From an optimization exercise on the open Yosys and OpenROAD flow, aimed at small area and a short achievable clock period; shortcuts taken in it are not production practice.
Some runs may be left out. An edit can pass the tests and still lose a function that they never use.
No run shown here included a check of the RTL's function; only the layout flow was run.
The clock port is modelled as an ideal driver; clocking choices that lean on that would not hold on a real chip.

<file path="design.v">
module rrc_filter #(
	parameter WIDTH = 9
)(
	input logic clk,
	input logic rst,
	input logic signed [WIDTH-1:0] filter_in,
	output logic signed [WIDTH-1:0] filter_out
);
  logic [8:0] sr0, sr1, sr2, sr3, sr4, sr5, sr6, sr7, sr8, sr9, sr10, sr11, sr12, sr13, sr14, sr15, sr16, sr17, sr18, sr19, sr20, sr21, sr22, sr23, sr24, sr25, sr26, sr27;
  always_ff @(posedge clk or posedge rst) begin
    if (rst) begin
      sr0 <= 9'h000;
      sr1 <= 9'h000;
      sr2 <= 9'h000;
      sr3 <= 9'h000;
      sr4 <= 9'h000;
      sr5 <= 9'h000;
      sr6 <= 9'h000;
      sr7 <= 9'h000;
      sr8 <= 9'h000;
      sr9 <= 9'h000;
      sr10 <= 9'h000;
      sr11 <= 9'h000;
      sr12 <= 9'h000;
      sr13 <= 9'h000;
      sr14 <= 9'h000;
      sr15 <= 9'h000;
      sr16 <= 9'h000;
      sr17 <= 9'h000;
      sr18 <= 9'h000;
      sr19 <= 9'h000;
      sr20 <= 9'h000;
      sr21 <= 9'h000;
      sr22 <= 9'h000;
      sr23 <= 9'h000;
      sr24 <= 9'h000;
      sr25 <= 9'h000;
      sr26 <= 9'h000;
      sr27 <= 9'h000;
    end else begin
      sr0 <= filter_in;
      sr1 <= sr0;
      sr2 <= sr1;
      sr3 <= sr2;
      sr4 <= sr3;
      sr5 <= sr4;
      sr6 <= sr5;
      sr7 <= sr6;
      sr8 <= sr7;
      sr9 <= sr8;
      sr10 <= sr9;
      sr11 <= sr10;
      sr12 <= sr11;
      sr13 <= sr12;
      sr14 <= sr13;
      sr15 <= sr14;
      sr16 <= sr15;
      sr17 <= sr16;
      sr18 <= sr17;
      sr19 <= sr18;
      sr20 <= sr19;
      sr21 <= sr20;
      sr22 <= sr21;
      sr23 <= sr22;
      sr24 <= sr23;
      sr25 <= sr24;
      sr26 <= sr25;
      sr27 <= sr26;
    end
  end
  logic [9:0] t0;
  always_ff @(posedge clk or posedge rst) begin
    if (rst) t0 <= 10'd888;
    else t0 <= 10'd888 - {{1{filter_in[8]}}, filter_in};
  end
  logic [9:0] pv1;
  always_ff @(posedge clk or posedge rst) begin
    if (rst) pv1 <= 10'd0;
    else pv1 <= {sr10[8], sr10} + {sr14[8], sr14};
  end
  logic [9:0] pv2;
  always_ff @(posedge clk or posedge rst) begin
    if (rst) pv2 <= 10'd0;
    else pv2 <= {sr8[8], sr8} + {sr16[8], sr16};
  end
  logic [9:0] pv0;
  always_ff @(posedge clk or posedge rst) begin
    if (rst) pv0 <= 10'd0;
    else pv0 <= {sr12[8], sr12} + {sr14[8], sr14};
  end
  logic [22:0] cs3;
  logic [24:0] cs2;
  logic [35:0] cs1;
  wire s1, c2;
  rrc_fa u2 (.a(sr0[0]), .b(sr24[0]), .ci(sr27[0]), .s(s1), .co(c2));
  wire s3, c4;
  rrc_fa u4 (.a(sr1[0]), .b(sr6[0]), .ci(sr18[0]), .s(s3), .co(c4));
  wire s5, c6;
  rrc_fa u6 (.a(sr0[1]), .b(sr3[0]), .ci(sr24[1]), .s(s5), .co(c6));
  wire n7 = ~sr27[1];
  wire s8, c9;
  rrc_fa u9 (.a(sr23[0]), .b(sr26[1]), .ci(n7), .s(s8), .co(c9));
  wire n10 = ~s3;
  wire s11, c12;
  rrc_fa u12 (.a(c2), .b(s5), .ci(n10), .s(s11), .co(c12));
  wire s13, c14;
  rrc_fa u14 (.a(sr1[1]), .b(sr6[1]), .ci(sr18[1]), .s(s13), .co(c14));
  wire s15, c16;
  rrc_fa u16 (.a(sr0[2]), .b(sr3[1]), .ci(sr24[2]), .s(s15), .co(c16));
  wire n17 = ~sr27[2];
  wire s18, c19;
  rrc_fa u19 (.a(sr23[1]), .b(sr26[2]), .ci(n17), .s(s18), .co(c19));
  wire n20 = ~c6;
  wire s21, c22;
  rrc_fa u22 (.a(c4), .b(c9), .ci(n20), .s(s21), .co(c22));
  wire n23 = ~s15;
  wire s24, c25;
  rrc_fa u25 (.a(s13), .b(s18), .ci(n23), .s(s24), .co(c25));
  wire n26 = ~c12;
  wire s27, c28;
  rrc_fa u28 (.a(s21), .b(n26), .ci(s24), .s(s27), .co(c28));
  wire s29, c30;
  rrc_fa u30 (.a(sr1[2]), .b(sr6[2]), .ci(sr18[2]), .s(s29), .co(c30));
  wire s31, c32;
  rrc_fa u32 (.a(sr0[3]), .b(sr3[2]), .ci(sr6[0]), .s(s31), .co(c32));
  wire s33, c34;
  rrc_fa u34 (.a(sr18[0]), .b(sr24[3]), .ci(sr27[3]), .s(s33), .co(c34));
  wire s35, c36;
  rrc_fa u36 (.a(sr23[2]), .b(sr26[3]), .ci(c14), .s(s35), .co(c36));
  wire n37 = ~c16;
  wire s38, c39;
  rrc_fa u39 (.a(c19), .b(n37), .ci(s29), .s(s38), .co(c39));
  wire n40 = ~c22;
  wire s41, c42;
  rrc_fa u42 (.a(s31), .b(s33), .ci(n40), .s(s41), .co(c42));
  wire s43, c44;
  rrc_fa u44 (.a(s35), .b(c25), .ci(s38), .s(s43), .co(c44));
  wire n45 = ~s41;
  wire s46, c47;
  rrc_fa u47 (.a(c28), .b(n45), .ci(s43), .s(s46), .co(c47));
  wire s48, c49;
  rrc_fa u49 (.a(sr1[3]), .b(sr6[3]), .ci(sr18[3]), .s(s48), .co(c49));
  wire s50, c51;
  rrc_fa u51 (.a(sr0[4]), .b(sr3[3]), .ci(sr6[1]), .s(s50), .co(c51));
  wire s52, c53;
  rrc_fa u53 (.a(sr18[1]), .b(sr24[4]), .ci(sr27[4]), .s(s52), .co(c53));
  wire s54, c55;
  rrc_fa u55 (.a(sr23[3]), .b(sr26[4]), .ci(c30), .s(s54), .co(c55));
  wire s56, c57;
  rrc_fa u57 (.a(c32), .b(c34), .ci(s50), .s(s56), .co(c57));
  wire n58 = ~s52;
  wire s59, c60;
  rrc_fa u60 (.a(s48), .b(n58), .ci(c36), .s(s59), .co(c60));
  wire n61 = ~s56;
  wire s62, c63;
  rrc_fa u63 (.a(c39), .b(s54), .ci(n61), .s(s62), .co(c63));
  wire n64 = ~c42;
  wire s65, c66;
  rrc_fa u66 (.a(s59), .b(n64), .ci(c44), .s(s65), .co(c66));
  wire s67, c68;
  rrc_fa u68 (.a(s62), .b(c47), .ci(s65), .s(s67), .co(c68));
  wire s69, c70;
  rrc_fa u70 (.a(sr1[4]), .b(sr6[4]), .ci(sr18[4]), .s(s69), .co(c70));
  wire s71, c72;
  rrc_fa u72 (.a(sr0[5]), .b(sr3[4]), .ci(sr6[2]), .s(s71), .co(c72));
  wire s73, c74;
  rrc_fa u74 (.a(sr18[2]), .b(sr24[5]), .ci(sr27[5]), .s(s73), .co(c74));
  wire s75, c76;
  rrc_fa u76 (.a(sr23[4]), .b(sr26[5]), .ci(c49), .s(s75), .co(c76));
  wire s77, c78;
  rrc_fa u78 (.a(c51), .b(c53), .ci(s71), .s(s77), .co(c78));
  wire n79 = ~s73;
  wire s80, c81;
  rrc_fa u81 (.a(s69), .b(n79), .ci(c55), .s(s80), .co(c81));
  wire n82 = ~s75;
  wire s83, c84;
  rrc_fa u84 (.a(c57), .b(n82), .ci(s77), .s(s83), .co(c84));
  wire s85, c86;
  rrc_fa u86 (.a(c60), .b(s80), .ci(c63), .s(s85), .co(c86));
  wire n87 = ~s83;
  wire s88, c89;
  rrc_fa u89 (.a(n87), .b(c66), .ci(s85), .s(s88), .co(c89));
  wire s90, c91;
  rrc_fa u91 (.a(sr1[5]), .b(sr6[5]), .ci(sr18[5]), .s(s90), .co(c91));
  wire s92, c93;
  rrc_fa u93 (.a(sr0[6]), .b(sr3[5]), .ci(sr6[3]), .s(s92), .co(c93));
  wire s94, c95;
  rrc_fa u95 (.a(sr18[3]), .b(sr24[6]), .ci(sr27[6]), .s(s94), .co(c95));
  wire s96, c97;
  rrc_fa u97 (.a(sr23[5]), .b(sr26[6]), .ci(c70), .s(s96), .co(c97));
  wire s98, c99;
  rrc_fa u99 (.a(c72), .b(c74), .ci(s92), .s(s98), .co(c99));
  wire n100 = ~s94;
  wire s101, c102;
  rrc_fa u102 (.a(s90), .b(n100), .ci(c76), .s(s101), .co(c102));
  wire n103 = ~s96;
  wire s104, c105;
  rrc_fa u105 (.a(c78), .b(n103), .ci(s98), .s(s104), .co(c105));
  wire n106 = ~c84;
  wire s107, c108;
  rrc_fa u108 (.a(c81), .b(s101), .ci(n106), .s(s107), .co(c108));
  wire n109 = ~s104;
  wire s110, c111;
  rrc_fa u111 (.a(n109), .b(c86), .ci(s107), .s(s110), .co(c111));
  wire s112, c113;
  rrc_fa u113 (.a(sr1[6]), .b(sr6[6]), .ci(sr18[6]), .s(s112), .co(c113));
  wire s114, c115;
  rrc_fa u115 (.a(sr0[7]), .b(sr3[6]), .ci(sr6[4]), .s(s114), .co(c115));
  wire s116, c117;
  rrc_fa u117 (.a(sr18[4]), .b(sr24[7]), .ci(sr27[7]), .s(s116), .co(c117));
  wire s118, c119;
  rrc_fa u119 (.a(sr23[6]), .b(sr26[7]), .ci(c91), .s(s118), .co(c119));
  wire s120, c121;
  rrc_fa u121 (.a(c93), .b(c95), .ci(s114), .s(s120), .co(c121));
  wire n122 = ~s116;
  wire s123, c124;
  rrc_fa u124 (.a(s112), .b(n122), .ci(c97), .s(s123), .co(c124));
  wire n125 = ~s118;
  wire s126, c127;
  rrc_fa u127 (.a(c99), .b(n125), .ci(s120), .s(s126), .co(c127));
  wire n128 = ~c105;
  wire s129, c130;
  rrc_fa u130 (.a(c102), .b(s123), .ci(n128), .s(s129), .co(c130));
  wire n131 = ~s126;
  wire s132, c133;
  rrc_fa u133 (.a(n131), .b(c108), .ci(s129), .s(s132), .co(c133));
  wire s134, c135;
  rrc_fa u135 (.a(sr0[8]), .b(sr1[7]), .ci(sr6[7]), .s(s134), .co(c135));
  wire s136, c137;
  rrc_fa u137 (.a(sr18[7]), .b(sr23[7]), .ci(sr24[8]), .s(s136), .co(c137));
  wire s138, c139;
  rrc_fa u139 (.a(sr3[7]), .b(sr6[5]), .ci(sr18[5]), .s(s138), .co(c139));
  wire n140 = ~sr26[8];
  wire s141, c142;
  rrc_fa u142 (.a(sr27[8]), .b(n140), .ci(c113), .s(s141), .co(c142));
  wire s143, c144;
  rrc_fa u144 (.a(c115), .b(c117), .ci(s138), .s(s143), .co(c144));
  wire s145, c146;
  rrc_fa u146 (.a(s134), .b(s136), .ci(c119), .s(s145), .co(c146));
  wire n147 = ~s141;
  wire s148, c149;
  rrc_fa u149 (.a(c121), .b(n147), .ci(s143), .s(s148), .co(c149));
  wire n150 = ~c127;
  wire s151, c152;
  rrc_fa u152 (.a(c124), .b(s145), .ci(n150), .s(s151), .co(c152));
  wire n153 = ~s148;
  wire s154, c155;
  rrc_fa u155 (.a(n153), .b(c130), .ci(s151), .s(s154), .co(c155));
  wire s156, c157;
  rrc_fa u157 (.a(sr1[8]), .b(sr6[6]), .ci(sr6[8]), .s(s156), .co(c157));
  wire s158, c159;
  rrc_fa u159 (.a(sr18[6]), .b(sr18[8]), .ci(sr23[8]), .s(s158), .co(c159));
  wire s160, c161;
  rrc_fa u161 (.a(sr3[8]), .b(c135), .ci(c137), .s(s160), .co(c161));
  wire s162, c163;
  rrc_fa u163 (.a(c139), .b(s156), .ci(s158), .s(s162), .co(c163));
  wire n164 = ~c144;
  wire s165, c166;
  rrc_fa u166 (.a(c142), .b(s160), .ci(n164), .s(s165), .co(c166));
  wire n167 = ~c146;
  wire s168, c169;
  rrc_fa u169 (.a(s162), .b(n167), .ci(c149), .s(s168), .co(c169));
  wire n170 = ~s168;
  wire s171, c172;
  rrc_fa u172 (.a(s165), .b(c152), .ci(n170), .s(s171), .co(c172));
  wire s173, c174;
  rrc_fa u174 (.a(sr6[7]), .b(sr18[7]), .ci(c157), .s(s173), .co(c174));
  wire n175 = ~c161;
  wire s176, c177;
  rrc_fa u177 (.a(c159), .b(n175), .ci(s173), .s(s176), .co(c177));
  wire n178 = ~c166;
  wire s179, c180;
  rrc_fa u180 (.a(c163), .b(n178), .ci(s176), .s(s179), .co(c180));
  wire n181 = ~c174;
  wire s182, c183;
  rrc_fa u183 (.a(sr6[8]), .b(sr18[8]), .ci(n181), .s(s182), .co(c183));
  wire n184 = ~s182;
  wire s185, c186;
  rrc_fa u186 (.a(c177), .b(n184), .ci(c180), .s(s185), .co(c186));
  wire n187 = ~sr22[0];
  wire s188, c189;
  rrc_fa u189 (.a(pv1[0]), .b(pv2[0]), .ci(n187), .s(s188), .co(c189));
  wire n190 = ~cs3[3];
  wire s191, c192;
  rrc_fa u192 (.a(cs3[2]), .b(n190), .ci(s188), .s(s191), .co(c192));
  wire s193, c194;
  rrc_fa u194 (.a(cs3[4]), .b(sr10[0]), .ci(pv1[1]), .s(s193), .co(c194));
  wire n195 = ~sr22[1];
  wire s196, c197;
  rrc_fa u197 (.a(pv2[1]), .b(n195), .ci(c189), .s(s196), .co(c197));
  wire s198, c199;
  rrc_fa u199 (.a(s193), .b(c192), .ci(s196), .s(s198), .co(c199));
  wire s200, c201;
  rrc_fa u201 (.a(sr10[1]), .b(pv1[2]), .ci(pv2[0]), .s(s200), .co(c201));
  wire n202 = ~sr22[2];
  wire s203, c204;
  rrc_fa u204 (.a(pv2[2]), .b(n202), .ci(cs3[5]), .s(s203), .co(c204));
  wire s205, c206;
  rrc_fa u206 (.a(c194), .b(s200), .ci(s203), .s(s205), .co(c206));
  wire s207, c208;
  rrc_fa u208 (.a(c197), .b(s205), .ci(c199), .s(s207), .co(c208));
  wire s209, c210;
  rrc_fa u210 (.a(cs3[6]), .b(sr10[2]), .ci(pv1[3]), .s(s209), .co(c210));
  wire n211 = ~pv2[1];
  wire s212, c213;
  rrc_fa u213 (.a(sr22[3]), .b(pv1[0]), .ci(n211), .s(s212), .co(c213));
  wire s214, c215;
  rrc_fa u215 (.a(pv2[3]), .b(c201), .ci(s209), .s(s214), .co(c215));
  wire n216 = ~s212;
  wire s217, c218;
  rrc_fa u218 (.a(c204), .b(n216), .ci(s214), .s(s217), .co(c218));
  wire s219, c220;
  rrc_fa u220 (.a(c206), .b(s217), .ci(c208), .s(s219), .co(c220));
  wire s221, c222;
  rrc_fa u222 (.a(cs3[8]), .b(sr10[3]), .ci(pv1[4]), .s(s221), .co(c222));
  wire s223, c224;
  rrc_fa u224 (.a(sr10[0]), .b(sr22[4]), .ci(pv1[1]), .s(s223), .co(c224));
  wire s225, c226;
  rrc_fa u226 (.a(pv2[2]), .b(pv2[4]), .ci(cs3[7]), .s(s225), .co(c226));
  wire n227 = ~c213;
  wire s228, c229;
  rrc_fa u229 (.a(c210), .b(n227), .ci(s221), .s(s228), .co(c229));
  wire n230 = ~s223;
  wire s231, c232;
  rrc_fa u232 (.a(n230), .b(s225), .ci(c215), .s(s231), .co(c232));
  wire s233, c234;
  rrc_fa u234 (.a(s228), .b(c218), .ci(s231), .s(s233), .co(c234));
  wire s235, c236;
  rrc_fa u236 (.a(cs3[10]), .b(sr10[4]), .ci(pv1[5]), .s(s235), .co(c236));
  wire s237, c238;
  rrc_fa u238 (.a(sr10[1]), .b(sr22[5]), .ci(pv1[2]), .s(s237), .co(c238));
  wire s239, c240;
  rrc_fa u240 (.a(pv2[3]), .b(pv2[5]), .ci(cs3[9]), .s(s239), .co(c240));
  wire n241 = ~c224;
  wire s242, c243;
  rrc_fa u243 (.a(c222), .b(n241), .ci(s235), .s(s242), .co(c243));
  wire n244 = ~s237;
  wire s245, c246;
  rrc_fa u246 (.a(c226), .b(n244), .ci(s239), .s(s245), .co(c246));
  wire s247, c248;
  rrc_fa u248 (.a(c229), .b(s242), .ci(s245), .s(s247), .co(c248));
  wire s249, c250;
  rrc_fa u250 (.a(c232), .b(s247), .ci(c234), .s(s249), .co(c250));
  wire s251, c252;
  rrc_fa u252 (.a(cs3[11]), .b(sr10[5]), .ci(pv1[6]), .s(s251), .co(c252));
  wire s253, c254;
  rrc_fa u254 (.a(sr10[2]), .b(sr22[6]), .ci(pv1[3]), .s(s253), .co(c254));
  wire s255, c256;
  rrc_fa u256 (.a(pv2[4]), .b(pv2[6]), .ci(cs3[12]), .s(s255), .co(c256));
  wire n257 = ~c238;
  wire s258, c259;
  rrc_fa u259 (.a(c236), .b(n257), .ci(s251), .s(s258), .co(c259));
  wire n260 = ~s253;
  wire s261, c262;
  rrc_fa u262 (.a(c240), .b(n260), .ci(s255), .s(s261), .co(c262));
  wire s263, c264;
  rrc_fa u264 (.a(c243), .b(s258), .ci(c246), .s(s263), .co(c264));
  wire s265, c266;
  rrc_fa u266 (.a(s261), .b(c248), .ci(s263), .s(s265), .co(c266));
  wire s267, c268;
  rrc_fa u268 (.a(cs3[13]), .b(sr10[6]), .ci(pv1[7]), .s(s267), .co(c268));
  wire s269, c270;
  rrc_fa u270 (.a(sr10[3]), .b(sr22[7]), .ci(pv1[4]), .s(s269), .co(c270));
  wire s271, c272;
  rrc_fa u272 (.a(pv2[5]), .b(pv2[7]), .ci(cs3[14]), .s(s271), .co(c272));
  wire n273 = ~c254;
  wire s274, c275;
  rrc_fa u275 (.a(c252), .b(n273), .ci(s267), .s(s274), .co(c275));
  wire n276 = ~s269;
  wire s277, c278;
  rrc_fa u278 (.a(c256), .b(n276), .ci(s271), .s(s277), .co(c278));
  wire s279, c280;
  rrc_fa u280 (.a(c259), .b(s274), .ci(c262), .s(s279), .co(c280));
  wire s281, c282;
  rrc_fa u282 (.a(s277), .b(c264), .ci(s279), .s(s281), .co(c282));
  wire s283, c284;
  rrc_fa u284 (.a(sr10[7]), .b(sr22[8]), .ci(pv1[8]), .s(s283), .co(c284));
  wire n285 = ~pv2[6];
  wire s286, c287;
  rrc_fa u287 (.a(sr10[4]), .b(pv1[5]), .ci(n285), .s(s286), .co(c287));
  wire s288, c289;
  rrc_fa u289 (.a(pv2[8]), .b(cs3[15]), .ci(cs3[16]), .s(s288), .co(c289));
  wire n290 = ~c270;
  wire s291, c292;
  rrc_fa u292 (.a(c268), .b(n290), .ci(s283), .s(s291), .co(c292));
  wire n293 = ~s286;
  wire s294, c295;
  rrc_fa u295 (.a(c272), .b(n293), .ci(s288), .s(s294), .co(c295));
  wire s296, c297;
  rrc_fa u297 (.a(c275), .b(s291), .ci(c278), .s(s296), .co(c297));
  wire s298, c299;
  rrc_fa u299 (.a(s294), .b(c280), .ci(s296), .s(s298), .co(c299));
  wire s300, c301;
  rrc_fa u301 (.a(cs3[17]), .b(cs3[18]), .ci(sr10[5]), .s(s300), .co(c301));
  wire s302, c303;
  rrc_fa u303 (.a(sr10[8]), .b(pv1[6]), .ci(pv1[9]), .s(s302), .co(c303));
  wire n304 = ~pv2[9];
  wire s305, c306;
  rrc_fa u306 (.a(cs3[19]), .b(pv2[7]), .ci(n304), .s(s305), .co(c306));
  wire n307 = ~c284;
  wire s308, c309;
  rrc_fa u309 (.a(c287), .b(n307), .ci(s300), .s(s308), .co(c309));
  wire n310 = ~s302;
  wire s311, c312;
  rrc_fa u312 (.a(s305), .b(c289), .ci(n310), .s(s311), .co(c312));
  wire s313, c314;
  rrc_fa u314 (.a(c292), .b(c295), .ci(s311), .s(s313), .co(c314));
  wire n315 = ~s308;
  wire s316, c317;
  rrc_fa u317 (.a(n315), .b(c297), .ci(s313), .s(s316), .co(c317));
  wire n318 = ~pv2[8];
  wire s319, c320;
  rrc_fa u320 (.a(sr10[6]), .b(pv1[7]), .ci(n318), .s(s319), .co(c320));
  wire s321, c322;
  rrc_fa u322 (.a(cs3[20]), .b(c301), .ci(c303), .s(s321), .co(c322));
  wire n323 = ~c306;
  wire s324, c325;
  rrc_fa u325 (.a(n323), .b(s319), .ci(c309), .s(s324), .co(c325));
  wire n326 = ~c312;
  wire s327, c328;
  rrc_fa u328 (.a(s321), .b(n326), .ci(s324), .s(s327), .co(c328));
  wire s329, c330;
  rrc_fa u330 (.a(cs3[22]), .b(sr10[7]), .ci(pv1[8]), .s(s329), .co(c330));
  wire n331 = ~cs3[21];
  wire s332, c333;
  rrc_fa u333 (.a(pv2[9]), .b(n331), .ci(c320), .s(s332), .co(c333));
  wire s334, c335;
  rrc_fa u335 (.a(s329), .b(c322), .ci(s332), .s(s334), .co(c335));
  wire s336, c337;
  rrc_fa u337 (.a(c325), .b(s334), .ci(c328), .s(s336), .co(c337));
  wire n338 = ~c330;
  wire s339, c340;
  rrc_fa u340 (.a(sr10[8]), .b(pv1[9]), .ci(n338), .s(s339), .co(c340));
  wire n341 = ~s339;
  wire s342, c343;
  rrc_fa u343 (.a(c333), .b(n341), .ci(c335), .s(s342), .co(c343));
  wire n344 = ~cs2[1];
  wire s345, c346;
  rrc_fa u346 (.a(cs2[0]), .b(sr0[0]), .ci(n344), .s(s345), .co(c346));
  wire s347, c348;
  rrc_fa u348 (.a(cs2[2]), .b(sr0[1]), .ci(sr6[0]), .s(s347), .co(c348));
  wire n349 = ~pv0[1];
  wire s350, c351;
  rrc_fa u351 (.a(sr22[0]), .b(n349), .ci(c346), .s(s350), .co(c351));
  wire s352, c353;
  rrc_fa u353 (.a(cs2[3]), .b(sr0[2]), .ci(sr6[1]), .s(s352), .co(c353));
  wire s354, c355;
  rrc_fa u355 (.a(sr14[0]), .b(sr17[0]), .ci(sr22[1]), .s(s354), .co(c355));
  wire n356 = ~pv0[2];
  wire s357, c358;
  rrc_fa u358 (.a(n356), .b(c348), .ci(s352), .s(s357), .co(c358));
  wire s359, c360;
  rrc_fa u360 (.a(s354), .b(c351), .ci(s357), .s(s359), .co(c360));
  wire s361, c362;
  rrc_fa u362 (.a(cs2[4]), .b(sr0[3]), .ci(sr6[2]), .s(s361), .co(c362));
  wire s363, c364;
  rrc_fa u364 (.a(sr9[0]), .b(sr14[1]), .ci(sr17[1]), .s(s363), .co(c364));
  wire n365 = ~pv0[3];
  wire s366, c367;
  rrc_fa u367 (.a(sr19[0]), .b(sr22[2]), .ci(n365), .s(s366), .co(c367));
  wire s368, c369;
  rrc_fa u369 (.a(c353), .b(c355), .ci(s361), .s(s368), .co(c369));
  wire s370, c371;
  rrc_fa u371 (.a(s363), .b(s366), .ci(c358), .s(s370), .co(c371));
  wire s372, c373;
  rrc_fa u373 (.a(s368), .b(c360), .ci(s370), .s(s372), .co(c373));
  wire s374, c375;
  rrc_fa u375 (.a(sr0[4]), .b(sr6[3]), .ci(sr9[1]), .s(s374), .co(c375));
  wire s376, c377;
  rrc_fa u377 (.a(sr14[2]), .b(sr17[2]), .ci(sr19[1]), .s(s376), .co(c377));
  wire n378 = ~sr22[3];
  wire s379, c380;
  rrc_fa u380 (.a(pv0[0]), .b(pv0[4]), .ci(n378), .s(s379), .co(c380));
  wire s381, c382;
  rrc_fa u382 (.a(cs2[5]), .b(c362), .ci(c364), .s(s381), .co(c382));
  wire s383, c384;
  rrc_fa u384 (.a(c367), .b(s374), .ci(s376), .s(s383), .co(c384));
  wire n385 = ~s379;
  wire s386, c387;
  rrc_fa u387 (.a(n385), .b(c369), .ci(s381), .s(s386), .co(c387));
  wire s388, c389;
  rrc_fa u389 (.a(s383), .b(c371), .ci(s386), .s(s388), .co(c389));
  wire s390, c391;
  rrc_fa u391 (.a(cs2[6]), .b(cs2[7]), .ci(sr0[5]), .s(s390), .co(c391));
  wire s392, c393;
  rrc_fa u393 (.a(sr6[4]), .b(sr9[2]), .ci(sr14[3]), .s(s392), .co(c393));
  wire s394, c395;
  rrc_fa u395 (.a(sr17[3]), .b(sr19[2]), .ci(sr22[4]), .s(s394), .co(c395));
  wire s396, c397;
  rrc_fa u397 (.a(sr17[0]), .b(pv0[1]), .ci(pv0[5]), .s(s396), .co(c397));
  wire n398 = ~c380;
  wire s399, c400;
  rrc_fa u400 (.a(c375), .b(c377), .ci(n398), .s(s399), .co(c400));
  wire s401, c402;
  rrc_fa u402 (.a(s390), .b(s392), .ci(s394), .s(s401), .co(c402));
  wire n403 = ~s396;
  wire s404, c405;
  rrc_fa u405 (.a(n403), .b(c382), .ci(c384), .s(s404), .co(c405));
  wire s406, c407;
  rrc_fa u407 (.a(s399), .b(s401), .ci(c387), .s(s406), .co(c407));
  wire s408, c409;
  rrc_fa u409 (.a(s404), .b(c389), .ci(s406), .s(s408), .co(c409));
  wire s410, c411;
  rrc_fa u411 (.a(sr0[6]), .b(sr6[5]), .ci(sr9[3]), .s(s410), .co(c411));
  wire s412, c413;
  rrc_fa u413 (.a(sr14[0]), .b(sr14[4]), .ci(sr17[4]), .s(s412), .co(c413));
  wire s414, c415;
  rrc_fa u415 (.a(sr17[1]), .b(pv0[2]), .ci(pv0[6]), .s(s414), .co(c415));
  wire s416, c417;
  rrc_fa u417 (.a(sr19[3]), .b(sr22[5]), .ci(cs2[8]), .s(s416), .co(c417));
  wire s418, c419;
  rrc_fa u419 (.a(c391), .b(c393), .ci(c395), .s(s418), .co(c419));
  wire n420 = ~c397;
  wire s421, c422;
  rrc_fa u422 (.a(n420), .b(s410), .ci(s412), .s(s421), .co(c422));
  wire n423 = ~s414;
  wire s424, c425;
  rrc_fa u425 (.a(n423), .b(s416), .ci(c400), .s(s424), .co(c425));
  wire s426, c427;
  rrc_fa u427 (.a(c402), .b(s418), .ci(s421), .s(s426), .co(c427));
  wire s428, c429;
  rrc_fa u429 (.a(c405), .b(s424), .ci(s426), .s(s428), .co(c429));
  wire s430, c431;
  rrc_fa u431 (.a(cs2[9]), .b(sr0[7]), .ci(sr6[6]), .s(s430), .co(c431));
  wire s432, c433;
  rrc_fa u433 (.a(sr9[4]), .b(sr14[0]), .ci(sr14[1]), .s(s432), .co(c433));
  wire s434, c435;
  rrc_fa u435 (.a(sr14[5]), .b(sr17[5]), .ci(sr19[4]), .s(s434), .co(c435));
  wire s436, c437;
  rrc_fa u437 (.a(sr17[2]), .b(pv0[3]), .ci(pv0[7]), .s(s436), .co(c437));
  wire s438, c439;
  rrc_fa u439 (.a(sr22[6]), .b(pv0[0]), .ci(cs2[10]), .s(s438), .co(c439));
  wire n440 = ~c415;
  wire s441, c442;
  rrc_fa u442 (.a(c411), .b(c413), .ci(n440), .s(s441), .co(c442));
  wire s443, c444;
  rrc_fa u444 (.a(s430), .b(s432), .ci(s434), .s(s443), .co(c444));
  wire n445 = ~s436;
  wire s446, c447;
  rrc_fa u447 (.a(c417), .b(n445), .ci(s438), .s(s446), .co(c447));
  wire s448, c449;
  rrc_fa u449 (.a(c419), .b(c422), .ci(s441), .s(s448), .co(c449));
  wire s450, c451;
  rrc_fa u451 (.a(s443), .b(s446), .ci(c425), .s(s450), .co(c451));
  wire s452, c453;
  rrc_fa u453 (.a(c427), .b(s448), .ci(s450), .s(s452), .co(c453));
  wire s454, c455;
  rrc_fa u455 (.a(cs2[12]), .b(sr6[7]), .ci(sr9[5]), .s(s454), .co(c455));
  wire s456, c457;
  rrc_fa u457 (.a(sr14[1]), .b(sr14[2]), .ci(sr14[6]), .s(s456), .co(c457));
  wire s458, c459;
  rrc_fa u459 (.a(sr17[6]), .b(sr19[5]), .ci(sr22[7]), .s(s458), .co(c459));
  wire s460, c461;
  rrc_fa u461 (.a(sr0[8]), .b(sr17[3]), .ci(pv0[4]), .s(s460), .co(c461));
  wire n462 = ~pv0[8];
  wire s463, c464;
  rrc_fa u464 (.a(pv0[1]), .b(n462), .ci(cs2[11]), .s(s463), .co(c464));
  wire s465, c466;
  rrc_fa u466 (.a(c431), .b(c433), .ci(c435), .s(s465), .co(c466));
  wire s467, c468;
  rrc_fa u468 (.a(s454), .b(s456), .ci(s458), .s(s467), .co(c468));
  wire n469 = ~c439;
  wire s470, c471;
  rrc_fa u471 (.a(c437), .b(s460), .ci(n469), .s(s470), .co(c471));
  wire s472, c473;
  rrc_fa u473 (.a(s463), .b(c442), .ci(c444), .s(s472), .co(c473));
  wire s474, c475;
  rrc_fa u475 (.a(s465), .b(c447), .ci(s467), .s(s474), .co(c475));
  wire n476 = ~s470;
  wire s477, c478;
  rrc_fa u478 (.a(n476), .b(c449), .ci(s472), .s(s477), .co(c478));
  wire s479, c480;
  rrc_fa u480 (.a(s474), .b(c451), .ci(s477), .s(s479), .co(c480));
  wire s481, c482;
  rrc_fa u482 (.a(sr9[6]), .b(sr14[2]), .ci(sr14[3]), .s(s481), .co(c482));
  wire s483, c484;
  rrc_fa u484 (.a(sr14[7]), .b(sr17[7]), .ci(sr19[6]), .s(s483), .co(c484));
  wire s485, c486;
  rrc_fa u486 (.a(sr6[8]), .b(sr17[4]), .ci(sr22[8]), .s(s485), .co(c486));
  wire n487 = ~pv0[5];
  wire s488, c489;
  rrc_fa u489 (.a(pv0[2]), .b(pv0[9]), .ci(n487), .s(s488), .co(c489));
  wire s490, c491;
  rrc_fa u491 (.a(cs2[13]), .b(cs2[14]), .ci(c455), .s(s490), .co(c491));
  wire n492 = ~c461;
  wire s493, c494;
  rrc_fa u494 (.a(c457), .b(c459), .ci(n492), .s(s493), .co(c494));
  wire s495, c496;
  rrc_fa u496 (.a(s481), .b(s483), .ci(c464), .s(s495), .co(c496));
  wire n497 = ~s485;
  wire s498, c499;
  rrc_fa u499 (.a(s488), .b(n497), .ci(c466), .s(s498), .co(c499));
  wire s500, c501;
  rrc_fa u501 (.a(s490), .b(c468), .ci(s493), .s(s500), .co(c501));
  wire n502 = ~c471;
  wire s503, c504;
  rrc_fa u504 (.a(s495), .b(n502), .ci(c473), .s(s503), .co(c504));
  wire s505, c506;
  rrc_fa u506 (.a(s498), .b(c475), .ci(s500), .s(s505), .co(c506));
  wire s507, c508;
  rrc_fa u508 (.a(cs2[15]), .b(cs2[16]), .ci(sr9[7]), .s(s507), .co(c508));
  wire s509, c510;
  rrc_fa u510 (.a(sr14[3]), .b(sr14[4]), .ci(sr19[7]), .s(s509), .co(c510));
  wire s511, c512;
  rrc_fa u512 (.a(sr14[8]), .b(sr17[5]), .ci(sr17[8]), .s(s511), .co(c512));
  wire n513 = ~pv0[6];
  wire s514, c515;
  rrc_fa u515 (.a(pv0[3]), .b(n513), .ci(c482), .s(s514), .co(c515));
  wire n516 = ~c486;
  wire s517, c518;
  rrc_fa u518 (.a(c484), .b(c489), .ci(n516), .s(s517), .co(c518));
  wire n519 = ~s511;
  wire s520, c521;
  rrc_fa u521 (.a(s507), .b(s509), .ci(n519), .s(s520), .co(c521));
  wire s522, c523;
  rrc_fa u523 (.a(c491), .b(c494), .ci(s514), .s(s522), .co(c523));
  wire s524, c525;
  rrc_fa u525 (.a(c496), .b(s517), .ci(s520), .s(s524), .co(c525));
  wire s526, c527;
  rrc_fa u527 (.a(c499), .b(c501), .ci(s522), .s(s526), .co(c527));
  wire s528, c529;
  rrc_fa u529 (.a(s524), .b(c504), .ci(c506), .s(s528), .co(c529));
  wire s530, c531;
  rrc_fa u531 (.a(cs2[17]), .b(cs2[19]), .ci(sr14[4]), .s(s530), .co(c531));
  wire s532, c533;
  rrc_fa u533 (.a(cs2[18]), .b(sr9[8]), .ci(sr17[6]), .s(s532), .co(c533));
  wire n534 = ~sr19[8];
  wire s535, c536;
  rrc_fa u536 (.a(sr14[5]), .b(pv0[4]), .ci(n534), .s(s535), .co(c536));
  wire n537 = ~pv0[7];
  wire s538, c539;
  rrc_fa u539 (.a(n537), .b(c508), .ci(c510), .s(s538), .co(c539));
  wire n540 = ~s530;
  wire s541, c542;
  rrc_fa u542 (.a(c512), .b(s532), .ci(n540), .s(s541), .co(c542));
  wire s543, c544;
  rrc_fa u544 (.a(s535), .b(c515), .ci(c518), .s(s543), .co(c544));
  wire n545 = ~s541;
  wire s546, c547;
  rrc_fa u547 (.a(s538), .b(c521), .ci(n545), .s(s546), .co(c547));
  wire s548, c549;
  rrc_fa u549 (.a(c523), .b(s543), .ci(c525), .s(s548), .co(c549));
  wire s550, c551;
  rrc_fa u551 (.a(s546), .b(c527), .ci(s548), .s(s550), .co(c551));
  wire s552, c553;
  rrc_fa u553 (.a(sr14[5]), .b(sr14[6]), .ci(pv0[5]), .s(s552), .co(c553));
  wire s554, c555;
  rrc_fa u555 (.a(cs2[20]), .b(sr17[7]), .ci(pv0[8]), .s(s554), .co(c555));
  wire n556 = ~c533;
  wire s557, c558;
  rrc_fa u558 (.a(c531), .b(c536), .ci(n556), .s(s557), .co(c558));
  wire n559 = ~s554;
  wire s560, c561;
  rrc_fa u561 (.a(s552), .b(n559), .ci(c539), .s(s560), .co(c561));
  wire n562 = ~c542;
  wire s563, c564;
  rrc_fa u564 (.a(s557), .b(n562), .ci(c544), .s(s563), .co(c564));
  wire s565, c566;
  rrc_fa u566 (.a(s560), .b(c547), .ci(s563), .s(s565), .co(c566));
  wire s567, c568;
  rrc_fa u568 (.a(sr14[6]), .b(sr14[7]), .ci(sr17[8]), .s(s567), .co(c568));
  wire n569 = ~cs2[22];
  wire s570, c571;
  rrc_fa u571 (.a(pv0[6]), .b(pv0[9]), .ci(n569), .s(s570), .co(c571));
  wire n572 = ~c553;
  wire s573, c574;
  rrc_fa u574 (.a(cs2[21]), .b(c555), .ci(n572), .s(s573), .co(c574));
  wire s575, c576;
  rrc_fa u576 (.a(s567), .b(s570), .ci(c558), .s(s575), .co(c576));
  wire n577 = ~s573;
  wire s578, c579;
  rrc_fa u579 (.a(n577), .b(c561), .ci(s575), .s(s578), .co(c579));
  wire s580, c581;
  rrc_fa u581 (.a(cs2[23]), .b(sr14[7]), .ci(pv0[7]), .s(s580), .co(c581));
  wire n582 = ~c568;
  wire s583, c584;
  rrc_fa u584 (.a(cs2[24]), .b(sr14[8]), .ci(n582), .s(s583), .co(c584));
  wire n585 = ~c574;
  wire s586, c587;
  rrc_fa u587 (.a(c571), .b(s580), .ci(n585), .s(s586), .co(c587));
  wire n588 = ~s583;
  wire s589, c590;
  rrc_fa u590 (.a(n588), .b(c576), .ci(s586), .s(s589), .co(c590));
  wire n591 = ~sr14[8];
  wire s592, c593;
  rrc_fa u593 (.a(pv0[8]), .b(n591), .ci(c581), .s(s592), .co(c593));
  wire n594 = ~c584;
  wire s595, c596;
  rrc_fa u596 (.a(s592), .b(n594), .ci(c587), .s(s595), .co(c596));
  wire n597 = ~pv0[9];
  wire s598, c599;
  rrc_fa u599 (.a(n597), .b(c593), .ci(c596), .s(s598), .co(c599));
  wire n600 = ~cs1[0];
  wire n601 = ~t0[9];
  wire s602, c603;
  rrc_ha u603 (.a(cs1[16]), .b(cs1[19]), .s(s602), .co(c603));
  wire s604, c605;
  rrc_ha u605 (.a(cs1[9]), .b(cs1[10]), .s(s604), .co(c605));
  wire s606, c607;
  rrc_ha u607 (.a(cs1[13]), .b(t0[7]), .s(s606), .co(c607));
  wire s608, c609;
  rrc_ha u609 (.a(cs1[14]), .b(cs1[15]), .s(s608), .co(c609));
  wire s610, c611;
  rrc_fa u611 (.a(cs1[17]), .b(cs1[18]), .ci(n601), .s(s610), .co(c611));
  wire s612, c613;
  rrc_fa1 u613 (.a(cs1[20]), .b(cs1[21]), .s(s612), .co(c613));
  wire n614 = ~cs1[29];
  wire n615 = ~cs1[30];
  wire s616, c617;
  rrc_ha u617 (.a(t0[0]), .b(n600), .s(s616), .co(c617));
  wire s618, c619;
  rrc_fa u619 (.a(cs1[2]), .b(t0[1]), .ci(cs1[3]), .s(s618), .co(c619));
  wire s620, c621;
  rrc_ha u621 (.a(t0[2]), .b(cs1[4]), .s(s620), .co(c621));
  wire s622, c623;
  rrc_ha u623 (.a(cs1[5]), .b(t0[3]), .s(s622), .co(c623));
  wire s624, c625;
  rrc_fa u625 (.a(cs1[6]), .b(cs1[7]), .ci(t0[4]), .s(s624), .co(c625));
  wire s626, c627;
  rrc_ha u627 (.a(cs1[8]), .b(t0[5]), .s(s626), .co(c627));
  wire s628, c629;
  rrc_fa u629 (.a(cs1[11]), .b(t0[6]), .ci(s604), .s(s628), .co(c629));
  wire s630, c631;
  rrc_fa u631 (.a(cs1[12]), .b(c605), .ci(s606), .s(s630), .co(c631));
  wire s632, c633;
  rrc_fa u633 (.a(t0[8]), .b(c607), .ci(s608), .s(s632), .co(c633));
  wire s634, c635;
  rrc_fa u635 (.a(s602), .b(c609), .ci(s610), .s(s634), .co(c635));
  wire s636, c637;
  rrc_fa u637 (.a(c603), .b(s612), .ci(c611), .s(s636), .co(c637));
  wire s638, c639;
  rrc_fa u639 (.a(cs1[22]), .b(cs1[23]), .ci(c613), .s(s638), .co(c639));
  wire s640, c641;
  rrc_fa u641 (.a(cs1[24]), .b(cs1[25]), .ci(cs1[26]), .s(s640), .co(c641));
  wire s642, c643;
  rrc_fa u643 (.a(n614), .b(cs1[27]), .ci(cs1[28]), .s(s642), .co(c643));
  wire s644, c645;
  rrc_fa u645 (.a(cs1[29]), .b(n615), .ci(cs1[31]), .s(s644), .co(c645));
  wire s646, c647;
  rrc_fa u647 (.a(cs1[32]), .b(cs1[33]), .ci(cs1[30]), .s(s646), .co(c647));
  wire n648 = ~cs1[34];
  always_ff @(posedge clk or posedge rst) begin
    if (rst) cs3 <= 23'b00100011101001010101100;
    else cs3 <= {c186, c183, s185, c172, s179, c169, s171, c155, s154, c133, s132, c111, s110, c89, s88, c68, s67, s46, s27, s11, s8, s1, sr26[0]};
  end
  always_ff @(posedge clk or posedge rst) begin
    if (rst) cs2 <= 25'b0001011000101001010110000;
    else cs2 <= {c343, c340, s342, c337, s336, c317, s327, c314, s316, c299, s298, c282, s281, c266, s265, c250, s249, s233, c220, s219, s207, s198, s191, cs3[1], cs3[0]};
  end
  always_ff @(posedge clk or posedge rst) begin
    if (rst) cs1 <= 36'b100001001111000110101011001111011010;
    else cs1 <= {c599, s598, s595, c590, s589, c579, c566, s578, c564, c551, s565, c549, s550, c529, s528, s526, c480, s505, s503, c478, s479, c453, s452, c429, c409, s428, c407, s408, s388, c373, s372, s359, s350, s347, s345, pv0[0]};
  end
  wire [18:0] fa_ = {1'b1, cs1[35], n648, s646, s644, s642, s640, s638, s636, s634, s632, s630, s628, s626, s624, s622, s620, s618, cs1[1]};
  wire [18:0] fb_ = {1'b0, cs1[34], c647, c645, c643, c641, c639, c637, c635, c633, c631, c629, c627, c625, c623, c621, c619, c617, s616};
  wire [18:0] sum_ = fa_ + fb_;
  wire ovf_ = (sum_[18] != sum_[16]) || (sum_[17] != sum_[16]);
  wire [8:0] y_ = ovf_ ? (sum_[18] ? 9'h100 : 9'h0ff) : sum_[16:8];
  always_ff @(posedge clk or posedge rst) begin
    if (rst) filter_out <= 9'd0;
    else filter_out <= y_;
  end
endmodule
module rrc_fa (input logic a, input logic b, input logic ci, output logic s, output logic co);
  assign s = a ^ b ^ ci;
  assign co = (a & b) | (a & ci) | (b & ci);
endmodule
module rrc_carry8 (input logic [7:0] a, input logic [7:0] b, output logic co);
  wire [8:0] t = {1'b0, a} + {1'b0, b};
  assign co = t[8];
endmodule
module rrc_hsat (input logic [10:0] a, input logic [10:0] b, input logic ci, output logic [8:0] y);
  wire [11:0] t2 = {a, ci} + {b, ci};
  wire [10:0] t = t2[11:1];
  wire ovf = (t[10] != t[8]) || (t[9] != t[8]);
  assign y = ovf ? (t[10] ? 9'h100 : 9'h0ff) : t[8:0];
endmodule
module rrc_fa1 (input logic a, input logic b, output logic s, output logic co);
  assign s = ~(a ^ b);
  assign co = a | b;
endmodule
module rrc_ha (input logic a, input logic b, output logic s, output logic co);
  assign s = a ^ b;
  assign co = a & b;
endmodule
</file>
<file path="flow/run.sh">
#!/bin/bash
# Own layout flow: the standard ORFS flow (standard.sh, unchanged synthesis), with
#  - timing repair aimed below the design's period (SETUP_SLACK_MARGIN; the SDC is unchanged),
#  - port buffers of a normal buffer cell rather than the smallest one,
#  - after CTS, the clock port drives the tree's branch buffers directly, split in two (flow/flatten_clock_root.tcl).
# Each step's full log is kept by ORFS under orfs/logs/; make's own output goes to flow.log.
set -uo pipefail
here=$(pwd)
bash standard.sh SETUP_SLACK_MARGIN=7.45 "BUFFER_PORTS_ARGS=-buffer_cell sky130_fd_sc_hd__buf_2" \
  "POST_CTS_TCL=$here/flow/flatten_clock_root.tcl" finish > flow.log 2>&1
</file>
<file path="flow/flatten_clock_root.tcl">
# POST_CTS hook. CTS builds root buffer -> branch buffers -> leaf buffers -> registers.
# 1. Drop the root buffer: the clock port then feeds the branch buffers directly.
set block [ord::get_db_block]
set clknet [$block findNet clk]

proc loads_of {net} {
  set l {}
  foreach it [$net getITerms] { if {[$it isInputSignal]} { lappend l $it } }
  return $l
}
proc out_net {inst} {
  foreach it [$inst getITerms] { if {[$it isOutputSignal]} { return [$it getNet] } }
  return ""
}

set roots [loads_of $clknet]
puts "clock hook: clock port feeds [llength $roots] cell(s)"
if {[llength $roots] == 1} {
  set root [[lindex $roots 0] getInst]
  set out [out_net $root]
  set loads [loads_of $out]
  if {[llength $loads] <= 4 && [llength $loads] > 0} {
    foreach it $loads {
      set pname "[[$it getInst] getName]/[[$it getMTerm] getName]"
      disconnect_pin [$out getName] $pname
      connect_pin clk $pname
    }
    set rname [$root getName]
    set oname [$out getName]
    delete_instance $rname
    delete_net $oname
    puts "clock hook: removed root $rname"
  }
}

set branches [loads_of $clknet]
set nsplit [expr {4 / max(1, [llength $branches])}]
if {[llength $branches] <= 2} {
  set k 0
  foreach bit $branches {
    set b [$bit getInst]
    set bnet [out_net $b]
    set leaves [loads_of $bnet]
    if {[llength $leaves] < 4} continue
    # split the leaves in two halves along the wider spread of their positions
    set pts {}
    foreach it $leaves {
      set li [$it getInst]
      set loc [$li getLocation]
      lappend pts [list $it [lindex $loc 0] [lindex $loc 1]]
    }
    set xs [lmap p $pts {lindex $p 1}]
    set ys [lmap p $pts {lindex $p 2}]
    set dx [expr {[tcl::mathfunc::max {*}$xs] - [tcl::mathfunc::min {*}$xs]}]
    set dy [expr {[tcl::mathfunc::max {*}$ys] - [tcl::mathfunc::min {*}$ys]}]
    set idx [expr {$dx >= $dy ? 1 : 2}]
    set pts [lsort -integer -index $idx $pts]
    set half [expr {[llength $pts] / 2}]
    set moved [lrange $pts $half end]
    set master [[$b getMaster] getName]
    set nname "clkhook_split_${k}"
    set netname "clkhook_net_${k}"
    incr k
    set newnet [odb::dbNet_create $block $netname]
    $newnet setSigType CLOCK
    set inst [odb::dbInst_create $block [[ord::get_db] findMaster $master] $nname]
    set sx 0; set sy 0
    foreach p $moved { set sx [expr {$sx + [lindex $p 1]}]; set sy [expr {$sy + [lindex $p 2]}] }
    set n [llength $moved]
    $inst setLocation [expr {$sx / $n}] [expr {$sy / $n}]
    $inst setPlacementStatus PLACED
    [$inst findITerm A] connect $clknet
    [$inst findITerm X] connect $newnet
    foreach p $moved {
      set it [lindex $p 0]
      $it disconnect
      $it connect $newnet
    }
    # move the original branch buffer to the centroid of the leaves it keeps
    set sx 0; set sy 0
    set kept [lrange $pts 0 [expr {$half - 1}]]
    foreach p $kept { set sx [expr {$sx + [lindex $p 1]}]; set sy [expr {$sy + [lindex $p 2]}] }
    set n [llength $kept]
    $b setLocation [expr {$sx / $n}] [expr {$sy / $n}]
    puts "clock hook: split [$b getName] ([llength $leaves] leaves) into two"
  }
  detailed_placement
  check_placement -verbose
}
estimate_parasitics -placement
report_clock_latency
</file>
<file path="standard.sh">
#!/bin/bash
# synth_recipe.tcl (not shown) runs the flow's synth.tcl, then flattens the netlist and writes it again
# the make line also repeats each setting of config.mk as NAME=value (left out here)
make -C /OpenROAD-flow-scripts/flow DESIGN_CONFIG=/design/flow/config.mk WORK_HOME=/design/flow/orfs CLKGATE_MAP_FILE= SYNTH_SCRIPT=/design/flow/synth_recipe.tcl "${@:-finish}"
</file>
<file path="config.mk">
export PLATFORM = sky130hd
export DESIGN_NAME = rrc_filter
export DESIGN_NICKNAME = rrc_filter
export VERILOG_FILES = /design/flow/design.v
export SDC_FILE = /design/flow/constraint.sdc
export NUM_CORES = 4
export LEC_CHECK = 0
export ABC_CLOCK_PERIOD_IN_PS = 800
export CAP_MARGIN = 20
export CORE_MARGIN = 2
export CORE_UTILIZATION = 70
export CTS_BUF_LIST = sky130_fd_sc_hd__clkbuf_16
export CTS_CLUSTER_DIAMETER = 80
export CTS_CLUSTER_SIZE = 30
export PLACE_DENSITY = 0.75
export SLEW_MARGIN = 20
export SYNTH_HIERARCHICAL = 1
</file>
<file path="constraint.sdc">
create_clock -name core_clock -period 10.5 [get_ports {clk}]
set_input_delay 2.1000 -clock core_clock [delete_from_list [all_inputs] [get_ports {clk}]]
set_output_delay 2.1000 -clock core_clock [all_outputs]
set_load 0.01 [all_outputs]
</file>
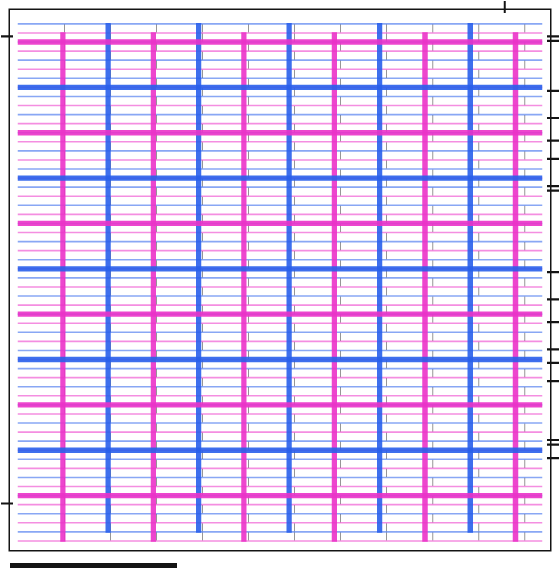
run_1/floorplan.png
The bar under the picture is 50 um long. Pins as bars on the die edge. Tap cells in grey.
- magenta: VSS
- blue: VDD
- tap cells: 324
- met5 straps: 11

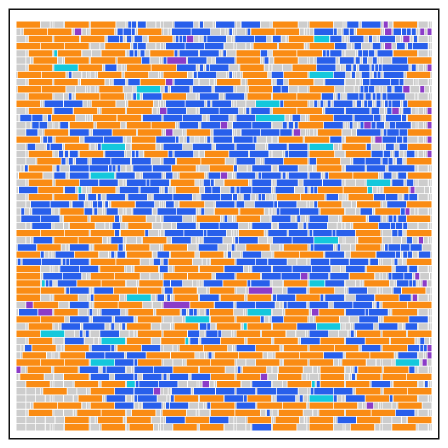
run_1/class_map.png
Fill, decap, tap and diode cells in grey.
- cyan: clock drivers and dummy loads (cells 30)
- blue: remaining logic cells (cells 637)
- orange: registers (cells 383)
- purple: remaining buffers and delay cells (cells 45)

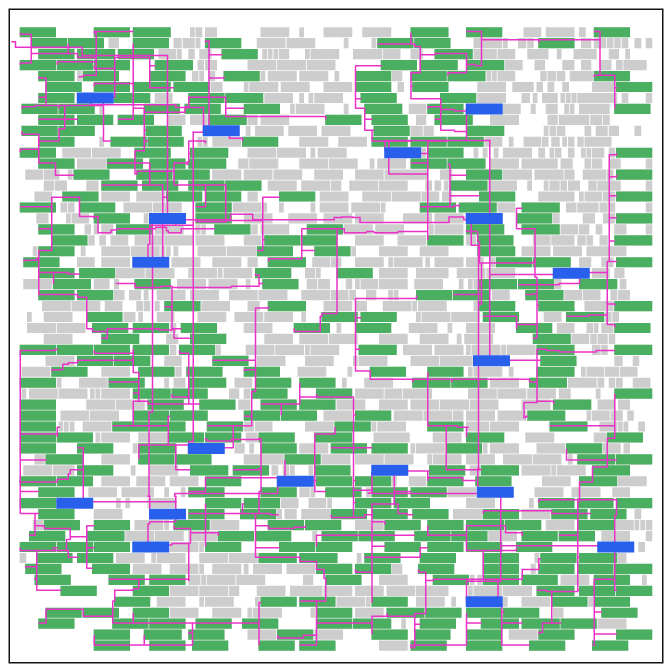
run_1/clock_wires.png
- green: flip-flops (count 383)
- magenta: clock wires (length 3720 um)
- blue: clock-net drivers (count 18)
- flops lie: spread over the die

==> run summary, run 1 <==
- The detailed-route vias per instance is approximately 5.5.
- In this run the tightest slew margin relative to its limit is between 40% and 50%.
- The count of final hold-check violations was 0.
- The area of the die is 26200 um^2.
- The clock latency on the worst-skew pair is between 0.3 and 0.4 ns.
- The maximum achievable frequency is slightly above 300 MHz.
- For this block, the initial DRC count from the detailed router was 612.
- The cell count after synthesis is 1024.
- For met2 alone, demand over resource in global routing was 45.9%.
- The critical path required time is around 11 ns.
- The worst hold path class is flip-flop to flip-flop.
- The row count is 57.
- The final setup violation count is 0.
- Ranked by total cell area, the synthesized netlist is headed by sky130_fd_sc_hd__dfrtp_1, sky130_fd_sc_hd__fa_1, sky130_fd_sc_hd__dfstp_2, sky130_fd_sc_hd__ha_1, sky130_fd_sc_hd__inv_1.
- For this run, design rule violations remaining after detail routing come to 0.
- The net count of the mapped netlist is 1355.
- The worst register-to-register path begins at t0[9].
- In this run the standard cell core region covers between 20000 and 25000 um^2.
- The count of nets left with antenna violations once routing finished came out at 0.
- The overall routing resource usage is a little over a quarter.
- Global routing consumed, on the met1 layer, approximately two fifths of the routing resources.
- The largest net degree at the start of global routing is 164.
- The post-synthesis to final-layout area growth is 8.21%.
- The minimum setup slack among reg-to-reg paths is between 7 and 8 ns.
- Yosys mapped a number of flops with a built-in enable equal to 0.
- The die span in y is roughly 160 um.
- The run finished with no timing, DRC or antenna violations.
- The routed layout has ~8000 vias.
- Once the floorplan was initialized, standard cells occupied between 70% and 80% of the core.
- The number of clock sinks seen by CTS is about 380.
- For this run, the register share of the synthesized area comes to between 50% and 60%.
- The final layout contains routed wiring with a total length of about 33000 um.
- For this run, the share of the core covered by cells in the final layout is 77.4%.
- The worst setup path is launched from a flip-flop.
- The count of final max-slew check failures came to 0.
- Subtracting the final worst setup slack from the clock period gives around 3.3 ns.
- Final hold analysis gives a worst-case slack of roughly 0.33 ns.
- The initial antenna violation count was 2.
- Of the post-synthesis cell area, the dominant cell type holds 48.6%.
- The first global-routing pass estimated a little over 50000 um of wire.
- Summed over all instances, the cell type with the most area after synthesis is sky130_fd_sc_hd__dfrtp_1.
- Global routing consumed, on the met3 layer, between 2 and 3% of the routing resources.
- A synthesized cell averages 17.0 um^2.
- By count the netlist is led by sky130_fd_sc_hd__dfrtp_1, sky130_fd_sc_hd__fa_1, sky130_fd_sc_hd__inv_1.
- Clock-pin slew was measured on the worst setup and hold paths at 0.10 ns.
- Measured in cells, the most critical reg-to-reg path has a length of 11.
- The setup skew after layout is roughly 0.044 ns.
- The HPWL after detailed placement is 24900 um.
- Buffers placed on the I/O ports in this run total 19.
- The number of violations of the max-capacitance limit is 0.
- The die is 162 um wide.
- The number of global-route vias before repair is between 9000 and 10000.
- The pre-antenna-repair detailed-routing pass consisted of 4 iterations.
- The post-route netlist has 16.5% of its cells at a drive strength greater than 1.
run 1: per-layer routing:
layer | part of all wire (%) | vias to the layer above
li1 | - | 3288
met1 | 43 | 4341
met2 | 52 | 146
met3 | 3.7 | 31
met4 | 1.8 | 0
met5 | 0 | -
run 1: how the worst max path moves through the flow:
stage	start	end	slack [ns]
3_5_place_dp	rst	sr8[7]	6.44
5_1_grt	t0[9]	filter_out[3]	7.16
2_1_floorplan	rst	cs1[0]	3.29
3_3_place_gp	rst	sr24[8]	6.51
6_report	t0[9]	filter_out[2]	7.25
run 1: sequential cells by signal, summed over array words and instances, names as in the netlist, 10 cells and up:
name / cells
cs1: 36
cs2: 25
cs3: 22
pv0: 10
pv1: 10
pv2: 10
run 1: area by class of cell, without the clock buffers:
class	instances	area, um^2	share of cell area [%]
Buffer	2	50.0	0.265
Inverter	134	507	2.68
Timing Repair Buffer	45	348	1.84
Clock inverter	12	103	0.543
Multi-Input combinational cell	503	7400	39.2
Tap cell	324	405	2.15
Sequential cell	383	9670	51.2
run 1: Yosys stat by module, one instance, submodules excluded:
module | flops+latches | cells inside | times used
rrc_fa | 0 | 1 | 263
rrc_fa1 | 0 | 5 | 1
rrc_filter | 383 | 748 | 1
rrc_ha | 0 | 1 | 8
run 1: critical path: stages (launching register included):
cell	delay, ns
sky130_fd_sc_hd__dfstp_2	0.54
sky130_fd_sc_hd__inv_2	0.03
sky130_fd_sc_hd__fa_1	0.45
sky130_fd_sc_hd__fa_1	0.55
sky130_fd_sc_hd__ha_4	0.24
sky130_fd_sc_hd__nand4_1	0.13
sky130_fd_sc_hd__o221ai_2	0.14
sky130_fd_sc_hd__a21oi_4	0.17
sky130_fd_sc_hd__a31oi_4	0.11
sky130_fd_sc_hd__a311o_4	0.45
sky130_fd_sc_hd__a21oi_4	0.22
sky130_fd_sc_hd__o21ai_1	0.08
run 1: layout by cell type, fill, tap and decap left out, types with 2 or more instances in the layout:
cell,netlist,routed
sky130_fd_sc_hd__o211ai_1,2,2
sky130_fd_sc_hd__mux2_2,2,2
sky130_fd_sc_hd__a21o_1,8,8
sky130_fd_sc_hd__ha_1,54,51
sky130_fd_sc_hd__nand3_1,7,7
sky130_fd_sc_hd__fa_1,266,261
sky130_fd_sc_hd__o21ai_0,10,10
sky130_fd_sc_hd__dfrtp_1,339,312
sky130_fd_sc_hd__inv_1,133,138
sky130_fd_sc_hd__a21oi_2,2,5
sky130_fd_sc_hd__inv_2,1,2
sky130_fd_sc_hd__a21oi_4,3,3
sky130_fd_sc_hd__xnor2_1,19,19
sky130_fd_sc_hd__nand2_1,17,17
sky130_fd_sc_hd__buf_4,0,22
sky130_fd_sc_hd__a21oi_1,38,35
sky130_fd_sc_hd__xor2_2,1,3
sky130_fd_sc_hd__dfstp_2,44,44
sky130_fd_sc_hd__fa_2,0,5
sky130_fd_sc_hd__nand2b_1,3,3
sky130_fd_sc_hd__buf_2,1,19
sky130_fd_sc_hd__nand4_1,3,3
sky130_fd_sc_hd__ha_4,0,2
sky130_fd_sc_hd__dfrtp_2,0,27
sky130_fd_sc_hd__nor2b_1,2,2
sky130_fd_sc_hd__clkbuf_16,0,19
sky130_fd_sc_hd__nor2_1,7,6
sky130_fd_sc_hd__xor2_1,17,15
sky130_fd_sc_hd__clkinv_8,0,2
sky130_fd_sc_hd__o21ai_2,1,2
sky130_fd_sc_hd__o21bai_1,7,6
sky130_fd_sc_hd__a211oi_1,3,3
sky130_fd_sc_hd__o21ai_1,10,8
run 1: kinds of logic after synthesis:
logic type,count (synthesis),synth area share (%)
muxes,2,0.129
adders and majority gates,320,34.4
xor gates and xnor gates,38,2.06
buffers and inverters,138,3.10
and+or+nand+nor,48,1.39
AOI/OAI and AO/OA,95,3.73
DFF,383,55.2
run 1: stage by stage:
step / cells / setup WS (ns) / cell area [um^2]
3_3_place_gp: 1367 / 6.51 / 18000
6_report: 1419 / 7.25 / 18900
5_1_grt: 1419 / 7.16 / 18900
3_5_place_dp: 1367 / 6.44 / 18000
2_1_floorplan: 1024 / 3.29 / 17500
run_1/top_view.png
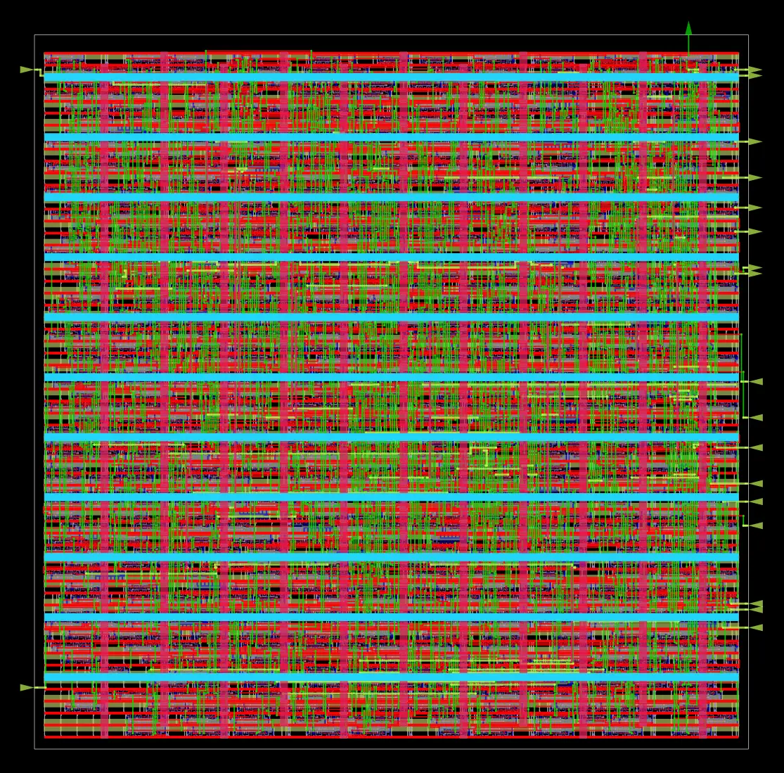

--- run 2 (changed files replaced; the others as in run 1) ---
==> design.v <==
module rrc_filter #(
	parameter WIDTH = 9
)(
	input logic clk,
	input logic rst,
	input logic signed [WIDTH-1:0] filter_in,
	output logic signed [WIDTH-1:0] filter_out
);
  logic [8:0] sr0, sr1, sr2, sr3, sr4, sr5, sr6, sr7, sr8, sr9, sr10, sr11, sr12, sr13, sr14, sr15, sr16, sr17, sr18, sr19, sr20, sr21, sr22, sr23, sr24, sr25, sr26, sr27;
  always_ff @(posedge clk or posedge rst) begin
    if (rst) begin
      sr0 <= 9'h000;
      sr1 <= 9'h000;
      sr2 <= 9'h000;
      sr3 <= 9'h000;
      sr4 <= 9'h000;
      sr5 <= 9'h000;
      sr6 <= 9'h000;
      sr7 <= 9'h000;
      sr8 <= 9'h000;
      sr9 <= 9'h000;
      sr10 <= 9'h000;
      sr11 <= 9'h000;
      sr12 <= 9'h000;
      sr13 <= 9'h000;
      sr14 <= 9'h000;
      sr15 <= 9'h000;
      sr16 <= 9'h000;
      sr17 <= 9'h000;
      sr18 <= 9'h000;
      sr19 <= 9'h000;
      sr20 <= 9'h000;
      sr21 <= 9'h000;
      sr22 <= 9'h000;
      sr23 <= 9'h000;
      sr24 <= 9'h000;
      sr25 <= 9'h000;
      sr26 <= 9'h000;
      sr27 <= 9'h000;
    end else begin
      sr0 <= filter_in;
      sr1 <= sr0;
      sr2 <= sr1;
      sr3 <= sr2;
      sr4 <= sr3;
      sr5 <= sr4;
      sr6 <= sr5;
      sr7 <= sr6;
      sr8 <= sr7;
      sr9 <= sr8;
      sr10 <= sr9;
      sr11 <= sr10;
      sr12 <= sr11;
      sr13 <= sr12;
      sr14 <= sr13;
      sr15 <= sr14;
      sr16 <= sr15;
      sr17 <= sr16;
      sr18 <= sr17;
      sr19 <= sr18;
      sr20 <= sr19;
      sr21 <= sr20;
      sr22 <= sr21;
      sr23 <= sr22;
      sr24 <= sr23;
      sr25 <= sr24;
      sr26 <= sr25;
      sr27 <= sr26;
    end
  end
  logic [9:0] t0;
  always_ff @(posedge clk or posedge rst) begin
    if (rst) t0 <= 10'd880;
    else t0 <= 10'd880 - {{1{filter_in[8]}}, filter_in};
  end
  logic [9:0] pv0;
  always_ff @(posedge clk or posedge rst) begin
    if (rst) pv0 <= 10'd0;
    else pv0 <= {sr11[8], sr11} + {sr13[8], sr13};
  end
  logic [9:0] pv1;
  always_ff @(posedge clk or posedge rst) begin
    if (rst) pv1 <= 10'd0;
    else pv1 <= {sr10[8], sr10} + {sr14[8], sr14};
  end
  logic [9:0] pv2;
  always_ff @(posedge clk or posedge rst) begin
    if (rst) pv2 <= 10'd0;
    else pv2 <= {sr6[8], sr6} + {sr18[8], sr18};
  end
  logic [24:0] cs3;
  logic [31:0] cs2;
  logic [30:0] cs1;
  wire n1 = ~sr26[0];
  wire s2, c3;
  rrc_fa u3 (.a(sr24[0]), .b(sr27[0]), .ci(n1), .s(s2), .co(c3));
  wire s4, c5;
  rrc_fa u5 (.a(sr16[0]), .b(sr20[0]), .ci(sr23[0]), .s(s4), .co(c5));
  wire s6, c7;
  rrc_fa u7 (.a(sr21[0]), .b(sr24[1]), .ci(sr27[1]), .s(s6), .co(c7));
  wire n8 = ~c3;
  wire s9, c10;
  rrc_fa u10 (.a(sr26[1]), .b(n8), .ci(s4), .s(s9), .co(c10));
  wire s11, c12;
  rrc_fa u12 (.a(sr15[0]), .b(sr16[1]), .ci(sr20[1]), .s(s11), .co(c12));
  wire s13, c14;
  rrc_fa u14 (.a(sr21[1]), .b(sr24[2]), .ci(sr27[2]), .s(s13), .co(c14));
  wire s15, c16;
  rrc_fa u16 (.a(sr23[1]), .b(sr26[2]), .ci(c5), .s(s15), .co(c16));
  wire n17 = ~s11;
  wire s18, c19;
  rrc_fa u19 (.a(c7), .b(s13), .ci(n17), .s(s18), .co(c19));
  wire n20 = ~s18;
  wire s21, c22;
  rrc_fa u22 (.a(s15), .b(c10), .ci(n20), .s(s21), .co(c22));
  wire s23, c24;
  rrc_fa u24 (.a(sr15[1]), .b(sr16[0]), .ci(sr16[2]), .s(s23), .co(c24));
  wire s25, c26;
  rrc_fa u26 (.a(sr17[0]), .b(sr20[2]), .ci(sr23[2]), .s(s25), .co(c26));
  wire s27, c28;
  rrc_fa u28 (.a(sr21[2]), .b(sr24[3]), .ci(sr27[3]), .s(s27), .co(c28));
  wire n29 = ~c14;
  wire s30, c31;
  rrc_fa u31 (.a(sr26[3]), .b(c12), .ci(n29), .s(s30), .co(c31));
  wire n32 = ~s27;
  wire s33, c34;
  rrc_fa u34 (.a(s23), .b(s25), .ci(n32), .s(s33), .co(c34));
  wire n35 = ~c19;
  wire s36, c37;
  rrc_fa u37 (.a(c16), .b(s30), .ci(n35), .s(s36), .co(c37));
  wire s38, c39;
  rrc_fa u39 (.a(s33), .b(c22), .ci(s36), .s(s38), .co(c39));
  wire s40, c41;
  rrc_fa u41 (.a(sr15[2]), .b(sr16[1]), .ci(sr16[3]), .s(s40), .co(c41));
  wire s42, c43;
  rrc_fa u43 (.a(sr17[1]), .b(sr20[3]), .ci(sr23[3]), .s(s42), .co(c43));
  wire s44, c45;
  rrc_fa u45 (.a(sr21[3]), .b(sr24[4]), .ci(sr27[4]), .s(s44), .co(c45));
  wire s46, c47;
  rrc_fa u47 (.a(sr26[4]), .b(c24), .ci(c26), .s(s46), .co(c47));
  wire n48 = ~c28;
  wire s49, c50;
  rrc_fa u50 (.a(n48), .b(s40), .ci(s42), .s(s49), .co(c50));
  wire n51 = ~s44;
  wire s52, c53;
  rrc_fa u53 (.a(n51), .b(c31), .ci(s46), .s(s52), .co(c53));
  wire s54, c55;
  rrc_fa u55 (.a(c34), .b(s49), .ci(c37), .s(s54), .co(c55));
  wire s56, c57;
  rrc_fa u57 (.a(s52), .b(s54), .ci(c39), .s(s56), .co(c57));
  wire s58, c59;
  rrc_fa u59 (.a(sr15[3]), .b(sr16[2]), .ci(sr16[4]), .s(s58), .co(c59));
  wire s60, c61;
  rrc_fa u61 (.a(sr17[2]), .b(sr20[4]), .ci(sr23[4]), .s(s60), .co(c61));
  wire s62, c63;
  rrc_fa u63 (.a(sr15[0]), .b(sr21[4]), .ci(sr24[5]), .s(s62), .co(c63));
  wire n64 = ~sr27[5];
  wire s65, c66;
  rrc_fa u66 (.a(sr26[5]), .b(n64), .ci(c41), .s(s65), .co(c66));
  wire n67 = ~c45;
  wire s68, c69;
  rrc_fa u69 (.a(c43), .b(n67), .ci(s58), .s(s68), .co(c69));
  wire n70 = ~s62;
  wire s71, c72;
  rrc_fa u72 (.a(s60), .b(n70), .ci(c47), .s(s71), .co(c72));
  wire s73, c74;
  rrc_fa u74 (.a(s65), .b(c50), .ci(s68), .s(s73), .co(c74));
  wire s75, c76;
  rrc_fa u76 (.a(c53), .b(s71), .ci(s73), .s(s75), .co(c76));
  wire s77, c78;
  rrc_fa u78 (.a(sr15[4]), .b(sr16[3]), .ci(sr16[5]), .s(s77), .co(c78));
  wire s79, c80;
  rrc_fa u80 (.a(sr17[3]), .b(sr20[5]), .ci(sr23[5]), .s(s79), .co(c80));
  wire s81, c82;
  rrc_fa u82 (.a(sr15[1]), .b(sr21[5]), .ci(sr24[6]), .s(s81), .co(c82));
  wire n83 = ~sr27[6];
  wire s84, c85;
  rrc_fa u85 (.a(sr26[6]), .b(n83), .ci(c59), .s(s84), .co(c85));
  wire n86 = ~c63;
  wire s87, c88;
  rrc_fa u88 (.a(c61), .b(n86), .ci(s77), .s(s87), .co(c88));
  wire n89 = ~s81;
  wire s90, c91;
  rrc_fa u91 (.a(s79), .b(n89), .ci(c66), .s(s90), .co(c91));
  wire s92, c93;
  rrc_fa u93 (.a(c69), .b(s84), .ci(s87), .s(s92), .co(c93));
  wire s94, c95;
  rrc_fa u95 (.a(c72), .b(s90), .ci(c74), .s(s94), .co(c95));
  wire s96, c97;
  rrc_fa u97 (.a(s92), .b(c76), .ci(s94), .s(s96), .co(c97));
  wire s98, c99;
  rrc_fa u99 (.a(sr15[5]), .b(sr16[4]), .ci(sr16[6]), .s(s98), .co(c99));
  wire s100, c101;
  rrc_fa u101 (.a(sr17[4]), .b(sr20[6]), .ci(sr23[6]), .s(s100), .co(c101));
  wire s102, c103;
  rrc_fa u103 (.a(sr15[2]), .b(sr21[6]), .ci(sr24[7]), .s(s102), .co(c103));
  wire n104 = ~sr27[7];
  wire s105, c106;
  rrc_fa u106 (.a(sr26[7]), .b(n104), .ci(c78), .s(s105), .co(c106));
  wire n107 = ~c82;
  wire s108, c109;
  rrc_fa u109 (.a(c80), .b(n107), .ci(s98), .s(s108), .co(c109));
  wire n110 = ~s102;
  wire s111, c112;
  rrc_fa u112 (.a(s100), .b(n110), .ci(c85), .s(s111), .co(c112));
  wire s113, c114;
  rrc_fa u114 (.a(c88), .b(s105), .ci(s108), .s(s113), .co(c114));
  wire s115, c116;
  rrc_fa u116 (.a(c91), .b(s111), .ci(c93), .s(s115), .co(c116));
  wire s117, c118;
  rrc_fa u118 (.a(s113), .b(c95), .ci(s115), .s(s117), .co(c118));
  wire s119, c120;
  rrc_fa u120 (.a(sr15[6]), .b(sr16[5]), .ci(sr16[7]), .s(s119), .co(c120));
  wire s121, c122;
  rrc_fa u122 (.a(sr17[5]), .b(sr20[7]), .ci(sr23[7]), .s(s121), .co(c122));
  wire s123, c124;
  rrc_fa u124 (.a(sr15[3]), .b(sr21[7]), .ci(sr26[8]), .s(s123), .co(c124));
  wire s125, c126;
  rrc_fa u126 (.a(sr24[8]), .b(sr27[8]), .ci(c99), .s(s125), .co(c126));
  wire n127 = ~c103;
  wire s128, c129;
  rrc_fa u129 (.a(c101), .b(n127), .ci(s119), .s(s128), .co(c129));
  wire n130 = ~s123;
  wire s131, c132;
  rrc_fa u132 (.a(s121), .b(n130), .ci(c106), .s(s131), .co(c132));
  wire s133, c134;
  rrc_fa u134 (.a(c109), .b(s125), .ci(s128), .s(s133), .co(c134));
  wire s135, c136;
  rrc_fa u136 (.a(c112), .b(s131), .ci(c114), .s(s135), .co(c136));
  wire s137, c138;
  rrc_fa u138 (.a(s133), .b(c116), .ci(s135), .s(s137), .co(c138));
  wire s139, c140;
  rrc_fa u140 (.a(sr15[7]), .b(sr16[6]), .ci(sr17[6]), .s(s139), .co(c140));
  wire s141, c142;
  rrc_fa u142 (.a(sr15[4]), .b(sr16[8]), .ci(sr20[8]), .s(s141), .co(c142));
  wire n143 = ~sr23[8];
  wire s144, c145;
  rrc_fa u145 (.a(sr21[8]), .b(n143), .ci(c120), .s(s144), .co(c145));
  wire n146 = ~c124;
  wire s147, c148;
  rrc_fa u148 (.a(c122), .b(n146), .ci(s139), .s(s147), .co(c148));
  wire n149 = ~s141;
  wire s150, c151;
  rrc_fa u151 (.a(n149), .b(c126), .ci(c129), .s(s150), .co(c151));
  wire s152, c153;
  rrc_fa u153 (.a(s144), .b(s147), .ci(c132), .s(s152), .co(c153));
  wire s154, c155;
  rrc_fa u155 (.a(c134), .b(s150), .ci(s152), .s(s154), .co(c155));
  wire n156 = ~sr16[7];
  wire s157, c158;
  rrc_fa u158 (.a(sr15[5]), .b(sr15[8]), .ci(n156), .s(s157), .co(c158));
  wire n159 = ~c142;
  wire s160, c161;
  rrc_fa u161 (.a(sr17[7]), .b(c140), .ci(n159), .s(s160), .co(c161));
  wire n162 = ~s157;
  wire s163, c164;
  rrc_fa u164 (.a(n162), .b(c145), .ci(c148), .s(s163), .co(c164));
  wire s165, c166;
  rrc_fa u166 (.a(s160), .b(c151), .ci(s163), .s(s165), .co(c166));
  wire s167, c168;
  rrc_fa u168 (.a(sr15[6]), .b(sr16[8]), .ci(sr17[8]), .s(s167), .co(c168));
  wire n169 = ~c161;
  wire s170, c171;
  rrc_fa u171 (.a(c158), .b(s167), .ci(n169), .s(s170), .co(c171));
  wire n172 = ~s170;
  wire s173, c174;
  rrc_fa u174 (.a(c164), .b(n172), .ci(c166), .s(s173), .co(c174));
  wire s175, c176;
  rrc_fa u176 (.a(sr15[7]), .b(c168), .ci(c171), .s(s175), .co(c176));
  wire n177 = ~pv1[0];
  wire s178, c179;
  rrc_fa u179 (.a(cs3[1]), .b(pv0[1]), .ci(n177), .s(s178), .co(c179));
  wire n180 = ~s178;
  wire s181, c182;
  rrc_fa u182 (.a(pv2[0]), .b(cs3[2]), .ci(n180), .s(s181), .co(c182));
  wire s183, c184;
  rrc_fa u184 (.a(cs3[3]), .b(sr13[0]), .ci(pv1[1]), .s(s183), .co(c184));
  wire n185 = ~pv2[1];
  wire s186, c187;
  rrc_fa u187 (.a(pv0[2]), .b(n185), .ci(c179), .s(s186), .co(c187));
  wire n188 = ~s186;
  wire s189, c190;
  rrc_fa u190 (.a(s183), .b(n188), .ci(c182), .s(s189), .co(c190));
  wire s191, c192;
  rrc_fa u192 (.a(sr8[0]), .b(sr13[1]), .ci(pv1[2]), .s(s191), .co(c192));
  wire n193 = ~pv2[2];
  wire s194, c195;
  rrc_fa u195 (.a(pv0[3]), .b(pv2[0]), .ci(n193), .s(s194), .co(c195));
  wire s196, c197;
  rrc_fa u197 (.a(cs3[4]), .b(c184), .ci(s191), .s(s196), .co(c197));
  wire n198 = ~s196;
  wire s199, c200;
  rrc_fa u200 (.a(s194), .b(c187), .ci(n198), .s(s199), .co(c200));
  wire s201, c202;
  rrc_fa u202 (.a(sr8[1]), .b(sr13[2]), .ci(pv1[3]), .s(s201), .co(c202));
  wire s203, c204;
  rrc_fa u204 (.a(pv0[0]), .b(pv0[4]), .ci(pv1[0]), .s(s203), .co(c204));
  wire n205 = ~pv2[1];
  wire s206, c207;
  rrc_fa u207 (.a(pv2[3]), .b(n205), .ci(cs3[5]), .s(s206), .co(c207));
  wire n208 = ~c195;
  wire s209, c210;
  rrc_fa u210 (.a(c192), .b(n208), .ci(s201), .s(s209), .co(c210));
  wire n211 = ~s203;
  wire s212, c213;
  rrc_fa u213 (.a(n211), .b(s206), .ci(c197), .s(s212), .co(c213));
  wire n214 = ~c200;
  wire s215, c216;
  rrc_fa u216 (.a(s209), .b(s212), .ci(n214), .s(s215), .co(c216));
  wire s217, c218;
  rrc_fa u218 (.a(cs3[8]), .b(sr8[2]), .ci(sr13[3]), .s(s217), .co(c218));
  wire s219, c220;
  rrc_fa u220 (.a(pv0[1]), .b(pv0[5]), .ci(pv1[1]), .s(s219), .co(c220));
  wire n221 = ~pv2[2];
  wire s222, c223;
  rrc_fa u223 (.a(pv1[4]), .b(pv2[4]), .ci(n221), .s(s222), .co(c223));
  wire s224, c225;
  rrc_fa u225 (.a(cs3[6]), .b(cs3[7]), .ci(c202), .s(s224), .co(c225));
  wire s226, c227;
  rrc_fa u227 (.a(s217), .b(c207), .ci(s222), .s(s226), .co(c227));
  wire n228 = ~s224;
  wire s229, c230;
  rrc_fa u230 (.a(c204), .b(s219), .ci(n228), .s(s229), .co(c230));
  wire s231, c232;
  rrc_fa u232 (.a(c210), .b(s226), .ci(c213), .s(s231), .co(c232));
  wire n233 = ~s229;
  wire s234, c235;
  rrc_fa u235 (.a(n233), .b(s231), .ci(c216), .s(s234), .co(c235));
  wire s236, c237;
  rrc_fa u237 (.a(cs3[9]), .b(sr8[3]), .ci(sr13[0]), .s(s236), .co(c237));
  wire s238, c239;
  rrc_fa u239 (.a(sr13[4]), .b(pv1[5]), .ci(pv2[5]), .s(s238), .co(c239));
  wire s240, c241;
  rrc_fa u241 (.a(pv0[2]), .b(pv0[6]), .ci(pv1[2]), .s(s240), .co(c241));
  wire n242 = ~c218;
  wire s243, c244;
  rrc_fa u244 (.a(pv2[3]), .b(c220), .ci(n242), .s(s243), .co(c244));
  wire s245, c246;
  rrc_fa u246 (.a(c223), .b(s236), .ci(s238), .s(s245), .co(c246));
  wire n247 = ~s240;
  wire s248, c249;
  rrc_fa u249 (.a(n247), .b(c225), .ci(c227), .s(s248), .co(c249));
  wire n250 = ~s245;
  wire s251, c252;
  rrc_fa u252 (.a(s243), .b(n250), .ci(c230), .s(s251), .co(c252));
  wire n253 = ~s251;
  wire s254, c255;
  rrc_fa u255 (.a(s248), .b(c232), .ci(n253), .s(s254), .co(c255));
  wire s256, c257;
  rrc_fa u257 (.a(cs3[10]), .b(sr8[4]), .ci(sr13[0]), .s(s256), .co(c257));
  wire s258, c259;
  rrc_fa u259 (.a(sr13[1]), .b(sr13[5]), .ci(pv0[0]), .s(s258), .co(c259));
  wire s260, c261;
  rrc_fa u261 (.a(pv0[3]), .b(pv0[7]), .ci(pv1[3]), .s(s260), .co(c261));
  wire n262 = ~pv2[4];
  wire s263, c264;
  rrc_fa u264 (.a(pv1[6]), .b(pv2[6]), .ci(n262), .s(s263), .co(c264));
  wire s265, c266;
  rrc_fa u266 (.a(cs3[11]), .b(c237), .ci(c239), .s(s265), .co(c266));
  wire s267, c268;
  rrc_fa u268 (.a(s256), .b(s258), .ci(s263), .s(s267), .co(c268));
  wire s269, c270;
  rrc_fa u270 (.a(c241), .b(s260), .ci(c244), .s(s269), .co(c270));
  wire s271, c272;
  rrc_fa u272 (.a(c246), .b(s265), .ci(s267), .s(s271), .co(c272));
  wire n273 = ~s269;
  wire s274, c275;
  rrc_fa u275 (.a(c249), .b(n273), .ci(s271), .s(s274), .co(c275));
  wire s276, c277;
  rrc_fa u277 (.a(cs3[12]), .b(cs3[13]), .ci(sr8[5]), .s(s276), .co(c277));
  wire s278, c279;
  rrc_fa u279 (.a(sr13[1]), .b(sr13[2]), .ci(sr13[6]), .s(s278), .co(c279));
  wire s280, c281;
  rrc_fa u281 (.a(pv0[1]), .b(pv1[7]), .ci(pv2[7]), .s(s280), .co(c281));
  wire s282, c283;
  rrc_fa u283 (.a(pv0[4]), .b(pv0[8]), .ci(pv1[4]), .s(s282), .co(c283));
  wire s284, c285;
  rrc_fa u285 (.a(c257), .b(c259), .ci(c264), .s(s284), .co(c285));
  wire s286, c287;
  rrc_fa u287 (.a(pv2[5]), .b(c261), .ci(s282), .s(s286), .co(c287));
  wire s288, c289;
  rrc_fa u289 (.a(s276), .b(s278), .ci(s280), .s(s288), .co(c289));
  wire s290, c291;
  rrc_fa u291 (.a(c266), .b(c268), .ci(s284), .s(s290), .co(c291));
  wire n292 = ~s288;
  wire s293, c294;
  rrc_fa u294 (.a(s286), .b(n292), .ci(c270), .s(s293), .co(c294));
  wire n295 = ~s293;
  wire s296, c297;
  rrc_fa u297 (.a(c272), .b(s290), .ci(n295), .s(s296), .co(c297));
  wire s298, c299;
  rrc_fa u299 (.a(sr8[6]), .b(sr13[2]), .ci(sr13[3]), .s(s298), .co(c299));
  wire s300, c301;
  rrc_fa u301 (.a(sr13[7]), .b(pv0[2]), .ci(pv0[9]), .s(s300), .co(c301));
  wire s302, c303;
  rrc_fa u303 (.a(pv0[5]), .b(pv1[5]), .ci(pv2[6]), .s(s302), .co(c303));
  wire s304, c305;
  rrc_fa u305 (.a(pv1[8]), .b(pv2[8]), .ci(cs3[14]), .s(s304), .co(c305));
  wire s306, c307;
  rrc_fa u307 (.a(cs3[15]), .b(cs3[16]), .ci(c277), .s(s306), .co(c307));
  wire n308 = ~c283;
  wire s309, c310;
  rrc_fa u310 (.a(c279), .b(c281), .ci(n308), .s(s309), .co(c310));
  wire n311 = ~s302;
  wire s312, c313;
  rrc_fa u313 (.a(s298), .b(s300), .ci(n311), .s(s312), .co(c313));
  wire s314, c315;
  rrc_fa u315 (.a(s304), .b(c285), .ci(s306), .s(s314), .co(c315));
  wire n316 = ~c287;
  wire s317, c318;
  rrc_fa u318 (.a(c289), .b(n316), .ci(s309), .s(s317), .co(c318));
  wire s319, c320;
  rrc_fa u320 (.a(s312), .b(c291), .ci(s314), .s(s319), .co(c320));
  wire n321 = ~c294;
  wire s322, c323;
  rrc_fa u323 (.a(s317), .b(n321), .ci(s319), .s(s322), .co(c323));
  wire s324, c325;
  rrc_fa u325 (.a(cs3[19]), .b(sr8[7]), .ci(sr13[3]), .s(s324), .co(c325));
  wire s326, c327;
  rrc_fa u327 (.a(sr13[8]), .b(pv0[6]), .ci(pv1[6]), .s(s326), .co(c327));
  wire s328, c329;
  rrc_fa u329 (.a(pv1[9]), .b(pv2[7]), .ci(pv2[9]), .s(s328), .co(c329));
  wire s330, c331;
  rrc_fa u331 (.a(sr13[4]), .b(pv0[3]), .ci(cs3[17]), .s(s330), .co(c331));
  wire s332, c333;
  rrc_fa u333 (.a(cs3[18]), .b(c299), .ci(c301), .s(s332), .co(c333));
  wire s334, c335;
  rrc_fa u335 (.a(c303), .b(s326), .ci(s328), .s(s334), .co(c335));
  wire s336, c337;
  rrc_fa u337 (.a(s324), .b(c305), .ci(s330), .s(s336), .co(c337));
  wire s338, c339;
  rrc_fa u339 (.a(c307), .b(c310), .ci(s332), .s(s338), .co(c339));
  wire n340 = ~s334;
  wire s341, c342;
  rrc_fa u342 (.a(c313), .b(n340), .ci(s336), .s(s341), .co(c342));
  wire s343, c344;
  rrc_fa u344 (.a(c315), .b(c318), .ci(s338), .s(s343), .co(c344));
  wire s345, c346;
  rrc_fa u346 (.a(s341), .b(c320), .ci(s343), .s(s345), .co(c346));
  wire s347, c348;
  rrc_fa u348 (.a(cs3[20]), .b(sr13[4]), .ci(sr13[5]), .s(s347), .co(c348));
  wire s349, c350;
  rrc_fa u350 (.a(sr8[8]), .b(pv0[7]), .ci(pv1[7]), .s(s349), .co(c350));
  wire n351 = ~pv2[8];
  wire s352, c353;
  rrc_fa u353 (.a(pv0[4]), .b(n351), .ci(c325), .s(s352), .co(c353));
  wire s354, c355;
  rrc_fa u355 (.a(c327), .b(c329), .ci(s349), .s(s354), .co(c355));
  wire s356, c357;
  rrc_fa u357 (.a(s347), .b(c331), .ci(c333), .s(s356), .co(c357));
  wire n358 = ~s352;
  wire s359, c360;
  rrc_fa u360 (.a(c335), .b(n358), .ci(s354), .s(s359), .co(c360));
  wire s361, c362;
  rrc_fa u362 (.a(c337), .b(c339), .ci(s356), .s(s361), .co(c362));
  wire n363 = ~s359;
  wire s364, c365;
  rrc_fa u365 (.a(c342), .b(n363), .ci(c344), .s(s364), .co(c365));
  wire s366, c367;
  rrc_fa u367 (.a(cs3[21]), .b(sr13[5]), .ci(sr13[6]), .s(s366), .co(c367));
  wire s368, c369;
  rrc_fa u369 (.a(cs3[22]), .b(pv0[8]), .ci(pv1[8]), .s(s368), .co(c369));
  wire s370, c371;
  rrc_fa u371 (.a(pv0[5]), .b(pv2[9]), .ci(c348), .s(s370), .co(c371));
  wire n372 = ~s366;
  wire s373, c374;
  rrc_fa u374 (.a(c350), .b(s368), .ci(n372), .s(s373), .co(c374));
  wire n375 = ~c355;
  wire s376, c377;
  rrc_fa u377 (.a(c353), .b(s370), .ci(n375), .s(s376), .co(c377));
  wire n378 = ~c357;
  wire s379, c380;
  rrc_fa u380 (.a(s373), .b(n378), .ci(c360), .s(s379), .co(c380));
  wire n381 = ~s379;
  wire s382, c383;
  rrc_fa u383 (.a(s376), .b(c362), .ci(n381), .s(s382), .co(c383));
  wire s384, c385;
  rrc_fa u385 (.a(cs3[23]), .b(sr13[6]), .ci(sr13[7]), .s(s384), .co(c385));
  wire s386, c387;
  rrc_fa u387 (.a(pv0[6]), .b(pv0[9]), .ci(pv1[9]), .s(s386), .co(c387));
  wire n388 = ~c367;
  wire s389, c390;
  rrc_fa u390 (.a(cs3[24]), .b(c369), .ci(n388), .s(s389), .co(c390));
  wire s391, c392;
  rrc_fa u392 (.a(s384), .b(s386), .ci(c371), .s(s391), .co(c392));
  wire n393 = ~s391;
  wire s394, c395;
  rrc_fa u395 (.a(c374), .b(s389), .ci(n393), .s(s394), .co(c395));
  wire n396 = ~c377;
  wire s397, c398;
  rrc_fa u398 (.a(n396), .b(c380), .ci(s394), .s(s397), .co(c398));
  wire n399 = ~sr13[8];
  wire s400, c401;
  rrc_fa u401 (.a(sr13[7]), .b(pv0[7]), .ci(n399), .s(s400), .co(c401));
  wire s402, c403;
  rrc_fa u403 (.a(c385), .b(c387), .ci(s400), .s(s402), .co(c403));
  wire n404 = ~c390;
  wire s405, c406;
  rrc_fa u406 (.a(n404), .b(s402), .ci(c392), .s(s405), .co(c406));
  wire n407 = ~sr13[8];
  wire s408, c409;
  rrc_fa u409 (.a(pv0[8]), .b(n407), .ci(c401), .s(s408), .co(c409));
  wire s410, c411;
  rrc_fa u411 (.a(c403), .b(s408), .ci(c406), .s(s410), .co(c411));
  wire n412 = ~pv0[9];
  wire s413, c414;
  rrc_fa u414 (.a(n412), .b(c409), .ci(c411), .s(s413), .co(c414));
  wire s415, c416;
  rrc_fa u416 (.a(cs2[0]), .b(cs2[1]), .ci(sr2[0]), .s(s415), .co(c416));
  wire s417, c418;
  rrc_fa u418 (.a(cs2[2]), .b(sr0[1]), .ci(sr3[0]), .s(s417), .co(c418));
  wire n419 = ~sr6[0];
  wire s420, c421;
  rrc_fa u421 (.a(sr2[1]), .b(sr5[0]), .ci(n419), .s(s420), .co(c421));
  wire n422 = ~c416;
  wire s423, c424;
  rrc_fa u424 (.a(sr10[0]), .b(n422), .ci(s417), .s(s423), .co(c424));
  wire s425, c426;
  rrc_fa u426 (.a(cs2[3]), .b(sr0[2]), .ci(sr3[1]), .s(s425), .co(c426));
  wire s427, c428;
  rrc_fa u428 (.a(sr6[1]), .b(sr10[1]), .ci(sr11[0]), .s(s427), .co(c428));
  wire s429, c430;
  rrc_fa u430 (.a(sr2[2]), .b(sr5[1]), .ci(c421), .s(s429), .co(c430));
  wire s431, c432;
  rrc_fa u432 (.a(c418), .b(s425), .ci(s427), .s(s431), .co(c432));
  wire n433 = ~s429;
  wire s434, c435;
  rrc_fa u435 (.a(c424), .b(n433), .ci(s431), .s(s434), .co(c435));
  wire s436, c437;
  rrc_fa u437 (.a(cs2[4]), .b(sr0[3]), .ci(sr3[2]), .s(s436), .co(c437));
  wire s438, c439;
  rrc_fa u439 (.a(sr6[2]), .b(sr10[0]), .ci(sr10[2]), .s(s438), .co(c439));
  wire s440, c441;
  rrc_fa u441 (.a(cs2[5]), .b(sr2[3]), .ci(sr5[2]), .s(s440), .co(c441));
  wire s442, c443;
  rrc_fa u443 (.a(sr11[1]), .b(c426), .ci(c428), .s(s442), .co(c443));
  wire n444 = ~s440;
  wire s445, c446;
  rrc_fa u446 (.a(s436), .b(s438), .ci(n444), .s(s445), .co(c446));
  wire n447 = ~c430;
  wire s448, c449;
  rrc_fa u449 (.a(n447), .b(c432), .ci(s442), .s(s448), .co(c449));
  wire s450, c451;
  rrc_fa u451 (.a(s445), .b(c435), .ci(s448), .s(s450), .co(c451));
  wire s452, c453;
  rrc_fa u453 (.a(sr0[4]), .b(sr3[3]), .ci(sr6[3]), .s(s452), .co(c453));
  wire s454, c455;
  rrc_fa u455 (.a(sr10[1]), .b(sr10[3]), .ci(sr11[2]), .s(s454), .co(c455));
  wire n456 = ~cs2[6];
  wire s457, c458;
  rrc_fa u458 (.a(sr2[4]), .b(sr5[3]), .ci(n456), .s(s457), .co(c458));
  wire n459 = ~c441;
  wire s460, c461;
  rrc_fa u461 (.a(c437), .b(c439), .ci(n459), .s(s460), .co(c461));
  wire n462 = ~s457;
  wire s463, c464;
  rrc_fa u464 (.a(s452), .b(s454), .ci(n462), .s(s463), .co(c464));
  wire s465, c466;
  rrc_fa u466 (.a(c443), .b(c446), .ci(s460), .s(s465), .co(c466));
  wire s467, c468;
  rrc_fa u468 (.a(s463), .b(c449), .ci(s465), .s(s467), .co(c468));
  wire s469, c470;
  rrc_fa u470 (.a(cs2[7]), .b(sr0[5]), .ci(sr3[4]), .s(s469), .co(c470));
  wire s471, c472;
  rrc_fa u472 (.a(sr6[4]), .b(sr10[2]), .ci(sr10[4]), .s(s471), .co(c472));
  wire s473, c474;
  rrc_fa u474 (.a(sr2[5]), .b(sr5[4]), .ci(sr11[0]), .s(s473), .co(c474));
  wire s475, c476;
  rrc_fa u476 (.a(sr11[3]), .b(c453), .ci(c455), .s(s475), .co(c476));
  wire n477 = ~s473;
  wire s478, c479;
  rrc_fa u479 (.a(s469), .b(s471), .ci(n477), .s(s478), .co(c479));
  wire n480 = ~c458;
  wire s481, c482;
  rrc_fa u482 (.a(n480), .b(c461), .ci(s475), .s(s481), .co(c482));
  wire s483, c484;
  rrc_fa u484 (.a(s478), .b(c464), .ci(c466), .s(s483), .co(c484));
  wire s485, c486;
  rrc_fa u486 (.a(s481), .b(c468), .ci(s483), .s(s485), .co(c486));
  wire s487, c488;
  rrc_fa u488 (.a(cs2[8]), .b(sr0[6]), .ci(sr3[5]), .s(s487), .co(c488));
  wire s489, c490;
  rrc_fa u490 (.a(sr6[5]), .b(sr10[3]), .ci(sr10[5]), .s(s489), .co(c490));
  wire s491, c492;
  rrc_fa u492 (.a(sr2[6]), .b(sr5[5]), .ci(sr11[1]), .s(s491), .co(c492));
  wire s493, c494;
  rrc_fa u494 (.a(sr11[4]), .b(cs2[9]), .ci(c470), .s(s493), .co(c494));
  wire n495 = ~c474;
  wire s496, c497;
  rrc_fa u497 (.a(c472), .b(n495), .ci(s487), .s(s496), .co(c497));
  wire n498 = ~s491;
  wire s499, c500;
  rrc_fa u500 (.a(s489), .b(n498), .ci(c476), .s(s499), .co(c500));
  wire s501, c502;
  rrc_fa u502 (.a(s493), .b(c479), .ci(s496), .s(s501), .co(c502));
  wire s503, c504;
  rrc_fa u504 (.a(c482), .b(s499), .ci(s501), .s(s503), .co(c504));
  wire s505, c506;
  rrc_fa u506 (.a(cs2[11]), .b(sr0[7]), .ci(sr3[6]), .s(s505), .co(c506));
  wire s507, c508;
  rrc_fa u508 (.a(sr6[6]), .b(sr10[4]), .ci(sr10[6]), .s(s507), .co(c508));
  wire s509, c510;
  rrc_fa u510 (.a(sr2[7]), .b(sr5[6]), .ci(sr11[2]), .s(s509), .co(c510));
  wire n511 = ~cs2[10];
  wire s512, c513;
  rrc_fa u513 (.a(sr11[5]), .b(cs2[12]), .ci(n511), .s(s512), .co(c513));
  wire n514 = ~c492;
  wire s515, c516;
  rrc_fa u516 (.a(c488), .b(c490), .ci(n514), .s(s515), .co(c516));
  wire n517 = ~s509;
  wire s518, c519;
  rrc_fa u519 (.a(s505), .b(s507), .ci(n517), .s(s518), .co(c519));
  wire s520, c521;
  rrc_fa u521 (.a(s512), .b(c494), .ci(c497), .s(s520), .co(c521));
  wire s522, c523;
  rrc_fa u523 (.a(s515), .b(s518), .ci(c500), .s(s522), .co(c523));
  wire s524, c525;
  rrc_fa u525 (.a(c502), .b(s520), .ci(s522), .s(s524), .co(c525));
  wire s526, c527;
  rrc_fa u527 (.a(cs2[14]), .b(sr2[8]), .ci(sr3[7]), .s(s526), .co(c527));
  wire s528, c529;
  rrc_fa u529 (.a(sr6[7]), .b(sr10[5]), .ci(sr10[7]), .s(s528), .co(c529));
  wire s530, c531;
  rrc_fa u531 (.a(sr0[8]), .b(sr5[7]), .ci(sr11[3]), .s(s530), .co(c531));
  wire s532, c533;
  rrc_fa u533 (.a(sr11[6]), .b(cs2[13]), .ci(c506), .s(s532), .co(c533));
  wire n534 = ~c510;
  wire s535, c536;
  rrc_fa u536 (.a(c508), .b(n534), .ci(s526), .s(s535), .co(c536));
  wire n537 = ~s530;
  wire s538, c539;
  rrc_fa u539 (.a(s528), .b(n537), .ci(c513), .s(s538), .co(c539));
  wire s540, c541;
  rrc_fa u541 (.a(c516), .b(s532), .ci(c519), .s(s540), .co(c541));
  wire s542, c543;
  rrc_fa u543 (.a(s535), .b(s538), .ci(c521), .s(s542), .co(c543));
  wire s544, c545;
  rrc_fa u545 (.a(s540), .b(c523), .ci(s542), .s(s544), .co(c545));
  wire s546, c547;
  rrc_fa u547 (.a(cs2[15]), .b(cs2[16]), .ci(sr5[8]), .s(s546), .co(c547));
  wire s548, c549;
  rrc_fa u549 (.a(sr3[8]), .b(sr6[8]), .ci(sr10[8]), .s(s548), .co(c549));
  wire n550 = ~sr11[4];
  wire s551, c552;
  rrc_fa u552 (.a(sr10[6]), .b(sr11[7]), .ci(n550), .s(s551), .co(c552));
  wire n553 = ~c531;
  wire s554, c555;
  rrc_fa u555 (.a(c527), .b(c529), .ci(n553), .s(s554), .co(c555));
  wire n556 = ~s548;
  wire s557, c558;
  rrc_fa u558 (.a(s546), .b(s551), .ci(n556), .s(s557), .co(c558));
  wire s559, c560;
  rrc_fa u560 (.a(c533), .b(c536), .ci(s554), .s(s559), .co(c560));
  wire s561, c562;
  rrc_fa u562 (.a(c539), .b(s557), .ci(c541), .s(s561), .co(c562));
  wire s563, c564;
  rrc_fa u564 (.a(s559), .b(c543), .ci(s561), .s(s563), .co(c564));
  wire n565 = ~sr11[5];
  wire s566, c567;
  rrc_fa u567 (.a(cs2[18]), .b(sr10[7]), .ci(n565), .s(s566), .co(c567));
  wire n568 = ~sr11[8];
  wire s569, c570;
  rrc_fa u570 (.a(n568), .b(cs2[17]), .ci(c547), .s(s569), .co(c570));
  wire n571 = ~c549;
  wire s572, c573;
  rrc_fa u573 (.a(c552), .b(n571), .ci(s566), .s(s572), .co(c573));
  wire s574, c575;
  rrc_fa u575 (.a(c555), .b(s569), .ci(c558), .s(s574), .co(c575));
  wire s576, c577;
  rrc_fa u577 (.a(s572), .b(c560), .ci(s574), .s(s576), .co(c577));
  wire n578 = ~cs2[19];
  wire s579, c580;
  rrc_fa u580 (.a(sr10[8]), .b(sr11[6]), .ci(n578), .s(s579), .co(c580));
  wire s581, c582;
  rrc_fa u582 (.a(cs2[20]), .b(cs2[21]), .ci(c567), .s(s581), .co(c582));
  wire n583 = ~s579;
  wire s584, c585;
  rrc_fa u585 (.a(n583), .b(c570), .ci(c573), .s(s584), .co(c585));
  wire s586, c587;
  rrc_fa u587 (.a(s581), .b(c575), .ci(s584), .s(s586), .co(c587));
  wire n588 = ~sr11[7];
  wire s589, c590;
  rrc_fa u590 (.a(cs2[22]), .b(cs2[23]), .ci(n588), .s(s589), .co(c590));
  wire n591 = ~c580;
  wire s592, c593;
  rrc_fa u593 (.a(n591), .b(s589), .ci(c582), .s(s592), .co(c593));
  wire s594, c595;
  rrc_fa u595 (.a(c585), .b(s592), .ci(c587), .s(s594), .co(c595));
  wire n596 = ~cs2[25];
  wire s597, c598;
  rrc_fa u598 (.a(sr11[8]), .b(n596), .ci(cs2[24]), .s(s597), .co(c598));
  wire s599, c600;
  rrc_fa u600 (.a(c590), .b(s597), .ci(c593), .s(s599), .co(c600));
  wire n601 = ~cs2[26];
  wire s602, c603;
  rrc_fa u603 (.a(n601), .b(cs2[27]), .ci(cs2[28]), .s(s602), .co(c603));
  wire n604 = ~s602;
  wire s605, c606;
  rrc_fa u606 (.a(c598), .b(n604), .ci(c600), .s(s605), .co(c606));
  wire n607 = ~c603;
  wire s608, c609;
  rrc_fa u609 (.a(cs2[29]), .b(n607), .ci(c606), .s(s608), .co(c609));
  wire n610 = ~cs1[1];
  wire n611 = ~cs1[2];
  wire n612 = ~t0[9];
  wire s613, c614;
  rrc_ha u614 (.a(cs1[9]), .b(cs1[10]), .s(s613), .co(c614));
  wire s615, c616;
  rrc_ha u616 (.a(t0[7]), .b(cs1[12]), .s(s615), .co(c616));
  wire s617, c618;
  rrc_ha u618 (.a(cs1[14]), .b(cs1[15]), .s(s617), .co(c618));
  wire s619, c620;
  rrc_ha u620 (.a(cs1[16]), .b(cs1[17]), .s(s619), .co(c620));
  wire s621, c622;
  rrc_fa1 u622 (.a(cs1[18]), .b(cs1[19]), .s(s621), .co(c622));
  wire s623, c624;
  rrc_ha u624 (.a(cs1[0]), .b(t0[0]), .s(s623), .co(c624));
  wire s625, c626;
  rrc_fa u626 (.a(t0[1]), .b(cs1[3]), .ci(n611), .s(s625), .co(c626));
  wire s627, c628;
  rrc_ha u628 (.a(t0[2]), .b(cs1[4]), .s(s627), .co(c628));
  wire s629, c630;
  rrc_ha u630 (.a(cs1[5]), .b(t0[3]), .s(s629), .co(c630));
  wire s631, c632;
  rrc_fa u632 (.a(cs1[6]), .b(cs1[7]), .ci(t0[4]), .s(s631), .co(c632));
  wire s633, c634;
  rrc_ha u634 (.a(cs1[8]), .b(t0[5]), .s(s633), .co(c634));
  wire s635, c636;
  rrc_fa u636 (.a(cs1[11]), .b(t0[6]), .ci(s613), .s(s635), .co(c636));
  wire s637, c638;
  rrc_fa u638 (.a(cs1[13]), .b(c614), .ci(s615), .s(s637), .co(c638));
  wire s639, c640;
  rrc_fa u640 (.a(t0[8]), .b(c616), .ci(s617), .s(s639), .co(c640));
  wire s641, c642;
  rrc_fa u642 (.a(n612), .b(s619), .ci(c618), .s(s641), .co(c642));
  wire s643, c644;
  rrc_fa u644 (.a(cs1[20]), .b(c620), .ci(s621), .s(s643), .co(c644));
  wire s645, c646;
  rrc_fa u646 (.a(cs1[21]), .b(cs1[22]), .ci(c622), .s(s645), .co(c646));
  wire n647 = ~cs1[24];
  wire n648 = ~cs1[26];
  wire n649 = ~cs1[28];
  always_ff @(posedge clk or posedge rst) begin
    if (rst) cs3 <= 25'b0000001111100100011110101;
    else cs3 <= {c176, sr15[8], s175, c174, s173, c155, s165, c153, c138, s154, c136, s137, c118, s117, c97, s96, c57, s75, c55, s56, s38, s21, s9, s6, s2};
  end
  always_ff @(posedge clk or posedge rst) begin
    if (rst) cs2 <= 32'b10011001010110010111010011100101;
    else cs2 <= {c414, s413, s410, c398, c395, s405, s397, c383, s382, c365, s364, c346, s361, s345, c323, s322, c297, s296, c275, c255, s274, c252, s254, c235, s234, s215, s199, c190, s189, s181, pv0[0], cs3[0]};
  end
  always_ff @(posedge clk or posedge rst) begin
    if (rst) cs1 <= 31'b1000111100010111100110001000110;
    else cs1 <= {cs2[31], c609, cs2[30], s608, s605, s599, c595, s594, s586, c577, c564, s576, c562, s563, c545, s544, c525, s524, c504, c486, s503, c484, s485, s467, c451, s450, s434, s423, s420, s415, sr0[0]};
  end
  wire [18:0] fa_ = {1'b1, cs1[30], cs1[29], cs1[27], n648, cs1[25], cs1[23], s645, s643, s641, s639, s637, s635, s633, s631, s629, s627, s625, n610};
  wire [18:0] fb_ = {1'b0, cs1[28], n649, cs1[26], cs1[24], n647, c646, c644, c642, c640, c638, c636, c634, c632, c630, c628, c626, c624, s623};
  wire [18:0] sum_ = fa_ + fb_;
  wire ovf_ = (sum_[18] != sum_[16]) || (sum_[17] != sum_[16]);
  wire [8:0] y_ = ovf_ ? (sum_[18] ? 9'h100 : 9'h0ff) : sum_[16:8];
  always_ff @(posedge clk or posedge rst) begin
    if (rst) filter_out <= 9'd0;
    else filter_out <= y_;
  end
endmodule
module rrc_fa (input logic a, input logic b, input logic ci, output logic s, output logic co);
  assign s = a ^ b ^ ci;
  assign co = (a & b) | (a & ci) | (b & ci);
endmodule
module rrc_carry8 (input logic [7:0] a, input logic [7:0] b, output logic co);
  wire [8:0] t = {1'b0, a} + {1'b0, b};
  assign co = t[8];
endmodule
module rrc_hsat (input logic [10:0] a, input logic [10:0] b, input logic ci, output logic [8:0] y);
  wire [11:0] t2 = {a, ci} + {b, ci};
  wire [10:0] t = t2[11:1];
  wire ovf = (t[10] != t[8]) || (t[9] != t[8]);
  assign y = ovf ? (t[10] ? 9'h100 : 9'h0ff) : t[8:0];
endmodule
module rrc_fa1 (input logic a, input logic b, output logic s, output logic co);
  assign s = ~(a ^ b);
  assign co = a | b;
endmodule
module rrc_ha (input logic a, input logic b, output logic s, output logic co);
  assign s = a ^ b;
  assign co = a & b;
endmodule
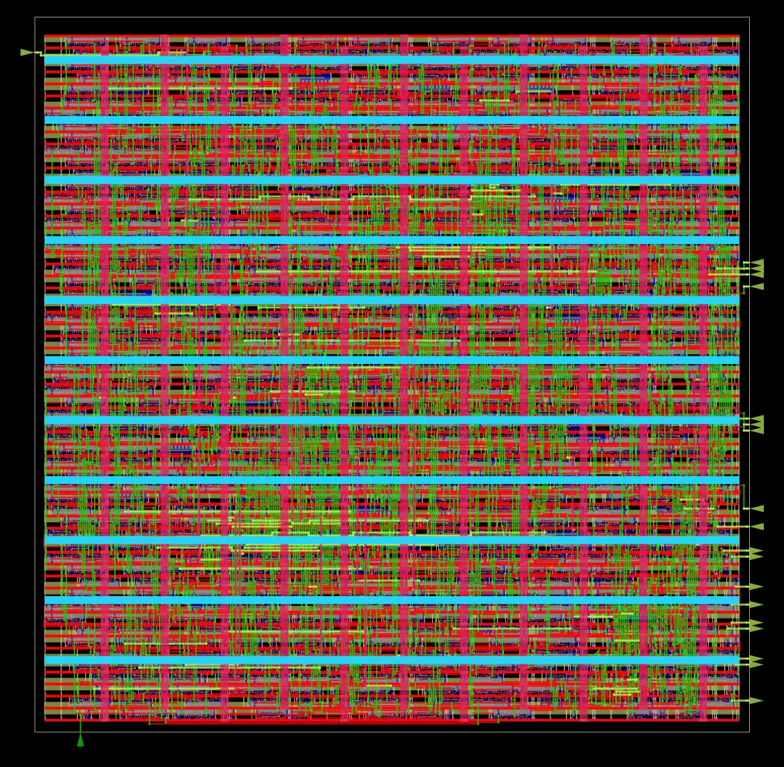
run_2/top_view.png
area of the die: 26300 um^2
Final Core Density: 77.4%
final wirelength: 30000 um

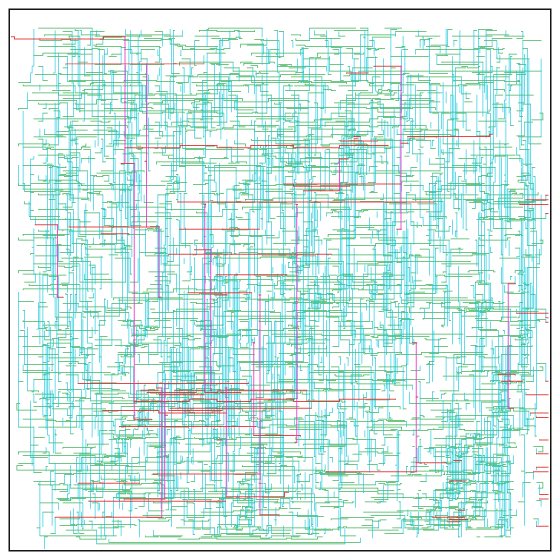
run_2/layers.png
- cyan: M2 (wire length 15100 um)
- magenta: M4 (wire length 711 um)
- red: M3 (wire length 1210 um)
- green: M1 (wire length 12900 um)

==> run summary, run 2 <==
- The run finished with no timing, DRC or antenna violations.
- The overall routing resource usage was 24.9% (-2.6 points).
- The highest metal layer with signal wires is met4.
- The detailed-route vias per instance is 5.41 (-1.6%).
- The count of final hold-check violations is 0 (unchanged).
- The register with the most flip-flops is cs2.
- The net count of the mapped netlist is 1352 (-0.22%).
- The slowest cell on the critical path is sky130_fd_sc_hd__dfstp_2.
- The maximum achievable frequency was 324 MHz (+5.6%).
- Compared with the post-synthesis result, the final layout area differs by 8.07%.
- The remaining antenna violation count is 0 (unchanged).
- The number of cells on the critical path is 9 (-2).
- The detailed route wirelength on metal3 was 1210 um (+0.41%).
- The top cell types in the final layout, fill and taps aside, are sky130_fd_sc_hd__dfrtp_1, sky130_fd_sc_hd__fa_1, sky130_fd_sc_hd__inv_1, sky130_fd_sc_hd__ha_1, sky130_fd_sc_hd__dfstp_2.
- The count of final max-slew check failures is 0 (unchanged).
- The clock latency on the worst-skew pair is 0.34 ns (about the same).
- After synthesis, the cell types taking the most area are sky130_fd_sc_hd__dfrtp_1, sky130_fd_sc_hd__fa_1, sky130_fd_sc_hd__dfstp_2, sky130_fd_sc_hd__ha_1, sky130_fd_sc_hd__inv_1.
- The largest delay contributor family on the critical path is compound AO/OA/AOI/OAI gates.
- The first-pass GRT wire length is 47700 um (-8.1%).
- The total via count in the routed design is 7659 (-1.9%).
- The post-synthesis adder-cell area fraction came to 34.3% (-0.044 points).
- The number of global-route vias before repair was 8753 (-3.4%).
- The row count was 57 (unchanged).
- The proportion of synthesized area in mux cells is 0.243% (+0.11 points).
- The signal on the critical path passes through ha_4, fa_1, ha_4, a211o_4, o32ai_4, o41ai_4, xor2_2, o21ai_4, o311ai_1.
- The HPWL reported at the end of detailed placement is 22800 um (-8.3%).
- The dominant combinational cell family by area after synthesis is adder cells.
- The clock transition at the register clock pins on the worst setup and hold paths after CTS is 0.11 ns (about the same).
- The xor/xnor cell area share of the yosys netlist is 1.99% (-0.067 points).
- The worst slew margin relative to its limit came to 60.6% (+15 points).
- The wire length on met1 was 12900 um (-8.0%).
- The mean instance size in the synthesized netlist is 17.1 um^2 (+0.42%).
- The flip-flop count of the largest register, all copies and words added is 32 (-11%).
- The initial antenna violation count was 0 (-2).
- The path class of the tightest hold or removal check is flip-flop to flip-flop.
- The starting density of the core is 71.7% (+0.092 points).
- The setup skew after layout is 0.0362 ns (-0.00787 ns).
- The ratio of cells with drive above 1 in the final layout is 15.9% (-0.67 points).
- The kind of start point of the critical path is a flip-flop.
- The minimum setup slack among reg-to-reg paths is 7.42 ns (+0.17 ns).
- The largest net degree at the start of global routing is 79 (-52%).
- The number of enable-type register cells in the synthesized netlist is 0 (unchanged).
- The library cell used most frequently in the layout, excluding fill and tap cells, is sky130_fd_sc_hd__dfrtp_1.
- The delay of the slowest cell on the worst path came to 0.55 ns (about the same).
- The number of detailed-routing iterations run before antenna repair was 4 (unchanged).
- The violation count after the first detailed-route iteration is 463 (-24%).
- In this run the critical register-to-register path is launched from cs1[14].
- The worst reg-to-reg path cell count is 9 (-2).
- The met2 wire length was 15100 um (-11%).
- The number of clock sinks seen by CTS was 386 (+0.78%).
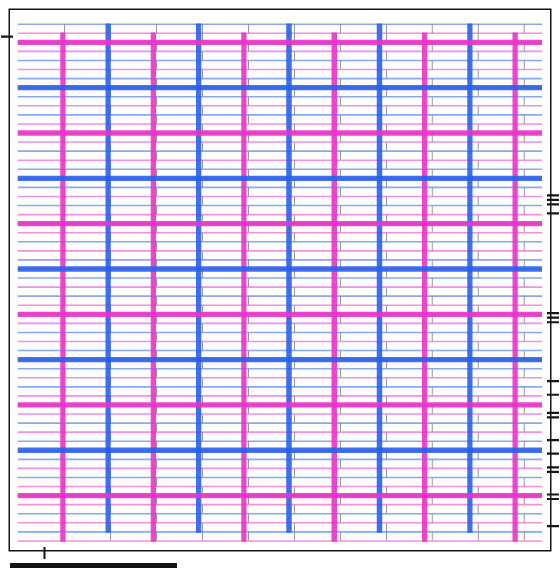
run_2/floorplan.png
The bar under the picture is 50 um long. Pins as bars on the die edge. Tap cells in grey.
- blue: VDD
- magenta: VSS
- rows: 57
- tap cells: 324
core outline area: 24400 um^2
chip height: 162 um
Die Span X: 162 um

[run 2: cell count changes in the layout (fill, tap and decap cells not counted), moves of 3 or more]
cell and delta:
sky130_fd_sc_hd__dfrtp_1 +7, sky130_fd_sc_hd__o21ai_0 +4, sky130_fd_sc_hd__a21oi_1 -6, sky130_fd_sc_hd__xor2_1 +3, sky130_fd_sc_hd__nor3_1 +3, sky130_fd_sc_hd__nand3_1 -3
sky130_fd_sc_hd__buf_4 -3, sky130_fd_sc_hd__inv_1 -5, sky130_fd_sc_hd__dfstp_2 +5, sky130_fd_sc_hd__fa_2 +5, sky130_fd_sc_hd__dfrtp_2 -9, sky130_fd_sc_hd__fa_1 -5
sky130_fd_sc_hd__o21ai_1 -5
[run 2: worst reg2reg max path, cell delays in order, from the launching register on]
cell,delay (ns)
sky130_fd_sc_hd__dfstp_2,0.55
sky130_fd_sc_hd__ha_4,0.20
sky130_fd_sc_hd__fa_1,0.52
sky130_fd_sc_hd__ha_4,0.22
sky130_fd_sc_hd__a211o_4,0.33
sky130_fd_sc_hd__o32ai_4,0.40
sky130_fd_sc_hd__o41ai_4,0.12
sky130_fd_sc_hd__xor2_2,0.23
sky130_fd_sc_hd__o21ai_4,0.25
sky130_fd_sc_hd__o311ai_1,0.14
[run 2: metal layers]
layer / global-route usage, % / up-vias
li1: - / 3303
met1: 37.0 / 4185
met2: 40.8 / 127
met3: 3.70 / 44
met4: 5.67 / 0
met5: 0 / -
[run 2: logic make-up after synthesis]
family | Yosys count
buffers and inverters | 131
XOR/XNOR | 38
adder cells (fa/ha/maj) | 320
multiplexers | 4
AO/OA/AOI/OAI | 93
AND/OR/NAND/NOR | 49
flip-flops | 386
[run 2: final cells by class, without the clock buffers]
class                      instances  area [um^2]
tap                              324          405
sequential                       386         9740
clock inverter                    11         65.1
timing repair inverter             1         5.00
timing repair buffer              43          334
buffer                             2         50.0
multi-input combinational        504         7400
inverter                         128          484
fill                            1355         5500
[run 2: how the worst max path moves through the flow]
stage | startpoint | to | slack, ns
after floorplan | rst | cs1[12] | 3.25
after global placement | rst | sr6[0] | 6.20
after detailed placement | rst | sr2[1] | 6.15
after global routing | cs1[14] | filter_out[4] | 7.33
final | cs1[14] | filter_out[4] | 7.42
[run 2: stage by stage]
stage	setup slack [ns]	instance area, um^2	hold WS [ns]	std cells
global placement	6.20	18000	0.331	1366
floorplan	3.25	17500	0.331	1021
finish	7.42	18900	0.351	1415
detailed placement	6.15	18000	0.335	1366
global route	7.33	18900	0.358	1415
[run 2: modules after synthesis (local to each module, per instance)]
| module | flip-flops and latches | cell area [um^2] | copies in the design |
|---|---|---|---|
| rrc_fa1 | 0 | 27.5 | 1 |
| rrc_fa | 0 | 20.0 | 263 |
| rrc_ha | 0 | 12.5 | 8 |
| rrc_filter | 386 | 12100 | 1 |
--- run 3 (changed files replaced; the others as in run 2) ---
==> design.v <==
module rrc_filter #(
	parameter WIDTH = 9
)(
	input logic clk,
	input logic rst,
	input logic signed [WIDTH-1:0] filter_in,
	output logic signed [WIDTH-1:0] filter_out
);
  logic [8:0] sr0, sr1, sr2, sr3, sr4, sr5, sr6, sr7, sr8, sr9, sr10, sr11, sr12, sr13, sr14, sr15, sr16, sr17, sr18, sr19, sr20, sr21, sr22, sr23, sr24, sr25, sr26, sr27;
  always_ff @(posedge clk or posedge rst) begin
    if (rst) begin
      sr0 <= 9'h000;
      sr1 <= 9'h000;
      sr2 <= 9'h000;
      sr3 <= 9'h000;
      sr4 <= 9'h000;
      sr5 <= 9'h000;
      sr6 <= 9'h000;
      sr7 <= 9'h000;
      sr8 <= 9'h000;
      sr9 <= 9'h000;
      sr10 <= 9'h000;
      sr11 <= 9'h000;
      sr12 <= 9'h000;
      sr13 <= 9'h000;
      sr14 <= 9'h000;
      sr15 <= 9'h000;
      sr16 <= 9'h000;
      sr17 <= 9'h000;
      sr18 <= 9'h000;
      sr19 <= 9'h000;
      sr20 <= 9'h000;
      sr21 <= 9'h000;
      sr22 <= 9'h000;
      sr23 <= 9'h000;
      sr24 <= 9'h000;
      sr25 <= 9'h000;
      sr26 <= 9'h000;
      sr27 <= 9'h000;
    end else begin
      sr0 <= filter_in;
      sr1 <= sr0;
      sr2 <= sr1;
      sr3 <= sr2;
      sr4 <= sr3;
      sr5 <= sr4;
      sr6 <= sr5;
      sr7 <= sr6;
      sr8 <= sr7;
      sr9 <= sr8;
      sr10 <= sr9;
      sr11 <= sr10;
      sr12 <= sr11;
      sr13 <= sr12;
      sr14 <= sr13;
      sr15 <= sr14;
      sr16 <= sr15;
      sr17 <= sr16;
      sr18 <= sr17;
      sr19 <= sr18;
      sr20 <= sr19;
      sr21 <= sr20;
      sr22 <= sr21;
      sr23 <= sr22;
      sr24 <= sr23;
      sr25 <= sr24;
      sr26 <= sr25;
      sr27 <= sr26;
    end
  end
  logic [9:0] t0;
  always_ff @(posedge clk or posedge rst) begin
    if (rst) t0 <= 10'd904;
    else t0 <= 10'd904 - {{1{filter_in[8]}}, filter_in};
  end
  logic [9:0] pv0;
  always_ff @(posedge clk or posedge rst) begin
    if (rst) pv0 <= 10'd0;
    else pv0 <= {sr11[8], sr11} + {sr13[8], sr13};
  end
  logic [26:0] cs3;
  logic [34:0] cs2;
  logic [34:0] cs1;
  wire n1 = ~sr26[0];
  wire s2, c3;
  rrc_fa u3 (.a(sr27[0]), .b(sr24[0]), .ci(n1), .s(s2), .co(c3));
  wire s4, c5;
  rrc_fa u5 (.a(sr20[0]), .b(sr23[0]), .ci(sr26[1]), .s(s4), .co(c5));
  wire s6, c7;
  rrc_fa u7 (.a(sr27[1]), .b(sr21[0]), .ci(sr24[1]), .s(s6), .co(c7));
  wire s8, c9;
  rrc_fa u9 (.a(sr16[0]), .b(sr18[0]), .ci(s4), .s(s8), .co(c9));
  wire n10 = ~s8;
  wire s11, c12;
  rrc_fa u12 (.a(c3), .b(s6), .ci(n10), .s(s11), .co(c12));
  wire s13, c14;
  rrc_fa u14 (.a(sr20[1]), .b(sr23[1]), .ci(sr26[2]), .s(s13), .co(c14));
  wire s15, c16;
  rrc_fa u16 (.a(sr27[2]), .b(sr21[1]), .ci(sr24[2]), .s(s15), .co(c16));
  wire s17, c18;
  rrc_fa u18 (.a(sr16[1]), .b(sr18[1]), .ci(sr15[0]), .s(s17), .co(c18));
  wire n19 = ~c7;
  wire s20, c21;
  rrc_fa u21 (.a(c5), .b(s13), .ci(n19), .s(s20), .co(c21));
  wire n22 = ~s15;
  wire s23, c24;
  rrc_fa u24 (.a(n22), .b(s17), .ci(c9), .s(s23), .co(c24));
  wire n25 = ~c12;
  wire s26, c27;
  rrc_fa u27 (.a(s20), .b(s23), .ci(n25), .s(s26), .co(c27));
  wire s28, c29;
  rrc_fa u29 (.a(sr17[0]), .b(sr20[2]), .ci(sr23[2]), .s(s28), .co(c29));
  wire s30, c31;
  rrc_fa u31 (.a(sr27[3]), .b(sr21[2]), .ci(sr24[3]), .s(s30), .co(c31));
  wire s32, c33;
  rrc_fa u33 (.a(sr26[3]), .b(sr16[0]), .ci(sr16[2]), .s(s32), .co(c33));
  wire n34 = ~sr18[0];
  wire s35, c36;
  rrc_fa u36 (.a(sr18[2]), .b(n34), .ci(sr15[1]), .s(s35), .co(c36));
  wire n37 = ~c16;
  wire s38, c39;
  rrc_fa u39 (.a(c14), .b(s28), .ci(n37), .s(s38), .co(c39));
  wire n40 = ~s30;
  wire s41, c42;
  rrc_fa u42 (.a(s32), .b(n40), .ci(c18), .s(s41), .co(c42));
  wire s43, c44;
  rrc_fa u44 (.a(s35), .b(c21), .ci(s38), .s(s43), .co(c44));
  wire s45, c46;
  rrc_fa u46 (.a(s41), .b(c24), .ci(s43), .s(s45), .co(c46));
  wire s47, c48;
  rrc_fa u48 (.a(sr17[1]), .b(sr20[3]), .ci(sr23[3]), .s(s47), .co(c48));
  wire s49, c50;
  rrc_fa u50 (.a(sr27[4]), .b(sr21[3]), .ci(sr24[4]), .s(s49), .co(c50));
  wire s51, c52;
  rrc_fa u52 (.a(sr26[4]), .b(sr16[1]), .ci(sr16[3]), .s(s51), .co(c52));
  wire n53 = ~sr18[1];
  wire s54, c55;
  rrc_fa u55 (.a(sr18[3]), .b(n53), .ci(sr15[2]), .s(s54), .co(c55));
  wire s56, c57;
  rrc_fa u57 (.a(c29), .b(s47), .ci(c33), .s(s56), .co(c57));
  wire n58 = ~s51;
  wire s59, c60;
  rrc_fa u60 (.a(c31), .b(s49), .ci(n58), .s(s59), .co(c60));
  wire s61, c62;
  rrc_fa u62 (.a(c36), .b(s54), .ci(c39), .s(s61), .co(c62));
  wire n63 = ~s59;
  wire s64, c65;
  rrc_fa u65 (.a(s56), .b(c42), .ci(n63), .s(s64), .co(c65));
  wire s66, c67;
  rrc_fa u67 (.a(c44), .b(s61), .ci(s64), .s(s66), .co(c67));
  wire s68, c69;
  rrc_fa u69 (.a(sr17[2]), .b(sr20[4]), .ci(sr23[4]), .s(s68), .co(c69));
  wire s70, c71;
  rrc_fa u71 (.a(sr27[5]), .b(sr21[4]), .ci(sr24[5]), .s(s70), .co(c71));
  wire s72, c73;
  rrc_fa u73 (.a(sr26[5]), .b(sr16[2]), .ci(sr16[4]), .s(s72), .co(c73));
  wire n74 = ~sr18[4];
  wire s75, c76;
  rrc_fa u76 (.a(sr18[2]), .b(n74), .ci(sr15[0]), .s(s75), .co(c76));
  wire s77, c78;
  rrc_fa u78 (.a(sr15[3]), .b(c48), .ci(s68), .s(s77), .co(c78));
  wire n79 = ~c52;
  wire s80, c81;
  rrc_fa u81 (.a(c50), .b(s70), .ci(n79), .s(s80), .co(c81));
  wire n82 = ~s75;
  wire s83, c84;
  rrc_fa u84 (.a(s72), .b(c55), .ci(n82), .s(s83), .co(c84));
  wire n85 = ~c60;
  wire s86, c87;
  rrc_fa u87 (.a(c57), .b(s77), .ci(n85), .s(s86), .co(c87));
  wire n88 = ~s80;
  wire s89, c90;
  rrc_fa u90 (.a(n88), .b(s83), .ci(c62), .s(s89), .co(c90));
  wire s91, c92;
  rrc_fa u92 (.a(c65), .b(s86), .ci(s89), .s(s91), .co(c92));
  wire s93, c94;
  rrc_fa u94 (.a(sr17[3]), .b(sr20[5]), .ci(sr23[5]), .s(s93), .co(c94));
  wire s95, c96;
  rrc_fa u96 (.a(sr27[6]), .b(sr21[5]), .ci(sr24[6]), .s(s95), .co(c96));
  wire s97, c98;
  rrc_fa u98 (.a(sr26[6]), .b(sr16[3]), .ci(sr16[5]), .s(s97), .co(c98));
  wire n99 = ~sr18[5];
  wire s100, c101;
  rrc_fa u101 (.a(sr18[3]), .b(n99), .ci(sr15[1]), .s(s100), .co(c101));
  wire s102, c103;
  rrc_fa u103 (.a(sr15[4]), .b(c69), .ci(s93), .s(s102), .co(c103));
  wire n104 = ~c73;
  wire s105, c106;
  rrc_fa u106 (.a(c71), .b(s95), .ci(n104), .s(s105), .co(c106));
  wire n107 = ~s97;
  wire s108, c109;
  rrc_fa u109 (.a(c76), .b(n107), .ci(s100), .s(s108), .co(c109));
  wire n110 = ~c81;
  wire s111, c112;
  rrc_fa u112 (.a(c78), .b(s102), .ci(n110), .s(s111), .co(c112));
  wire n113 = ~c84;
  wire s114, c115;
  rrc_fa u115 (.a(s105), .b(s108), .ci(n113), .s(s114), .co(c115));
  wire n116 = ~s114;
  wire s117, c118;
  rrc_fa u118 (.a(c87), .b(s111), .ci(n116), .s(s117), .co(c118));
  wire s119, c120;
  rrc_fa u120 (.a(sr17[4]), .b(sr20[6]), .ci(sr23[6]), .s(s119), .co(c120));
  wire s121, c122;
  rrc_fa u122 (.a(sr27[7]), .b(sr21[6]), .ci(sr24[7]), .s(s121), .co(c122));
  wire s123, c124;
  rrc_fa u124 (.a(sr26[7]), .b(sr16[4]), .ci(sr16[6]), .s(s123), .co(c124));
  wire n125 = ~sr18[6];
  wire s126, c127;
  rrc_fa u127 (.a(sr18[4]), .b(n125), .ci(sr15[2]), .s(s126), .co(c127));
  wire s128, c129;
  rrc_fa u129 (.a(sr15[5]), .b(c94), .ci(s119), .s(s128), .co(c129));
  wire n130 = ~c98;
  wire s131, c132;
  rrc_fa u132 (.a(c96), .b(s121), .ci(n130), .s(s131), .co(c132));
  wire n133 = ~s123;
  wire s134, c135;
  rrc_fa u135 (.a(c101), .b(n133), .ci(s126), .s(s134), .co(c135));
  wire s136, c137;
  rrc_fa u137 (.a(c106), .b(s131), .ci(c109), .s(s136), .co(c137));
  wire n138 = ~s134;
  wire s139, c140;
  rrc_fa u140 (.a(c103), .b(s128), .ci(n138), .s(s139), .co(c140));
  wire n141 = ~c112;
  wire s142, c143;
  rrc_fa u143 (.a(s136), .b(n141), .ci(c115), .s(s142), .co(c143));
  wire n144 = ~s142;
  wire s145, c146;
  rrc_fa u146 (.a(s139), .b(n144), .ci(c118), .s(s145), .co(c146));
  wire s147, c148;
  rrc_fa u148 (.a(sr27[8]), .b(sr17[5]), .ci(sr20[7]), .s(s147), .co(c148));
  wire s149, c150;
  rrc_fa u150 (.a(sr23[7]), .b(sr24[8]), .ci(sr16[5]), .s(s149), .co(c150));
  wire s151, c152;
  rrc_fa u152 (.a(sr21[7]), .b(sr26[8]), .ci(sr18[5]), .s(s151), .co(c152));
  wire s153, c154;
  rrc_fa u154 (.a(sr16[7]), .b(sr18[7]), .ci(sr15[6]), .s(s153), .co(c154));
  wire s155, c156;
  rrc_fa u156 (.a(sr15[3]), .b(c122), .ci(s151), .s(s155), .co(c156));
  wire s157, c158;
  rrc_fa u158 (.a(c120), .b(s147), .ci(c124), .s(s157), .co(c158));
  wire n159 = ~c127;
  wire s160, c161;
  rrc_fa u161 (.a(s149), .b(s153), .ci(n159), .s(s160), .co(c161));
  wire n162 = ~s155;
  wire s163, c164;
  rrc_fa u164 (.a(c129), .b(s157), .ci(n162), .s(s163), .co(c164));
  wire n165 = ~s160;
  wire s166, c167;
  rrc_fa u167 (.a(c132), .b(c135), .ci(n165), .s(s166), .co(c167));
  wire n168 = ~c137;
  wire s169, c170;
  rrc_fa u170 (.a(s163), .b(n168), .ci(c140), .s(s169), .co(c170));
  wire n171 = ~s169;
  wire s172, c173;
  rrc_fa u173 (.a(s166), .b(c143), .ci(n171), .s(s172), .co(c173));
  wire s174, c175;
  rrc_fa u175 (.a(sr17[6]), .b(sr21[8]), .ci(sr16[6]), .s(s174), .co(c175));
  wire s176, c177;
  rrc_fa u177 (.a(sr20[8]), .b(sr23[8]), .ci(sr16[8]), .s(s176), .co(c177));
  wire s178, c179;
  rrc_fa u179 (.a(sr18[6]), .b(sr18[8]), .ci(sr15[4]), .s(s178), .co(c179));
  wire s180, c181;
  rrc_fa u181 (.a(sr15[7]), .b(c148), .ci(c150), .s(s180), .co(c181));
  wire n182 = ~s174;
  wire s183, c184;
  rrc_fa u184 (.a(c152), .b(s176), .ci(n182), .s(s183), .co(c184));
  wire n185 = ~c154;
  wire s186, c187;
  rrc_fa u187 (.a(s178), .b(n185), .ci(c156), .s(s186), .co(c187));
  wire s188, c189;
  rrc_fa u189 (.a(c158), .b(s180), .ci(c161), .s(s188), .co(c189));
  wire n190 = ~c164;
  wire s191, c192;
  rrc_fa u192 (.a(s183), .b(s186), .ci(n190), .s(s191), .co(c192));
  wire n193 = ~s188;
  wire s194, c195;
  rrc_fa u195 (.a(c167), .b(n193), .ci(s191), .s(s194), .co(c195));
  wire n196 = ~sr18[7];
  wire s197, c198;
  rrc_fa u198 (.a(sr17[7]), .b(sr16[7]), .ci(n196), .s(s197), .co(c198));
  wire s199, c200;
  rrc_fa u200 (.a(sr15[5]), .b(sr15[8]), .ci(c177), .s(s199), .co(c200));
  wire n201 = ~c179;
  wire s202, c203;
  rrc_fa u203 (.a(c175), .b(s197), .ci(n201), .s(s202), .co(c203));
  wire n204 = ~c181;
  wire s205, c206;
  rrc_fa u206 (.a(s199), .b(n204), .ci(c184), .s(s205), .co(c206));
  wire n207 = ~s202;
  wire s208, c209;
  rrc_fa u209 (.a(n207), .b(c187), .ci(s205), .s(s208), .co(c209));
  wire n210 = ~c189;
  wire s211, c212;
  rrc_fa u212 (.a(n210), .b(s208), .ci(c192), .s(s211), .co(c212));
  wire n213 = ~sr18[8];
  wire s214, c215;
  rrc_fa u215 (.a(sr17[8]), .b(sr16[8]), .ci(n213), .s(s214), .co(c215));
  wire n216 = ~c198;
  wire s217, c218;
  rrc_fa u218 (.a(sr15[6]), .b(s214), .ci(n216), .s(s217), .co(c218));
  wire n219 = ~c203;
  wire s220, c221;
  rrc_fa u221 (.a(c200), .b(s217), .ci(n219), .s(s220), .co(c221));
  wire s222, c223;
  rrc_fa u223 (.a(c206), .b(s220), .ci(c209), .s(s222), .co(c223));
  wire s224, c225;
  rrc_fa u225 (.a(sr15[7]), .b(c215), .ci(c218), .s(s224), .co(c225));
  wire n226 = ~sr15[0];
  wire s227, c228;
  rrc_fa u228 (.a(pv0[1]), .b(cs3[1]), .ci(n226), .s(s227), .co(c228));
  wire n229 = ~pv0[2];
  wire s230, c231;
  rrc_fa u231 (.a(n229), .b(cs3[2]), .ci(sr13[0]), .s(s230), .co(c231));
  wire s232, c233;
  rrc_fa u233 (.a(sr15[1]), .b(sr11[1]), .ci(s230), .s(s232), .co(c233));
  wire n234 = ~pv0[3];
  wire s235, c236;
  rrc_fa u236 (.a(sr8[0]), .b(n234), .ci(cs3[3]), .s(s235), .co(c236));
  wire s237, c238;
  rrc_fa u238 (.a(cs3[4]), .b(sr13[1]), .ci(sr15[2]), .s(s237), .co(c238));
  wire s239, c240;
  rrc_fa u240 (.a(sr11[2]), .b(c231), .ci(s235), .s(s239), .co(c240));
  wire s241, c242;
  rrc_fa u242 (.a(s237), .b(c233), .ci(s239), .s(s241), .co(c242));
  wire s243, c244;
  rrc_fa u244 (.a(cs3[5]), .b(cs3[6]), .ci(sr8[1]), .s(s243), .co(c244));
  wire s245, c246;
  rrc_fa u246 (.a(pv0[0]), .b(pv0[4]), .ci(sr15[0]), .s(s245), .co(c246));
  wire s247, c248;
  rrc_fa u248 (.a(sr13[2]), .b(sr15[3]), .ci(sr11[3]), .s(s247), .co(c248));
  wire n249 = ~sr11[0];
  wire s250, c251;
  rrc_fa u251 (.a(n249), .b(s243), .ci(c236), .s(s250), .co(c251));
  wire n252 = ~s245;
  wire s253, c254;
  rrc_fa u254 (.a(c238), .b(s247), .ci(n252), .s(s253), .co(c254));
  wire s255, c256;
  rrc_fa u256 (.a(c240), .b(s250), .ci(s253), .s(s255), .co(c256));
  wire s257, c258;
  rrc_fa u258 (.a(sr8[2]), .b(cs3[7]), .ci(cs3[8]), .s(s257), .co(c258));
  wire s259, c260;
  rrc_fa u260 (.a(pv0[1]), .b(pv0[5]), .ci(sr15[1]), .s(s259), .co(c260));
  wire s261, c262;
  rrc_fa u262 (.a(sr13[3]), .b(sr15[4]), .ci(sr11[4]), .s(s261), .co(c262));
  wire s263, c264;
  rrc_fa u264 (.a(sr11[1]), .b(c246), .ci(s259), .s(s263), .co(c264));
  wire s265, c266;
  rrc_fa u266 (.a(c244), .b(s257), .ci(c248), .s(s265), .co(c266));
  wire s267, c268;
  rrc_fa u268 (.a(s261), .b(c251), .ci(s265), .s(s267), .co(c268));
  wire n269 = ~s263;
  wire s270, c271;
  rrc_fa u271 (.a(c254), .b(n269), .ci(s267), .s(s270), .co(c271));
  wire s272, c273;
  rrc_fa u273 (.a(cs3[9]), .b(cs3[10]), .ci(cs3[11]), .s(s272), .co(c273));
  wire s274, c275;
  rrc_fa u275 (.a(pv0[2]), .b(pv0[6]), .ci(sr15[2]), .s(s274), .co(c275));
  wire s276, c277;
  rrc_fa u277 (.a(sr8[3]), .b(sr13[0]), .ci(sr13[4]), .s(s276), .co(c277));
  wire n278 = ~sr11[2];
  wire s279, c280;
  rrc_fa u280 (.a(sr15[5]), .b(sr11[5]), .ci(n278), .s(s279), .co(c280));
  wire s281, c282;
  rrc_fa u282 (.a(s272), .b(c258), .ci(c262), .s(s281), .co(c282));
  wire n283 = ~s276;
  wire s284, c285;
  rrc_fa u285 (.a(c260), .b(s274), .ci(n283), .s(s284), .co(c285));
  wire s286, c287;
  rrc_fa u287 (.a(s279), .b(c266), .ci(s281), .s(s286), .co(c287));
  wire n288 = ~c268;
  wire s289, c290;
  rrc_fa u290 (.a(c264), .b(s284), .ci(n288), .s(s289), .co(c290));
  wire n291 = ~s289;
  wire s292, c293;
  rrc_fa u293 (.a(s286), .b(c271), .ci(n291), .s(s292), .co(c293));
  wire n294 = ~pv0[0];
  wire s295, c296;
  rrc_fa u296 (.a(pv0[3]), .b(pv0[7]), .ci(n294), .s(s295), .co(c296));
  wire s297, c298;
  rrc_fa u298 (.a(sr8[4]), .b(cs3[12]), .ci(sr13[0]), .s(s297), .co(c298));
  wire s299, c300;
  rrc_fa u300 (.a(sr13[1]), .b(sr13[5]), .ci(sr15[6]), .s(s299), .co(c300));
  wire n301 = ~sr11[6];
  wire s302, c303;
  rrc_fa u303 (.a(sr15[3]), .b(sr11[3]), .ci(n301), .s(s302), .co(c303));
  wire n304 = ~c273;
  wire s305, c306;
  rrc_fa u306 (.a(n304), .b(s295), .ci(c275), .s(s305), .co(c306));
  wire s307, c308;
  rrc_fa u308 (.a(c277), .b(s297), .ci(s299), .s(s307), .co(c308));
  wire n309 = ~c280;
  wire s310, c311;
  rrc_fa u311 (.a(s302), .b(n309), .ci(s305), .s(s310), .co(c311));
  wire n312 = ~c285;
  wire s313, c314;
  rrc_fa u314 (.a(c282), .b(s307), .ci(n312), .s(s313), .co(c314));
  wire n315 = ~s310;
  wire s316, c317;
  rrc_fa u317 (.a(c287), .b(n315), .ci(s313), .s(s316), .co(c317));
  wire s318, c319;
  rrc_fa u319 (.a(cs3[14]), .b(pv0[4]), .ci(pv0[8]), .s(s318), .co(c319));
  wire s320, c321;
  rrc_fa u321 (.a(pv0[1]), .b(sr8[5]), .ci(cs3[13]), .s(s320), .co(c321));
  wire s322, c323;
  rrc_fa u323 (.a(sr13[1]), .b(sr13[2]), .ci(sr13[6]), .s(s322), .co(c323));
  wire n324 = ~sr15[7];
  wire s325, c326;
  rrc_fa u326 (.a(sr15[4]), .b(sr11[4]), .ci(n324), .s(s325), .co(c326));
  wire n327 = ~sr11[7];
  wire s328, c329;
  rrc_fa u329 (.a(n327), .b(s318), .ci(c296), .s(s328), .co(c329));
  wire s330, c331;
  rrc_fa u331 (.a(c298), .b(s320), .ci(c300), .s(s330), .co(c331));
  wire n332 = ~s322;
  wire s333, c334;
  rrc_fa u334 (.a(c303), .b(s325), .ci(n332), .s(s333), .co(c334));
  wire n335 = ~c308;
  wire s336, c337;
  rrc_fa u337 (.a(c306), .b(s328), .ci(n335), .s(s336), .co(c337));
  wire n338 = ~s330;
  wire s339, c340;
  rrc_fa u340 (.a(n338), .b(s333), .ci(c311), .s(s339), .co(c340));
  wire n341 = ~c314;
  wire s342, c343;
  rrc_fa u343 (.a(s336), .b(n341), .ci(s339), .s(s342), .co(c343));
  wire n344 = ~cs3[16];
  wire s345, c346;
  rrc_fa u346 (.a(cs3[15]), .b(n344), .ci(pv0[2]), .s(s345), .co(c346));
  wire n347 = ~pv0[5];
  wire s348, c349;
  rrc_fa u349 (.a(pv0[9]), .b(sr8[6]), .ci(n347), .s(s348), .co(c349));
  wire s350, c351;
  rrc_fa u351 (.a(sr13[2]), .b(sr13[3]), .ci(sr13[7]), .s(s350), .co(c351));
  wire s352, c353;
  rrc_fa u353 (.a(cs3[17]), .b(sr15[5]), .ci(sr15[8]), .s(s352), .co(c353));
  wire s354, c355;
  rrc_fa u355 (.a(sr11[5]), .b(sr11[8]), .ci(c319), .s(s354), .co(c355));
  wire s356, c357;
  rrc_fa u357 (.a(s345), .b(c321), .ci(s348), .s(s356), .co(c357));
  wire n358 = ~s352;
  wire s359, c360;
  rrc_fa u360 (.a(c323), .b(s350), .ci(n358), .s(s359), .co(c360));
  wire s361, c362;
  rrc_fa u362 (.a(c326), .b(s354), .ci(c329), .s(s361), .co(c362));
  wire s363, c364;
  rrc_fa u364 (.a(c331), .b(s356), .ci(s359), .s(s363), .co(c364));
  wire s365, c366;
  rrc_fa u366 (.a(c334), .b(s361), .ci(c337), .s(s365), .co(c366));
  wire n367 = ~s363;
  wire s368, c369;
  rrc_fa u369 (.a(n367), .b(c340), .ci(s365), .s(s368), .co(c369));
  wire n370 = ~pv0[3];
  wire s371, c372;
  rrc_fa u372 (.a(cs3[19]), .b(pv0[6]), .ci(n370), .s(s371), .co(c372));
  wire s373, c374;
  rrc_fa u374 (.a(sr8[7]), .b(sr13[3]), .ci(sr13[4]), .s(s373), .co(c374));
  wire s375, c376;
  rrc_fa u376 (.a(cs3[18]), .b(sr13[8]), .ci(sr15[6]), .s(s375), .co(c376));
  wire n377 = ~sr11[6];
  wire s378, c379;
  rrc_fa u379 (.a(n377), .b(c346), .ci(c349), .s(s378), .co(c379));
  wire s380, c381;
  rrc_fa u381 (.a(s371), .b(c353), .ci(s375), .s(s380), .co(c381));
  wire n382 = ~c355;
  wire s383, c384;
  rrc_fa u384 (.a(c351), .b(s373), .ci(n382), .s(s383), .co(c384));
  wire s385, c386;
  rrc_fa u386 (.a(c357), .b(s378), .ci(c360), .s(s385), .co(c386));
  wire n387 = ~s383;
  wire s388, c389;
  rrc_fa u389 (.a(s380), .b(c362), .ci(n387), .s(s388), .co(c389));
  wire n390 = ~s388;
  wire s391, c392;
  rrc_fa u392 (.a(c364), .b(s385), .ci(n390), .s(s391), .co(c392));
  wire s393, c394;
  rrc_fa u394 (.a(pv0[7]), .b(sr8[8]), .ci(cs3[20]), .s(s393), .co(c394));
  wire s395, c396;
  rrc_fa u396 (.a(pv0[4]), .b(sr13[4]), .ci(sr13[5]), .s(s395), .co(c396));
  wire s397, c398;
  rrc_fa u398 (.a(cs3[21]), .b(sr15[7]), .ci(sr11[7]), .s(s397), .co(c398));
  wire s399, c400;
  rrc_fa u400 (.a(c372), .b(s393), .ci(c376), .s(s399), .co(c400));
  wire n401 = ~s397;
  wire s402, c403;
  rrc_fa u403 (.a(c374), .b(s395), .ci(n401), .s(s402), .co(c403));
  wire n404 = ~c379;
  wire s405, c406;
  rrc_fa u406 (.a(n404), .b(c381), .ci(s399), .s(s405), .co(c406));
  wire s407, c408;
  rrc_fa u408 (.a(s402), .b(c384), .ci(c386), .s(s407), .co(c408));
  wire n409 = ~s407;
  wire s410, c411;
  rrc_fa u411 (.a(s405), .b(c389), .ci(n409), .s(s410), .co(c411));
  wire s412, c413;
  rrc_fa u413 (.a(cs3[23]), .b(cs3[24]), .ci(pv0[8]), .s(s412), .co(c413));
  wire s414, c415;
  rrc_fa u415 (.a(pv0[5]), .b(sr13[5]), .ci(sr13[6]), .s(s414), .co(c415));
  wire n416 = ~cs3[22];
  wire s417, c418;
  rrc_fa u418 (.a(sr15[8]), .b(n416), .ci(sr11[8]), .s(s417), .co(c418));
  wire s419, c420;
  rrc_fa u420 (.a(s412), .b(c394), .ci(c398), .s(s419), .co(c420));
  wire s421, c422;
  rrc_fa u422 (.a(c396), .b(s414), .ci(s417), .s(s421), .co(c422));
  wire n423 = ~s421;
  wire s424, c425;
  rrc_fa u425 (.a(c400), .b(s419), .ci(n423), .s(s424), .co(c425));
  wire n426 = ~c403;
  wire s427, c428;
  rrc_fa u428 (.a(n426), .b(c406), .ci(s424), .s(s427), .co(c428));
  wire n429 = ~cs3[26];
  wire s430, c431;
  rrc_fa u431 (.a(cs3[25]), .b(n429), .ci(pv0[6]), .s(s430), .co(c431));
  wire s432, c433;
  rrc_fa u433 (.a(pv0[9]), .b(sr13[6]), .ci(sr13[7]), .s(s432), .co(c433));
  wire n434 = ~c413;
  wire s435, c436;
  rrc_fa u436 (.a(s430), .b(n434), .ci(c415), .s(s435), .co(c436));
  wire s437, c438;
  rrc_fa u438 (.a(s432), .b(c418), .ci(s435), .s(s437), .co(c438));
  wire n439 = ~c420;
  wire s440, c441;
  rrc_fa u441 (.a(c422), .b(n439), .ci(s437), .s(s440), .co(c441));
  wire n442 = ~s440;
  wire s443, c444;
  rrc_fa u444 (.a(c425), .b(n442), .ci(c428), .s(s443), .co(c444));
  wire n445 = ~sr13[8];
  wire s446, c447;
  rrc_fa u447 (.a(pv0[7]), .b(sr13[7]), .ci(n445), .s(s446), .co(c447));
  wire s448, c449;
  rrc_fa u449 (.a(c431), .b(c433), .ci(s446), .s(s448), .co(c449));
  wire s450, c451;
  rrc_fa u451 (.a(c436), .b(s448), .ci(c438), .s(s450), .co(c451));
  wire n452 = ~sr13[8];
  wire s453, c454;
  rrc_fa u454 (.a(pv0[8]), .b(n452), .ci(c447), .s(s453), .co(c454));
  wire s455, c456;
  rrc_fa u456 (.a(c449), .b(s453), .ci(c451), .s(s455), .co(c456));
  wire s457, c458;
  rrc_fa u458 (.a(cs2[0]), .b(cs2[1]), .ci(sr2[0]), .s(s457), .co(c458));
  wire s459, c460;
  rrc_fa u460 (.a(cs2[2]), .b(sr3[0]), .ci(sr6[0]), .s(s459), .co(c460));
  wire s461, c462;
  rrc_fa u462 (.a(sr0[1]), .b(sr10[0]), .ci(sr8[0]), .s(s461), .co(c462));
  wire s463, c464;
  rrc_fa u464 (.a(sr2[1]), .b(sr5[0]), .ci(cs2[3]), .s(s463), .co(c464));
  wire n465 = ~c458;
  wire s466, c467;
  rrc_fa u467 (.a(n465), .b(s459), .ci(s461), .s(s466), .co(c467));
  wire s468, c469;
  rrc_fa u469 (.a(cs2[4]), .b(sr2[2]), .ci(sr5[1]), .s(s468), .co(c469));
  wire s470, c471;
  rrc_fa u471 (.a(sr3[1]), .b(sr6[1]), .ci(sr0[2]), .s(s470), .co(c471));
  wire s472, c473;
  rrc_fa u473 (.a(sr10[1]), .b(sr8[1]), .ci(cs2[5]), .s(s472), .co(c473));
  wire s474, c475;
  rrc_fa u475 (.a(sr11[0]), .b(c460), .ci(s470), .s(s474), .co(c475));
  wire n476 = ~c462;
  wire s477, c478;
  rrc_fa u478 (.a(s468), .b(c464), .ci(n476), .s(s477), .co(c478));
  wire s479, c480;
  rrc_fa u480 (.a(s472), .b(s474), .ci(c467), .s(s479), .co(c480));
  wire s481, c482;
  rrc_fa u482 (.a(sr3[2]), .b(sr6[2]), .ci(sr0[3]), .s(s481), .co(c482));
  wire s483, c484;
  rrc_fa u484 (.a(sr10[0]), .b(sr10[2]), .ci(sr8[2]), .s(s483), .co(c484));
  wire s485, c486;
  rrc_fa u486 (.a(sr2[3]), .b(sr5[2]), .ci(sr8[0]), .s(s485), .co(c486));
  wire s487, c488;
  rrc_fa u488 (.a(cs2[6]), .b(sr11[1]), .ci(c471), .s(s487), .co(c488));
  wire n489 = ~c469;
  wire s490, c491;
  rrc_fa u491 (.a(s481), .b(n489), .ci(s483), .s(s490), .co(c491));
  wire n492 = ~s485;
  wire s493, c494;
  rrc_fa u494 (.a(c473), .b(n492), .ci(c475), .s(s493), .co(c494));
  wire n495 = ~c478;
  wire s496, c497;
  rrc_fa u497 (.a(s487), .b(s490), .ci(n495), .s(s496), .co(c497));
  wire s498, c499;
  rrc_fa u499 (.a(s493), .b(c480), .ci(s496), .s(s498), .co(c499));
  wire s500, c501;
  rrc_fa u501 (.a(cs2[7]), .b(cs2[8]), .ci(sr3[3]), .s(s500), .co(c501));
  wire n502 = ~sr6[3];
  wire s503, c504;
  rrc_fa u504 (.a(sr2[4]), .b(sr5[3]), .ci(n502), .s(s503), .co(c504));
  wire s505, c506;
  rrc_fa u506 (.a(sr0[4]), .b(sr10[1]), .ci(sr10[3]), .s(s505), .co(c506));
  wire n507 = ~sr8[1];
  wire s508, c509;
  rrc_fa u509 (.a(sr8[3]), .b(n507), .ci(sr11[2]), .s(s508), .co(c509));
  wire s510, c511;
  rrc_fa u511 (.a(s500), .b(c482), .ci(c484), .s(s510), .co(c511));
  wire n512 = ~s505;
  wire s513, c514;
  rrc_fa u514 (.a(s503), .b(c486), .ci(n512), .s(s513), .co(c514));
  wire s515, c516;
  rrc_fa u516 (.a(s508), .b(c488), .ci(c491), .s(s515), .co(c516));
  wire n517 = ~s513;
  wire s518, c519;
  rrc_fa u519 (.a(s510), .b(n517), .ci(c494), .s(s518), .co(c519));
  wire s520, c521;
  rrc_fa u521 (.a(s515), .b(c497), .ci(s518), .s(s520), .co(c521));
  wire s522, c523;
  rrc_fa u523 (.a(sr3[4]), .b(sr6[4]), .ci(sr0[5]), .s(s522), .co(c523));
  wire s524, c525;
  rrc_fa u525 (.a(sr10[2]), .b(sr10[4]), .ci(sr8[4]), .s(s524), .co(c525));
  wire s526, c527;
  rrc_fa u527 (.a(sr2[5]), .b(sr5[4]), .ci(sr8[2]), .s(s526), .co(c527));
  wire s528, c529;
  rrc_fa u529 (.a(cs2[9]), .b(cs2[10]), .ci(sr11[3]), .s(s528), .co(c529));
  wire n530 = ~c501;
  wire s531, c532;
  rrc_fa u532 (.a(sr11[0]), .b(n530), .ci(c504), .s(s531), .co(c532));
  wire s533, c534;
  rrc_fa u534 (.a(c506), .b(s522), .ci(s524), .s(s533), .co(c534));
  wire n535 = ~s526;
  wire s536, c537;
  rrc_fa u537 (.a(n535), .b(c509), .ci(s528), .s(s536), .co(c537));
  wire n538 = ~s531;
  wire s539, c540;
  rrc_fa u540 (.a(c511), .b(s533), .ci(n538), .s(s539), .co(c540));
  wire n541 = ~c514;
  wire s542, c543;
  rrc_fa u543 (.a(n541), .b(s536), .ci(c516), .s(s542), .co(c543));
  wire s544, c545;
  rrc_fa u545 (.a(s539), .b(c519), .ci(s542), .s(s544), .co(c545));
  wire s546, c547;
  rrc_fa u547 (.a(cs2[11]), .b(sr3[5]), .ci(sr6[5]), .s(s546), .co(c547));
  wire s548, c549;
  rrc_fa u549 (.a(sr0[6]), .b(sr10[3]), .ci(sr10[5]), .s(s548), .co(c549));
  wire s550, c551;
  rrc_fa u551 (.a(sr2[6]), .b(sr5[5]), .ci(sr8[3]), .s(s550), .co(c551));
  wire n552 = ~sr11[1];
  wire s553, c554;
  rrc_fa u554 (.a(sr8[5]), .b(sr11[4]), .ci(n552), .s(s553), .co(c554));
  wire s555, c556;
  rrc_fa u556 (.a(c523), .b(s546), .ci(c525), .s(s555), .co(c556));
  wire n557 = ~s548;
  wire s558, c559;
  rrc_fa u559 (.a(c527), .b(s550), .ci(n557), .s(s558), .co(c559));
  wire s560, c561;
  rrc_fa u561 (.a(c529), .b(s553), .ci(c534), .s(s560), .co(c561));
  wire n562 = ~s555;
  wire s563, c564;
  rrc_fa u564 (.a(c532), .b(n562), .ci(s558), .s(s563), .co(c564));
  wire s565, c566;
  rrc_fa u566 (.a(c537), .b(s560), .ci(c540), .s(s565), .co(c566));
  wire n567 = ~s563;
  wire s568, c569;
  rrc_fa u569 (.a(n567), .b(c543), .ci(s565), .s(s568), .co(c569));
  wire s570, c571;
  rrc_fa u571 (.a(cs2[13]), .b(sr3[6]), .ci(sr6[6]), .s(s570), .co(c571));
  wire s572, c573;
  rrc_fa u573 (.a(sr0[7]), .b(sr10[4]), .ci(sr10[6]), .s(s572), .co(c573));
  wire s574, c575;
  rrc_fa u575 (.a(sr2[7]), .b(sr5[6]), .ci(sr8[4]), .s(s574), .co(c575));
  wire n576 = ~cs2[12];
  wire s577, c578;
  rrc_fa u578 (.a(sr8[6]), .b(cs2[14]), .ci(n576), .s(s577), .co(c578));
  wire n579 = ~sr11[2];
  wire s580, c581;
  rrc_fa u581 (.a(sr11[5]), .b(n579), .ci(c547), .s(s580), .co(c581));
  wire s582, c583;
  rrc_fa u583 (.a(s570), .b(c549), .ci(s572), .s(s582), .co(c583));
  wire n584 = ~s577;
  wire s585, c586;
  rrc_fa u586 (.a(c551), .b(s574), .ci(n584), .s(s585), .co(c586));
  wire s587, c588;
  rrc_fa u588 (.a(c554), .b(s580), .ci(c556), .s(s587), .co(c588));
  wire n589 = ~s582;
  wire s590, c591;
  rrc_fa u591 (.a(c559), .b(n589), .ci(s585), .s(s590), .co(c591));
  wire n592 = ~c564;
  wire s593, c594;
  rrc_fa u594 (.a(c561), .b(s587), .ci(n592), .s(s593), .co(c594));
  wire n595 = ~s590;
  wire s596, c597;
  rrc_fa u597 (.a(n595), .b(c566), .ci(s593), .s(s596), .co(c597));
  wire s598, c599;
  rrc_fa u599 (.a(sr2[8]), .b(sr3[7]), .ci(sr6[7]), .s(s598), .co(c599));
  wire s600, c601;
  rrc_fa u601 (.a(cs2[16]), .b(sr5[7]), .ci(sr0[8]), .s(s600), .co(c601));
  wire s602, c603;
  rrc_fa u603 (.a(sr10[5]), .b(sr10[7]), .ci(sr8[7]), .s(s602), .co(c603));
  wire n604 = ~cs2[15];
  wire s605, c606;
  rrc_fa u606 (.a(sr8[5]), .b(n604), .ci(sr11[3]), .s(s605), .co(c606));
  wire s607, c608;
  rrc_fa u608 (.a(sr11[6]), .b(c571), .ci(s598), .s(s607), .co(c608));
  wire n609 = ~c573;
  wire s610, c611;
  rrc_fa u611 (.a(s600), .b(c575), .ci(n609), .s(s610), .co(c611));
  wire n612 = ~s605;
  wire s613, c614;
  rrc_fa u614 (.a(s602), .b(c578), .ci(n612), .s(s613), .co(c614));
  wire s615, c616;
  rrc_fa u616 (.a(c581), .b(s607), .ci(c583), .s(s615), .co(c616));
  wire n617 = ~s613;
  wire s618, c619;
  rrc_fa u619 (.a(s610), .b(c586), .ci(n617), .s(s618), .co(c619));
  wire n620 = ~c591;
  wire s621, c622;
  rrc_fa u622 (.a(c588), .b(s615), .ci(n620), .s(s621), .co(c622));
  wire n623 = ~s618;
  wire s624, c625;
  rrc_fa u625 (.a(n623), .b(c594), .ci(s621), .s(s624), .co(c625));
  wire s626, c627;
  rrc_fa u627 (.a(sr3[8]), .b(sr6[8]), .ci(sr10[8]), .s(s626), .co(c627));
  wire s628, c629;
  rrc_fa u629 (.a(sr8[6]), .b(sr8[8]), .ci(cs2[17]), .s(s628), .co(c629));
  wire n630 = ~cs2[18];
  wire s631, c632;
  rrc_fa u632 (.a(sr5[8]), .b(sr10[6]), .ci(n630), .s(s631), .co(c632));
  wire n633 = ~sr11[4];
  wire s634, c635;
  rrc_fa u635 (.a(sr11[7]), .b(n633), .ci(c599), .s(s634), .co(c635));
  wire s636, c637;
  rrc_fa u637 (.a(c601), .b(s626), .ci(s628), .s(s636), .co(c637));
  wire n638 = ~c606;
  wire s639, c640;
  rrc_fa u640 (.a(c603), .b(s631), .ci(n638), .s(s639), .co(c640));
  wire n641 = ~c611;
  wire s642, c643;
  rrc_fa u643 (.a(c608), .b(s634), .ci(n641), .s(s642), .co(c643));
  wire n644 = ~s636;
  wire s645, c646;
  rrc_fa u646 (.a(n644), .b(c614), .ci(s639), .s(s645), .co(c646));
  wire s647, c648;
  rrc_fa u648 (.a(c616), .b(s642), .ci(s645), .s(s647), .co(c648));
  wire n649 = ~c619;
  wire s650, c651;
  rrc_fa u651 (.a(n649), .b(c622), .ci(s647), .s(s650), .co(c651));
  wire n652 = ~cs2[20];
  wire s653, c654;
  rrc_fa u654 (.a(cs2[21]), .b(n652), .ci(sr10[7]), .s(s653), .co(c654));
  wire s655, c656;
  rrc_fa u656 (.a(sr8[7]), .b(cs2[19]), .ci(sr11[5]), .s(s655), .co(c656));
  wire s657, c658;
  rrc_fa u658 (.a(sr11[8]), .b(c627), .ci(c629), .s(s657), .co(c658));
  wire n659 = ~s655;
  wire s660, c661;
  rrc_fa u661 (.a(s653), .b(c632), .ci(n659), .s(s660), .co(c661));
  wire n662 = ~c635;
  wire s663, c664;
  rrc_fa u664 (.a(n662), .b(c637), .ci(s657), .s(s663), .co(c664));
  wire s665, c666;
  rrc_fa u666 (.a(c640), .b(s660), .ci(c643), .s(s665), .co(c666));
  wire n667 = ~s663;
  wire s668, c669;
  rrc_fa u669 (.a(n667), .b(c646), .ci(s665), .s(s668), .co(c669));
  wire n670 = ~cs2[22];
  wire s671, c672;
  rrc_fa u672 (.a(cs2[23]), .b(n670), .ci(sr10[8]), .s(s671), .co(c672));
  wire n673 = ~sr11[6];
  wire s674, c675;
  rrc_fa u675 (.a(sr8[8]), .b(n673), .ci(c654), .s(s674), .co(c675));
  wire s676, c677;
  rrc_fa u677 (.a(s671), .b(c656), .ci(c658), .s(s676), .co(c677));
  wire n678 = ~s676;
  wire s679, c680;
  rrc_fa u680 (.a(s674), .b(c661), .ci(n678), .s(s679), .co(c680));
  wire n681 = ~c664;
  wire s682, c683;
  rrc_fa u683 (.a(n681), .b(c666), .ci(s679), .s(s682), .co(c683));
  wire n684 = ~cs2[24];
  wire s685, c686;
  rrc_fa u686 (.a(cs2[25]), .b(cs2[26]), .ci(n684), .s(s685), .co(c686));
  wire s687, c688;
  rrc_fa u688 (.a(sr11[7]), .b(c672), .ci(s685), .s(s687), .co(c688));
  wire n689 = ~c675;
  wire s690, c691;
  rrc_fa u691 (.a(n689), .b(s687), .ci(c677), .s(s690), .co(c691));
  wire n692 = ~sr11[8];
  wire s693, c694;
  rrc_fa u694 (.a(cs2[27]), .b(n692), .ci(c686), .s(s693), .co(c694));
  wire s695, c696;
  rrc_fa u696 (.a(c688), .b(s693), .ci(c691), .s(s695), .co(c696));
  wire n697 = ~cs2[30];
  wire s698, c699;
  rrc_fa u699 (.a(cs2[28]), .b(cs2[29]), .ci(n697), .s(s698), .co(c699));
  wire n700 = ~cs2[32];
  wire s701, c702;
  rrc_fa u702 (.a(cs2[33]), .b(n700), .ci(cs2[34]), .s(s701), .co(c702));
  wire n703 = ~cs1[1];
  wire n704 = ~cs1[2];
  wire n705 = ~cs1[4];
  wire n706 = ~t0[9];
  wire n707 = ~cs1[24];
  wire n708 = ~cs1[27];
  wire n709 = ~cs1[29];
  wire n710 = ~cs1[30];
  wire n711 = ~cs1[19];
  wire n712 = ~n709;
  wire s713, c714;
  rrc_ha u714 (.a(cs1[0]), .b(t0[0]), .s(s713), .co(c714));
  wire s715, c716;
  rrc_fa u716 (.a(t0[1]), .b(n704), .ci(cs1[3]), .s(s715), .co(c716));
  wire s717, c718;
  rrc_fa u718 (.a(cs1[5]), .b(t0[2]), .ci(n705), .s(s717), .co(c718));
  wire s719, c720;
  rrc_ha u720 (.a(cs1[6]), .b(t0[3]), .s(s719), .co(c720));
  wire s721, c722;
  rrc_fa u722 (.a(cs1[7]), .b(t0[4]), .ci(cs1[8]), .s(s721), .co(c722));
  wire s723, c724;
  rrc_fa u724 (.a(t0[5]), .b(cs1[9]), .ci(cs1[10]), .s(s723), .co(c724));
  wire s725, c726;
  rrc_fa u726 (.a(cs1[11]), .b(cs1[12]), .ci(t0[6]), .s(s725), .co(c726));
  wire s727, c728;
  rrc_fa u728 (.a(cs1[13]), .b(cs1[14]), .ci(t0[7]), .s(s727), .co(c728));
  wire s729, c730;
  rrc_fa u730 (.a(cs1[15]), .b(cs1[16]), .ci(t0[8]), .s(s729), .co(c730));
  wire s731, c732;
  rrc_fa u732 (.a(cs1[17]), .b(cs1[18]), .ci(n706), .s(s731), .co(c732));
  wire s733, c734;
  rrc_fa u734 (.a(cs1[20]), .b(cs1[21]), .ci(n711), .s(s733), .co(c734));
  wire s735, c736;
  rrc_fa u736 (.a(cs1[22]), .b(cs1[23]), .ci(cs1[19]), .s(s735), .co(c736));
  wire s737, c738;
  rrc_fa u738 (.a(n707), .b(cs1[25]), .ci(cs1[26]), .s(s737), .co(c738));
  wire n739 = ~n708;
  wire s740, c741;
  rrc_fa u741 (.a(n712), .b(cs1[28]), .ci(n710), .s(s740), .co(c741));
  wire s742, c743;
  rrc_fa u743 (.a(cs1[31]), .b(cs1[32]), .ci(n709), .s(s742), .co(c743));
  wire n744 = ~cs1[33];
  always_ff @(posedge clk or posedge rst) begin
    if (rst) cs3 <= 27'b000011101100011000110011111;
    else cs3 <= {c225, sr15[8], c223, c221, s224, s222, c212, s211, c195, c173, s194, c170, s172, c146, s145, c92, s117, c90, s91, c67, s66, c46, s45, c27, s26, s11, s2};
  end
  always_ff @(posedge clk or posedge rst) begin
    if (rst) cs2 <= 35'b10000001010101011101101000110010001;
    else cs2 <= {c456, c454, pv0[9], s455, c444, c441, s450, s443, c411, s427, c408, s410, c392, s391, c369, c366, s368, c343, s342, c317, c293, s316, c290, s292, s270, c256, s255, c242, s241, s232, c228, s227, sr11[0], pv0[0], cs3[0]};
  end
  always_ff @(posedge clk or posedge rst) begin
    if (rst) cs1 <= 35'b10000111101001100010110101010001010;
    else cs1 <= {c702, s701, c699, cs2[31], c696, c694, s698, s695, c683, c680, s690, s682, c669, c651, s668, c648, s650, c625, s624, c597, s596, c569, s568, c545, s544, c521, s520, c499, s498, s479, s477, s466, s463, s457, sr0[0]};
  end
  wire [18:0] fa_ = {1'b1, cs1[34], n744, s742, s740, n739, s737, s735, s733, s731, s729, s727, s725, s723, s721, s719, s717, s715, n703};
  wire [18:0] fb_ = {1'b0, cs1[33], c743, c741, n708, c738, c736, c734, c732, c730, c728, c726, c724, c722, c720, c718, c716, c714, s713};
  wire [18:0] sum_ = fa_ + fb_;
  wire ovf_ = (sum_[18] != sum_[16]) || (sum_[17] != sum_[16]);
  wire [8:0] y_ = ovf_ ? (sum_[18] ? 9'h100 : 9'h0ff) : sum_[16:8];
  always_ff @(posedge clk or posedge rst) begin
    if (rst) filter_out <= 9'd0;
    else filter_out <= y_;
  end
endmodule
module rrc_fa (input logic a, input logic b, input logic ci, output logic s, output logic co);
  assign s = a ^ b ^ ci;
  assign co = (a & b) | (a & ci) | (b & ci);
endmodule
module rrc_carry8 (input logic [7:0] a, input logic [7:0] b, output logic co);
  wire [8:0] t = {1'b0, a} + {1'b0, b};
  assign co = t[8];
endmodule
module rrc_hsat (input logic [10:0] a, input logic [10:0] b, input logic ci, output logic [8:0] y);
  wire [11:0] t2 = {a, ci} + {b, ci};
  wire [10:0] t = t2[11:1];
  wire ovf = (t[10] != t[8]) || (t[9] != t[8]);
  assign y = ovf ? (t[10] ? 9'h100 : 9'h0ff) : t[8:0];
endmodule
module rrc_fa1 (input logic a, input logic b, output logic s, output logic co);
  assign s = ~(a ^ b);
  assign co = a | b;
endmodule
module rrc_ha (input logic a, input logic b, output logic s, output logic co);
  assign s = a ^ b;
  assign co = a & b;
endmodule
==> config.mk <==
export PLATFORM = sky130hd
export DESIGN_NAME = rrc_filter
export DESIGN_NICKNAME = rrc_filter
export VERILOG_FILES = /design/flow/design.v
export SDC_FILE = /design/flow/constraint.sdc
export NUM_CORES = 4
export LEC_CHECK = 0
export ABC_CLOCK_PERIOD_IN_PS = 800
export CAP_MARGIN = 20
export CORE_MARGIN = 2
export CORE_UTILIZATION = 70
export CTS_BUF_LIST = sky130_fd_sc_hd__clkbuf_16
export CTS_CLUSTER_DIAMETER = 90
export CTS_CLUSTER_SIZE = 32
export PLACE_DENSITY = 0.75
export SLEW_MARGIN = 20
export SYNTH_HIERARCHICAL = 1
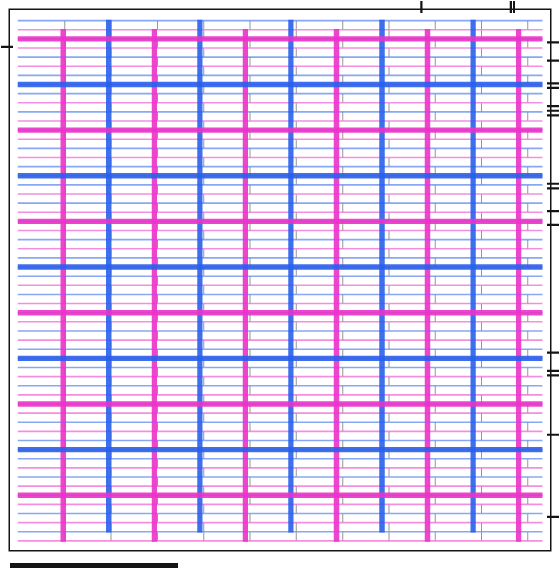
run_3/floorplan.png
The bar under the picture is 50 um long. Pins as bars on the die edge. Tap cells in grey.
- blue: VDD
- magenta: VSS
- rows: 57
- met5 straps: 11
- met4 straps: 11

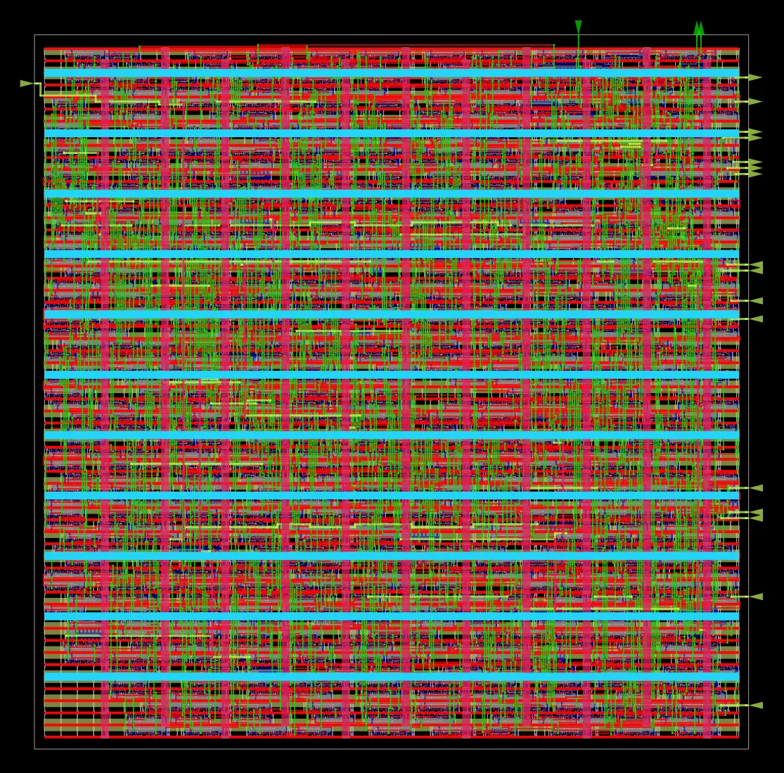
run_3/top_view.png
area of the die: 25900 um^2
Final Core Density: 76.9%
cell row count: 57
final instance area: 18600 um^2
final wirelength: 28500 um

==> run summary, run 3 <==
- The largest net degree at the start of global routing is 83 (+5.1%).
- In the layout the commonest cells are sky130_fd_sc_hd__dfrtp_1, sky130_fd_sc_hd__fa_1, sky130_fd_sc_hd__inv_1, sky130_fd_sc_hd__dfstp_2, sky130_fd_sc_hd__dfrtp_2.
- The first-pass GRT wire length was 47900 um (+0.39%).
- The number of global-route vias before repair is 8780 (+0.31%).
- The largest registers in the layout are cs1 x34, cs2 x34, cs3 x27.
- The ratio of cells with drive above 1 in the final layout is 18.5% (+2.7 points).
- The proportion of synthesized area in mux cells was 0% (-0.24 points).
- The clock period minus worst slack is ~3 ns.
- The largest delay contributor family on the critical path is adder cells.
- The initial antenna violation count is 0 (unchanged).
- The clock latency on the worst-skew pair was 0.34 ns (about the same).
- The start of the worst register-to-register path is cs2[17].
- The minimum setup slack among reg-to-reg paths is 7.43 ns (about the same).
- The worst reg-to-reg path cell count was 6 (-3).
- The die span in y is 161 um (-0.68%).
- The number of enable-type register cells in the synthesized netlist is 0 (unchanged).
- Tracing the worst setup path back leads to its startpoint at cs2[17].
- The area taken by flip-flops and latches is 9460 um^2 (-2.9%).
- The post-synthesis to final-layout area growth is 8.15% (about the same).
- The count of final hold-check violations is 0 (unchanged).
- The placed cell area is 17800 um^2 (-1.2%).
- The smallest hold slack is 0.345 ns (-0.00554 ns).
- The net count of the mapped netlist came to 1319 (-2.4%).
- The global-route layer with the greatest usage is met2.
- The total via count in the routed design was 7298 (-4.7%).
- The count of final max-slew check failures is 0 (unchanged).
- The number of cells on the critical path is 6 (-3).
- The starting density of the core was 71.1% (-0.58 points).
- The met3 usage in global routing is 3.15% (-0.55 points).
- The maximum achievable frequency is 326 MHz (+0.35%).
- The routing usage on met2 was 42.8% (+1.9 points).
- The signal on the critical path passes through fa_1, fa_1, inv_1, fa_1, fa_1, fa_1.
- The post-synthesis adder-cell area fraction is 36.6% (+2.3 points).
- The delay of the slowest cell on the worst path came to 0.56 ns (about the same).
- The fill cell total of the finished layout is 1383 (+2.1%).
- The HPWL reported at the end of detailed placement is 21600 um (-5.2%).
- The run finished with no timing, DRC or antenna violations.
- The placeable core region is 24200 um^2 (-0.58%).
- The mean instance size in the synthesized netlist was 17.6 um^2 (+2.5%).
- By area, the combinational part of the netlist is dominated by adder cells.
- The worst hold path class is flip-flop to flip-flop.
- The worst slew margin relative to its limit is 57.2% (-3.5 points).
- The xor/xnor cell area share of the yosys netlist is 1.21% (-0.78 points).
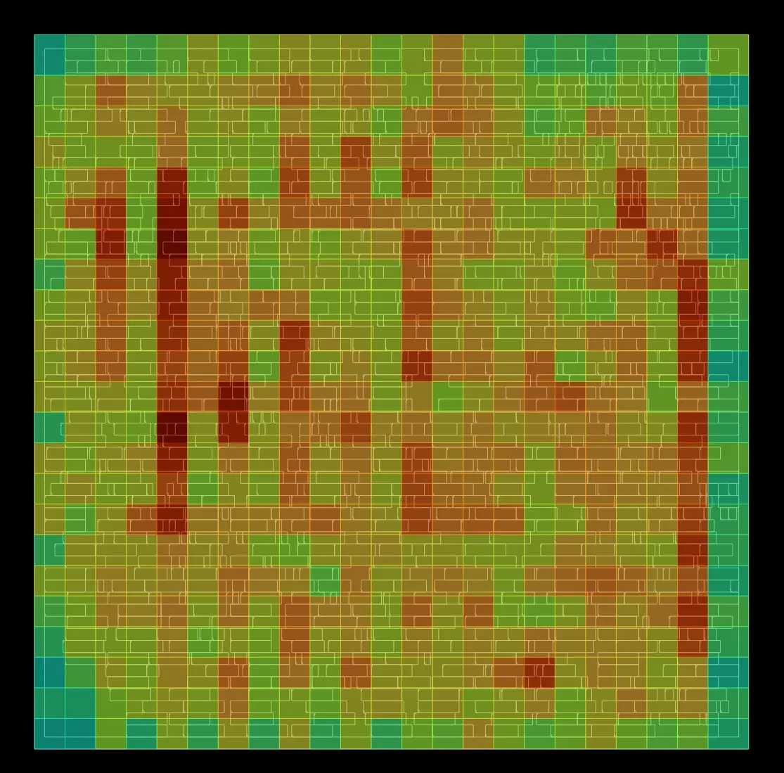
run_3/congestion_map.png
Total Routing Usage GR: 25.2%
routed len/inst: 20.6 um
grt met1 use: 37.4%

## run 3: cell types whose count changed in the layout (fill, tap and decap cells not counted), moves of 7 or more
| cell | change |
|---|---|
| sky130_fd_sc_hd__xor2_1 | -9 |
| sky130_fd_sc_hd__o21ai_0 | -9 |
| sky130_fd_sc_hd__nand2_1 | -7 |
| sky130_fd_sc_hd__dfrtp_2 | +14 |
| sky130_fd_sc_hd__dfrtp_1 | -26 |
| sky130_fd_sc_hd__fa_1 | +26 |
| sky130_fd_sc_hd__inv_1 | +25 |
| sky130_fd_sc_hd__ha_1 | -22 |
## run 3: metrics by stage
step                cells  setup slack (ns)  util, %
floorplan             982              3.42        -
global placement     1329              6.26     73.3
detailed placement   1329              6.19     73.3
global route         1382              7.35     76.9
finish               1382              7.43     76.9
## run 3: cells by family (layout without fill, tap and decap cells)
logic type | Yosys count | count (layout)
AO/OA/AOI/OAI | 66 | 66
XOR/XNOR | 23 | 23
adder cells (fa/ha/maj) | 326 | 326
buffers and inverters | 157 | 233
flip-flops | 374 | 374
AND/OR/NAND/NOR | 36 | 36
## run 3: layer usage
layer	share of wire (%)	vias to the layer above
li1	-	3103
met1	44	4084
met2	52	84
met3	2.8	27
met4	1.4	0
met5	0	-
## run 3: worst reg2reg max path, cell delays in order, from the launching register on
cell and delay [ns]:
sky130_fd_sc_hd__dfstp_2 0.55, sky130_fd_sc_hd__fa_1 0.42, sky130_fd_sc_hd__fa_1 0.49, sky130_fd_sc_hd__inv_1 0.06, sky130_fd_sc_hd__fa_1 0.56, sky130_fd_sc_hd__fa_1 0.43, sky130_fd_sc_hd__fa_1 0.44
## run 3: final cells by class, without the clock buffers
| class | count | share of cell area [%] |
|---|---|---|
| sequential | 374 | 50.7 |
| multi-input combinational | 451 | 39.3 |
| inverter | 156 | 3.16 |
| tap | 324 | 2.17 |
| timing repair buffer | 49 | 2.01 |
| clock inverter | 11 | 0.409 |
| buffer | 2 | 0.268 |
| timing repair inverter | 1 | 0.0268 |
## run 3: worst min path at each step
stage	to	from	slack [ns]
final	sr26[3]	sr25[3]	0.35
after global routing	sr15[1]	sr14[1]	0.35
after global placement	sr20[3]	sr19[3]	0.33
after floorplan	cs1[31]	cs2[31]	0.33
after detailed placement	sr10[4]	sr9[4]	0.33
## run 3: modules after synthesis (local to each module, per instance)
| module | cells | cell area, um^2 | flops+latches |
|---|---|---|---|
| rrc_fa | 1 | 20.0 | 0 |
| rrc_filter | 684 | 11300 | 374 |
| rrc_ha | 1 | 12.5 | 0 |
run_3/clock_wires.png
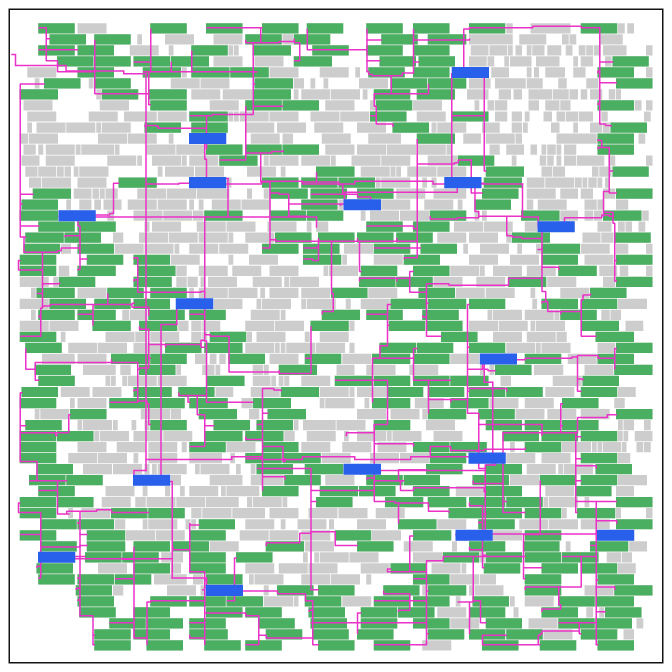

==> run 4: a larger rewrite; changed files in full <==
==> design.v <==
module rrc_filter #(
	parameter WIDTH = 9
)(
	input logic clk,
	input logic rst,
	input logic signed [WIDTH-1:0] filter_in,
	output logic signed [WIDTH-1:0] filter_out
);
  logic [8:0] sr0, sr1, sr2, sr3, sr4, sr5, sr6, sr7, sr8, sr9, sr10, sr11, sr12, sr13, sr14, sr15, sr16, sr17, sr18, sr19, sr20, sr21, sr22, sr23, sr24, sr25, sr26, sr27;
  always_ff @(posedge clk or posedge rst) begin
    if (rst) begin
      sr0 <= 9'h000;
      sr1 <= 9'h000;
      sr2 <= 9'h000;
      sr3 <= 9'h000;
      sr4 <= 9'h000;
      sr5 <= 9'h000;
      sr6 <= 9'h000;
      sr7 <= 9'h000;
      sr8 <= 9'h000;
      sr9 <= 9'h000;
      sr10 <= 9'h000;
      sr11 <= 9'h000;
      sr12 <= 9'h000;
      sr13 <= 9'h000;
      sr14 <= 9'h000;
      sr15 <= 9'h000;
      sr16 <= 9'h000;
      sr17 <= 9'h000;
      sr18 <= 9'h000;
      sr19 <= 9'h000;
      sr20 <= 9'h000;
      sr21 <= 9'h000;
      sr22 <= 9'h000;
      sr23 <= 9'h000;
      sr24 <= 9'h000;
      sr25 <= 9'h000;
      sr26 <= 9'h000;
      sr27 <= 9'h000;
    end else begin
      sr0 <= filter_in;
      sr1 <= sr0;
      sr2 <= sr1;
      sr3 <= sr2;
      sr4 <= sr3;
      sr5 <= sr4;
      sr6 <= sr5;
      sr7 <= sr6;
      sr8 <= sr7;
      sr9 <= sr8;
      sr10 <= sr9;
      sr11 <= sr10;
      sr12 <= sr11;
      sr13 <= sr12;
      sr14 <= sr13;
      sr15 <= sr14;
      sr16 <= sr15;
      sr17 <= sr16;
      sr18 <= sr17;
      sr19 <= sr18;
      sr20 <= sr19;
      sr21 <= sr20;
      sr22 <= sr21;
      sr23 <= sr22;
      sr24 <= sr23;
      sr25 <= sr24;
      sr26 <= sr25;
      sr27 <= sr26;
    end
  end
  logic [9:0] t0;
  always_ff @(posedge clk or posedge rst) begin
    if (rst) t0 <= 10'd904;
    else t0 <= 10'd904 - {{1{filter_in[8]}}, filter_in};
  end
  logic [9:0] pv0;
  always_ff @(posedge clk or posedge rst) begin
    if (rst) pv0 <= 10'd0;
    else pv0 <= {sr11[8], sr11} + {sr13[8], sr13};
  end
  logic [27:0] cs3;
  logic [35:0] cs2;
  logic [34:0] cs1;
  wire n1 = ~sr26[0];
  wire s2, c3;
  rrc_fa u3 (.a(sr27[0]), .b(sr24[0]), .ci(n1), .s(s2), .co(c3));
  wire s4, c5;
  rrc_fa u5 (.a(sr20[0]), .b(sr23[0]), .ci(sr26[1]), .s(s4), .co(c5));
  wire s6, c7;
  rrc_fa u7 (.a(sr27[1]), .b(sr21[0]), .ci(sr24[1]), .s(s6), .co(c7));
  wire s8, c9;
  rrc_fa u9 (.a(sr16[0]), .b(sr18[0]), .ci(s4), .s(s8), .co(c9));
  wire n10 = ~s8;
  wire s11, c12;
  rrc_fa u12 (.a(c3), .b(s6), .ci(n10), .s(s11), .co(c12));
  wire s13, c14;
  rrc_fa u14 (.a(sr20[1]), .b(sr23[1]), .ci(sr26[2]), .s(s13), .co(c14));
  wire s15, c16;
  rrc_fa u16 (.a(sr27[2]), .b(sr21[1]), .ci(sr24[2]), .s(s15), .co(c16));
  wire s17, c18;
  rrc_fa u18 (.a(sr16[1]), .b(sr18[1]), .ci(sr15[0]), .s(s17), .co(c18));
  wire n19 = ~c7;
  wire s20, c21;
  rrc_fa u21 (.a(c5), .b(s13), .ci(n19), .s(s20), .co(c21));
  wire n22 = ~s15;
  wire s23, c24;
  rrc_fa u24 (.a(n22), .b(s17), .ci(c9), .s(s23), .co(c24));
  wire n25 = ~c12;
  wire s26, c27;
  rrc_fa u27 (.a(s20), .b(s23), .ci(n25), .s(s26), .co(c27));
  wire s28, c29;
  rrc_fa u29 (.a(sr17[0]), .b(sr20[2]), .ci(sr23[2]), .s(s28), .co(c29));
  wire s30, c31;
  rrc_fa u31 (.a(sr27[3]), .b(sr21[2]), .ci(sr24[3]), .s(s30), .co(c31));
  wire s32, c33;
  rrc_fa u33 (.a(sr26[3]), .b(sr16[0]), .ci(sr16[2]), .s(s32), .co(c33));
  wire n34 = ~sr18[0];
  wire s35, c36;
  rrc_fa u36 (.a(sr18[2]), .b(n34), .ci(sr15[1]), .s(s35), .co(c36));
  wire s37, c38;
  rrc_fa u38 (.a(c14), .b(s28), .ci(s32), .s(s37), .co(c38));
  wire n39 = ~c18;
  wire s40, c41;
  rrc_fa u41 (.a(c16), .b(s30), .ci(n39), .s(s40), .co(c41));
  wire s42, c43;
  rrc_fa u43 (.a(s35), .b(c21), .ci(s37), .s(s42), .co(c43));
  wire n44 = ~s40;
  wire s45, c46;
  rrc_fa u46 (.a(n44), .b(c24), .ci(s42), .s(s45), .co(c46));
  wire s47, c48;
  rrc_fa u48 (.a(sr17[1]), .b(sr20[3]), .ci(sr23[3]), .s(s47), .co(c48));
  wire s49, c50;
  rrc_fa u50 (.a(sr27[4]), .b(sr21[3]), .ci(sr24[4]), .s(s49), .co(c50));
  wire s51, c52;
  rrc_fa u52 (.a(sr26[4]), .b(sr16[1]), .ci(sr16[3]), .s(s51), .co(c52));
  wire n53 = ~sr18[1];
  wire s54, c55;
  rrc_fa u55 (.a(sr18[3]), .b(n53), .ci(sr15[2]), .s(s54), .co(c55));
  wire s56, c57;
  rrc_fa u57 (.a(c29), .b(s47), .ci(c33), .s(s56), .co(c57));
  wire s58, c59;
  rrc_fa u59 (.a(s51), .b(c36), .ci(s54), .s(s58), .co(c59));
  wire s60, c61;
  rrc_fa u61 (.a(c31), .b(s49), .ci(c41), .s(s60), .co(c61));
  wire s62, c63;
  rrc_fa u63 (.a(c38), .b(s56), .ci(s58), .s(s62), .co(c63));
  wire n64 = ~s60;
  wire s65, c66;
  rrc_fa u66 (.a(c43), .b(s62), .ci(n64), .s(s65), .co(c66));
  wire s67, c68;
  rrc_fa u68 (.a(sr17[2]), .b(sr20[4]), .ci(sr23[4]), .s(s67), .co(c68));
  wire s69, c70;
  rrc_fa u70 (.a(sr27[5]), .b(sr21[4]), .ci(sr24[5]), .s(s69), .co(c70));
  wire s71, c72;
  rrc_fa u72 (.a(sr26[5]), .b(sr16[2]), .ci(sr16[4]), .s(s71), .co(c72));
  wire n73 = ~sr18[4];
  wire s74, c75;
  rrc_fa u75 (.a(sr18[2]), .b(n73), .ci(sr15[0]), .s(s74), .co(c75));
  wire s76, c77;
  rrc_fa u77 (.a(sr15[3]), .b(c48), .ci(s67), .s(s76), .co(c77));
  wire s78, c79;
  rrc_fa u79 (.a(c52), .b(s71), .ci(c55), .s(s78), .co(c79));
  wire s80, c81;
  rrc_fa u81 (.a(c50), .b(s69), .ci(s74), .s(s80), .co(c81));
  wire s82, c83;
  rrc_fa u83 (.a(c57), .b(s76), .ci(s78), .s(s82), .co(c83));
  wire s84, c85;
  rrc_fa u85 (.a(c59), .b(s82), .ci(c63), .s(s84), .co(c85));
  wire n86 = ~s84;
  wire s87, c88;
  rrc_fa u88 (.a(s80), .b(c61), .ci(n86), .s(s87), .co(c88));
  wire s89, c90;
  rrc_fa u90 (.a(sr17[3]), .b(sr20[5]), .ci(sr23[5]), .s(s89), .co(c90));
  wire s91, c92;
  rrc_fa u92 (.a(sr27[6]), .b(sr21[5]), .ci(sr24[6]), .s(s91), .co(c92));
  wire s93, c94;
  rrc_fa u94 (.a(sr26[6]), .b(sr16[3]), .ci(sr16[5]), .s(s93), .co(c94));
  wire n95 = ~sr18[5];
  wire s96, c97;
  rrc_fa u97 (.a(sr18[3]), .b(n95), .ci(sr15[1]), .s(s96), .co(c97));
  wire s98, c99;
  rrc_fa u99 (.a(sr15[4]), .b(c68), .ci(s89), .s(s98), .co(c99));
  wire s100, c101;
  rrc_fa u101 (.a(c70), .b(s91), .ci(c75), .s(s100), .co(c101));
  wire n102 = ~s96;
  wire s103, c104;
  rrc_fa u104 (.a(c72), .b(s93), .ci(n102), .s(s103), .co(c104));
  wire s105, c106;
  rrc_fa u106 (.a(c77), .b(s98), .ci(c79), .s(s105), .co(c106));
  wire n107 = ~s103;
  wire s108, c109;
  rrc_fa u109 (.a(s100), .b(c81), .ci(n107), .s(s108), .co(c109));
  wire n110 = ~s108;
  wire s111, c112;
  rrc_fa u112 (.a(c83), .b(s105), .ci(n110), .s(s111), .co(c112));
  wire s113, c114;
  rrc_fa u114 (.a(sr17[4]), .b(sr20[6]), .ci(sr23[6]), .s(s113), .co(c114));
  wire s115, c116;
  rrc_fa u116 (.a(sr27[7]), .b(sr21[6]), .ci(sr24[7]), .s(s115), .co(c116));
  wire s117, c118;
  rrc_fa u118 (.a(sr26[7]), .b(sr16[4]), .ci(sr16[6]), .s(s117), .co(c118));
  wire n119 = ~sr18[6];
  wire s120, c121;
  rrc_fa u121 (.a(sr18[4]), .b(n119), .ci(sr15[2]), .s(s120), .co(c121));
  wire s122, c123;
  rrc_fa u123 (.a(sr15[5]), .b(c90), .ci(s113), .s(s122), .co(c123));
  wire s124, c125;
  rrc_fa u125 (.a(c92), .b(s115), .ci(c97), .s(s124), .co(c125));
  wire n126 = ~s120;
  wire s127, c128;
  rrc_fa u128 (.a(c94), .b(s117), .ci(n126), .s(s127), .co(c128));
  wire s129, c130;
  rrc_fa u130 (.a(c99), .b(s122), .ci(c104), .s(s129), .co(c130));
  wire n131 = ~s127;
  wire s132, c133;
  rrc_fa u133 (.a(c101), .b(s124), .ci(n131), .s(s132), .co(c133));
  wire n134 = ~c109;
  wire s135, c136;
  rrc_fa u136 (.a(c106), .b(s129), .ci(n134), .s(s135), .co(c136));
  wire s137, c138;
  rrc_fa u138 (.a(sr27[8]), .b(sr17[5]), .ci(sr20[7]), .s(s137), .co(c138));
  wire s139, c140;
  rrc_fa u140 (.a(sr23[7]), .b(sr24[8]), .ci(sr16[5]), .s(s139), .co(c140));
  wire s141, c142;
  rrc_fa u142 (.a(sr21[7]), .b(sr26[8]), .ci(sr18[5]), .s(s141), .co(c142));
  wire s143, c144;
  rrc_fa u144 (.a(sr16[7]), .b(sr18[7]), .ci(sr15[6]), .s(s143), .co(c144));
  wire s145, c146;
  rrc_fa u146 (.a(sr15[3]), .b(c116), .ci(s141), .s(s145), .co(c146));
  wire s147, c148;
  rrc_fa u148 (.a(c114), .b(s137), .ci(c118), .s(s147), .co(c148));
  wire n149 = ~c121;
  wire s150, c151;
  rrc_fa u151 (.a(s139), .b(s143), .ci(n149), .s(s150), .co(c151));
  wire n152 = ~s145;
  wire s153, c154;
  rrc_fa u154 (.a(c123), .b(s147), .ci(n152), .s(s153), .co(c154));
  wire n155 = ~c125;
  wire s156, c157;
  rrc_fa u157 (.a(n155), .b(c128), .ci(s150), .s(s156), .co(c157));
  wire s158, c159;
  rrc_fa u159 (.a(s153), .b(c130), .ci(s156), .s(s158), .co(c159));
  wire n160 = ~c133;
  wire s161, c162;
  rrc_fa u162 (.a(n160), .b(s158), .ci(c136), .s(s161), .co(c162));
  wire s163, c164;
  rrc_fa u164 (.a(sr17[6]), .b(sr21[8]), .ci(sr16[6]), .s(s163), .co(c164));
  wire s165, c166;
  rrc_fa u166 (.a(sr20[8]), .b(sr23[8]), .ci(sr16[8]), .s(s165), .co(c166));
  wire s167, c168;
  rrc_fa u168 (.a(sr18[6]), .b(sr18[8]), .ci(sr15[4]), .s(s167), .co(c168));
  wire s169, c170;
  rrc_fa u170 (.a(sr15[7]), .b(c138), .ci(c140), .s(s169), .co(c170));
  wire s171, c172;
  rrc_fa u172 (.a(c142), .b(s165), .ci(s167), .s(s171), .co(c172));
  wire s173, c174;
  rrc_fa u174 (.a(s163), .b(c144), .ci(c148), .s(s173), .co(c174));
  wire n175 = ~c146;
  wire s176, c177;
  rrc_fa u177 (.a(s169), .b(n175), .ci(c151), .s(s176), .co(c177));
  wire n178 = ~s171;
  wire s179, c180;
  rrc_fa u180 (.a(n178), .b(s173), .ci(c154), .s(s179), .co(c180));
  wire s181, c182;
  rrc_fa u182 (.a(s176), .b(c157), .ci(s179), .s(s181), .co(c182));
  wire n183 = ~sr18[7];
  wire s184, c185;
  rrc_fa u185 (.a(sr17[7]), .b(sr16[7]), .ci(n183), .s(s184), .co(c185));
  wire s186, c187;
  rrc_fa u187 (.a(sr15[5]), .b(sr15[8]), .ci(c166), .s(s186), .co(c187));
  wire n188 = ~c168;
  wire s189, c190;
  rrc_fa u190 (.a(c164), .b(s184), .ci(n188), .s(s189), .co(c190));
  wire n191 = ~c170;
  wire s192, c193;
  rrc_fa u193 (.a(s186), .b(n191), .ci(c172), .s(s192), .co(c193));
  wire s194, c195;
  rrc_fa u195 (.a(s189), .b(c174), .ci(c177), .s(s194), .co(c195));
  wire n196 = ~s192;
  wire s197, c198;
  rrc_fa u198 (.a(n196), .b(c180), .ci(s194), .s(s197), .co(c198));
  wire s199, c200;
  rrc_fa u200 (.a(sr17[8]), .b(sr16[8]), .ci(sr15[6]), .s(s199), .co(c200));
  wire n201 = ~s199;
  wire s202, c203;
  rrc_fa u203 (.a(sr18[8]), .b(c185), .ci(n201), .s(s202), .co(c203));
  wire n204 = ~c187;
  wire s205, c206;
  rrc_fa u206 (.a(n204), .b(c190), .ci(s202), .s(s205), .co(c206));
  wire n207 = ~c193;
  wire s208, c209;
  rrc_fa u209 (.a(n207), .b(s205), .ci(c195), .s(s208), .co(c209));
  wire n210 = ~c203;
  wire s211, c212;
  rrc_fa u212 (.a(sr15[7]), .b(c200), .ci(n210), .s(s211), .co(c212));
  wire n213 = ~sr15[0];
  wire s214, c215;
  rrc_fa u215 (.a(pv0[1]), .b(cs3[1]), .ci(n213), .s(s214), .co(c215));
  wire s216, c217;
  rrc_fa u217 (.a(cs3[2]), .b(sr13[0]), .ci(sr15[1]), .s(s216), .co(c217));
  wire n218 = ~pv0[2];
  wire s219, c220;
  rrc_fa u220 (.a(n218), .b(sr11[1]), .ci(s216), .s(s219), .co(c220));
  wire s221, c222;
  rrc_fa u222 (.a(sr8[0]), .b(cs3[3]), .ci(cs3[4]), .s(s221), .co(c222));
  wire s223, c224;
  rrc_fa u224 (.a(sr13[1]), .b(sr15[2]), .ci(sr11[2]), .s(s223), .co(c224));
  wire s225, c226;
  rrc_fa u226 (.a(c217), .b(s221), .ci(s223), .s(s225), .co(c226));
  wire n227 = ~pv0[3];
  wire s228, c229;
  rrc_fa u229 (.a(n227), .b(c220), .ci(s225), .s(s228), .co(c229));
  wire s230, c231;
  rrc_fa u231 (.a(cs3[5]), .b(cs3[6]), .ci(sr8[1]), .s(s230), .co(c231));
  wire s232, c233;
  rrc_fa u233 (.a(pv0[0]), .b(pv0[4]), .ci(sr15[0]), .s(s232), .co(c233));
  wire s234, c235;
  rrc_fa u235 (.a(sr13[2]), .b(sr15[3]), .ci(sr11[3]), .s(s234), .co(c235));
  wire s236, c237;
  rrc_fa u237 (.a(s230), .b(c222), .ci(c224), .s(s236), .co(c237));
  wire n238 = ~s234;
  wire s239, c240;
  rrc_fa u240 (.a(sr11[0]), .b(s232), .ci(n238), .s(s239), .co(c240));
  wire n241 = ~s239;
  wire s242, c243;
  rrc_fa u243 (.a(c226), .b(s236), .ci(n241), .s(s242), .co(c243));
  wire s244, c245;
  rrc_fa u245 (.a(cs3[8]), .b(pv0[1]), .ci(pv0[5]), .s(s244), .co(c245));
  wire s246, c247;
  rrc_fa u247 (.a(sr8[2]), .b(cs3[7]), .ci(sr13[3]), .s(s246), .co(c247));
  wire n248 = ~sr15[4];
  wire s249, c250;
  rrc_fa u250 (.a(sr15[1]), .b(sr11[1]), .ci(n248), .s(s249), .co(c250));
  wire s251, c252;
  rrc_fa u252 (.a(sr11[4]), .b(c231), .ci(s246), .s(s251), .co(c252));
  wire s253, c254;
  rrc_fa u254 (.a(s244), .b(c233), .ci(s249), .s(s253), .co(c254));
  wire s255, c256;
  rrc_fa u256 (.a(c235), .b(c237), .ci(s251), .s(s255), .co(c256));
  wire n257 = ~s255;
  wire s258, c259;
  rrc_fa u259 (.a(c240), .b(s253), .ci(n257), .s(s258), .co(c259));
  wire s260, c261;
  rrc_fa u261 (.a(cs3[9]), .b(cs3[10]), .ci(sr8[3]), .s(s260), .co(c261));
  wire s262, c263;
  rrc_fa u263 (.a(pv0[2]), .b(pv0[6]), .ci(cs3[11]), .s(s262), .co(c263));
  wire s264, c265;
  rrc_fa u265 (.a(sr13[0]), .b(sr13[4]), .ci(sr15[5]), .s(s264), .co(c265));
  wire n266 = ~sr11[5];
  wire s267, c268;
  rrc_fa u268 (.a(sr15[2]), .b(sr11[2]), .ci(n266), .s(s267), .co(c268));
  wire s269, c270;
  rrc_fa u270 (.a(s260), .b(c247), .ci(s264), .s(s269), .co(c270));
  wire s271, c272;
  rrc_fa u272 (.a(c245), .b(s262), .ci(c250), .s(s271), .co(c272));
  wire s273, c274;
  rrc_fa u274 (.a(s267), .b(c254), .ci(s271), .s(s273), .co(c274));
  wire s275, c276;
  rrc_fa u276 (.a(c252), .b(s269), .ci(c256), .s(s275), .co(c276));
  wire n277 = ~s275;
  wire s278, c279;
  rrc_fa u279 (.a(s273), .b(n277), .ci(c259), .s(s278), .co(c279));
  wire s280, c281;
  rrc_fa u281 (.a(cs3[13]), .b(pv0[0]), .ci(sr8[4]), .s(s280), .co(c281));
  wire s282, c283;
  rrc_fa u283 (.a(pv0[3]), .b(pv0[7]), .ci(cs3[12]), .s(s282), .co(c283));
  wire s284, c285;
  rrc_fa u285 (.a(cs3[14]), .b(sr13[0]), .ci(sr13[1]), .s(s284), .co(c285));
  wire s286, c287;
  rrc_fa u287 (.a(sr13[5]), .b(sr15[6]), .ci(sr11[6]), .s(s286), .co(c287));
  wire s288, c289;
  rrc_fa u289 (.a(sr15[3]), .b(sr11[3]), .ci(c263), .s(s288), .co(c289));
  wire s290, c291;
  rrc_fa u291 (.a(c261), .b(s280), .ci(c265), .s(s290), .co(c291));
  wire n292 = ~s282;
  wire s293, c294;
  rrc_fa u294 (.a(n292), .b(s284), .ci(s286), .s(s293), .co(c294));
  wire s295, c296;
  rrc_fa u296 (.a(c268), .b(s288), .ci(c272), .s(s295), .co(c296));
  wire s297, c298;
  rrc_fa u298 (.a(c270), .b(s290), .ci(s293), .s(s297), .co(c298));
  wire n299 = ~s297;
  wire s300, c301;
  rrc_fa u301 (.a(s295), .b(c274), .ci(n299), .s(s300), .co(c301));
  wire s302, c303;
  rrc_fa u303 (.a(cs3[15]), .b(pv0[1]), .ci(sr8[5]), .s(s302), .co(c303));
  wire s304, c305;
  rrc_fa u305 (.a(pv0[4]), .b(pv0[8]), .ci(sr15[4]), .s(s304), .co(c305));
  wire s306, c307;
  rrc_fa u307 (.a(sr13[1]), .b(sr13[2]), .ci(sr13[6]), .s(s306), .co(c307));
  wire n308 = ~sr11[4];
  wire s309, c310;
  rrc_fa u310 (.a(sr15[7]), .b(sr11[7]), .ci(n308), .s(s309), .co(c310));
  wire s311, c312;
  rrc_fa u312 (.a(c281), .b(s302), .ci(c285), .s(s311), .co(c312));
  wire s313, c314;
  rrc_fa u314 (.a(c287), .b(s306), .ci(s309), .s(s313), .co(c314));
  wire s315, c316;
  rrc_fa u316 (.a(c283), .b(s304), .ci(c289), .s(s315), .co(c316));
  wire s317, c318;
  rrc_fa u318 (.a(c291), .b(s311), .ci(c294), .s(s317), .co(c318));
  wire n319 = ~s313;
  wire s320, c321;
  rrc_fa u321 (.a(n319), .b(s315), .ci(c296), .s(s320), .co(c321));
  wire n322 = ~s320;
  wire s323, c324;
  rrc_fa u324 (.a(c298), .b(s317), .ci(n322), .s(s323), .co(c324));
  wire s325, c326;
  rrc_fa u326 (.a(cs3[16]), .b(pv0[2]), .ci(pv0[9]), .s(s325), .co(c326));
  wire s327, c328;
  rrc_fa u328 (.a(sr8[6]), .b(cs3[17]), .ci(cs3[18]), .s(s327), .co(c328));
  wire s329, c330;
  rrc_fa u330 (.a(sr13[2]), .b(sr13[3]), .ci(sr13[7]), .s(s329), .co(c330));
  wire s331, c332;
  rrc_fa u332 (.a(pv0[5]), .b(sr15[5]), .ci(sr15[8]), .s(s331), .co(c332));
  wire s333, c334;
  rrc_fa u334 (.a(sr11[5]), .b(sr11[8]), .ci(c305), .s(s333), .co(c334));
  wire s335, c336;
  rrc_fa u336 (.a(c303), .b(s325), .ci(c307), .s(s335), .co(c336));
  wire s337, c338;
  rrc_fa u338 (.a(s327), .b(s329), .ci(c310), .s(s337), .co(c338));
  wire s339, c340;
  rrc_fa u340 (.a(c312), .b(s335), .ci(c314), .s(s339), .co(c340));
  wire n341 = ~s337;
  wire s342, c343;
  rrc_fa u343 (.a(s331), .b(s333), .ci(n341), .s(s342), .co(c343));
  wire n344 = ~c316;
  wire s345, c346;
  rrc_fa u346 (.a(n344), .b(c318), .ci(s339), .s(s345), .co(c346));
  wire n347 = ~s345;
  wire s348, c349;
  rrc_fa u349 (.a(s342), .b(c321), .ci(n347), .s(s348), .co(c349));
  wire s350, c351;
  rrc_fa u351 (.a(cs3[20]), .b(pv0[3]), .ci(sr8[7]), .s(s350), .co(c351));
  wire s352, c353;
  rrc_fa u353 (.a(cs3[19]), .b(sr13[3]), .ci(sr13[4]), .s(s352), .co(c353));
  wire s354, c355;
  rrc_fa u355 (.a(pv0[6]), .b(sr13[8]), .ci(sr15[6]), .s(s354), .co(c355));
  wire s356, c357;
  rrc_fa u357 (.a(c326), .b(s350), .ci(c328), .s(s356), .co(c357));
  wire s358, c359;
  rrc_fa u359 (.a(sr11[6]), .b(c332), .ci(s354), .s(s358), .co(c359));
  wire s360, c361;
  rrc_fa u361 (.a(c330), .b(s352), .ci(c336), .s(s360), .co(c361));
  wire n362 = ~s356;
  wire s363, c364;
  rrc_fa u364 (.a(c334), .b(s358), .ci(n362), .s(s363), .co(c364));
  wire s365, c366;
  rrc_fa u366 (.a(c338), .b(s360), .ci(c340), .s(s365), .co(c366));
  wire n367 = ~c346;
  wire s368, c369;
  rrc_fa u369 (.a(s363), .b(c343), .ci(n367), .s(s368), .co(c369));
  wire s370, c371;
  rrc_fa u371 (.a(cs3[21]), .b(cs3[22]), .ci(pv0[4]), .s(s370), .co(c371));
  wire s372, c373;
  rrc_fa u373 (.a(pv0[7]), .b(sr8[8]), .ci(sr15[7]), .s(s372), .co(c373));
  wire n374 = ~sr11[7];
  wire s375, c376;
  rrc_fa u376 (.a(sr13[4]), .b(sr13[5]), .ci(n374), .s(s375), .co(c376));
  wire s377, c378;
  rrc_fa u378 (.a(s370), .b(c351), .ci(c353), .s(s377), .co(c378));
  wire n379 = ~s375;
  wire s380, c381;
  rrc_fa u381 (.a(c355), .b(s372), .ci(n379), .s(s380), .co(c381));
  wire n382 = ~c359;
  wire s383, c384;
  rrc_fa u384 (.a(c357), .b(s377), .ci(n382), .s(s383), .co(c384));
  wire n385 = ~c361;
  wire s386, c387;
  rrc_fa u387 (.a(s380), .b(n385), .ci(c364), .s(s386), .co(c387));
  wire n388 = ~s386;
  wire s389, c390;
  rrc_fa u390 (.a(s383), .b(c366), .ci(n388), .s(s389), .co(c390));
  wire s391, c392;
  rrc_fa u392 (.a(pv0[5]), .b(cs3[23]), .ci(cs3[25]), .s(s391), .co(c392));
  wire s393, c394;
  rrc_fa u394 (.a(sr13[5]), .b(sr13[6]), .ci(sr15[8]), .s(s393), .co(c394));
  wire n395 = ~sr11[8];
  wire s396, c397;
  rrc_fa u397 (.a(pv0[8]), .b(cs3[24]), .ci(n395), .s(s396), .co(c397));
  wire s398, c399;
  rrc_fa u399 (.a(c371), .b(s391), .ci(s393), .s(s398), .co(c399));
  wire n400 = ~c376;
  wire s401, c402;
  rrc_fa u402 (.a(c373), .b(s396), .ci(n400), .s(s401), .co(c402));
  wire n403 = ~c381;
  wire s404, c405;
  rrc_fa u405 (.a(c378), .b(s398), .ci(n403), .s(s404), .co(c405));
  wire n406 = ~s401;
  wire s407, c408;
  rrc_fa u408 (.a(n406), .b(c384), .ci(s404), .s(s407), .co(c408));
  wire s409, c410;
  rrc_fa u410 (.a(cs3[26]), .b(pv0[6]), .ci(pv0[9]), .s(s409), .co(c410));
  wire n411 = ~cs3[27];
  wire s412, c413;
  rrc_fa u413 (.a(n411), .b(sr13[6]), .ci(sr13[7]), .s(s412), .co(c413));
  wire s414, c415;
  rrc_fa u415 (.a(s409), .b(c392), .ci(c394), .s(s414), .co(c415));
  wire s416, c417;
  rrc_fa u417 (.a(s412), .b(c399), .ci(s414), .s(s416), .co(c417));
  wire n418 = ~s416;
  wire s419, c420;
  rrc_fa u420 (.a(c397), .b(c402), .ci(n418), .s(s419), .co(c420));
  wire n421 = ~sr13[8];
  wire s422, c423;
  rrc_fa u423 (.a(pv0[7]), .b(sr13[7]), .ci(n421), .s(s422), .co(c423));
  wire s424, c425;
  rrc_fa u425 (.a(c410), .b(c413), .ci(s422), .s(s424), .co(c425));
  wire s426, c427;
  rrc_fa u427 (.a(c415), .b(s424), .ci(c417), .s(s426), .co(c427));
  wire n428 = ~sr13[8];
  wire s429, c430;
  rrc_fa u430 (.a(pv0[8]), .b(n428), .ci(c423), .s(s429), .co(c430));
  wire s431, c432;
  rrc_fa u432 (.a(c425), .b(s429), .ci(c427), .s(s431), .co(c432));
  wire s433, c434;
  rrc_fa u434 (.a(cs2[0]), .b(cs2[1]), .ci(sr2[0]), .s(s433), .co(c434));
  wire s435, c436;
  rrc_fa u436 (.a(cs2[2]), .b(sr3[0]), .ci(sr6[0]), .s(s435), .co(c436));
  wire s437, c438;
  rrc_fa u438 (.a(sr0[1]), .b(sr10[0]), .ci(sr8[0]), .s(s437), .co(c438));
  wire s439, c440;
  rrc_fa u440 (.a(sr2[1]), .b(sr5[0]), .ci(cs2[3]), .s(s439), .co(c440));
  wire n441 = ~c434;
  wire s442, c443;
  rrc_fa u443 (.a(n441), .b(s435), .ci(s437), .s(s442), .co(c443));
  wire s444, c445;
  rrc_fa u445 (.a(cs2[4]), .b(sr2[2]), .ci(sr5[1]), .s(s444), .co(c445));
  wire s446, c447;
  rrc_fa u447 (.a(sr3[1]), .b(sr6[1]), .ci(sr0[2]), .s(s446), .co(c447));
  wire s448, c449;
  rrc_fa u449 (.a(sr10[1]), .b(sr8[1]), .ci(cs2[5]), .s(s448), .co(c449));
  wire s450, c451;
  rrc_fa u451 (.a(sr11[0]), .b(c436), .ci(s446), .s(s450), .co(c451));
  wire n452 = ~c438;
  wire s453, c454;
  rrc_fa u454 (.a(s444), .b(c440), .ci(n452), .s(s453), .co(c454));
  wire s455, c456;
  rrc_fa u456 (.a(s448), .b(s450), .ci(c443), .s(s455), .co(c456));
  wire s457, c458;
  rrc_fa u458 (.a(sr3[2]), .b(sr6[2]), .ci(sr0[3]), .s(s457), .co(c458));
  wire s459, c460;
  rrc_fa u460 (.a(sr10[0]), .b(sr10[2]), .ci(sr8[2]), .s(s459), .co(c460));
  wire s461, c462;
  rrc_fa u462 (.a(sr2[3]), .b(sr5[2]), .ci(sr8[0]), .s(s461), .co(c462));
  wire s463, c464;
  rrc_fa u464 (.a(cs2[6]), .b(sr11[1]), .ci(c447), .s(s463), .co(c464));
  wire s465, c466;
  rrc_fa u466 (.a(s457), .b(s459), .ci(c449), .s(s465), .co(c466));
  wire s467, c468;
  rrc_fa u468 (.a(c445), .b(s461), .ci(c454), .s(s467), .co(c468));
  wire s469, c470;
  rrc_fa u470 (.a(c451), .b(s463), .ci(s465), .s(s469), .co(c470));
  wire n471 = ~s467;
  wire s472, c473;
  rrc_fa u473 (.a(c456), .b(s469), .ci(n471), .s(s472), .co(c473));
  wire s474, c475;
  rrc_fa u475 (.a(cs2[7]), .b(cs2[8]), .ci(sr3[3]), .s(s474), .co(c475));
  wire s476, c477;
  rrc_fa u477 (.a(sr6[3]), .b(sr0[4]), .ci(sr10[1]), .s(s476), .co(c477));
  wire s478, c479;
  rrc_fa u479 (.a(sr2[4]), .b(sr5[3]), .ci(sr8[1]), .s(s478), .co(c479));
  wire s480, c481;
  rrc_fa u481 (.a(sr10[3]), .b(sr8[3]), .ci(sr11[2]), .s(s480), .co(c481));
  wire s482, c483;
  rrc_fa u483 (.a(s474), .b(c458), .ci(c460), .s(s482), .co(c483));
  wire n484 = ~s476;
  wire s485, c486;
  rrc_fa u486 (.a(c462), .b(s478), .ci(n484), .s(s485), .co(c486));
  wire s487, c488;
  rrc_fa u488 (.a(s480), .b(c464), .ci(s482), .s(s487), .co(c488));
  wire s489, c490;
  rrc_fa u490 (.a(c466), .b(s487), .ci(c470), .s(s489), .co(c490));
  wire n491 = ~s489;
  wire s492, c493;
  rrc_fa u493 (.a(s485), .b(c468), .ci(n491), .s(s492), .co(c493));
  wire s494, c495;
  rrc_fa u495 (.a(cs2[9]), .b(sr3[4]), .ci(sr6[4]), .s(s494), .co(c495));
  wire s496, c497;
  rrc_fa u497 (.a(cs2[10]), .b(sr2[5]), .ci(sr5[4]), .s(s496), .co(c497));
  wire s498, c499;
  rrc_fa u499 (.a(sr0[5]), .b(sr10[2]), .ci(sr10[4]), .s(s498), .co(c499));
  wire n500 = ~sr8[4];
  wire s501, c502;
  rrc_fa u502 (.a(sr8[2]), .b(n500), .ci(sr11[0]), .s(s501), .co(c502));
  wire s503, c504;
  rrc_fa u504 (.a(sr11[3]), .b(c475), .ci(s494), .s(s503), .co(c504));
  wire n505 = ~c477;
  wire s506, c507;
  rrc_fa u507 (.a(s496), .b(c479), .ci(n505), .s(s506), .co(c507));
  wire n508 = ~s501;
  wire s509, c510;
  rrc_fa u510 (.a(s498), .b(c481), .ci(n508), .s(s509), .co(c510));
  wire n511 = ~c486;
  wire s512, c513;
  rrc_fa u513 (.a(s503), .b(c483), .ci(n511), .s(s512), .co(c513));
  wire n514 = ~s506;
  wire s515, c516;
  rrc_fa u516 (.a(n514), .b(s509), .ci(c488), .s(s515), .co(c516));
  wire s517, c518;
  rrc_fa u518 (.a(s512), .b(s515), .ci(c490), .s(s517), .co(c518));
  wire s519, c520;
  rrc_fa u520 (.a(sr3[5]), .b(sr6[5]), .ci(sr0[6]), .s(s519), .co(c520));
  wire s521, c522;
  rrc_fa u522 (.a(sr10[3]), .b(sr10[5]), .ci(sr8[5]), .s(s521), .co(c522));
  wire s523, c524;
  rrc_fa u524 (.a(sr2[6]), .b(sr5[5]), .ci(sr8[3]), .s(s523), .co(c524));
  wire n525 = ~sr11[4];
  wire s526, c527;
  rrc_fa u527 (.a(cs2[11]), .b(sr11[1]), .ci(n525), .s(s526), .co(c527));
  wire s528, c529;
  rrc_fa u529 (.a(c495), .b(c499), .ci(s519), .s(s528), .co(c529));
  wire s530, c531;
  rrc_fa u531 (.a(c497), .b(s523), .ci(c502), .s(s530), .co(c531));
  wire n532 = ~s526;
  wire s533, c534;
  rrc_fa u534 (.a(s521), .b(n532), .ci(c504), .s(s533), .co(c534));
  wire n535 = ~s528;
  wire s536, c537;
  rrc_fa u537 (.a(c507), .b(n535), .ci(s530), .s(s536), .co(c537));
  wire s538, c539;
  rrc_fa u539 (.a(c510), .b(s533), .ci(c513), .s(s538), .co(c539));
  wire n540 = ~s536;
  wire s541, c542;
  rrc_fa u542 (.a(n540), .b(c516), .ci(s538), .s(s541), .co(c542));
  wire s543, c544;
  rrc_fa u544 (.a(cs2[12]), .b(sr3[6]), .ci(sr6[6]), .s(s543), .co(c544));
  wire s545, c546;
  rrc_fa u546 (.a(cs2[13]), .b(sr2[7]), .ci(sr5[6]), .s(s545), .co(c546));
  wire s547, c548;
  rrc_fa u548 (.a(sr0[7]), .b(sr10[4]), .ci(sr10[6]), .s(s547), .co(c548));
  wire s549, c550;
  rrc_fa u550 (.a(sr8[4]), .b(cs2[14]), .ci(sr11[2]), .s(s549), .co(c550));
  wire s551, c552;
  rrc_fa u552 (.a(sr8[6]), .b(sr11[5]), .ci(c520), .s(s551), .co(c552));
  wire s553, c554;
  rrc_fa u554 (.a(s543), .b(c522), .ci(s547), .s(s553), .co(c554));
  wire s555, c556;
  rrc_fa u556 (.a(s545), .b(c524), .ci(s549), .s(s555), .co(c556));
  wire s557, c558;
  rrc_fa u558 (.a(s551), .b(c529), .ci(s553), .s(s557), .co(c558));
  wire s559, c560;
  rrc_fa u560 (.a(c527), .b(c531), .ci(s555), .s(s559), .co(c560));
  wire n561 = ~c537;
  wire s562, c563;
  rrc_fa u563 (.a(c534), .b(s557), .ci(n561), .s(s562), .co(c563));
  wire n564 = ~s559;
  wire s565, c566;
  rrc_fa u566 (.a(n564), .b(c539), .ci(s562), .s(s565), .co(c566));
  wire s567, c568;
  rrc_fa u568 (.a(sr2[8]), .b(sr3[7]), .ci(sr6[7]), .s(s567), .co(c568));
  wire s569, c570;
  rrc_fa u570 (.a(cs2[15]), .b(sr5[7]), .ci(sr0[8]), .s(s569), .co(c570));
  wire s571, c572;
  rrc_fa u572 (.a(sr10[5]), .b(sr10[7]), .ci(sr8[7]), .s(s571), .co(c572));
  wire n573 = ~cs2[16];
  wire s574, c575;
  rrc_fa u575 (.a(sr8[5]), .b(n573), .ci(sr11[3]), .s(s574), .co(c575));
  wire s576, c577;
  rrc_fa u577 (.a(sr11[6]), .b(c544), .ci(s567), .s(s576), .co(c577));
  wire n578 = ~c548;
  wire s579, c580;
  rrc_fa u580 (.a(c546), .b(s569), .ci(n578), .s(s579), .co(c580));
  wire n581 = ~s571;
  wire s582, c583;
  rrc_fa u583 (.a(n581), .b(c550), .ci(s574), .s(s582), .co(c583));
  wire s584, c585;
  rrc_fa u585 (.a(c552), .b(s576), .ci(c554), .s(s584), .co(c585));
  wire s586, c587;
  rrc_fa u587 (.a(s579), .b(c556), .ci(s582), .s(s586), .co(c587));
  wire n588 = ~c560;
  wire s589, c590;
  rrc_fa u590 (.a(c558), .b(s584), .ci(n588), .s(s589), .co(c590));
  wire n591 = ~s586;
  wire s592, c593;
  rrc_fa u593 (.a(n591), .b(c563), .ci(s589), .s(s592), .co(c593));
  wire s594, c595;
  rrc_fa u595 (.a(cs2[17]), .b(sr5[8]), .ci(sr10[6]), .s(s594), .co(c595));
  wire s596, c597;
  rrc_fa u597 (.a(sr3[8]), .b(sr6[8]), .ci(sr10[8]), .s(s596), .co(c597));
  wire s598, c599;
  rrc_fa u599 (.a(sr8[6]), .b(sr8[8]), .ci(cs2[18]), .s(s598), .co(c599));
  wire s600, c601;
  rrc_fa u601 (.a(sr11[7]), .b(c568), .ci(s594), .s(s600), .co(c601));
  wire s602, c603;
  rrc_fa u603 (.a(sr11[4]), .b(c570), .ci(s596), .s(s602), .co(c603));
  wire n604 = ~c572;
  wire s605, c606;
  rrc_fa u606 (.a(s598), .b(n604), .ci(c575), .s(s605), .co(c606));
  wire n607 = ~s602;
  wire s608, c609;
  rrc_fa u609 (.a(c577), .b(s600), .ci(n607), .s(s608), .co(c609));
  wire s610, c611;
  rrc_fa u611 (.a(c580), .b(c583), .ci(s605), .s(s610), .co(c611));
  wire n612 = ~c587;
  wire s613, c614;
  rrc_fa u614 (.a(c585), .b(s608), .ci(n612), .s(s613), .co(c614));
  wire n615 = ~s610;
  wire s616, c617;
  rrc_fa u617 (.a(n615), .b(c590), .ci(s613), .s(s616), .co(c617));
  wire n618 = ~cs2[19];
  wire s619, c620;
  rrc_fa u620 (.a(cs2[20]), .b(cs2[21]), .ci(n618), .s(s619), .co(c620));
  wire s621, c622;
  rrc_fa u622 (.a(sr8[7]), .b(sr11[5]), .ci(sr11[8]), .s(s621), .co(c622));
  wire s623, c624;
  rrc_fa u624 (.a(s619), .b(c597), .ci(c599), .s(s623), .co(c624));
  wire n625 = ~s621;
  wire s626, c627;
  rrc_fa u627 (.a(sr10[7]), .b(c595), .ci(n625), .s(s626), .co(c627));
  wire s628, c629;
  rrc_fa u629 (.a(c603), .b(s623), .ci(c606), .s(s628), .co(c629));
  wire s630, c631;
  rrc_fa u631 (.a(c601), .b(s626), .ci(c609), .s(s630), .co(c631));
  wire n632 = ~s630;
  wire s633, c634;
  rrc_fa u634 (.a(s628), .b(c611), .ci(n632), .s(s633), .co(c634));
  wire s635, c636;
  rrc_fa u636 (.a(sr10[8]), .b(cs2[22]), .ci(sr11[6]), .s(s635), .co(c636));
  wire n637 = ~c620;
  wire s638, c639;
  rrc_fa u639 (.a(sr8[8]), .b(cs2[23]), .ci(n637), .s(s638), .co(c639));
  wire s640, c641;
  rrc_fa u641 (.a(c622), .b(s635), .ci(c624), .s(s640), .co(c641));
  wire n642 = ~s640;
  wire s643, c644;
  rrc_fa u644 (.a(s638), .b(c627), .ci(n642), .s(s643), .co(c644));
  wire n645 = ~c629;
  wire s646, c647;
  rrc_fa u647 (.a(n645), .b(c631), .ci(s643), .s(s646), .co(c647));
  wire n648 = ~cs2[24];
  wire s649, c650;
  rrc_fa u650 (.a(cs2[25]), .b(cs2[26]), .ci(n648), .s(s649), .co(c650));
  wire n651 = ~s649;
  wire s652, c653;
  rrc_fa u653 (.a(sr11[7]), .b(n651), .ci(c636), .s(s652), .co(c653));
  wire n654 = ~c639;
  wire s655, c656;
  rrc_fa u656 (.a(n654), .b(s652), .ci(c641), .s(s655), .co(c656));
  wire s657, c658;
  rrc_fa u658 (.a(cs2[27]), .b(cs2[29]), .ci(sr11[8]), .s(s657), .co(c658));
  wire n659 = ~cs2[28];
  wire s660, c661;
  rrc_fa u661 (.a(n659), .b(c650), .ci(s657), .s(s660), .co(c661));
  wire n662 = ~s660;
  wire s663, c664;
  rrc_fa u664 (.a(c653), .b(n662), .ci(c656), .s(s663), .co(c664));
  wire n665 = ~cs2[30];
  wire s666, c667;
  rrc_fa u667 (.a(n665), .b(cs2[31]), .ci(c658), .s(s666), .co(c667));
  wire n668 = ~cs2[33];
  wire s669, c670;
  rrc_fa u670 (.a(cs2[34]), .b(cs2[35]), .ci(n668), .s(s669), .co(c670));
  wire n671 = ~cs1[1];
  wire n672 = ~cs1[2];
  wire n673 = ~cs1[4];
  wire n674 = ~cs1[8];
  wire n675 = ~cs1[9];
  wire n676 = ~t0[9];
  wire n677 = ~cs1[20];
  wire n678 = ~cs1[22];
  wire n679 = ~cs1[24];
  wire n680 = ~cs1[27];
  wire n681 = ~cs1[30];
  wire n682 = ~cs1[21];
  wire n683 = ~cs1[28];
  wire s684, c685;
  rrc_ha u685 (.a(cs1[0]), .b(t0[0]), .s(s684), .co(c685));
  wire s686, c687;
  rrc_fa u687 (.a(t0[1]), .b(n672), .ci(cs1[3]), .s(s686), .co(c687));
  wire s688, c689;
  rrc_fa u689 (.a(cs1[5]), .b(t0[2]), .ci(n673), .s(s688), .co(c689));
  wire s690, c691;
  rrc_ha u691 (.a(cs1[6]), .b(t0[3]), .s(s690), .co(c691));
  wire s692, c693;
  rrc_fa u693 (.a(cs1[7]), .b(t0[4]), .ci(n674), .s(s692), .co(c693));
  wire s694, c695;
  rrc_fa u695 (.a(t0[5]), .b(cs1[10]), .ci(n675), .s(s694), .co(c695));
  wire s696, c697;
  rrc_fa u697 (.a(cs1[11]), .b(cs1[12]), .ci(t0[6]), .s(s696), .co(c697));
  wire s698, c699;
  rrc_fa u699 (.a(cs1[13]), .b(cs1[14]), .ci(t0[7]), .s(s698), .co(c699));
  wire s700, c701;
  rrc_fa u701 (.a(cs1[15]), .b(cs1[16]), .ci(t0[8]), .s(s700), .co(c701));
  wire s702, c703;
  rrc_fa u703 (.a(cs1[17]), .b(cs1[18]), .ci(n676), .s(s702), .co(c703));
  wire s704, c705;
  rrc_fa u705 (.a(n677), .b(n682), .ci(cs1[19]), .s(s704), .co(c705));
  wire s706, c707;
  rrc_fa u707 (.a(cs1[21]), .b(cs1[23]), .ci(n678), .s(s706), .co(c707));
  wire s708, c709;
  rrc_fa u709 (.a(cs1[26]), .b(cs1[25]), .ci(n679), .s(s708), .co(c709));
  wire n710 = ~n680;
  wire s711, c712;
  rrc_fa u712 (.a(n681), .b(n683), .ci(cs1[29]), .s(s711), .co(c712));
  wire s713, c714;
  rrc_fa u714 (.a(cs1[31]), .b(cs1[32]), .ci(cs1[28]), .s(s713), .co(c714));
  wire n715 = ~cs1[33];
  always_ff @(posedge clk or posedge rst) begin
    if (rst) cs3 <= 28'b0011100011100101100010011111;
    else cs3 <= {c212, sr15[8], c209, s211, c206, s208, c198, s197, c182, c162, s181, c159, s161, s135, c112, s132, c88, s111, c85, s87, c66, s65, c46, s45, c27, s26, s11, s2};
  end
  always_ff @(posedge clk or posedge rst) begin
    if (rst) cs2 <= 36'b100001000010101011010010110110010001;
    else cs2 <= {c432, c430, pv0[9], s431, s426, c420, c408, s419, c405, c390, s407, c387, s389, c369, s368, c349, s365, s348, c324, s323, c301, c279, s300, c276, s278, s258, c243, s242, c229, s228, s219, c215, s214, sr11[0], pv0[0], cs3[0]};
  end
  always_ff @(posedge clk or posedge rst) begin
    if (rst) cs1 <= 35'b10000011001101000011001011000001010;
    else cs1 <= {c670, s669, c667, cs2[32], c664, s666, c661, s663, c647, c644, s655, s646, c634, c617, s633, c614, s616, c593, s592, c566, s565, c542, s541, c518, s517, c493, s492, c473, s472, s455, s453, s442, s439, s433, sr0[0]};
  end
  wire [18:0] fa_ = {1'b1, cs1[34], n715, s713, s711, n710, s708, s706, s704, s702, s700, s698, s696, s694, s692, s690, s688, s686, n671};
  wire [18:0] fb_ = {1'b0, cs1[33], c714, c712, n680, c709, c707, c705, c703, c701, c699, c697, c695, c693, c691, c689, c687, c685, s684};
  wire [18:0] sum_ = fa_ + fb_;
  wire ovf_ = (sum_[18] != sum_[16]) || (sum_[17] != sum_[16]);
  wire [8:0] y_ = ovf_ ? (sum_[18] ? 9'h100 : 9'h0ff) : sum_[16:8];
  always_ff @(posedge clk or posedge rst) begin
    if (rst) filter_out <= 9'd0;
    else filter_out <= y_;
  end
endmodule
module rrc_fa (input logic a, input logic b, input logic ci, output logic s, output logic co);
  assign s = a ^ b ^ ci;
  assign co = (a & b) | (a & ci) | (b & ci);
endmodule
module rrc_carry8 (input logic [7:0] a, input logic [7:0] b, output logic co);
  wire [8:0] t = {1'b0, a} + {1'b0, b};
  assign co = t[8];
endmodule
module rrc_hsat (input logic [10:0] a, input logic [10:0] b, input logic ci, output logic [8:0] y);
  wire [11:0] t2 = {a, ci} + {b, ci};
  wire [10:0] t = t2[11:1];
  wire ovf = (t[10] != t[8]) || (t[9] != t[8]);
  assign y = ovf ? (t[10] ? 9'h100 : 9'h0ff) : t[8:0];
endmodule
module rrc_fa1 (input logic a, input logic b, output logic s, output logic co);
  assign s = ~(a ^ b);
  assign co = a | b;
endmodule
module rrc_ha (input logic a, input logic b, output logic s, output logic co);
  assign s = a ^ b;
  assign co = a & b;
endmodule
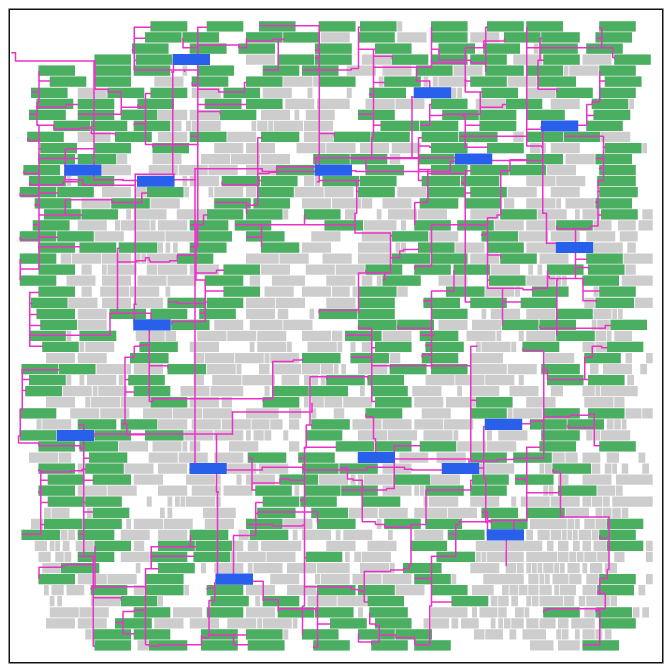
run_4/clock_wires.png
- green: flip-flops (count 376)
- magenta: clock wires (length 3540 um)
- blue: clock-net drivers (count 16)
- routed clock nets: 17
worst setup skew after layout: 0.0261 ns
later-pin clock latency in the skew report: 0.34 ns

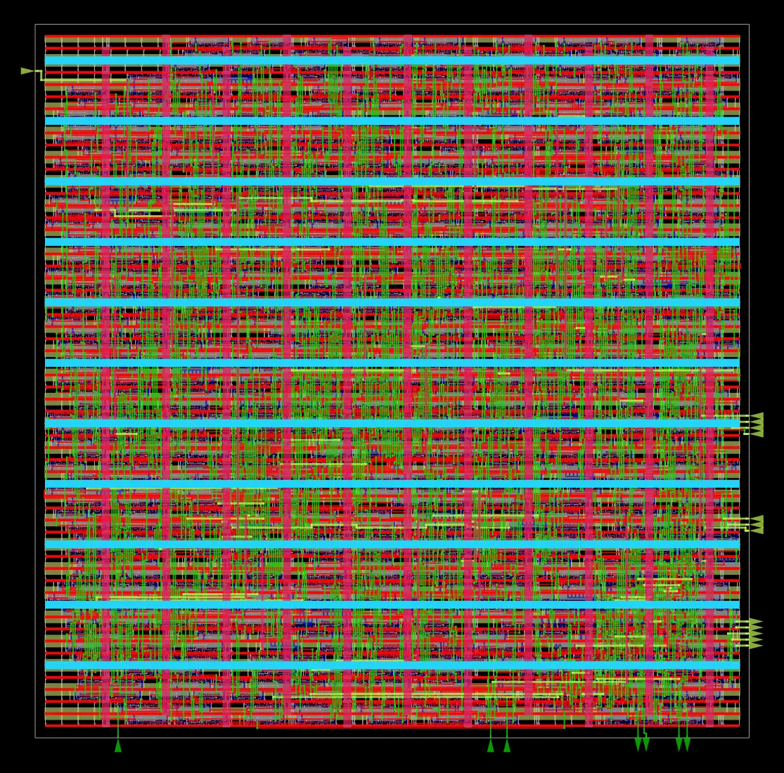
run_4/top_view.png
final instance area: 18800 um^2
Die Span X: 160 um
num ports: 20
final wirelength: 30700 um

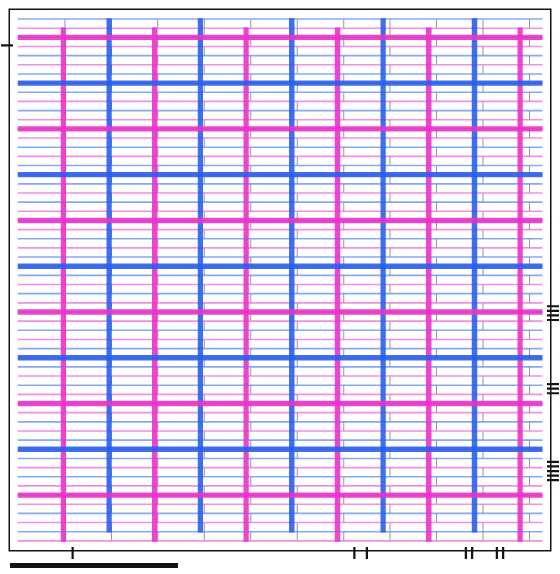
run_4/floorplan.png
The bar under the picture is 50 um long. Pins as bars on the die edge. Tap cells in grey.
- blue: VDD
- magenta: VSS
- met1 rails: 58
- met5 straps: 11
- signal pins: 20

==> run summary, run 4 <==
- Clock-pin slew was measured on the worst setup and hold paths at ~0.12 ns.
- The mean instance size in the synthesized netlist was 17.7 um^2 (+1.0%).
- The first-pass GRT wire length came to 49000 um (+2.3%).
- Leaving out fill and tap cells, the most frequent cells in the layout are sky130_fd_sc_hd__dfrtp_1, sky130_fd_sc_hd__fa_1, sky130_fd_sc_hd__inv_1, sky130_fd_sc_hd__dfstp_2, sky130_fd_sc_hd__buf_4.
- The ratio of cells with drive above 1 in the final layout came to 21.1% (+2.6 points).
- The sum of negative setup slack is 0 ns.
- The fill cell total of the finished layout was 1283 (-7.2%).
- The number of detailed-routing iterations run before antenna repair is 4.
- The endpoint kind of the worst setup timing path is a flip-flop.
- The critical path required time is about 11 ns.
- The largest net degree at the start of global routing is 196 (+140%).
- The placed cell area is 17700 um^2 (-0.61%).
- The overall routing resource usage was 25.8% (+0.68 points).
- Dividing the final minimum period by the clock period gives 29.9%.
- The post-synthesis to final-layout area growth is 9.87%.
- The maximum achievable frequency was 319 MHz (-2.0%).
- The number of global-route vias before repair came to 9002 (+2.5%).
- The total via count in the routed design is 7547 (+3.4%).
- In this run the worst hold path is classified as flip-flop to flip-flop.
- The top cell type by total area after synthesis is sky130_fd_sc_hd__dfrtp_1.
- The net count of the mapped netlist is 1303 (-1.2%).
- Summed over all layers, the global routing overflow is 0.
- The placeable core region came to 24200 um^2 (-0.29%).
- The count of final max-slew check failures is 0 (unchanged).
- The HPWL reported at the end of detailed placement is 22400 um (+3.5%).
- The remaining antenna violation count is 0.
- The measured slew at the worst slew-check pin is 0.584 ns.
- The cell total after placement is 1310 (-1.4%).
- The routed wirelength normalized by instance count is 22.2 um (+7.4%).
- The maximum fanout along the worst path is 7.
- The initial antenna violation count is 0 (unchanged).
- The area of the die is 25700 um^2 (-0.60%).
- The final non-filler cell total came to 1384 (+0.14%).
- Setup repair after global routing could not meet its margin everywhere.
- In the final layout, the registers with the most flip-flops are cs2 x35, cs1 x34, cs3 x28.
- The worst slew margin relative to its limit is 60.9% (+3.7 points).
- The number of enable-type register cells in the synthesized netlist is 0 (unchanged).
- Summing every instance area after synthesis gives ~17000 um^2.
- The flow ran to the end and the layout has no timing, DRC or antenna violations.
- The clock period minus worst slack is 3.14 ns (+0.0637 ns).
- The row count came to 57 (unchanged).
- The starting density of the core is 70.9% (-0.23 points).
- In the routed layout, each cell is associated on average with a via count of roughly 5.5.
- The count of final hold-check violations came to 0 (unchanged).
## run 4: path summary, 6_finish.rpt
kind / to / cells after the start / slack (ns) / from
max in group asynchronous: cs3[23] / 5 / 7.59 / rst
max reg2reg: filter_out[1] / 10 / 7.36 / cs1[3]
max: filter_out[1] / 10 / 7.36 / cs1[3]
min: sr13[7] / 0 / 0.35 / sr12[7]
min in group asynchronous: cs2[26] / 2 / 1.88 / rst
min reg2reg: sr13[7] / 0 / 0.35 / sr12[7]
## run 4: routing by layer
metal | part of all wire, % | up-vias | track usage, %
met5 | 0 | - | 0
met4 | 2.1 | 0 | 5.73
met3 | 3.1 | 47 | 4.18
met2 | 54 | 123 | 43.8
met1 | 41 | 4257 | 36.9
li1 | - | 3120 | -
## run 4: kinds of logic (layout without fill, tap and decap cells)
kind of cell | after synthesis | after routing | share of synthesized area, %
buffers and inverters | 130 | 224 | 2.86
adders and majority gates | 326 | 326 | 36.8
DFF | 376 | 376 | 55.3
and+or+nand+nor | 50 | 50 | 1.56
AOI/OAI and AO/OA | 62 | 62 | 2.37
xor gates and xnor gates | 22 | 22 | 1.12
## run 4: cell type report, without the clock buffers
class / instances / area (um^2) / share of cell area, %
buffer: 2 / 50.0 / 0.266
clock inverter: 11 / 51.3 / 0.273
inverter: 128 / 484 / 2.57
multi-input combinational: 460 / 7430 / 39.5
sequential: 376 / 9520 / 50.6
tap: 324 / 405 / 2.15
timing repair buffer: 67 / 522 / 2.77
timing repair inverter: 2 / 12.5 / 0.0665
## run 4: through the flow
| stage | utilization (%) | hold WS [ns] | worst slack (ns) |
|---|---|---|---|
| floorplan | - | 0.331 | 3.39 |
| global placement | 73.1 | 0.332 | 6.03 |
| detailed placement | 73.1 | 0.335 | 5.87 |
| global route | 77.9 | 0.366 | 7.30 |
| finish | 77.9 | 0.350 | 7.36 |
## run 4: worst max-delay path: stages (launching register included)
cell                       delay, ns
sky130_fd_sc_hd__dfstp_2        0.56
sky130_fd_sc_hd__fa_1           0.41
sky130_fd_sc_hd__ha_1           0.28
sky130_fd_sc_hd__and3b_2        0.23
sky130_fd_sc_hd__o311a_4        0.34
sky130_fd_sc_hd__o41ai_4        0.29
sky130_fd_sc_hd__o211ai_1       0.19
sky130_fd_sc_hd__xor2_2         0.19
sky130_fd_sc_hd__buf_6          0.15
sky130_fd_sc_hd__o21ai_4        0.25
sky130_fd_sc_hd__a21oi_1        0.12
## run 4: Yosys stat by module (local to each module, per instance)
module      cells inside  flip-flops and latches  cell area, um^2  copies in the design
rrc_filter           668                     376            11200                     1
rrc_ha                 1                       0             12.5                     2
rrc_fa                 1                       0             20.0                   296
run_4/class_map.png
Fill, decap, tap and diode cells in grey.
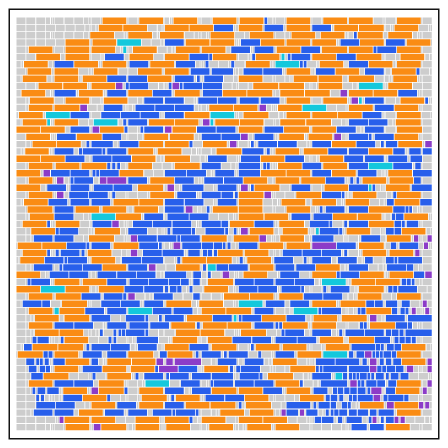

--- run 5: outline of the changes from run 4 ---
design.v: 842 -> 870 lines; modules unchanged: 5
  rrc_filter: edited, 820 -> 848 lines
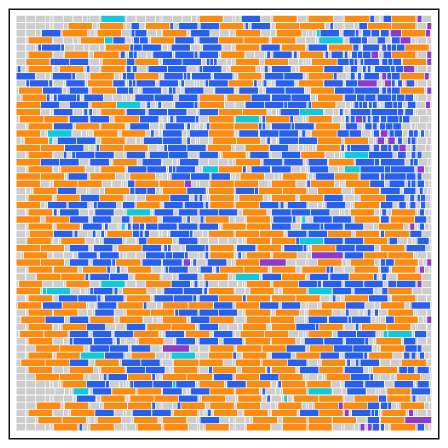
run_5/class_map.png
Fill, decap, tap and diode cells in grey.
- purple: remaining buffers and delay cells (cells 37)
- orange: registers (cells 382)
- blue: remaining logic cells (cells 637)
- cyan: clock drivers and dummy loads (cells 29)
final instance area: 19000 um^2
core outline area: 24900 um^2
Final Core Density: 76.3%
cell row count: 58

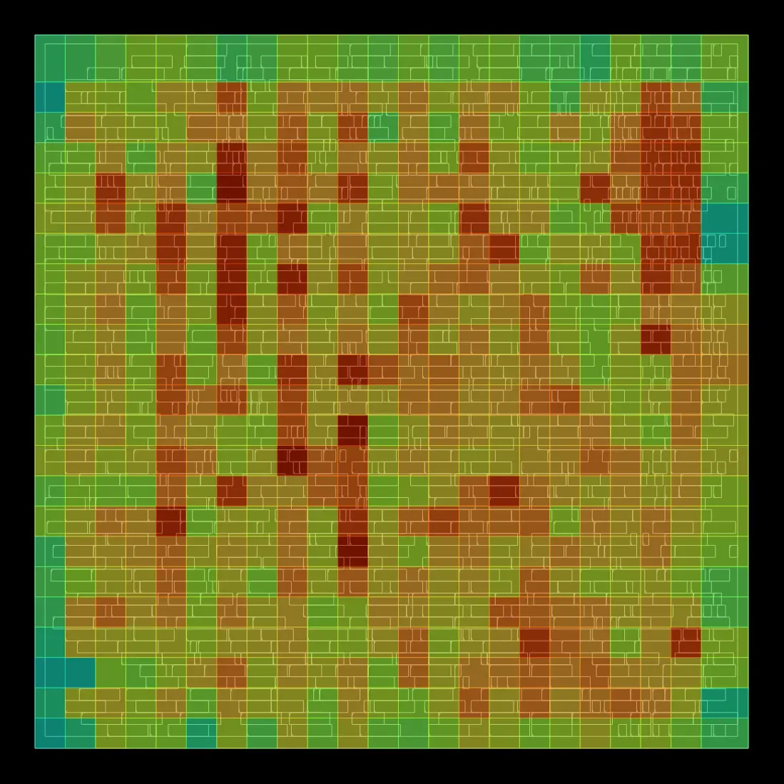
run_5/congestion_map.png
grt met1 use: 37.9%
most utilized layer in the global route result: met2
routed len/inst: 21.2 um
met2 track utilization from global routing: 42.5%
met3 GRT Util: 2.47%

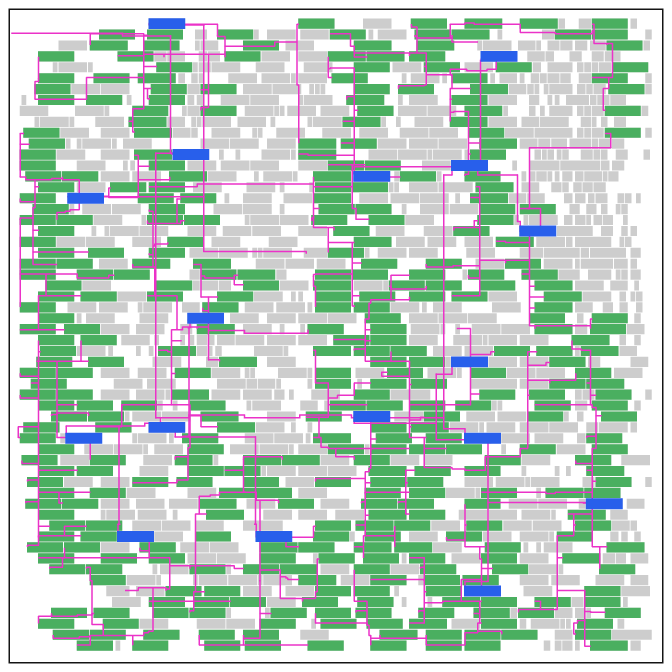
run_5/clock_wires.png
- magenta: clock wires (length 3560 um)
- blue: clock-net drivers (count 17)
- green: flip-flops (count 382)
- flops lie: spread over the die
- routed clock nets: 18
worst setup skew after layout: 0.0280 ns

==> run summary, run 5 <==
- The worst setup timing slack at the placement stage came to 6.46 ns (+0.593 ns).
- The total congestion overflow after global routing is 0 (unchanged).
- The largest registers in the layout are cs1 x37, cs2 x37, cs3 x29.
- The count of final max-slew check failures is 0 (unchanged).
- The period utilization is 33.4% (+3.5 points).
- The flow ran to the end and the layout has no timing, DRC or antenna violations.
- The count of final hold-check violations is 0 (unchanged).
- The net count of the mapped netlist is 1362 (+4.5%).
- The number of detailed-routing iterations run before antenna repair is 4 (unchanged).
- The clock latency on the worst-skew pair is 0.34 ns (about the same).
- The initial antenna violation count was 0 (unchanged).
- The measured slew at the worst slew-check pin is 0.542 ns (-0.0414 ns).
- The first-pass GRT wire length came to 49300 um (+0.63%).
- The setup slack of the critical path after layout is 7.00 ns (-0.368 ns).
- The start of the worst register-to-register path is t0[9].
- The fill cell total of the finished layout is 1366 (+6.5%).
- The worst setup path startpoint is t0[9].
- The total via count in the routed design came to 7655 (+1.4%).
- The mean instance size in the synthesized netlist was 17.2 um^2 (-2.9%).
- The placed cell area is 18100 um^2 (+2.7%).
- The ratio of cells with drive above 1 in the final layout was 15.0% (-6.1 points).
- The worst slew margin relative to its limit came to 63.8% (+3.0 points).
- The number of placed I/O pins is 20 (unchanged).
- The synthesized cell area was 17600 um^2 (+2.7%).
- The maximum fanout along the worst path is 5 (-2).
- The detailed-route vias per instance is 5.41 (-0.79%).
- The startpoint identified for the worst hold timing path is sr4[5].
- The largest net degree at the start of global routing is 99 (-49%).
- The number of global-route vias before repair is 9071 (+0.77%).
- The top cell type by total area after synthesis is sky130_fd_sc_hd__dfrtp_1.
-- run 5: routing by layer --
layer  vias to the layer above  part of all wire [%]  GRT usage, %
li1                       3217                     -             -
met1                      4245                    43          37.9
met2                       139                    51          42.5
met3                        54                   3.5          2.47
met4                         0                   2.6          7.00
met5                         -                     0             0
-- run 5: through the flow --
stage	hold slack [ns]	util, %	instances
6_report	0.345	76.3	1415
5_1_grt	0.355	76.3	1415
3_5_place_dp	0.335	72.9	1368
3_3_place_gp	0.331	72.9	1368
2_1_floorplan	0.331	-	1021
-- run 5: cell type report, without the clock buffers --
type	count	area [um^2]	area share, %
flip-flops and latches	382	9650	50.8
multi-input cells	484	7490	39.4
inverters	152	587	3.09
well taps	330	413	2.17
repair buffers	37	339	1.78
clock inverters	12	88.8	0.467
plain buffers	2	50.0	0.263
repair inverters	1	8.76	0.0461
-- run 5: per-module statistics from Yosys, one instance, submodules excluded --
module / flops+latches / cells inside / area [um^2]
rrc_ha: 0 / 1 / 12.5
rrc_fa: 0 / 1 / 20.0
rrc_filter: 382 / 715 / 11600
rrc_fa1: 0 / 5 / 27.5
-- run 5: critical path, cell delays in order, from the launching register on --
cell and delay (ns):
sky130_fd_sc_hd__dfstp_2 0.54, sky130_fd_sc_hd__inv_2 0.03, sky130_fd_sc_hd__fa_1 0.48, sky130_fd_sc_hd__fa_1 0.61, sky130_fd_sc_hd__ha_4 0.24, sky130_fd_sc_hd__buf_4 0.14
sky130_fd_sc_hd__nand4_1 0.11, sky130_fd_sc_hd__or2_1 0.15, sky130_fd_sc_hd__o221ai_2 0.13, sky130_fd_sc_hd__o31a_4 0.31, sky130_fd_sc_hd__or2_4 0.30, sky130_fd_sc_hd__clkinv_8 0.08
sky130_fd_sc_hd__o21ai_2 0.05, sky130_fd_sc_hd__a22o_1 0.22
-- run 5: worst paths after layout --
path                       slack [ns]  cells after the start             to
min in group asynchronous        1.99                      3        sr23[0]
hold reg to reg                  0.35                      0         sr5[5]
hold / removal                   0.35                      0         sr5[5]
setup / recovery                 7.00                     13  filter_out[0]
setup reg to reg                 7.00                     13  filter_out[0]
max in group asynchronous        7.64                      4        cs2[28]
-- run 5: cell families (layout without fill, tap and decap cells) --
group,Yosys count,count (layout),share of synthesized area (%)
simple gates,46,47,1.31
xor+xnor,23,23,1.15
buf+inv,156,219,3.46
flops,382,382,54.8
compound gates,84,84,3.22
fa+ha+maj,330,330,36.1
--- run 6: outline of the changes from run 5 ---
design.v: 870 -> 885 lines; modules unchanged: 5
  rrc_filter: edited, 848 -> 863 lines
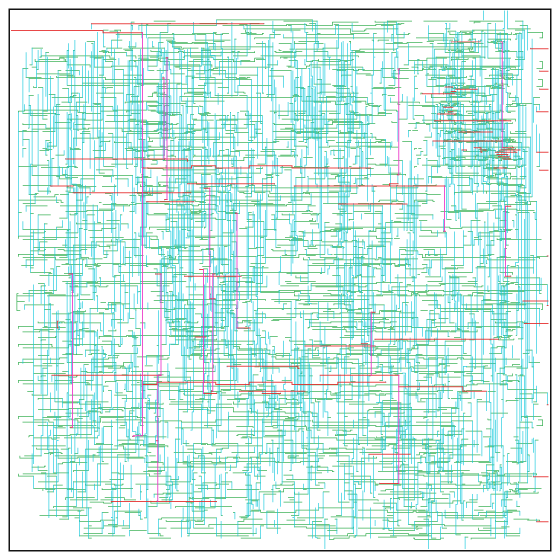
run_6/layers.png
- green: M1 (wire length 13000 um)
- red: M3 (wire length 888 um)
- magenta: M4 (wire length 599 um)
- cyan: M2 (wire length 15900 um)
Total Routing Usage GR: 26.1%
final wirelength: 30400 um

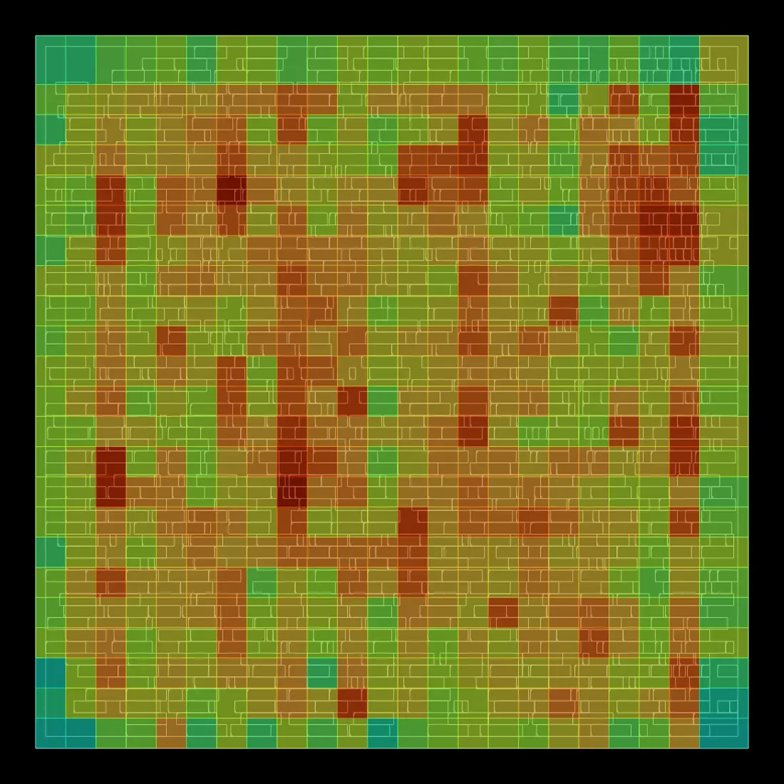
run_6/congestion_map.png
routed len/inst: 21.4 um
Final Core Density: 76.5%

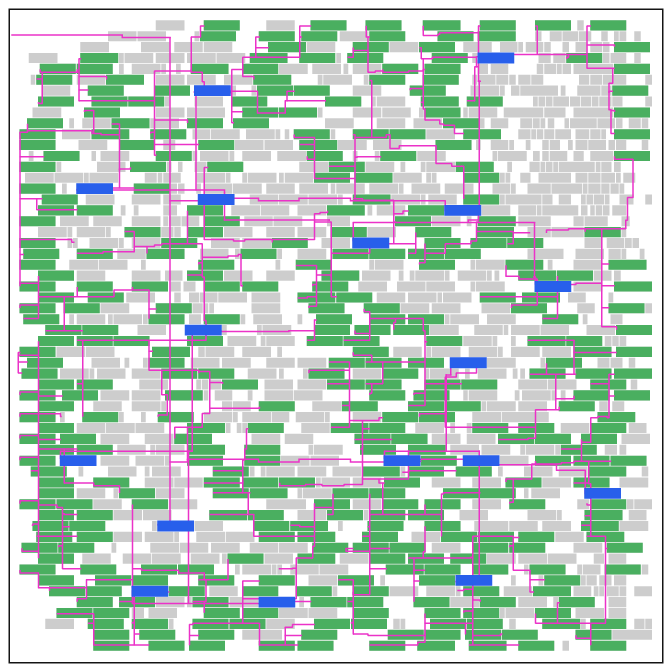
run_6/clock_wires.png
- magenta: clock wires (length 3670 um)
- green: flip-flops (count 385)
- blue: clock-net drivers (count 17)
- routed clock nets: 18

==> run summary, run 6 <==
- The delay of the slowest cell on the worst path is 0.54 ns (-0.07 ns).
- The setup skew after layout was 0.0272 ns (-0.000800 ns).
- The path with the worst hold slack has its endpoint at sr10[0].
- The largest net degree at the start of global routing is 102 (+3.0%).
- The worst register-to-register path ends at filter_out[5].
- The largest delay contributor family on the critical path is adder cells.
- The number of global-route vias before repair is 9147 (+0.84%).
- The number of placed I/O pins was 20 (unchanged).
- The mean instance size in the synthesized netlist is 17.2 um^2 (-0.41%).
- The global routing usage on met1 is 37.8% (about the same).
- The global-route layer with the greatest usage is met2.
- The maximum fanout along the worst path is 5 (unchanged).
- The total congestion overflow after global routing is 0 (unchanged).
- The number of detailed-routing iterations run before antenna repair was 4 (unchanged).
- The total via count in the routed design was 7636 (-0.25%).
- The routing usage on met2 is 44.6% (+2.1 points).
- The flow ran to the end and the layout has no timing, DRC or antenna violations.
- The met3 usage in global routing was 3.03% (+0.56 points).
- The placeable core region was 25000 um^2 (+0.29%).
- The measured slew at the worst slew-check pin came to 0.708 ns (+0.166 ns).
- The synthesized cell area is 17700 um^2 (+0.56%).
- The detailed-route vias per instance came to 5.38 (-0.53%).
- The startpoint identified for the worst hold timing path is sr9[0].
- The worst hold path stage count is 0 (unchanged).
- The slowest cell on the critical path is sky130_fd_sc_hd__dfstp_2.
- Of all cell types, the one taking the most synthesized area is sky130_fd_sc_hd__dfrtp_1.
- The net count of the mapped netlist is 1372 (+0.73%).
- The count of final max-slew check failures is 0 (unchanged).
- The worst reg-to-reg path cell count came to 11 (-2).
- The first-pass GRT wire length is 50300 um (+1.9%).
- The smallest hold slack is 0.355 ns (+0.0100 ns).
- The largest registers in the layout are cs2 x40, cs1 x37, cs3 x29.
- The ratio of cells with drive above 1 in the final layout is 14.0% (-1.1 points).
- The initial antenna violation count is 0 (unchanged).
## run 6: routing by layer
layer	vias to the layer above	share of wire (%)
met4	0	2.0
met1	4235	43
met2	129	52
met3	35	2.9
met5	-	0
li1	3237	-
## run 6: worst reg2reg max path, stage by stage, from the launching register on
cell and delay [ns]:
sky130_fd_sc_hd__dfstp_2 0.54, sky130_fd_sc_hd__inv_2 0.04, sky130_fd_sc_hd__ha_4 0.15, sky130_fd_sc_hd__fa_2 0.53
sky130_fd_sc_hd__fa_2 0.46, sky130_fd_sc_hd__ha_4 0.33, sky130_fd_sc_hd__nand2_4 0.07, sky130_fd_sc_hd__or4_4 0.51
sky130_fd_sc_hd__a41oi_4 0.29, sky130_fd_sc_hd__buf_4 0.19, sky130_fd_sc_hd__o21ai_1 0.06, sky130_fd_sc_hd__a21oi_1 0.13
## run 6: final cells by class, without the clock buffers
class | count | area (um^2) | area share [%]
Tap cell | 330 | 413 | 2.16
Multi-Input combinational cell | 475 | 7540 | 39.5
Buffer | 2 | 50.0 | 0.262
Inverter | 168 | 634 | 3.32
Clock inverter | 12 | 83.8 | 0.439
Timing Repair Buffer | 32 | 285 | 1.49
Sequential cell | 385 | 9700 | 50.8
## run 6: Yosys stat by module, one instance, submodules excluded
module	cells inside	copies in the design
rrc_fa1	5	1
rrc_filter	725	1
rrc_ha	1	6
rrc_fa	1	295
## run 6: cells by family (layout without fill, tap and decap cells)
family                   after synthesis  after routing  share of synthesized area, %
multiplexers                           2              2                         0.113
XOR/XNOR                              19             19                         0.941
buffers and inverters                172            229                          3.79
flip-flops                           385            385                          54.8
AND/OR/NAND/NOR                       48             49                          1.42
AO/OA/AOI/OAI                         75             75                          2.98
adder cells (fa/ha/maj)              330            330                          35.9
## run 6: how the worst max path moves through the flow
stage                     slack [ns]  depth (start not counted)            end  startpoint
after floorplan                 3.27                          1        cs1[12]         rst
after global routing            7.02                         13  filter_out[1]     cs1[19]
after global placement          6.50                          4        cs3[28]         rst
after detailed placement        6.45                          4        sr17[8]         rst
final                           7.12                         11  filter_out[5]     cs1[19]
## run 6: through the flow
stage / area, um^2 / setup slack (ns)
2_1_floorplan: 17800 / 3.27
6_report: 19100 / 7.12
5_1_grt: 19100 / 7.02
3_5_place_dp: 18300 / 6.45
3_3_place_gp: 18300 / 6.50
--- run 7: outline of the changes from run 6 ---
design.v: 885 -> 837 lines; modules unchanged: 5
  rrc_filter: edited, 863 -> 815 lines
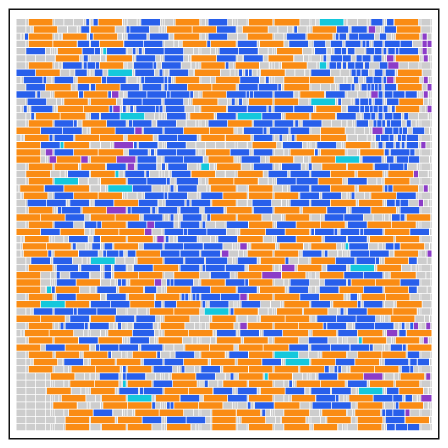
run_7/class_map.png
Fill, decap, tap and diode cells in grey.
- orange: registers (cells 376)
- purple: remaining buffers and delay cells (cells 48)
- cyan: clock drivers and dummy loads (cells 26)
- blue: remaining logic cells (cells 588)

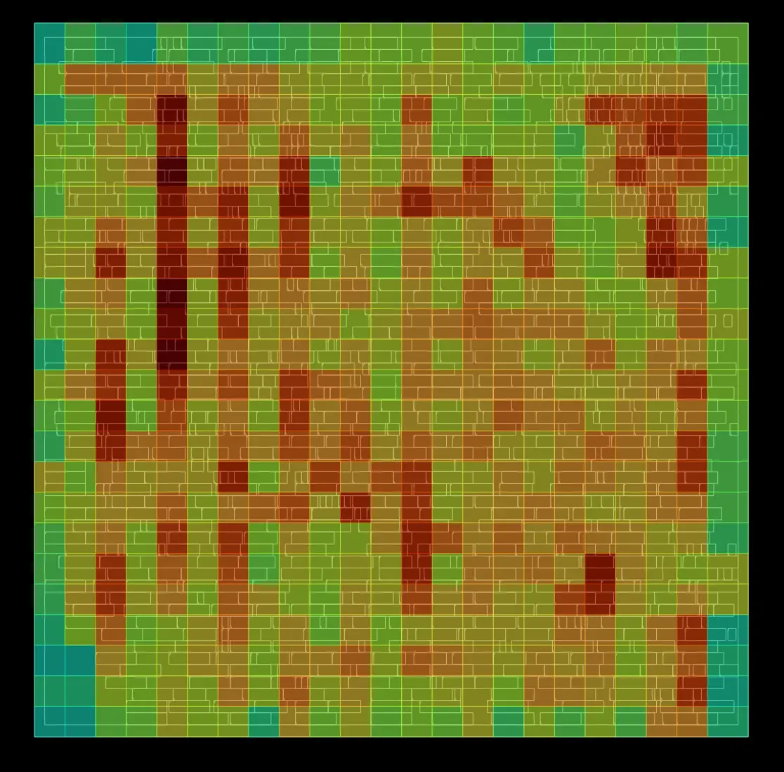
run_7/congestion_map.png
met3 GRT Util: 2.59%
routed len/inst: 22.0 um
grt met1 use: 37.0%

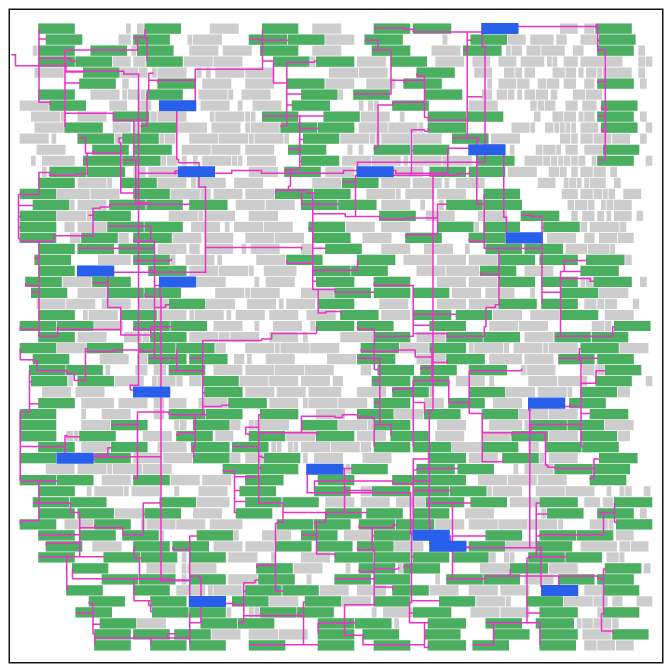
run_7/clock_wires.png
- green: flip-flops (count 376)
- magenta: clock wires (length 3590 um)
- blue: clock-net drivers (count 16)
- flops lie: spread over the die
- routed clock nets: 17

==> run summary, run 7 <==
- The run finished with no timing, DRC or antenna violations.
- The final routed wirelength across all metal layers was 30000 um (-1.3%).
- The number of global-route vias before repair came to 9262 (+1.3%).
- Among the stages of the critical path, the cell type that occurs most often is sky130_fd_sc_hd__buf_6.
- The first-pass GRT wire length was 50100 um (-0.33%).
- The number of detailed-routing iterations run before antenna repair is 4 (unchanged).
- For the finished layout, the period the worst path requires is around 3.1 ns.
- The setup skew after layout is 0.0269 ns (-0.000235 ns).
- The overall routing resource usage is 26.1% (about the same).
- The number of placed I/O pins came to 20 (unchanged).
- The placeable core region is 24200 um^2 (-2.9%).
- The largest net degree at the start of global routing is 90 (-12%).
- Of all cell types, the one taking the most synthesized area is sky130_fd_sc_hd__dfrtp_1.
- In the final layout, the registers with the most flip-flops are cs2 x38, cs1 x34, cs3 x24.
- The smallest hold slack is 0.340 ns (-0.0155 ns).
- The total non-filler cell area in the finished layout is 18600 um^2 (-2.6%).
- The commonest cells after synthesis are sky130_fd_sc_hd__dfrtp_1, sky130_fd_sc_hd__fa_1, sky130_fd_sc_hd__inv_1.
- The worst setup timing slack at the placement stage is 6.04 ns (-0.419 ns).
- In this run the tightest slew margin relative to its limit is between 50% and 60%.
- The detailed-route vias per instance was 5.48 (+1.8%).
- The maximum fanout along the worst path is 8 (+3).
- Among all stages on the critical path, the largest delay is contributed by sky130_fd_sc_hd__dfstp_2.
- The mean instance size in the synthesized netlist is 17.8 um^2 (+3.9%).
- The measured slew at the worst slew-check pin is 0.661 ns (-0.0473 ns).
- The placed cell area is 17700 um^2 (-3.2%).
- The setup slack of the critical path after layout came to 7.38 ns (+0.258 ns).
- The ratio of cells with drive above 1 in the final layout came to 18.8% (+4.8 points).
- The total via count in the routed design was 7461 (-2.3%).
- The final core utilization is 76.7% (+0.22 points).
- The initial antenna violation count is 0 (unchanged).
- The number of buffers and inverters on the critical path is 3.
- The synthesized cell area was 17300 um^2 (-2.5%).
- The largest delay contributor family on the critical path is compound AO/OA/AOI/OAI gates.
run 7: cell count changes in the layout (fill, tap and decap cells not counted), moves of 5 or more:
cell                      change
sky130_fd_sc_hd__a21oi_2      -5
sky130_fd_sc_hd__fa_2        +10
sky130_fd_sc_hd__inv_1       -45
sky130_fd_sc_hd__dfrtp_1     -38
sky130_fd_sc_hd__fa_1         -9
sky130_fd_sc_hd__dfrtp_2     +29
sky130_fd_sc_hd__buf_4       +12
sky130_fd_sc_hd__buf_12       +5
sky130_fd_sc_hd__o22ai_2      +5
run 7: kinds of logic (layout without fill, tap and decap cells):
logic type      Yosys count  after routing  share of synthesized area (%)
simple gates             44             44                           1.35
mux                       1              1                         0.0580
xor+xnor                 22             22                           1.16
fa+ha+maj               326            326                           36.6
flops                   376            376                           54.9
compound gates           70             70                           2.90
buf+inv                 129            199                           3.03
run 7: Yosys stat by module (local to each module, per instance):
module	cells	flip-flops and latches	cell area [um^2]	times used
rrc_ha	1	0	12.5	2
rrc_filter	670	376	11300	1
rrc_fa	1	0	20.0	296
run 7: path summary, 6_finish.rpt:
path,slack [ns],end,startpoint,cells past startpoint
min,0.34,sr26[7],sr25[7],0
max,7.38,filter_out[7],cs1[5],11
max reg2reg,7.38,filter_out[7],cs1[5],11
max in group asynchronous,7.61,sr19[4],rst,4
min reg2reg,0.34,sr26[7],sr25[7],0
min in group asynchronous,1.79,cs2[7],rst,2
run 7: area by class of cell, without the clock buffers:
cell class,count,area [um^2]
sequential,376,9510
multi-input combinational,463,7350
fill,1348,5650
inverter,123,465
tap,324,405
timing repair buffer,48,397
buffer,2,50.0
clock inverter,10,47.5
timing repair inverter,2,12.5
run 7: layer usage:
metal	track usage (%)	vias up	share of wire (%)
met2	44.9	140	53
met1	37.0	4181	42
met5	0	-	0
met3	2.59	54	2.9
met4	7.47	0	2.6
li1	-	3086	-

## re-timing with driven ports
In the flow no input, the clock included, has a driving cell. The finished layouts below were timed again as built, in two steps. Step 1, drivers: a clkbuf_16 drives clk and a buf_2 each remaining input, both assumed. Step 2 also shifts input and output timing later by t, the mid clock arrival at the registers, as if the neighbouring blocks saw the same clock. a / b / c = ideal ports / drivers / drivers and shift; a / b = the first two.
run | t, ns | slack for setup (ns) | worst hold slack (ns) | worst setup path after step 2 | cell pins on the clock port's net
run 1 | 0.430 | 7.246 / 7.246 / 7.190 | 0.332 / 0.332 / 0.332 | input to register | 4
run 2 | 0.421 | 7.418 / 7.418 / 7.260 | 0.351 / 0.351 / 0.351 | input, reset recovery | 4
run 3 | 0.423 | 7.429 / 7.429 / 7.237 | 0.345 / 0.345 / 0.345 | input to register | 4
run 4 | 0.419 | 7.365 / 7.365 / 7.154 | 0.350 / 0.350 / 0.350 | input to register | 4
run 5 | 0.420 | 6.997 / 6.997 / 6.997 | 0.345 / 0.345 / 0.345 | register to register | 4
run 6 | 0.423 | 7.120 / 7.120 / 7.120 | 0.355 / 0.355 / 0.355 | register to register | 4
run 7 | 0.422 | 7.377 / 7.377 / 7.170 | 0.340 / 0.340 / 0.340 | input to register | 4
After both steps every run listed still meets setup and hold. For run 4, which loses most, drivers alone change the setup slack by 0.000 ns; drivers and shift together by -0.211 ns. Setup slack includes reset recovery checks.
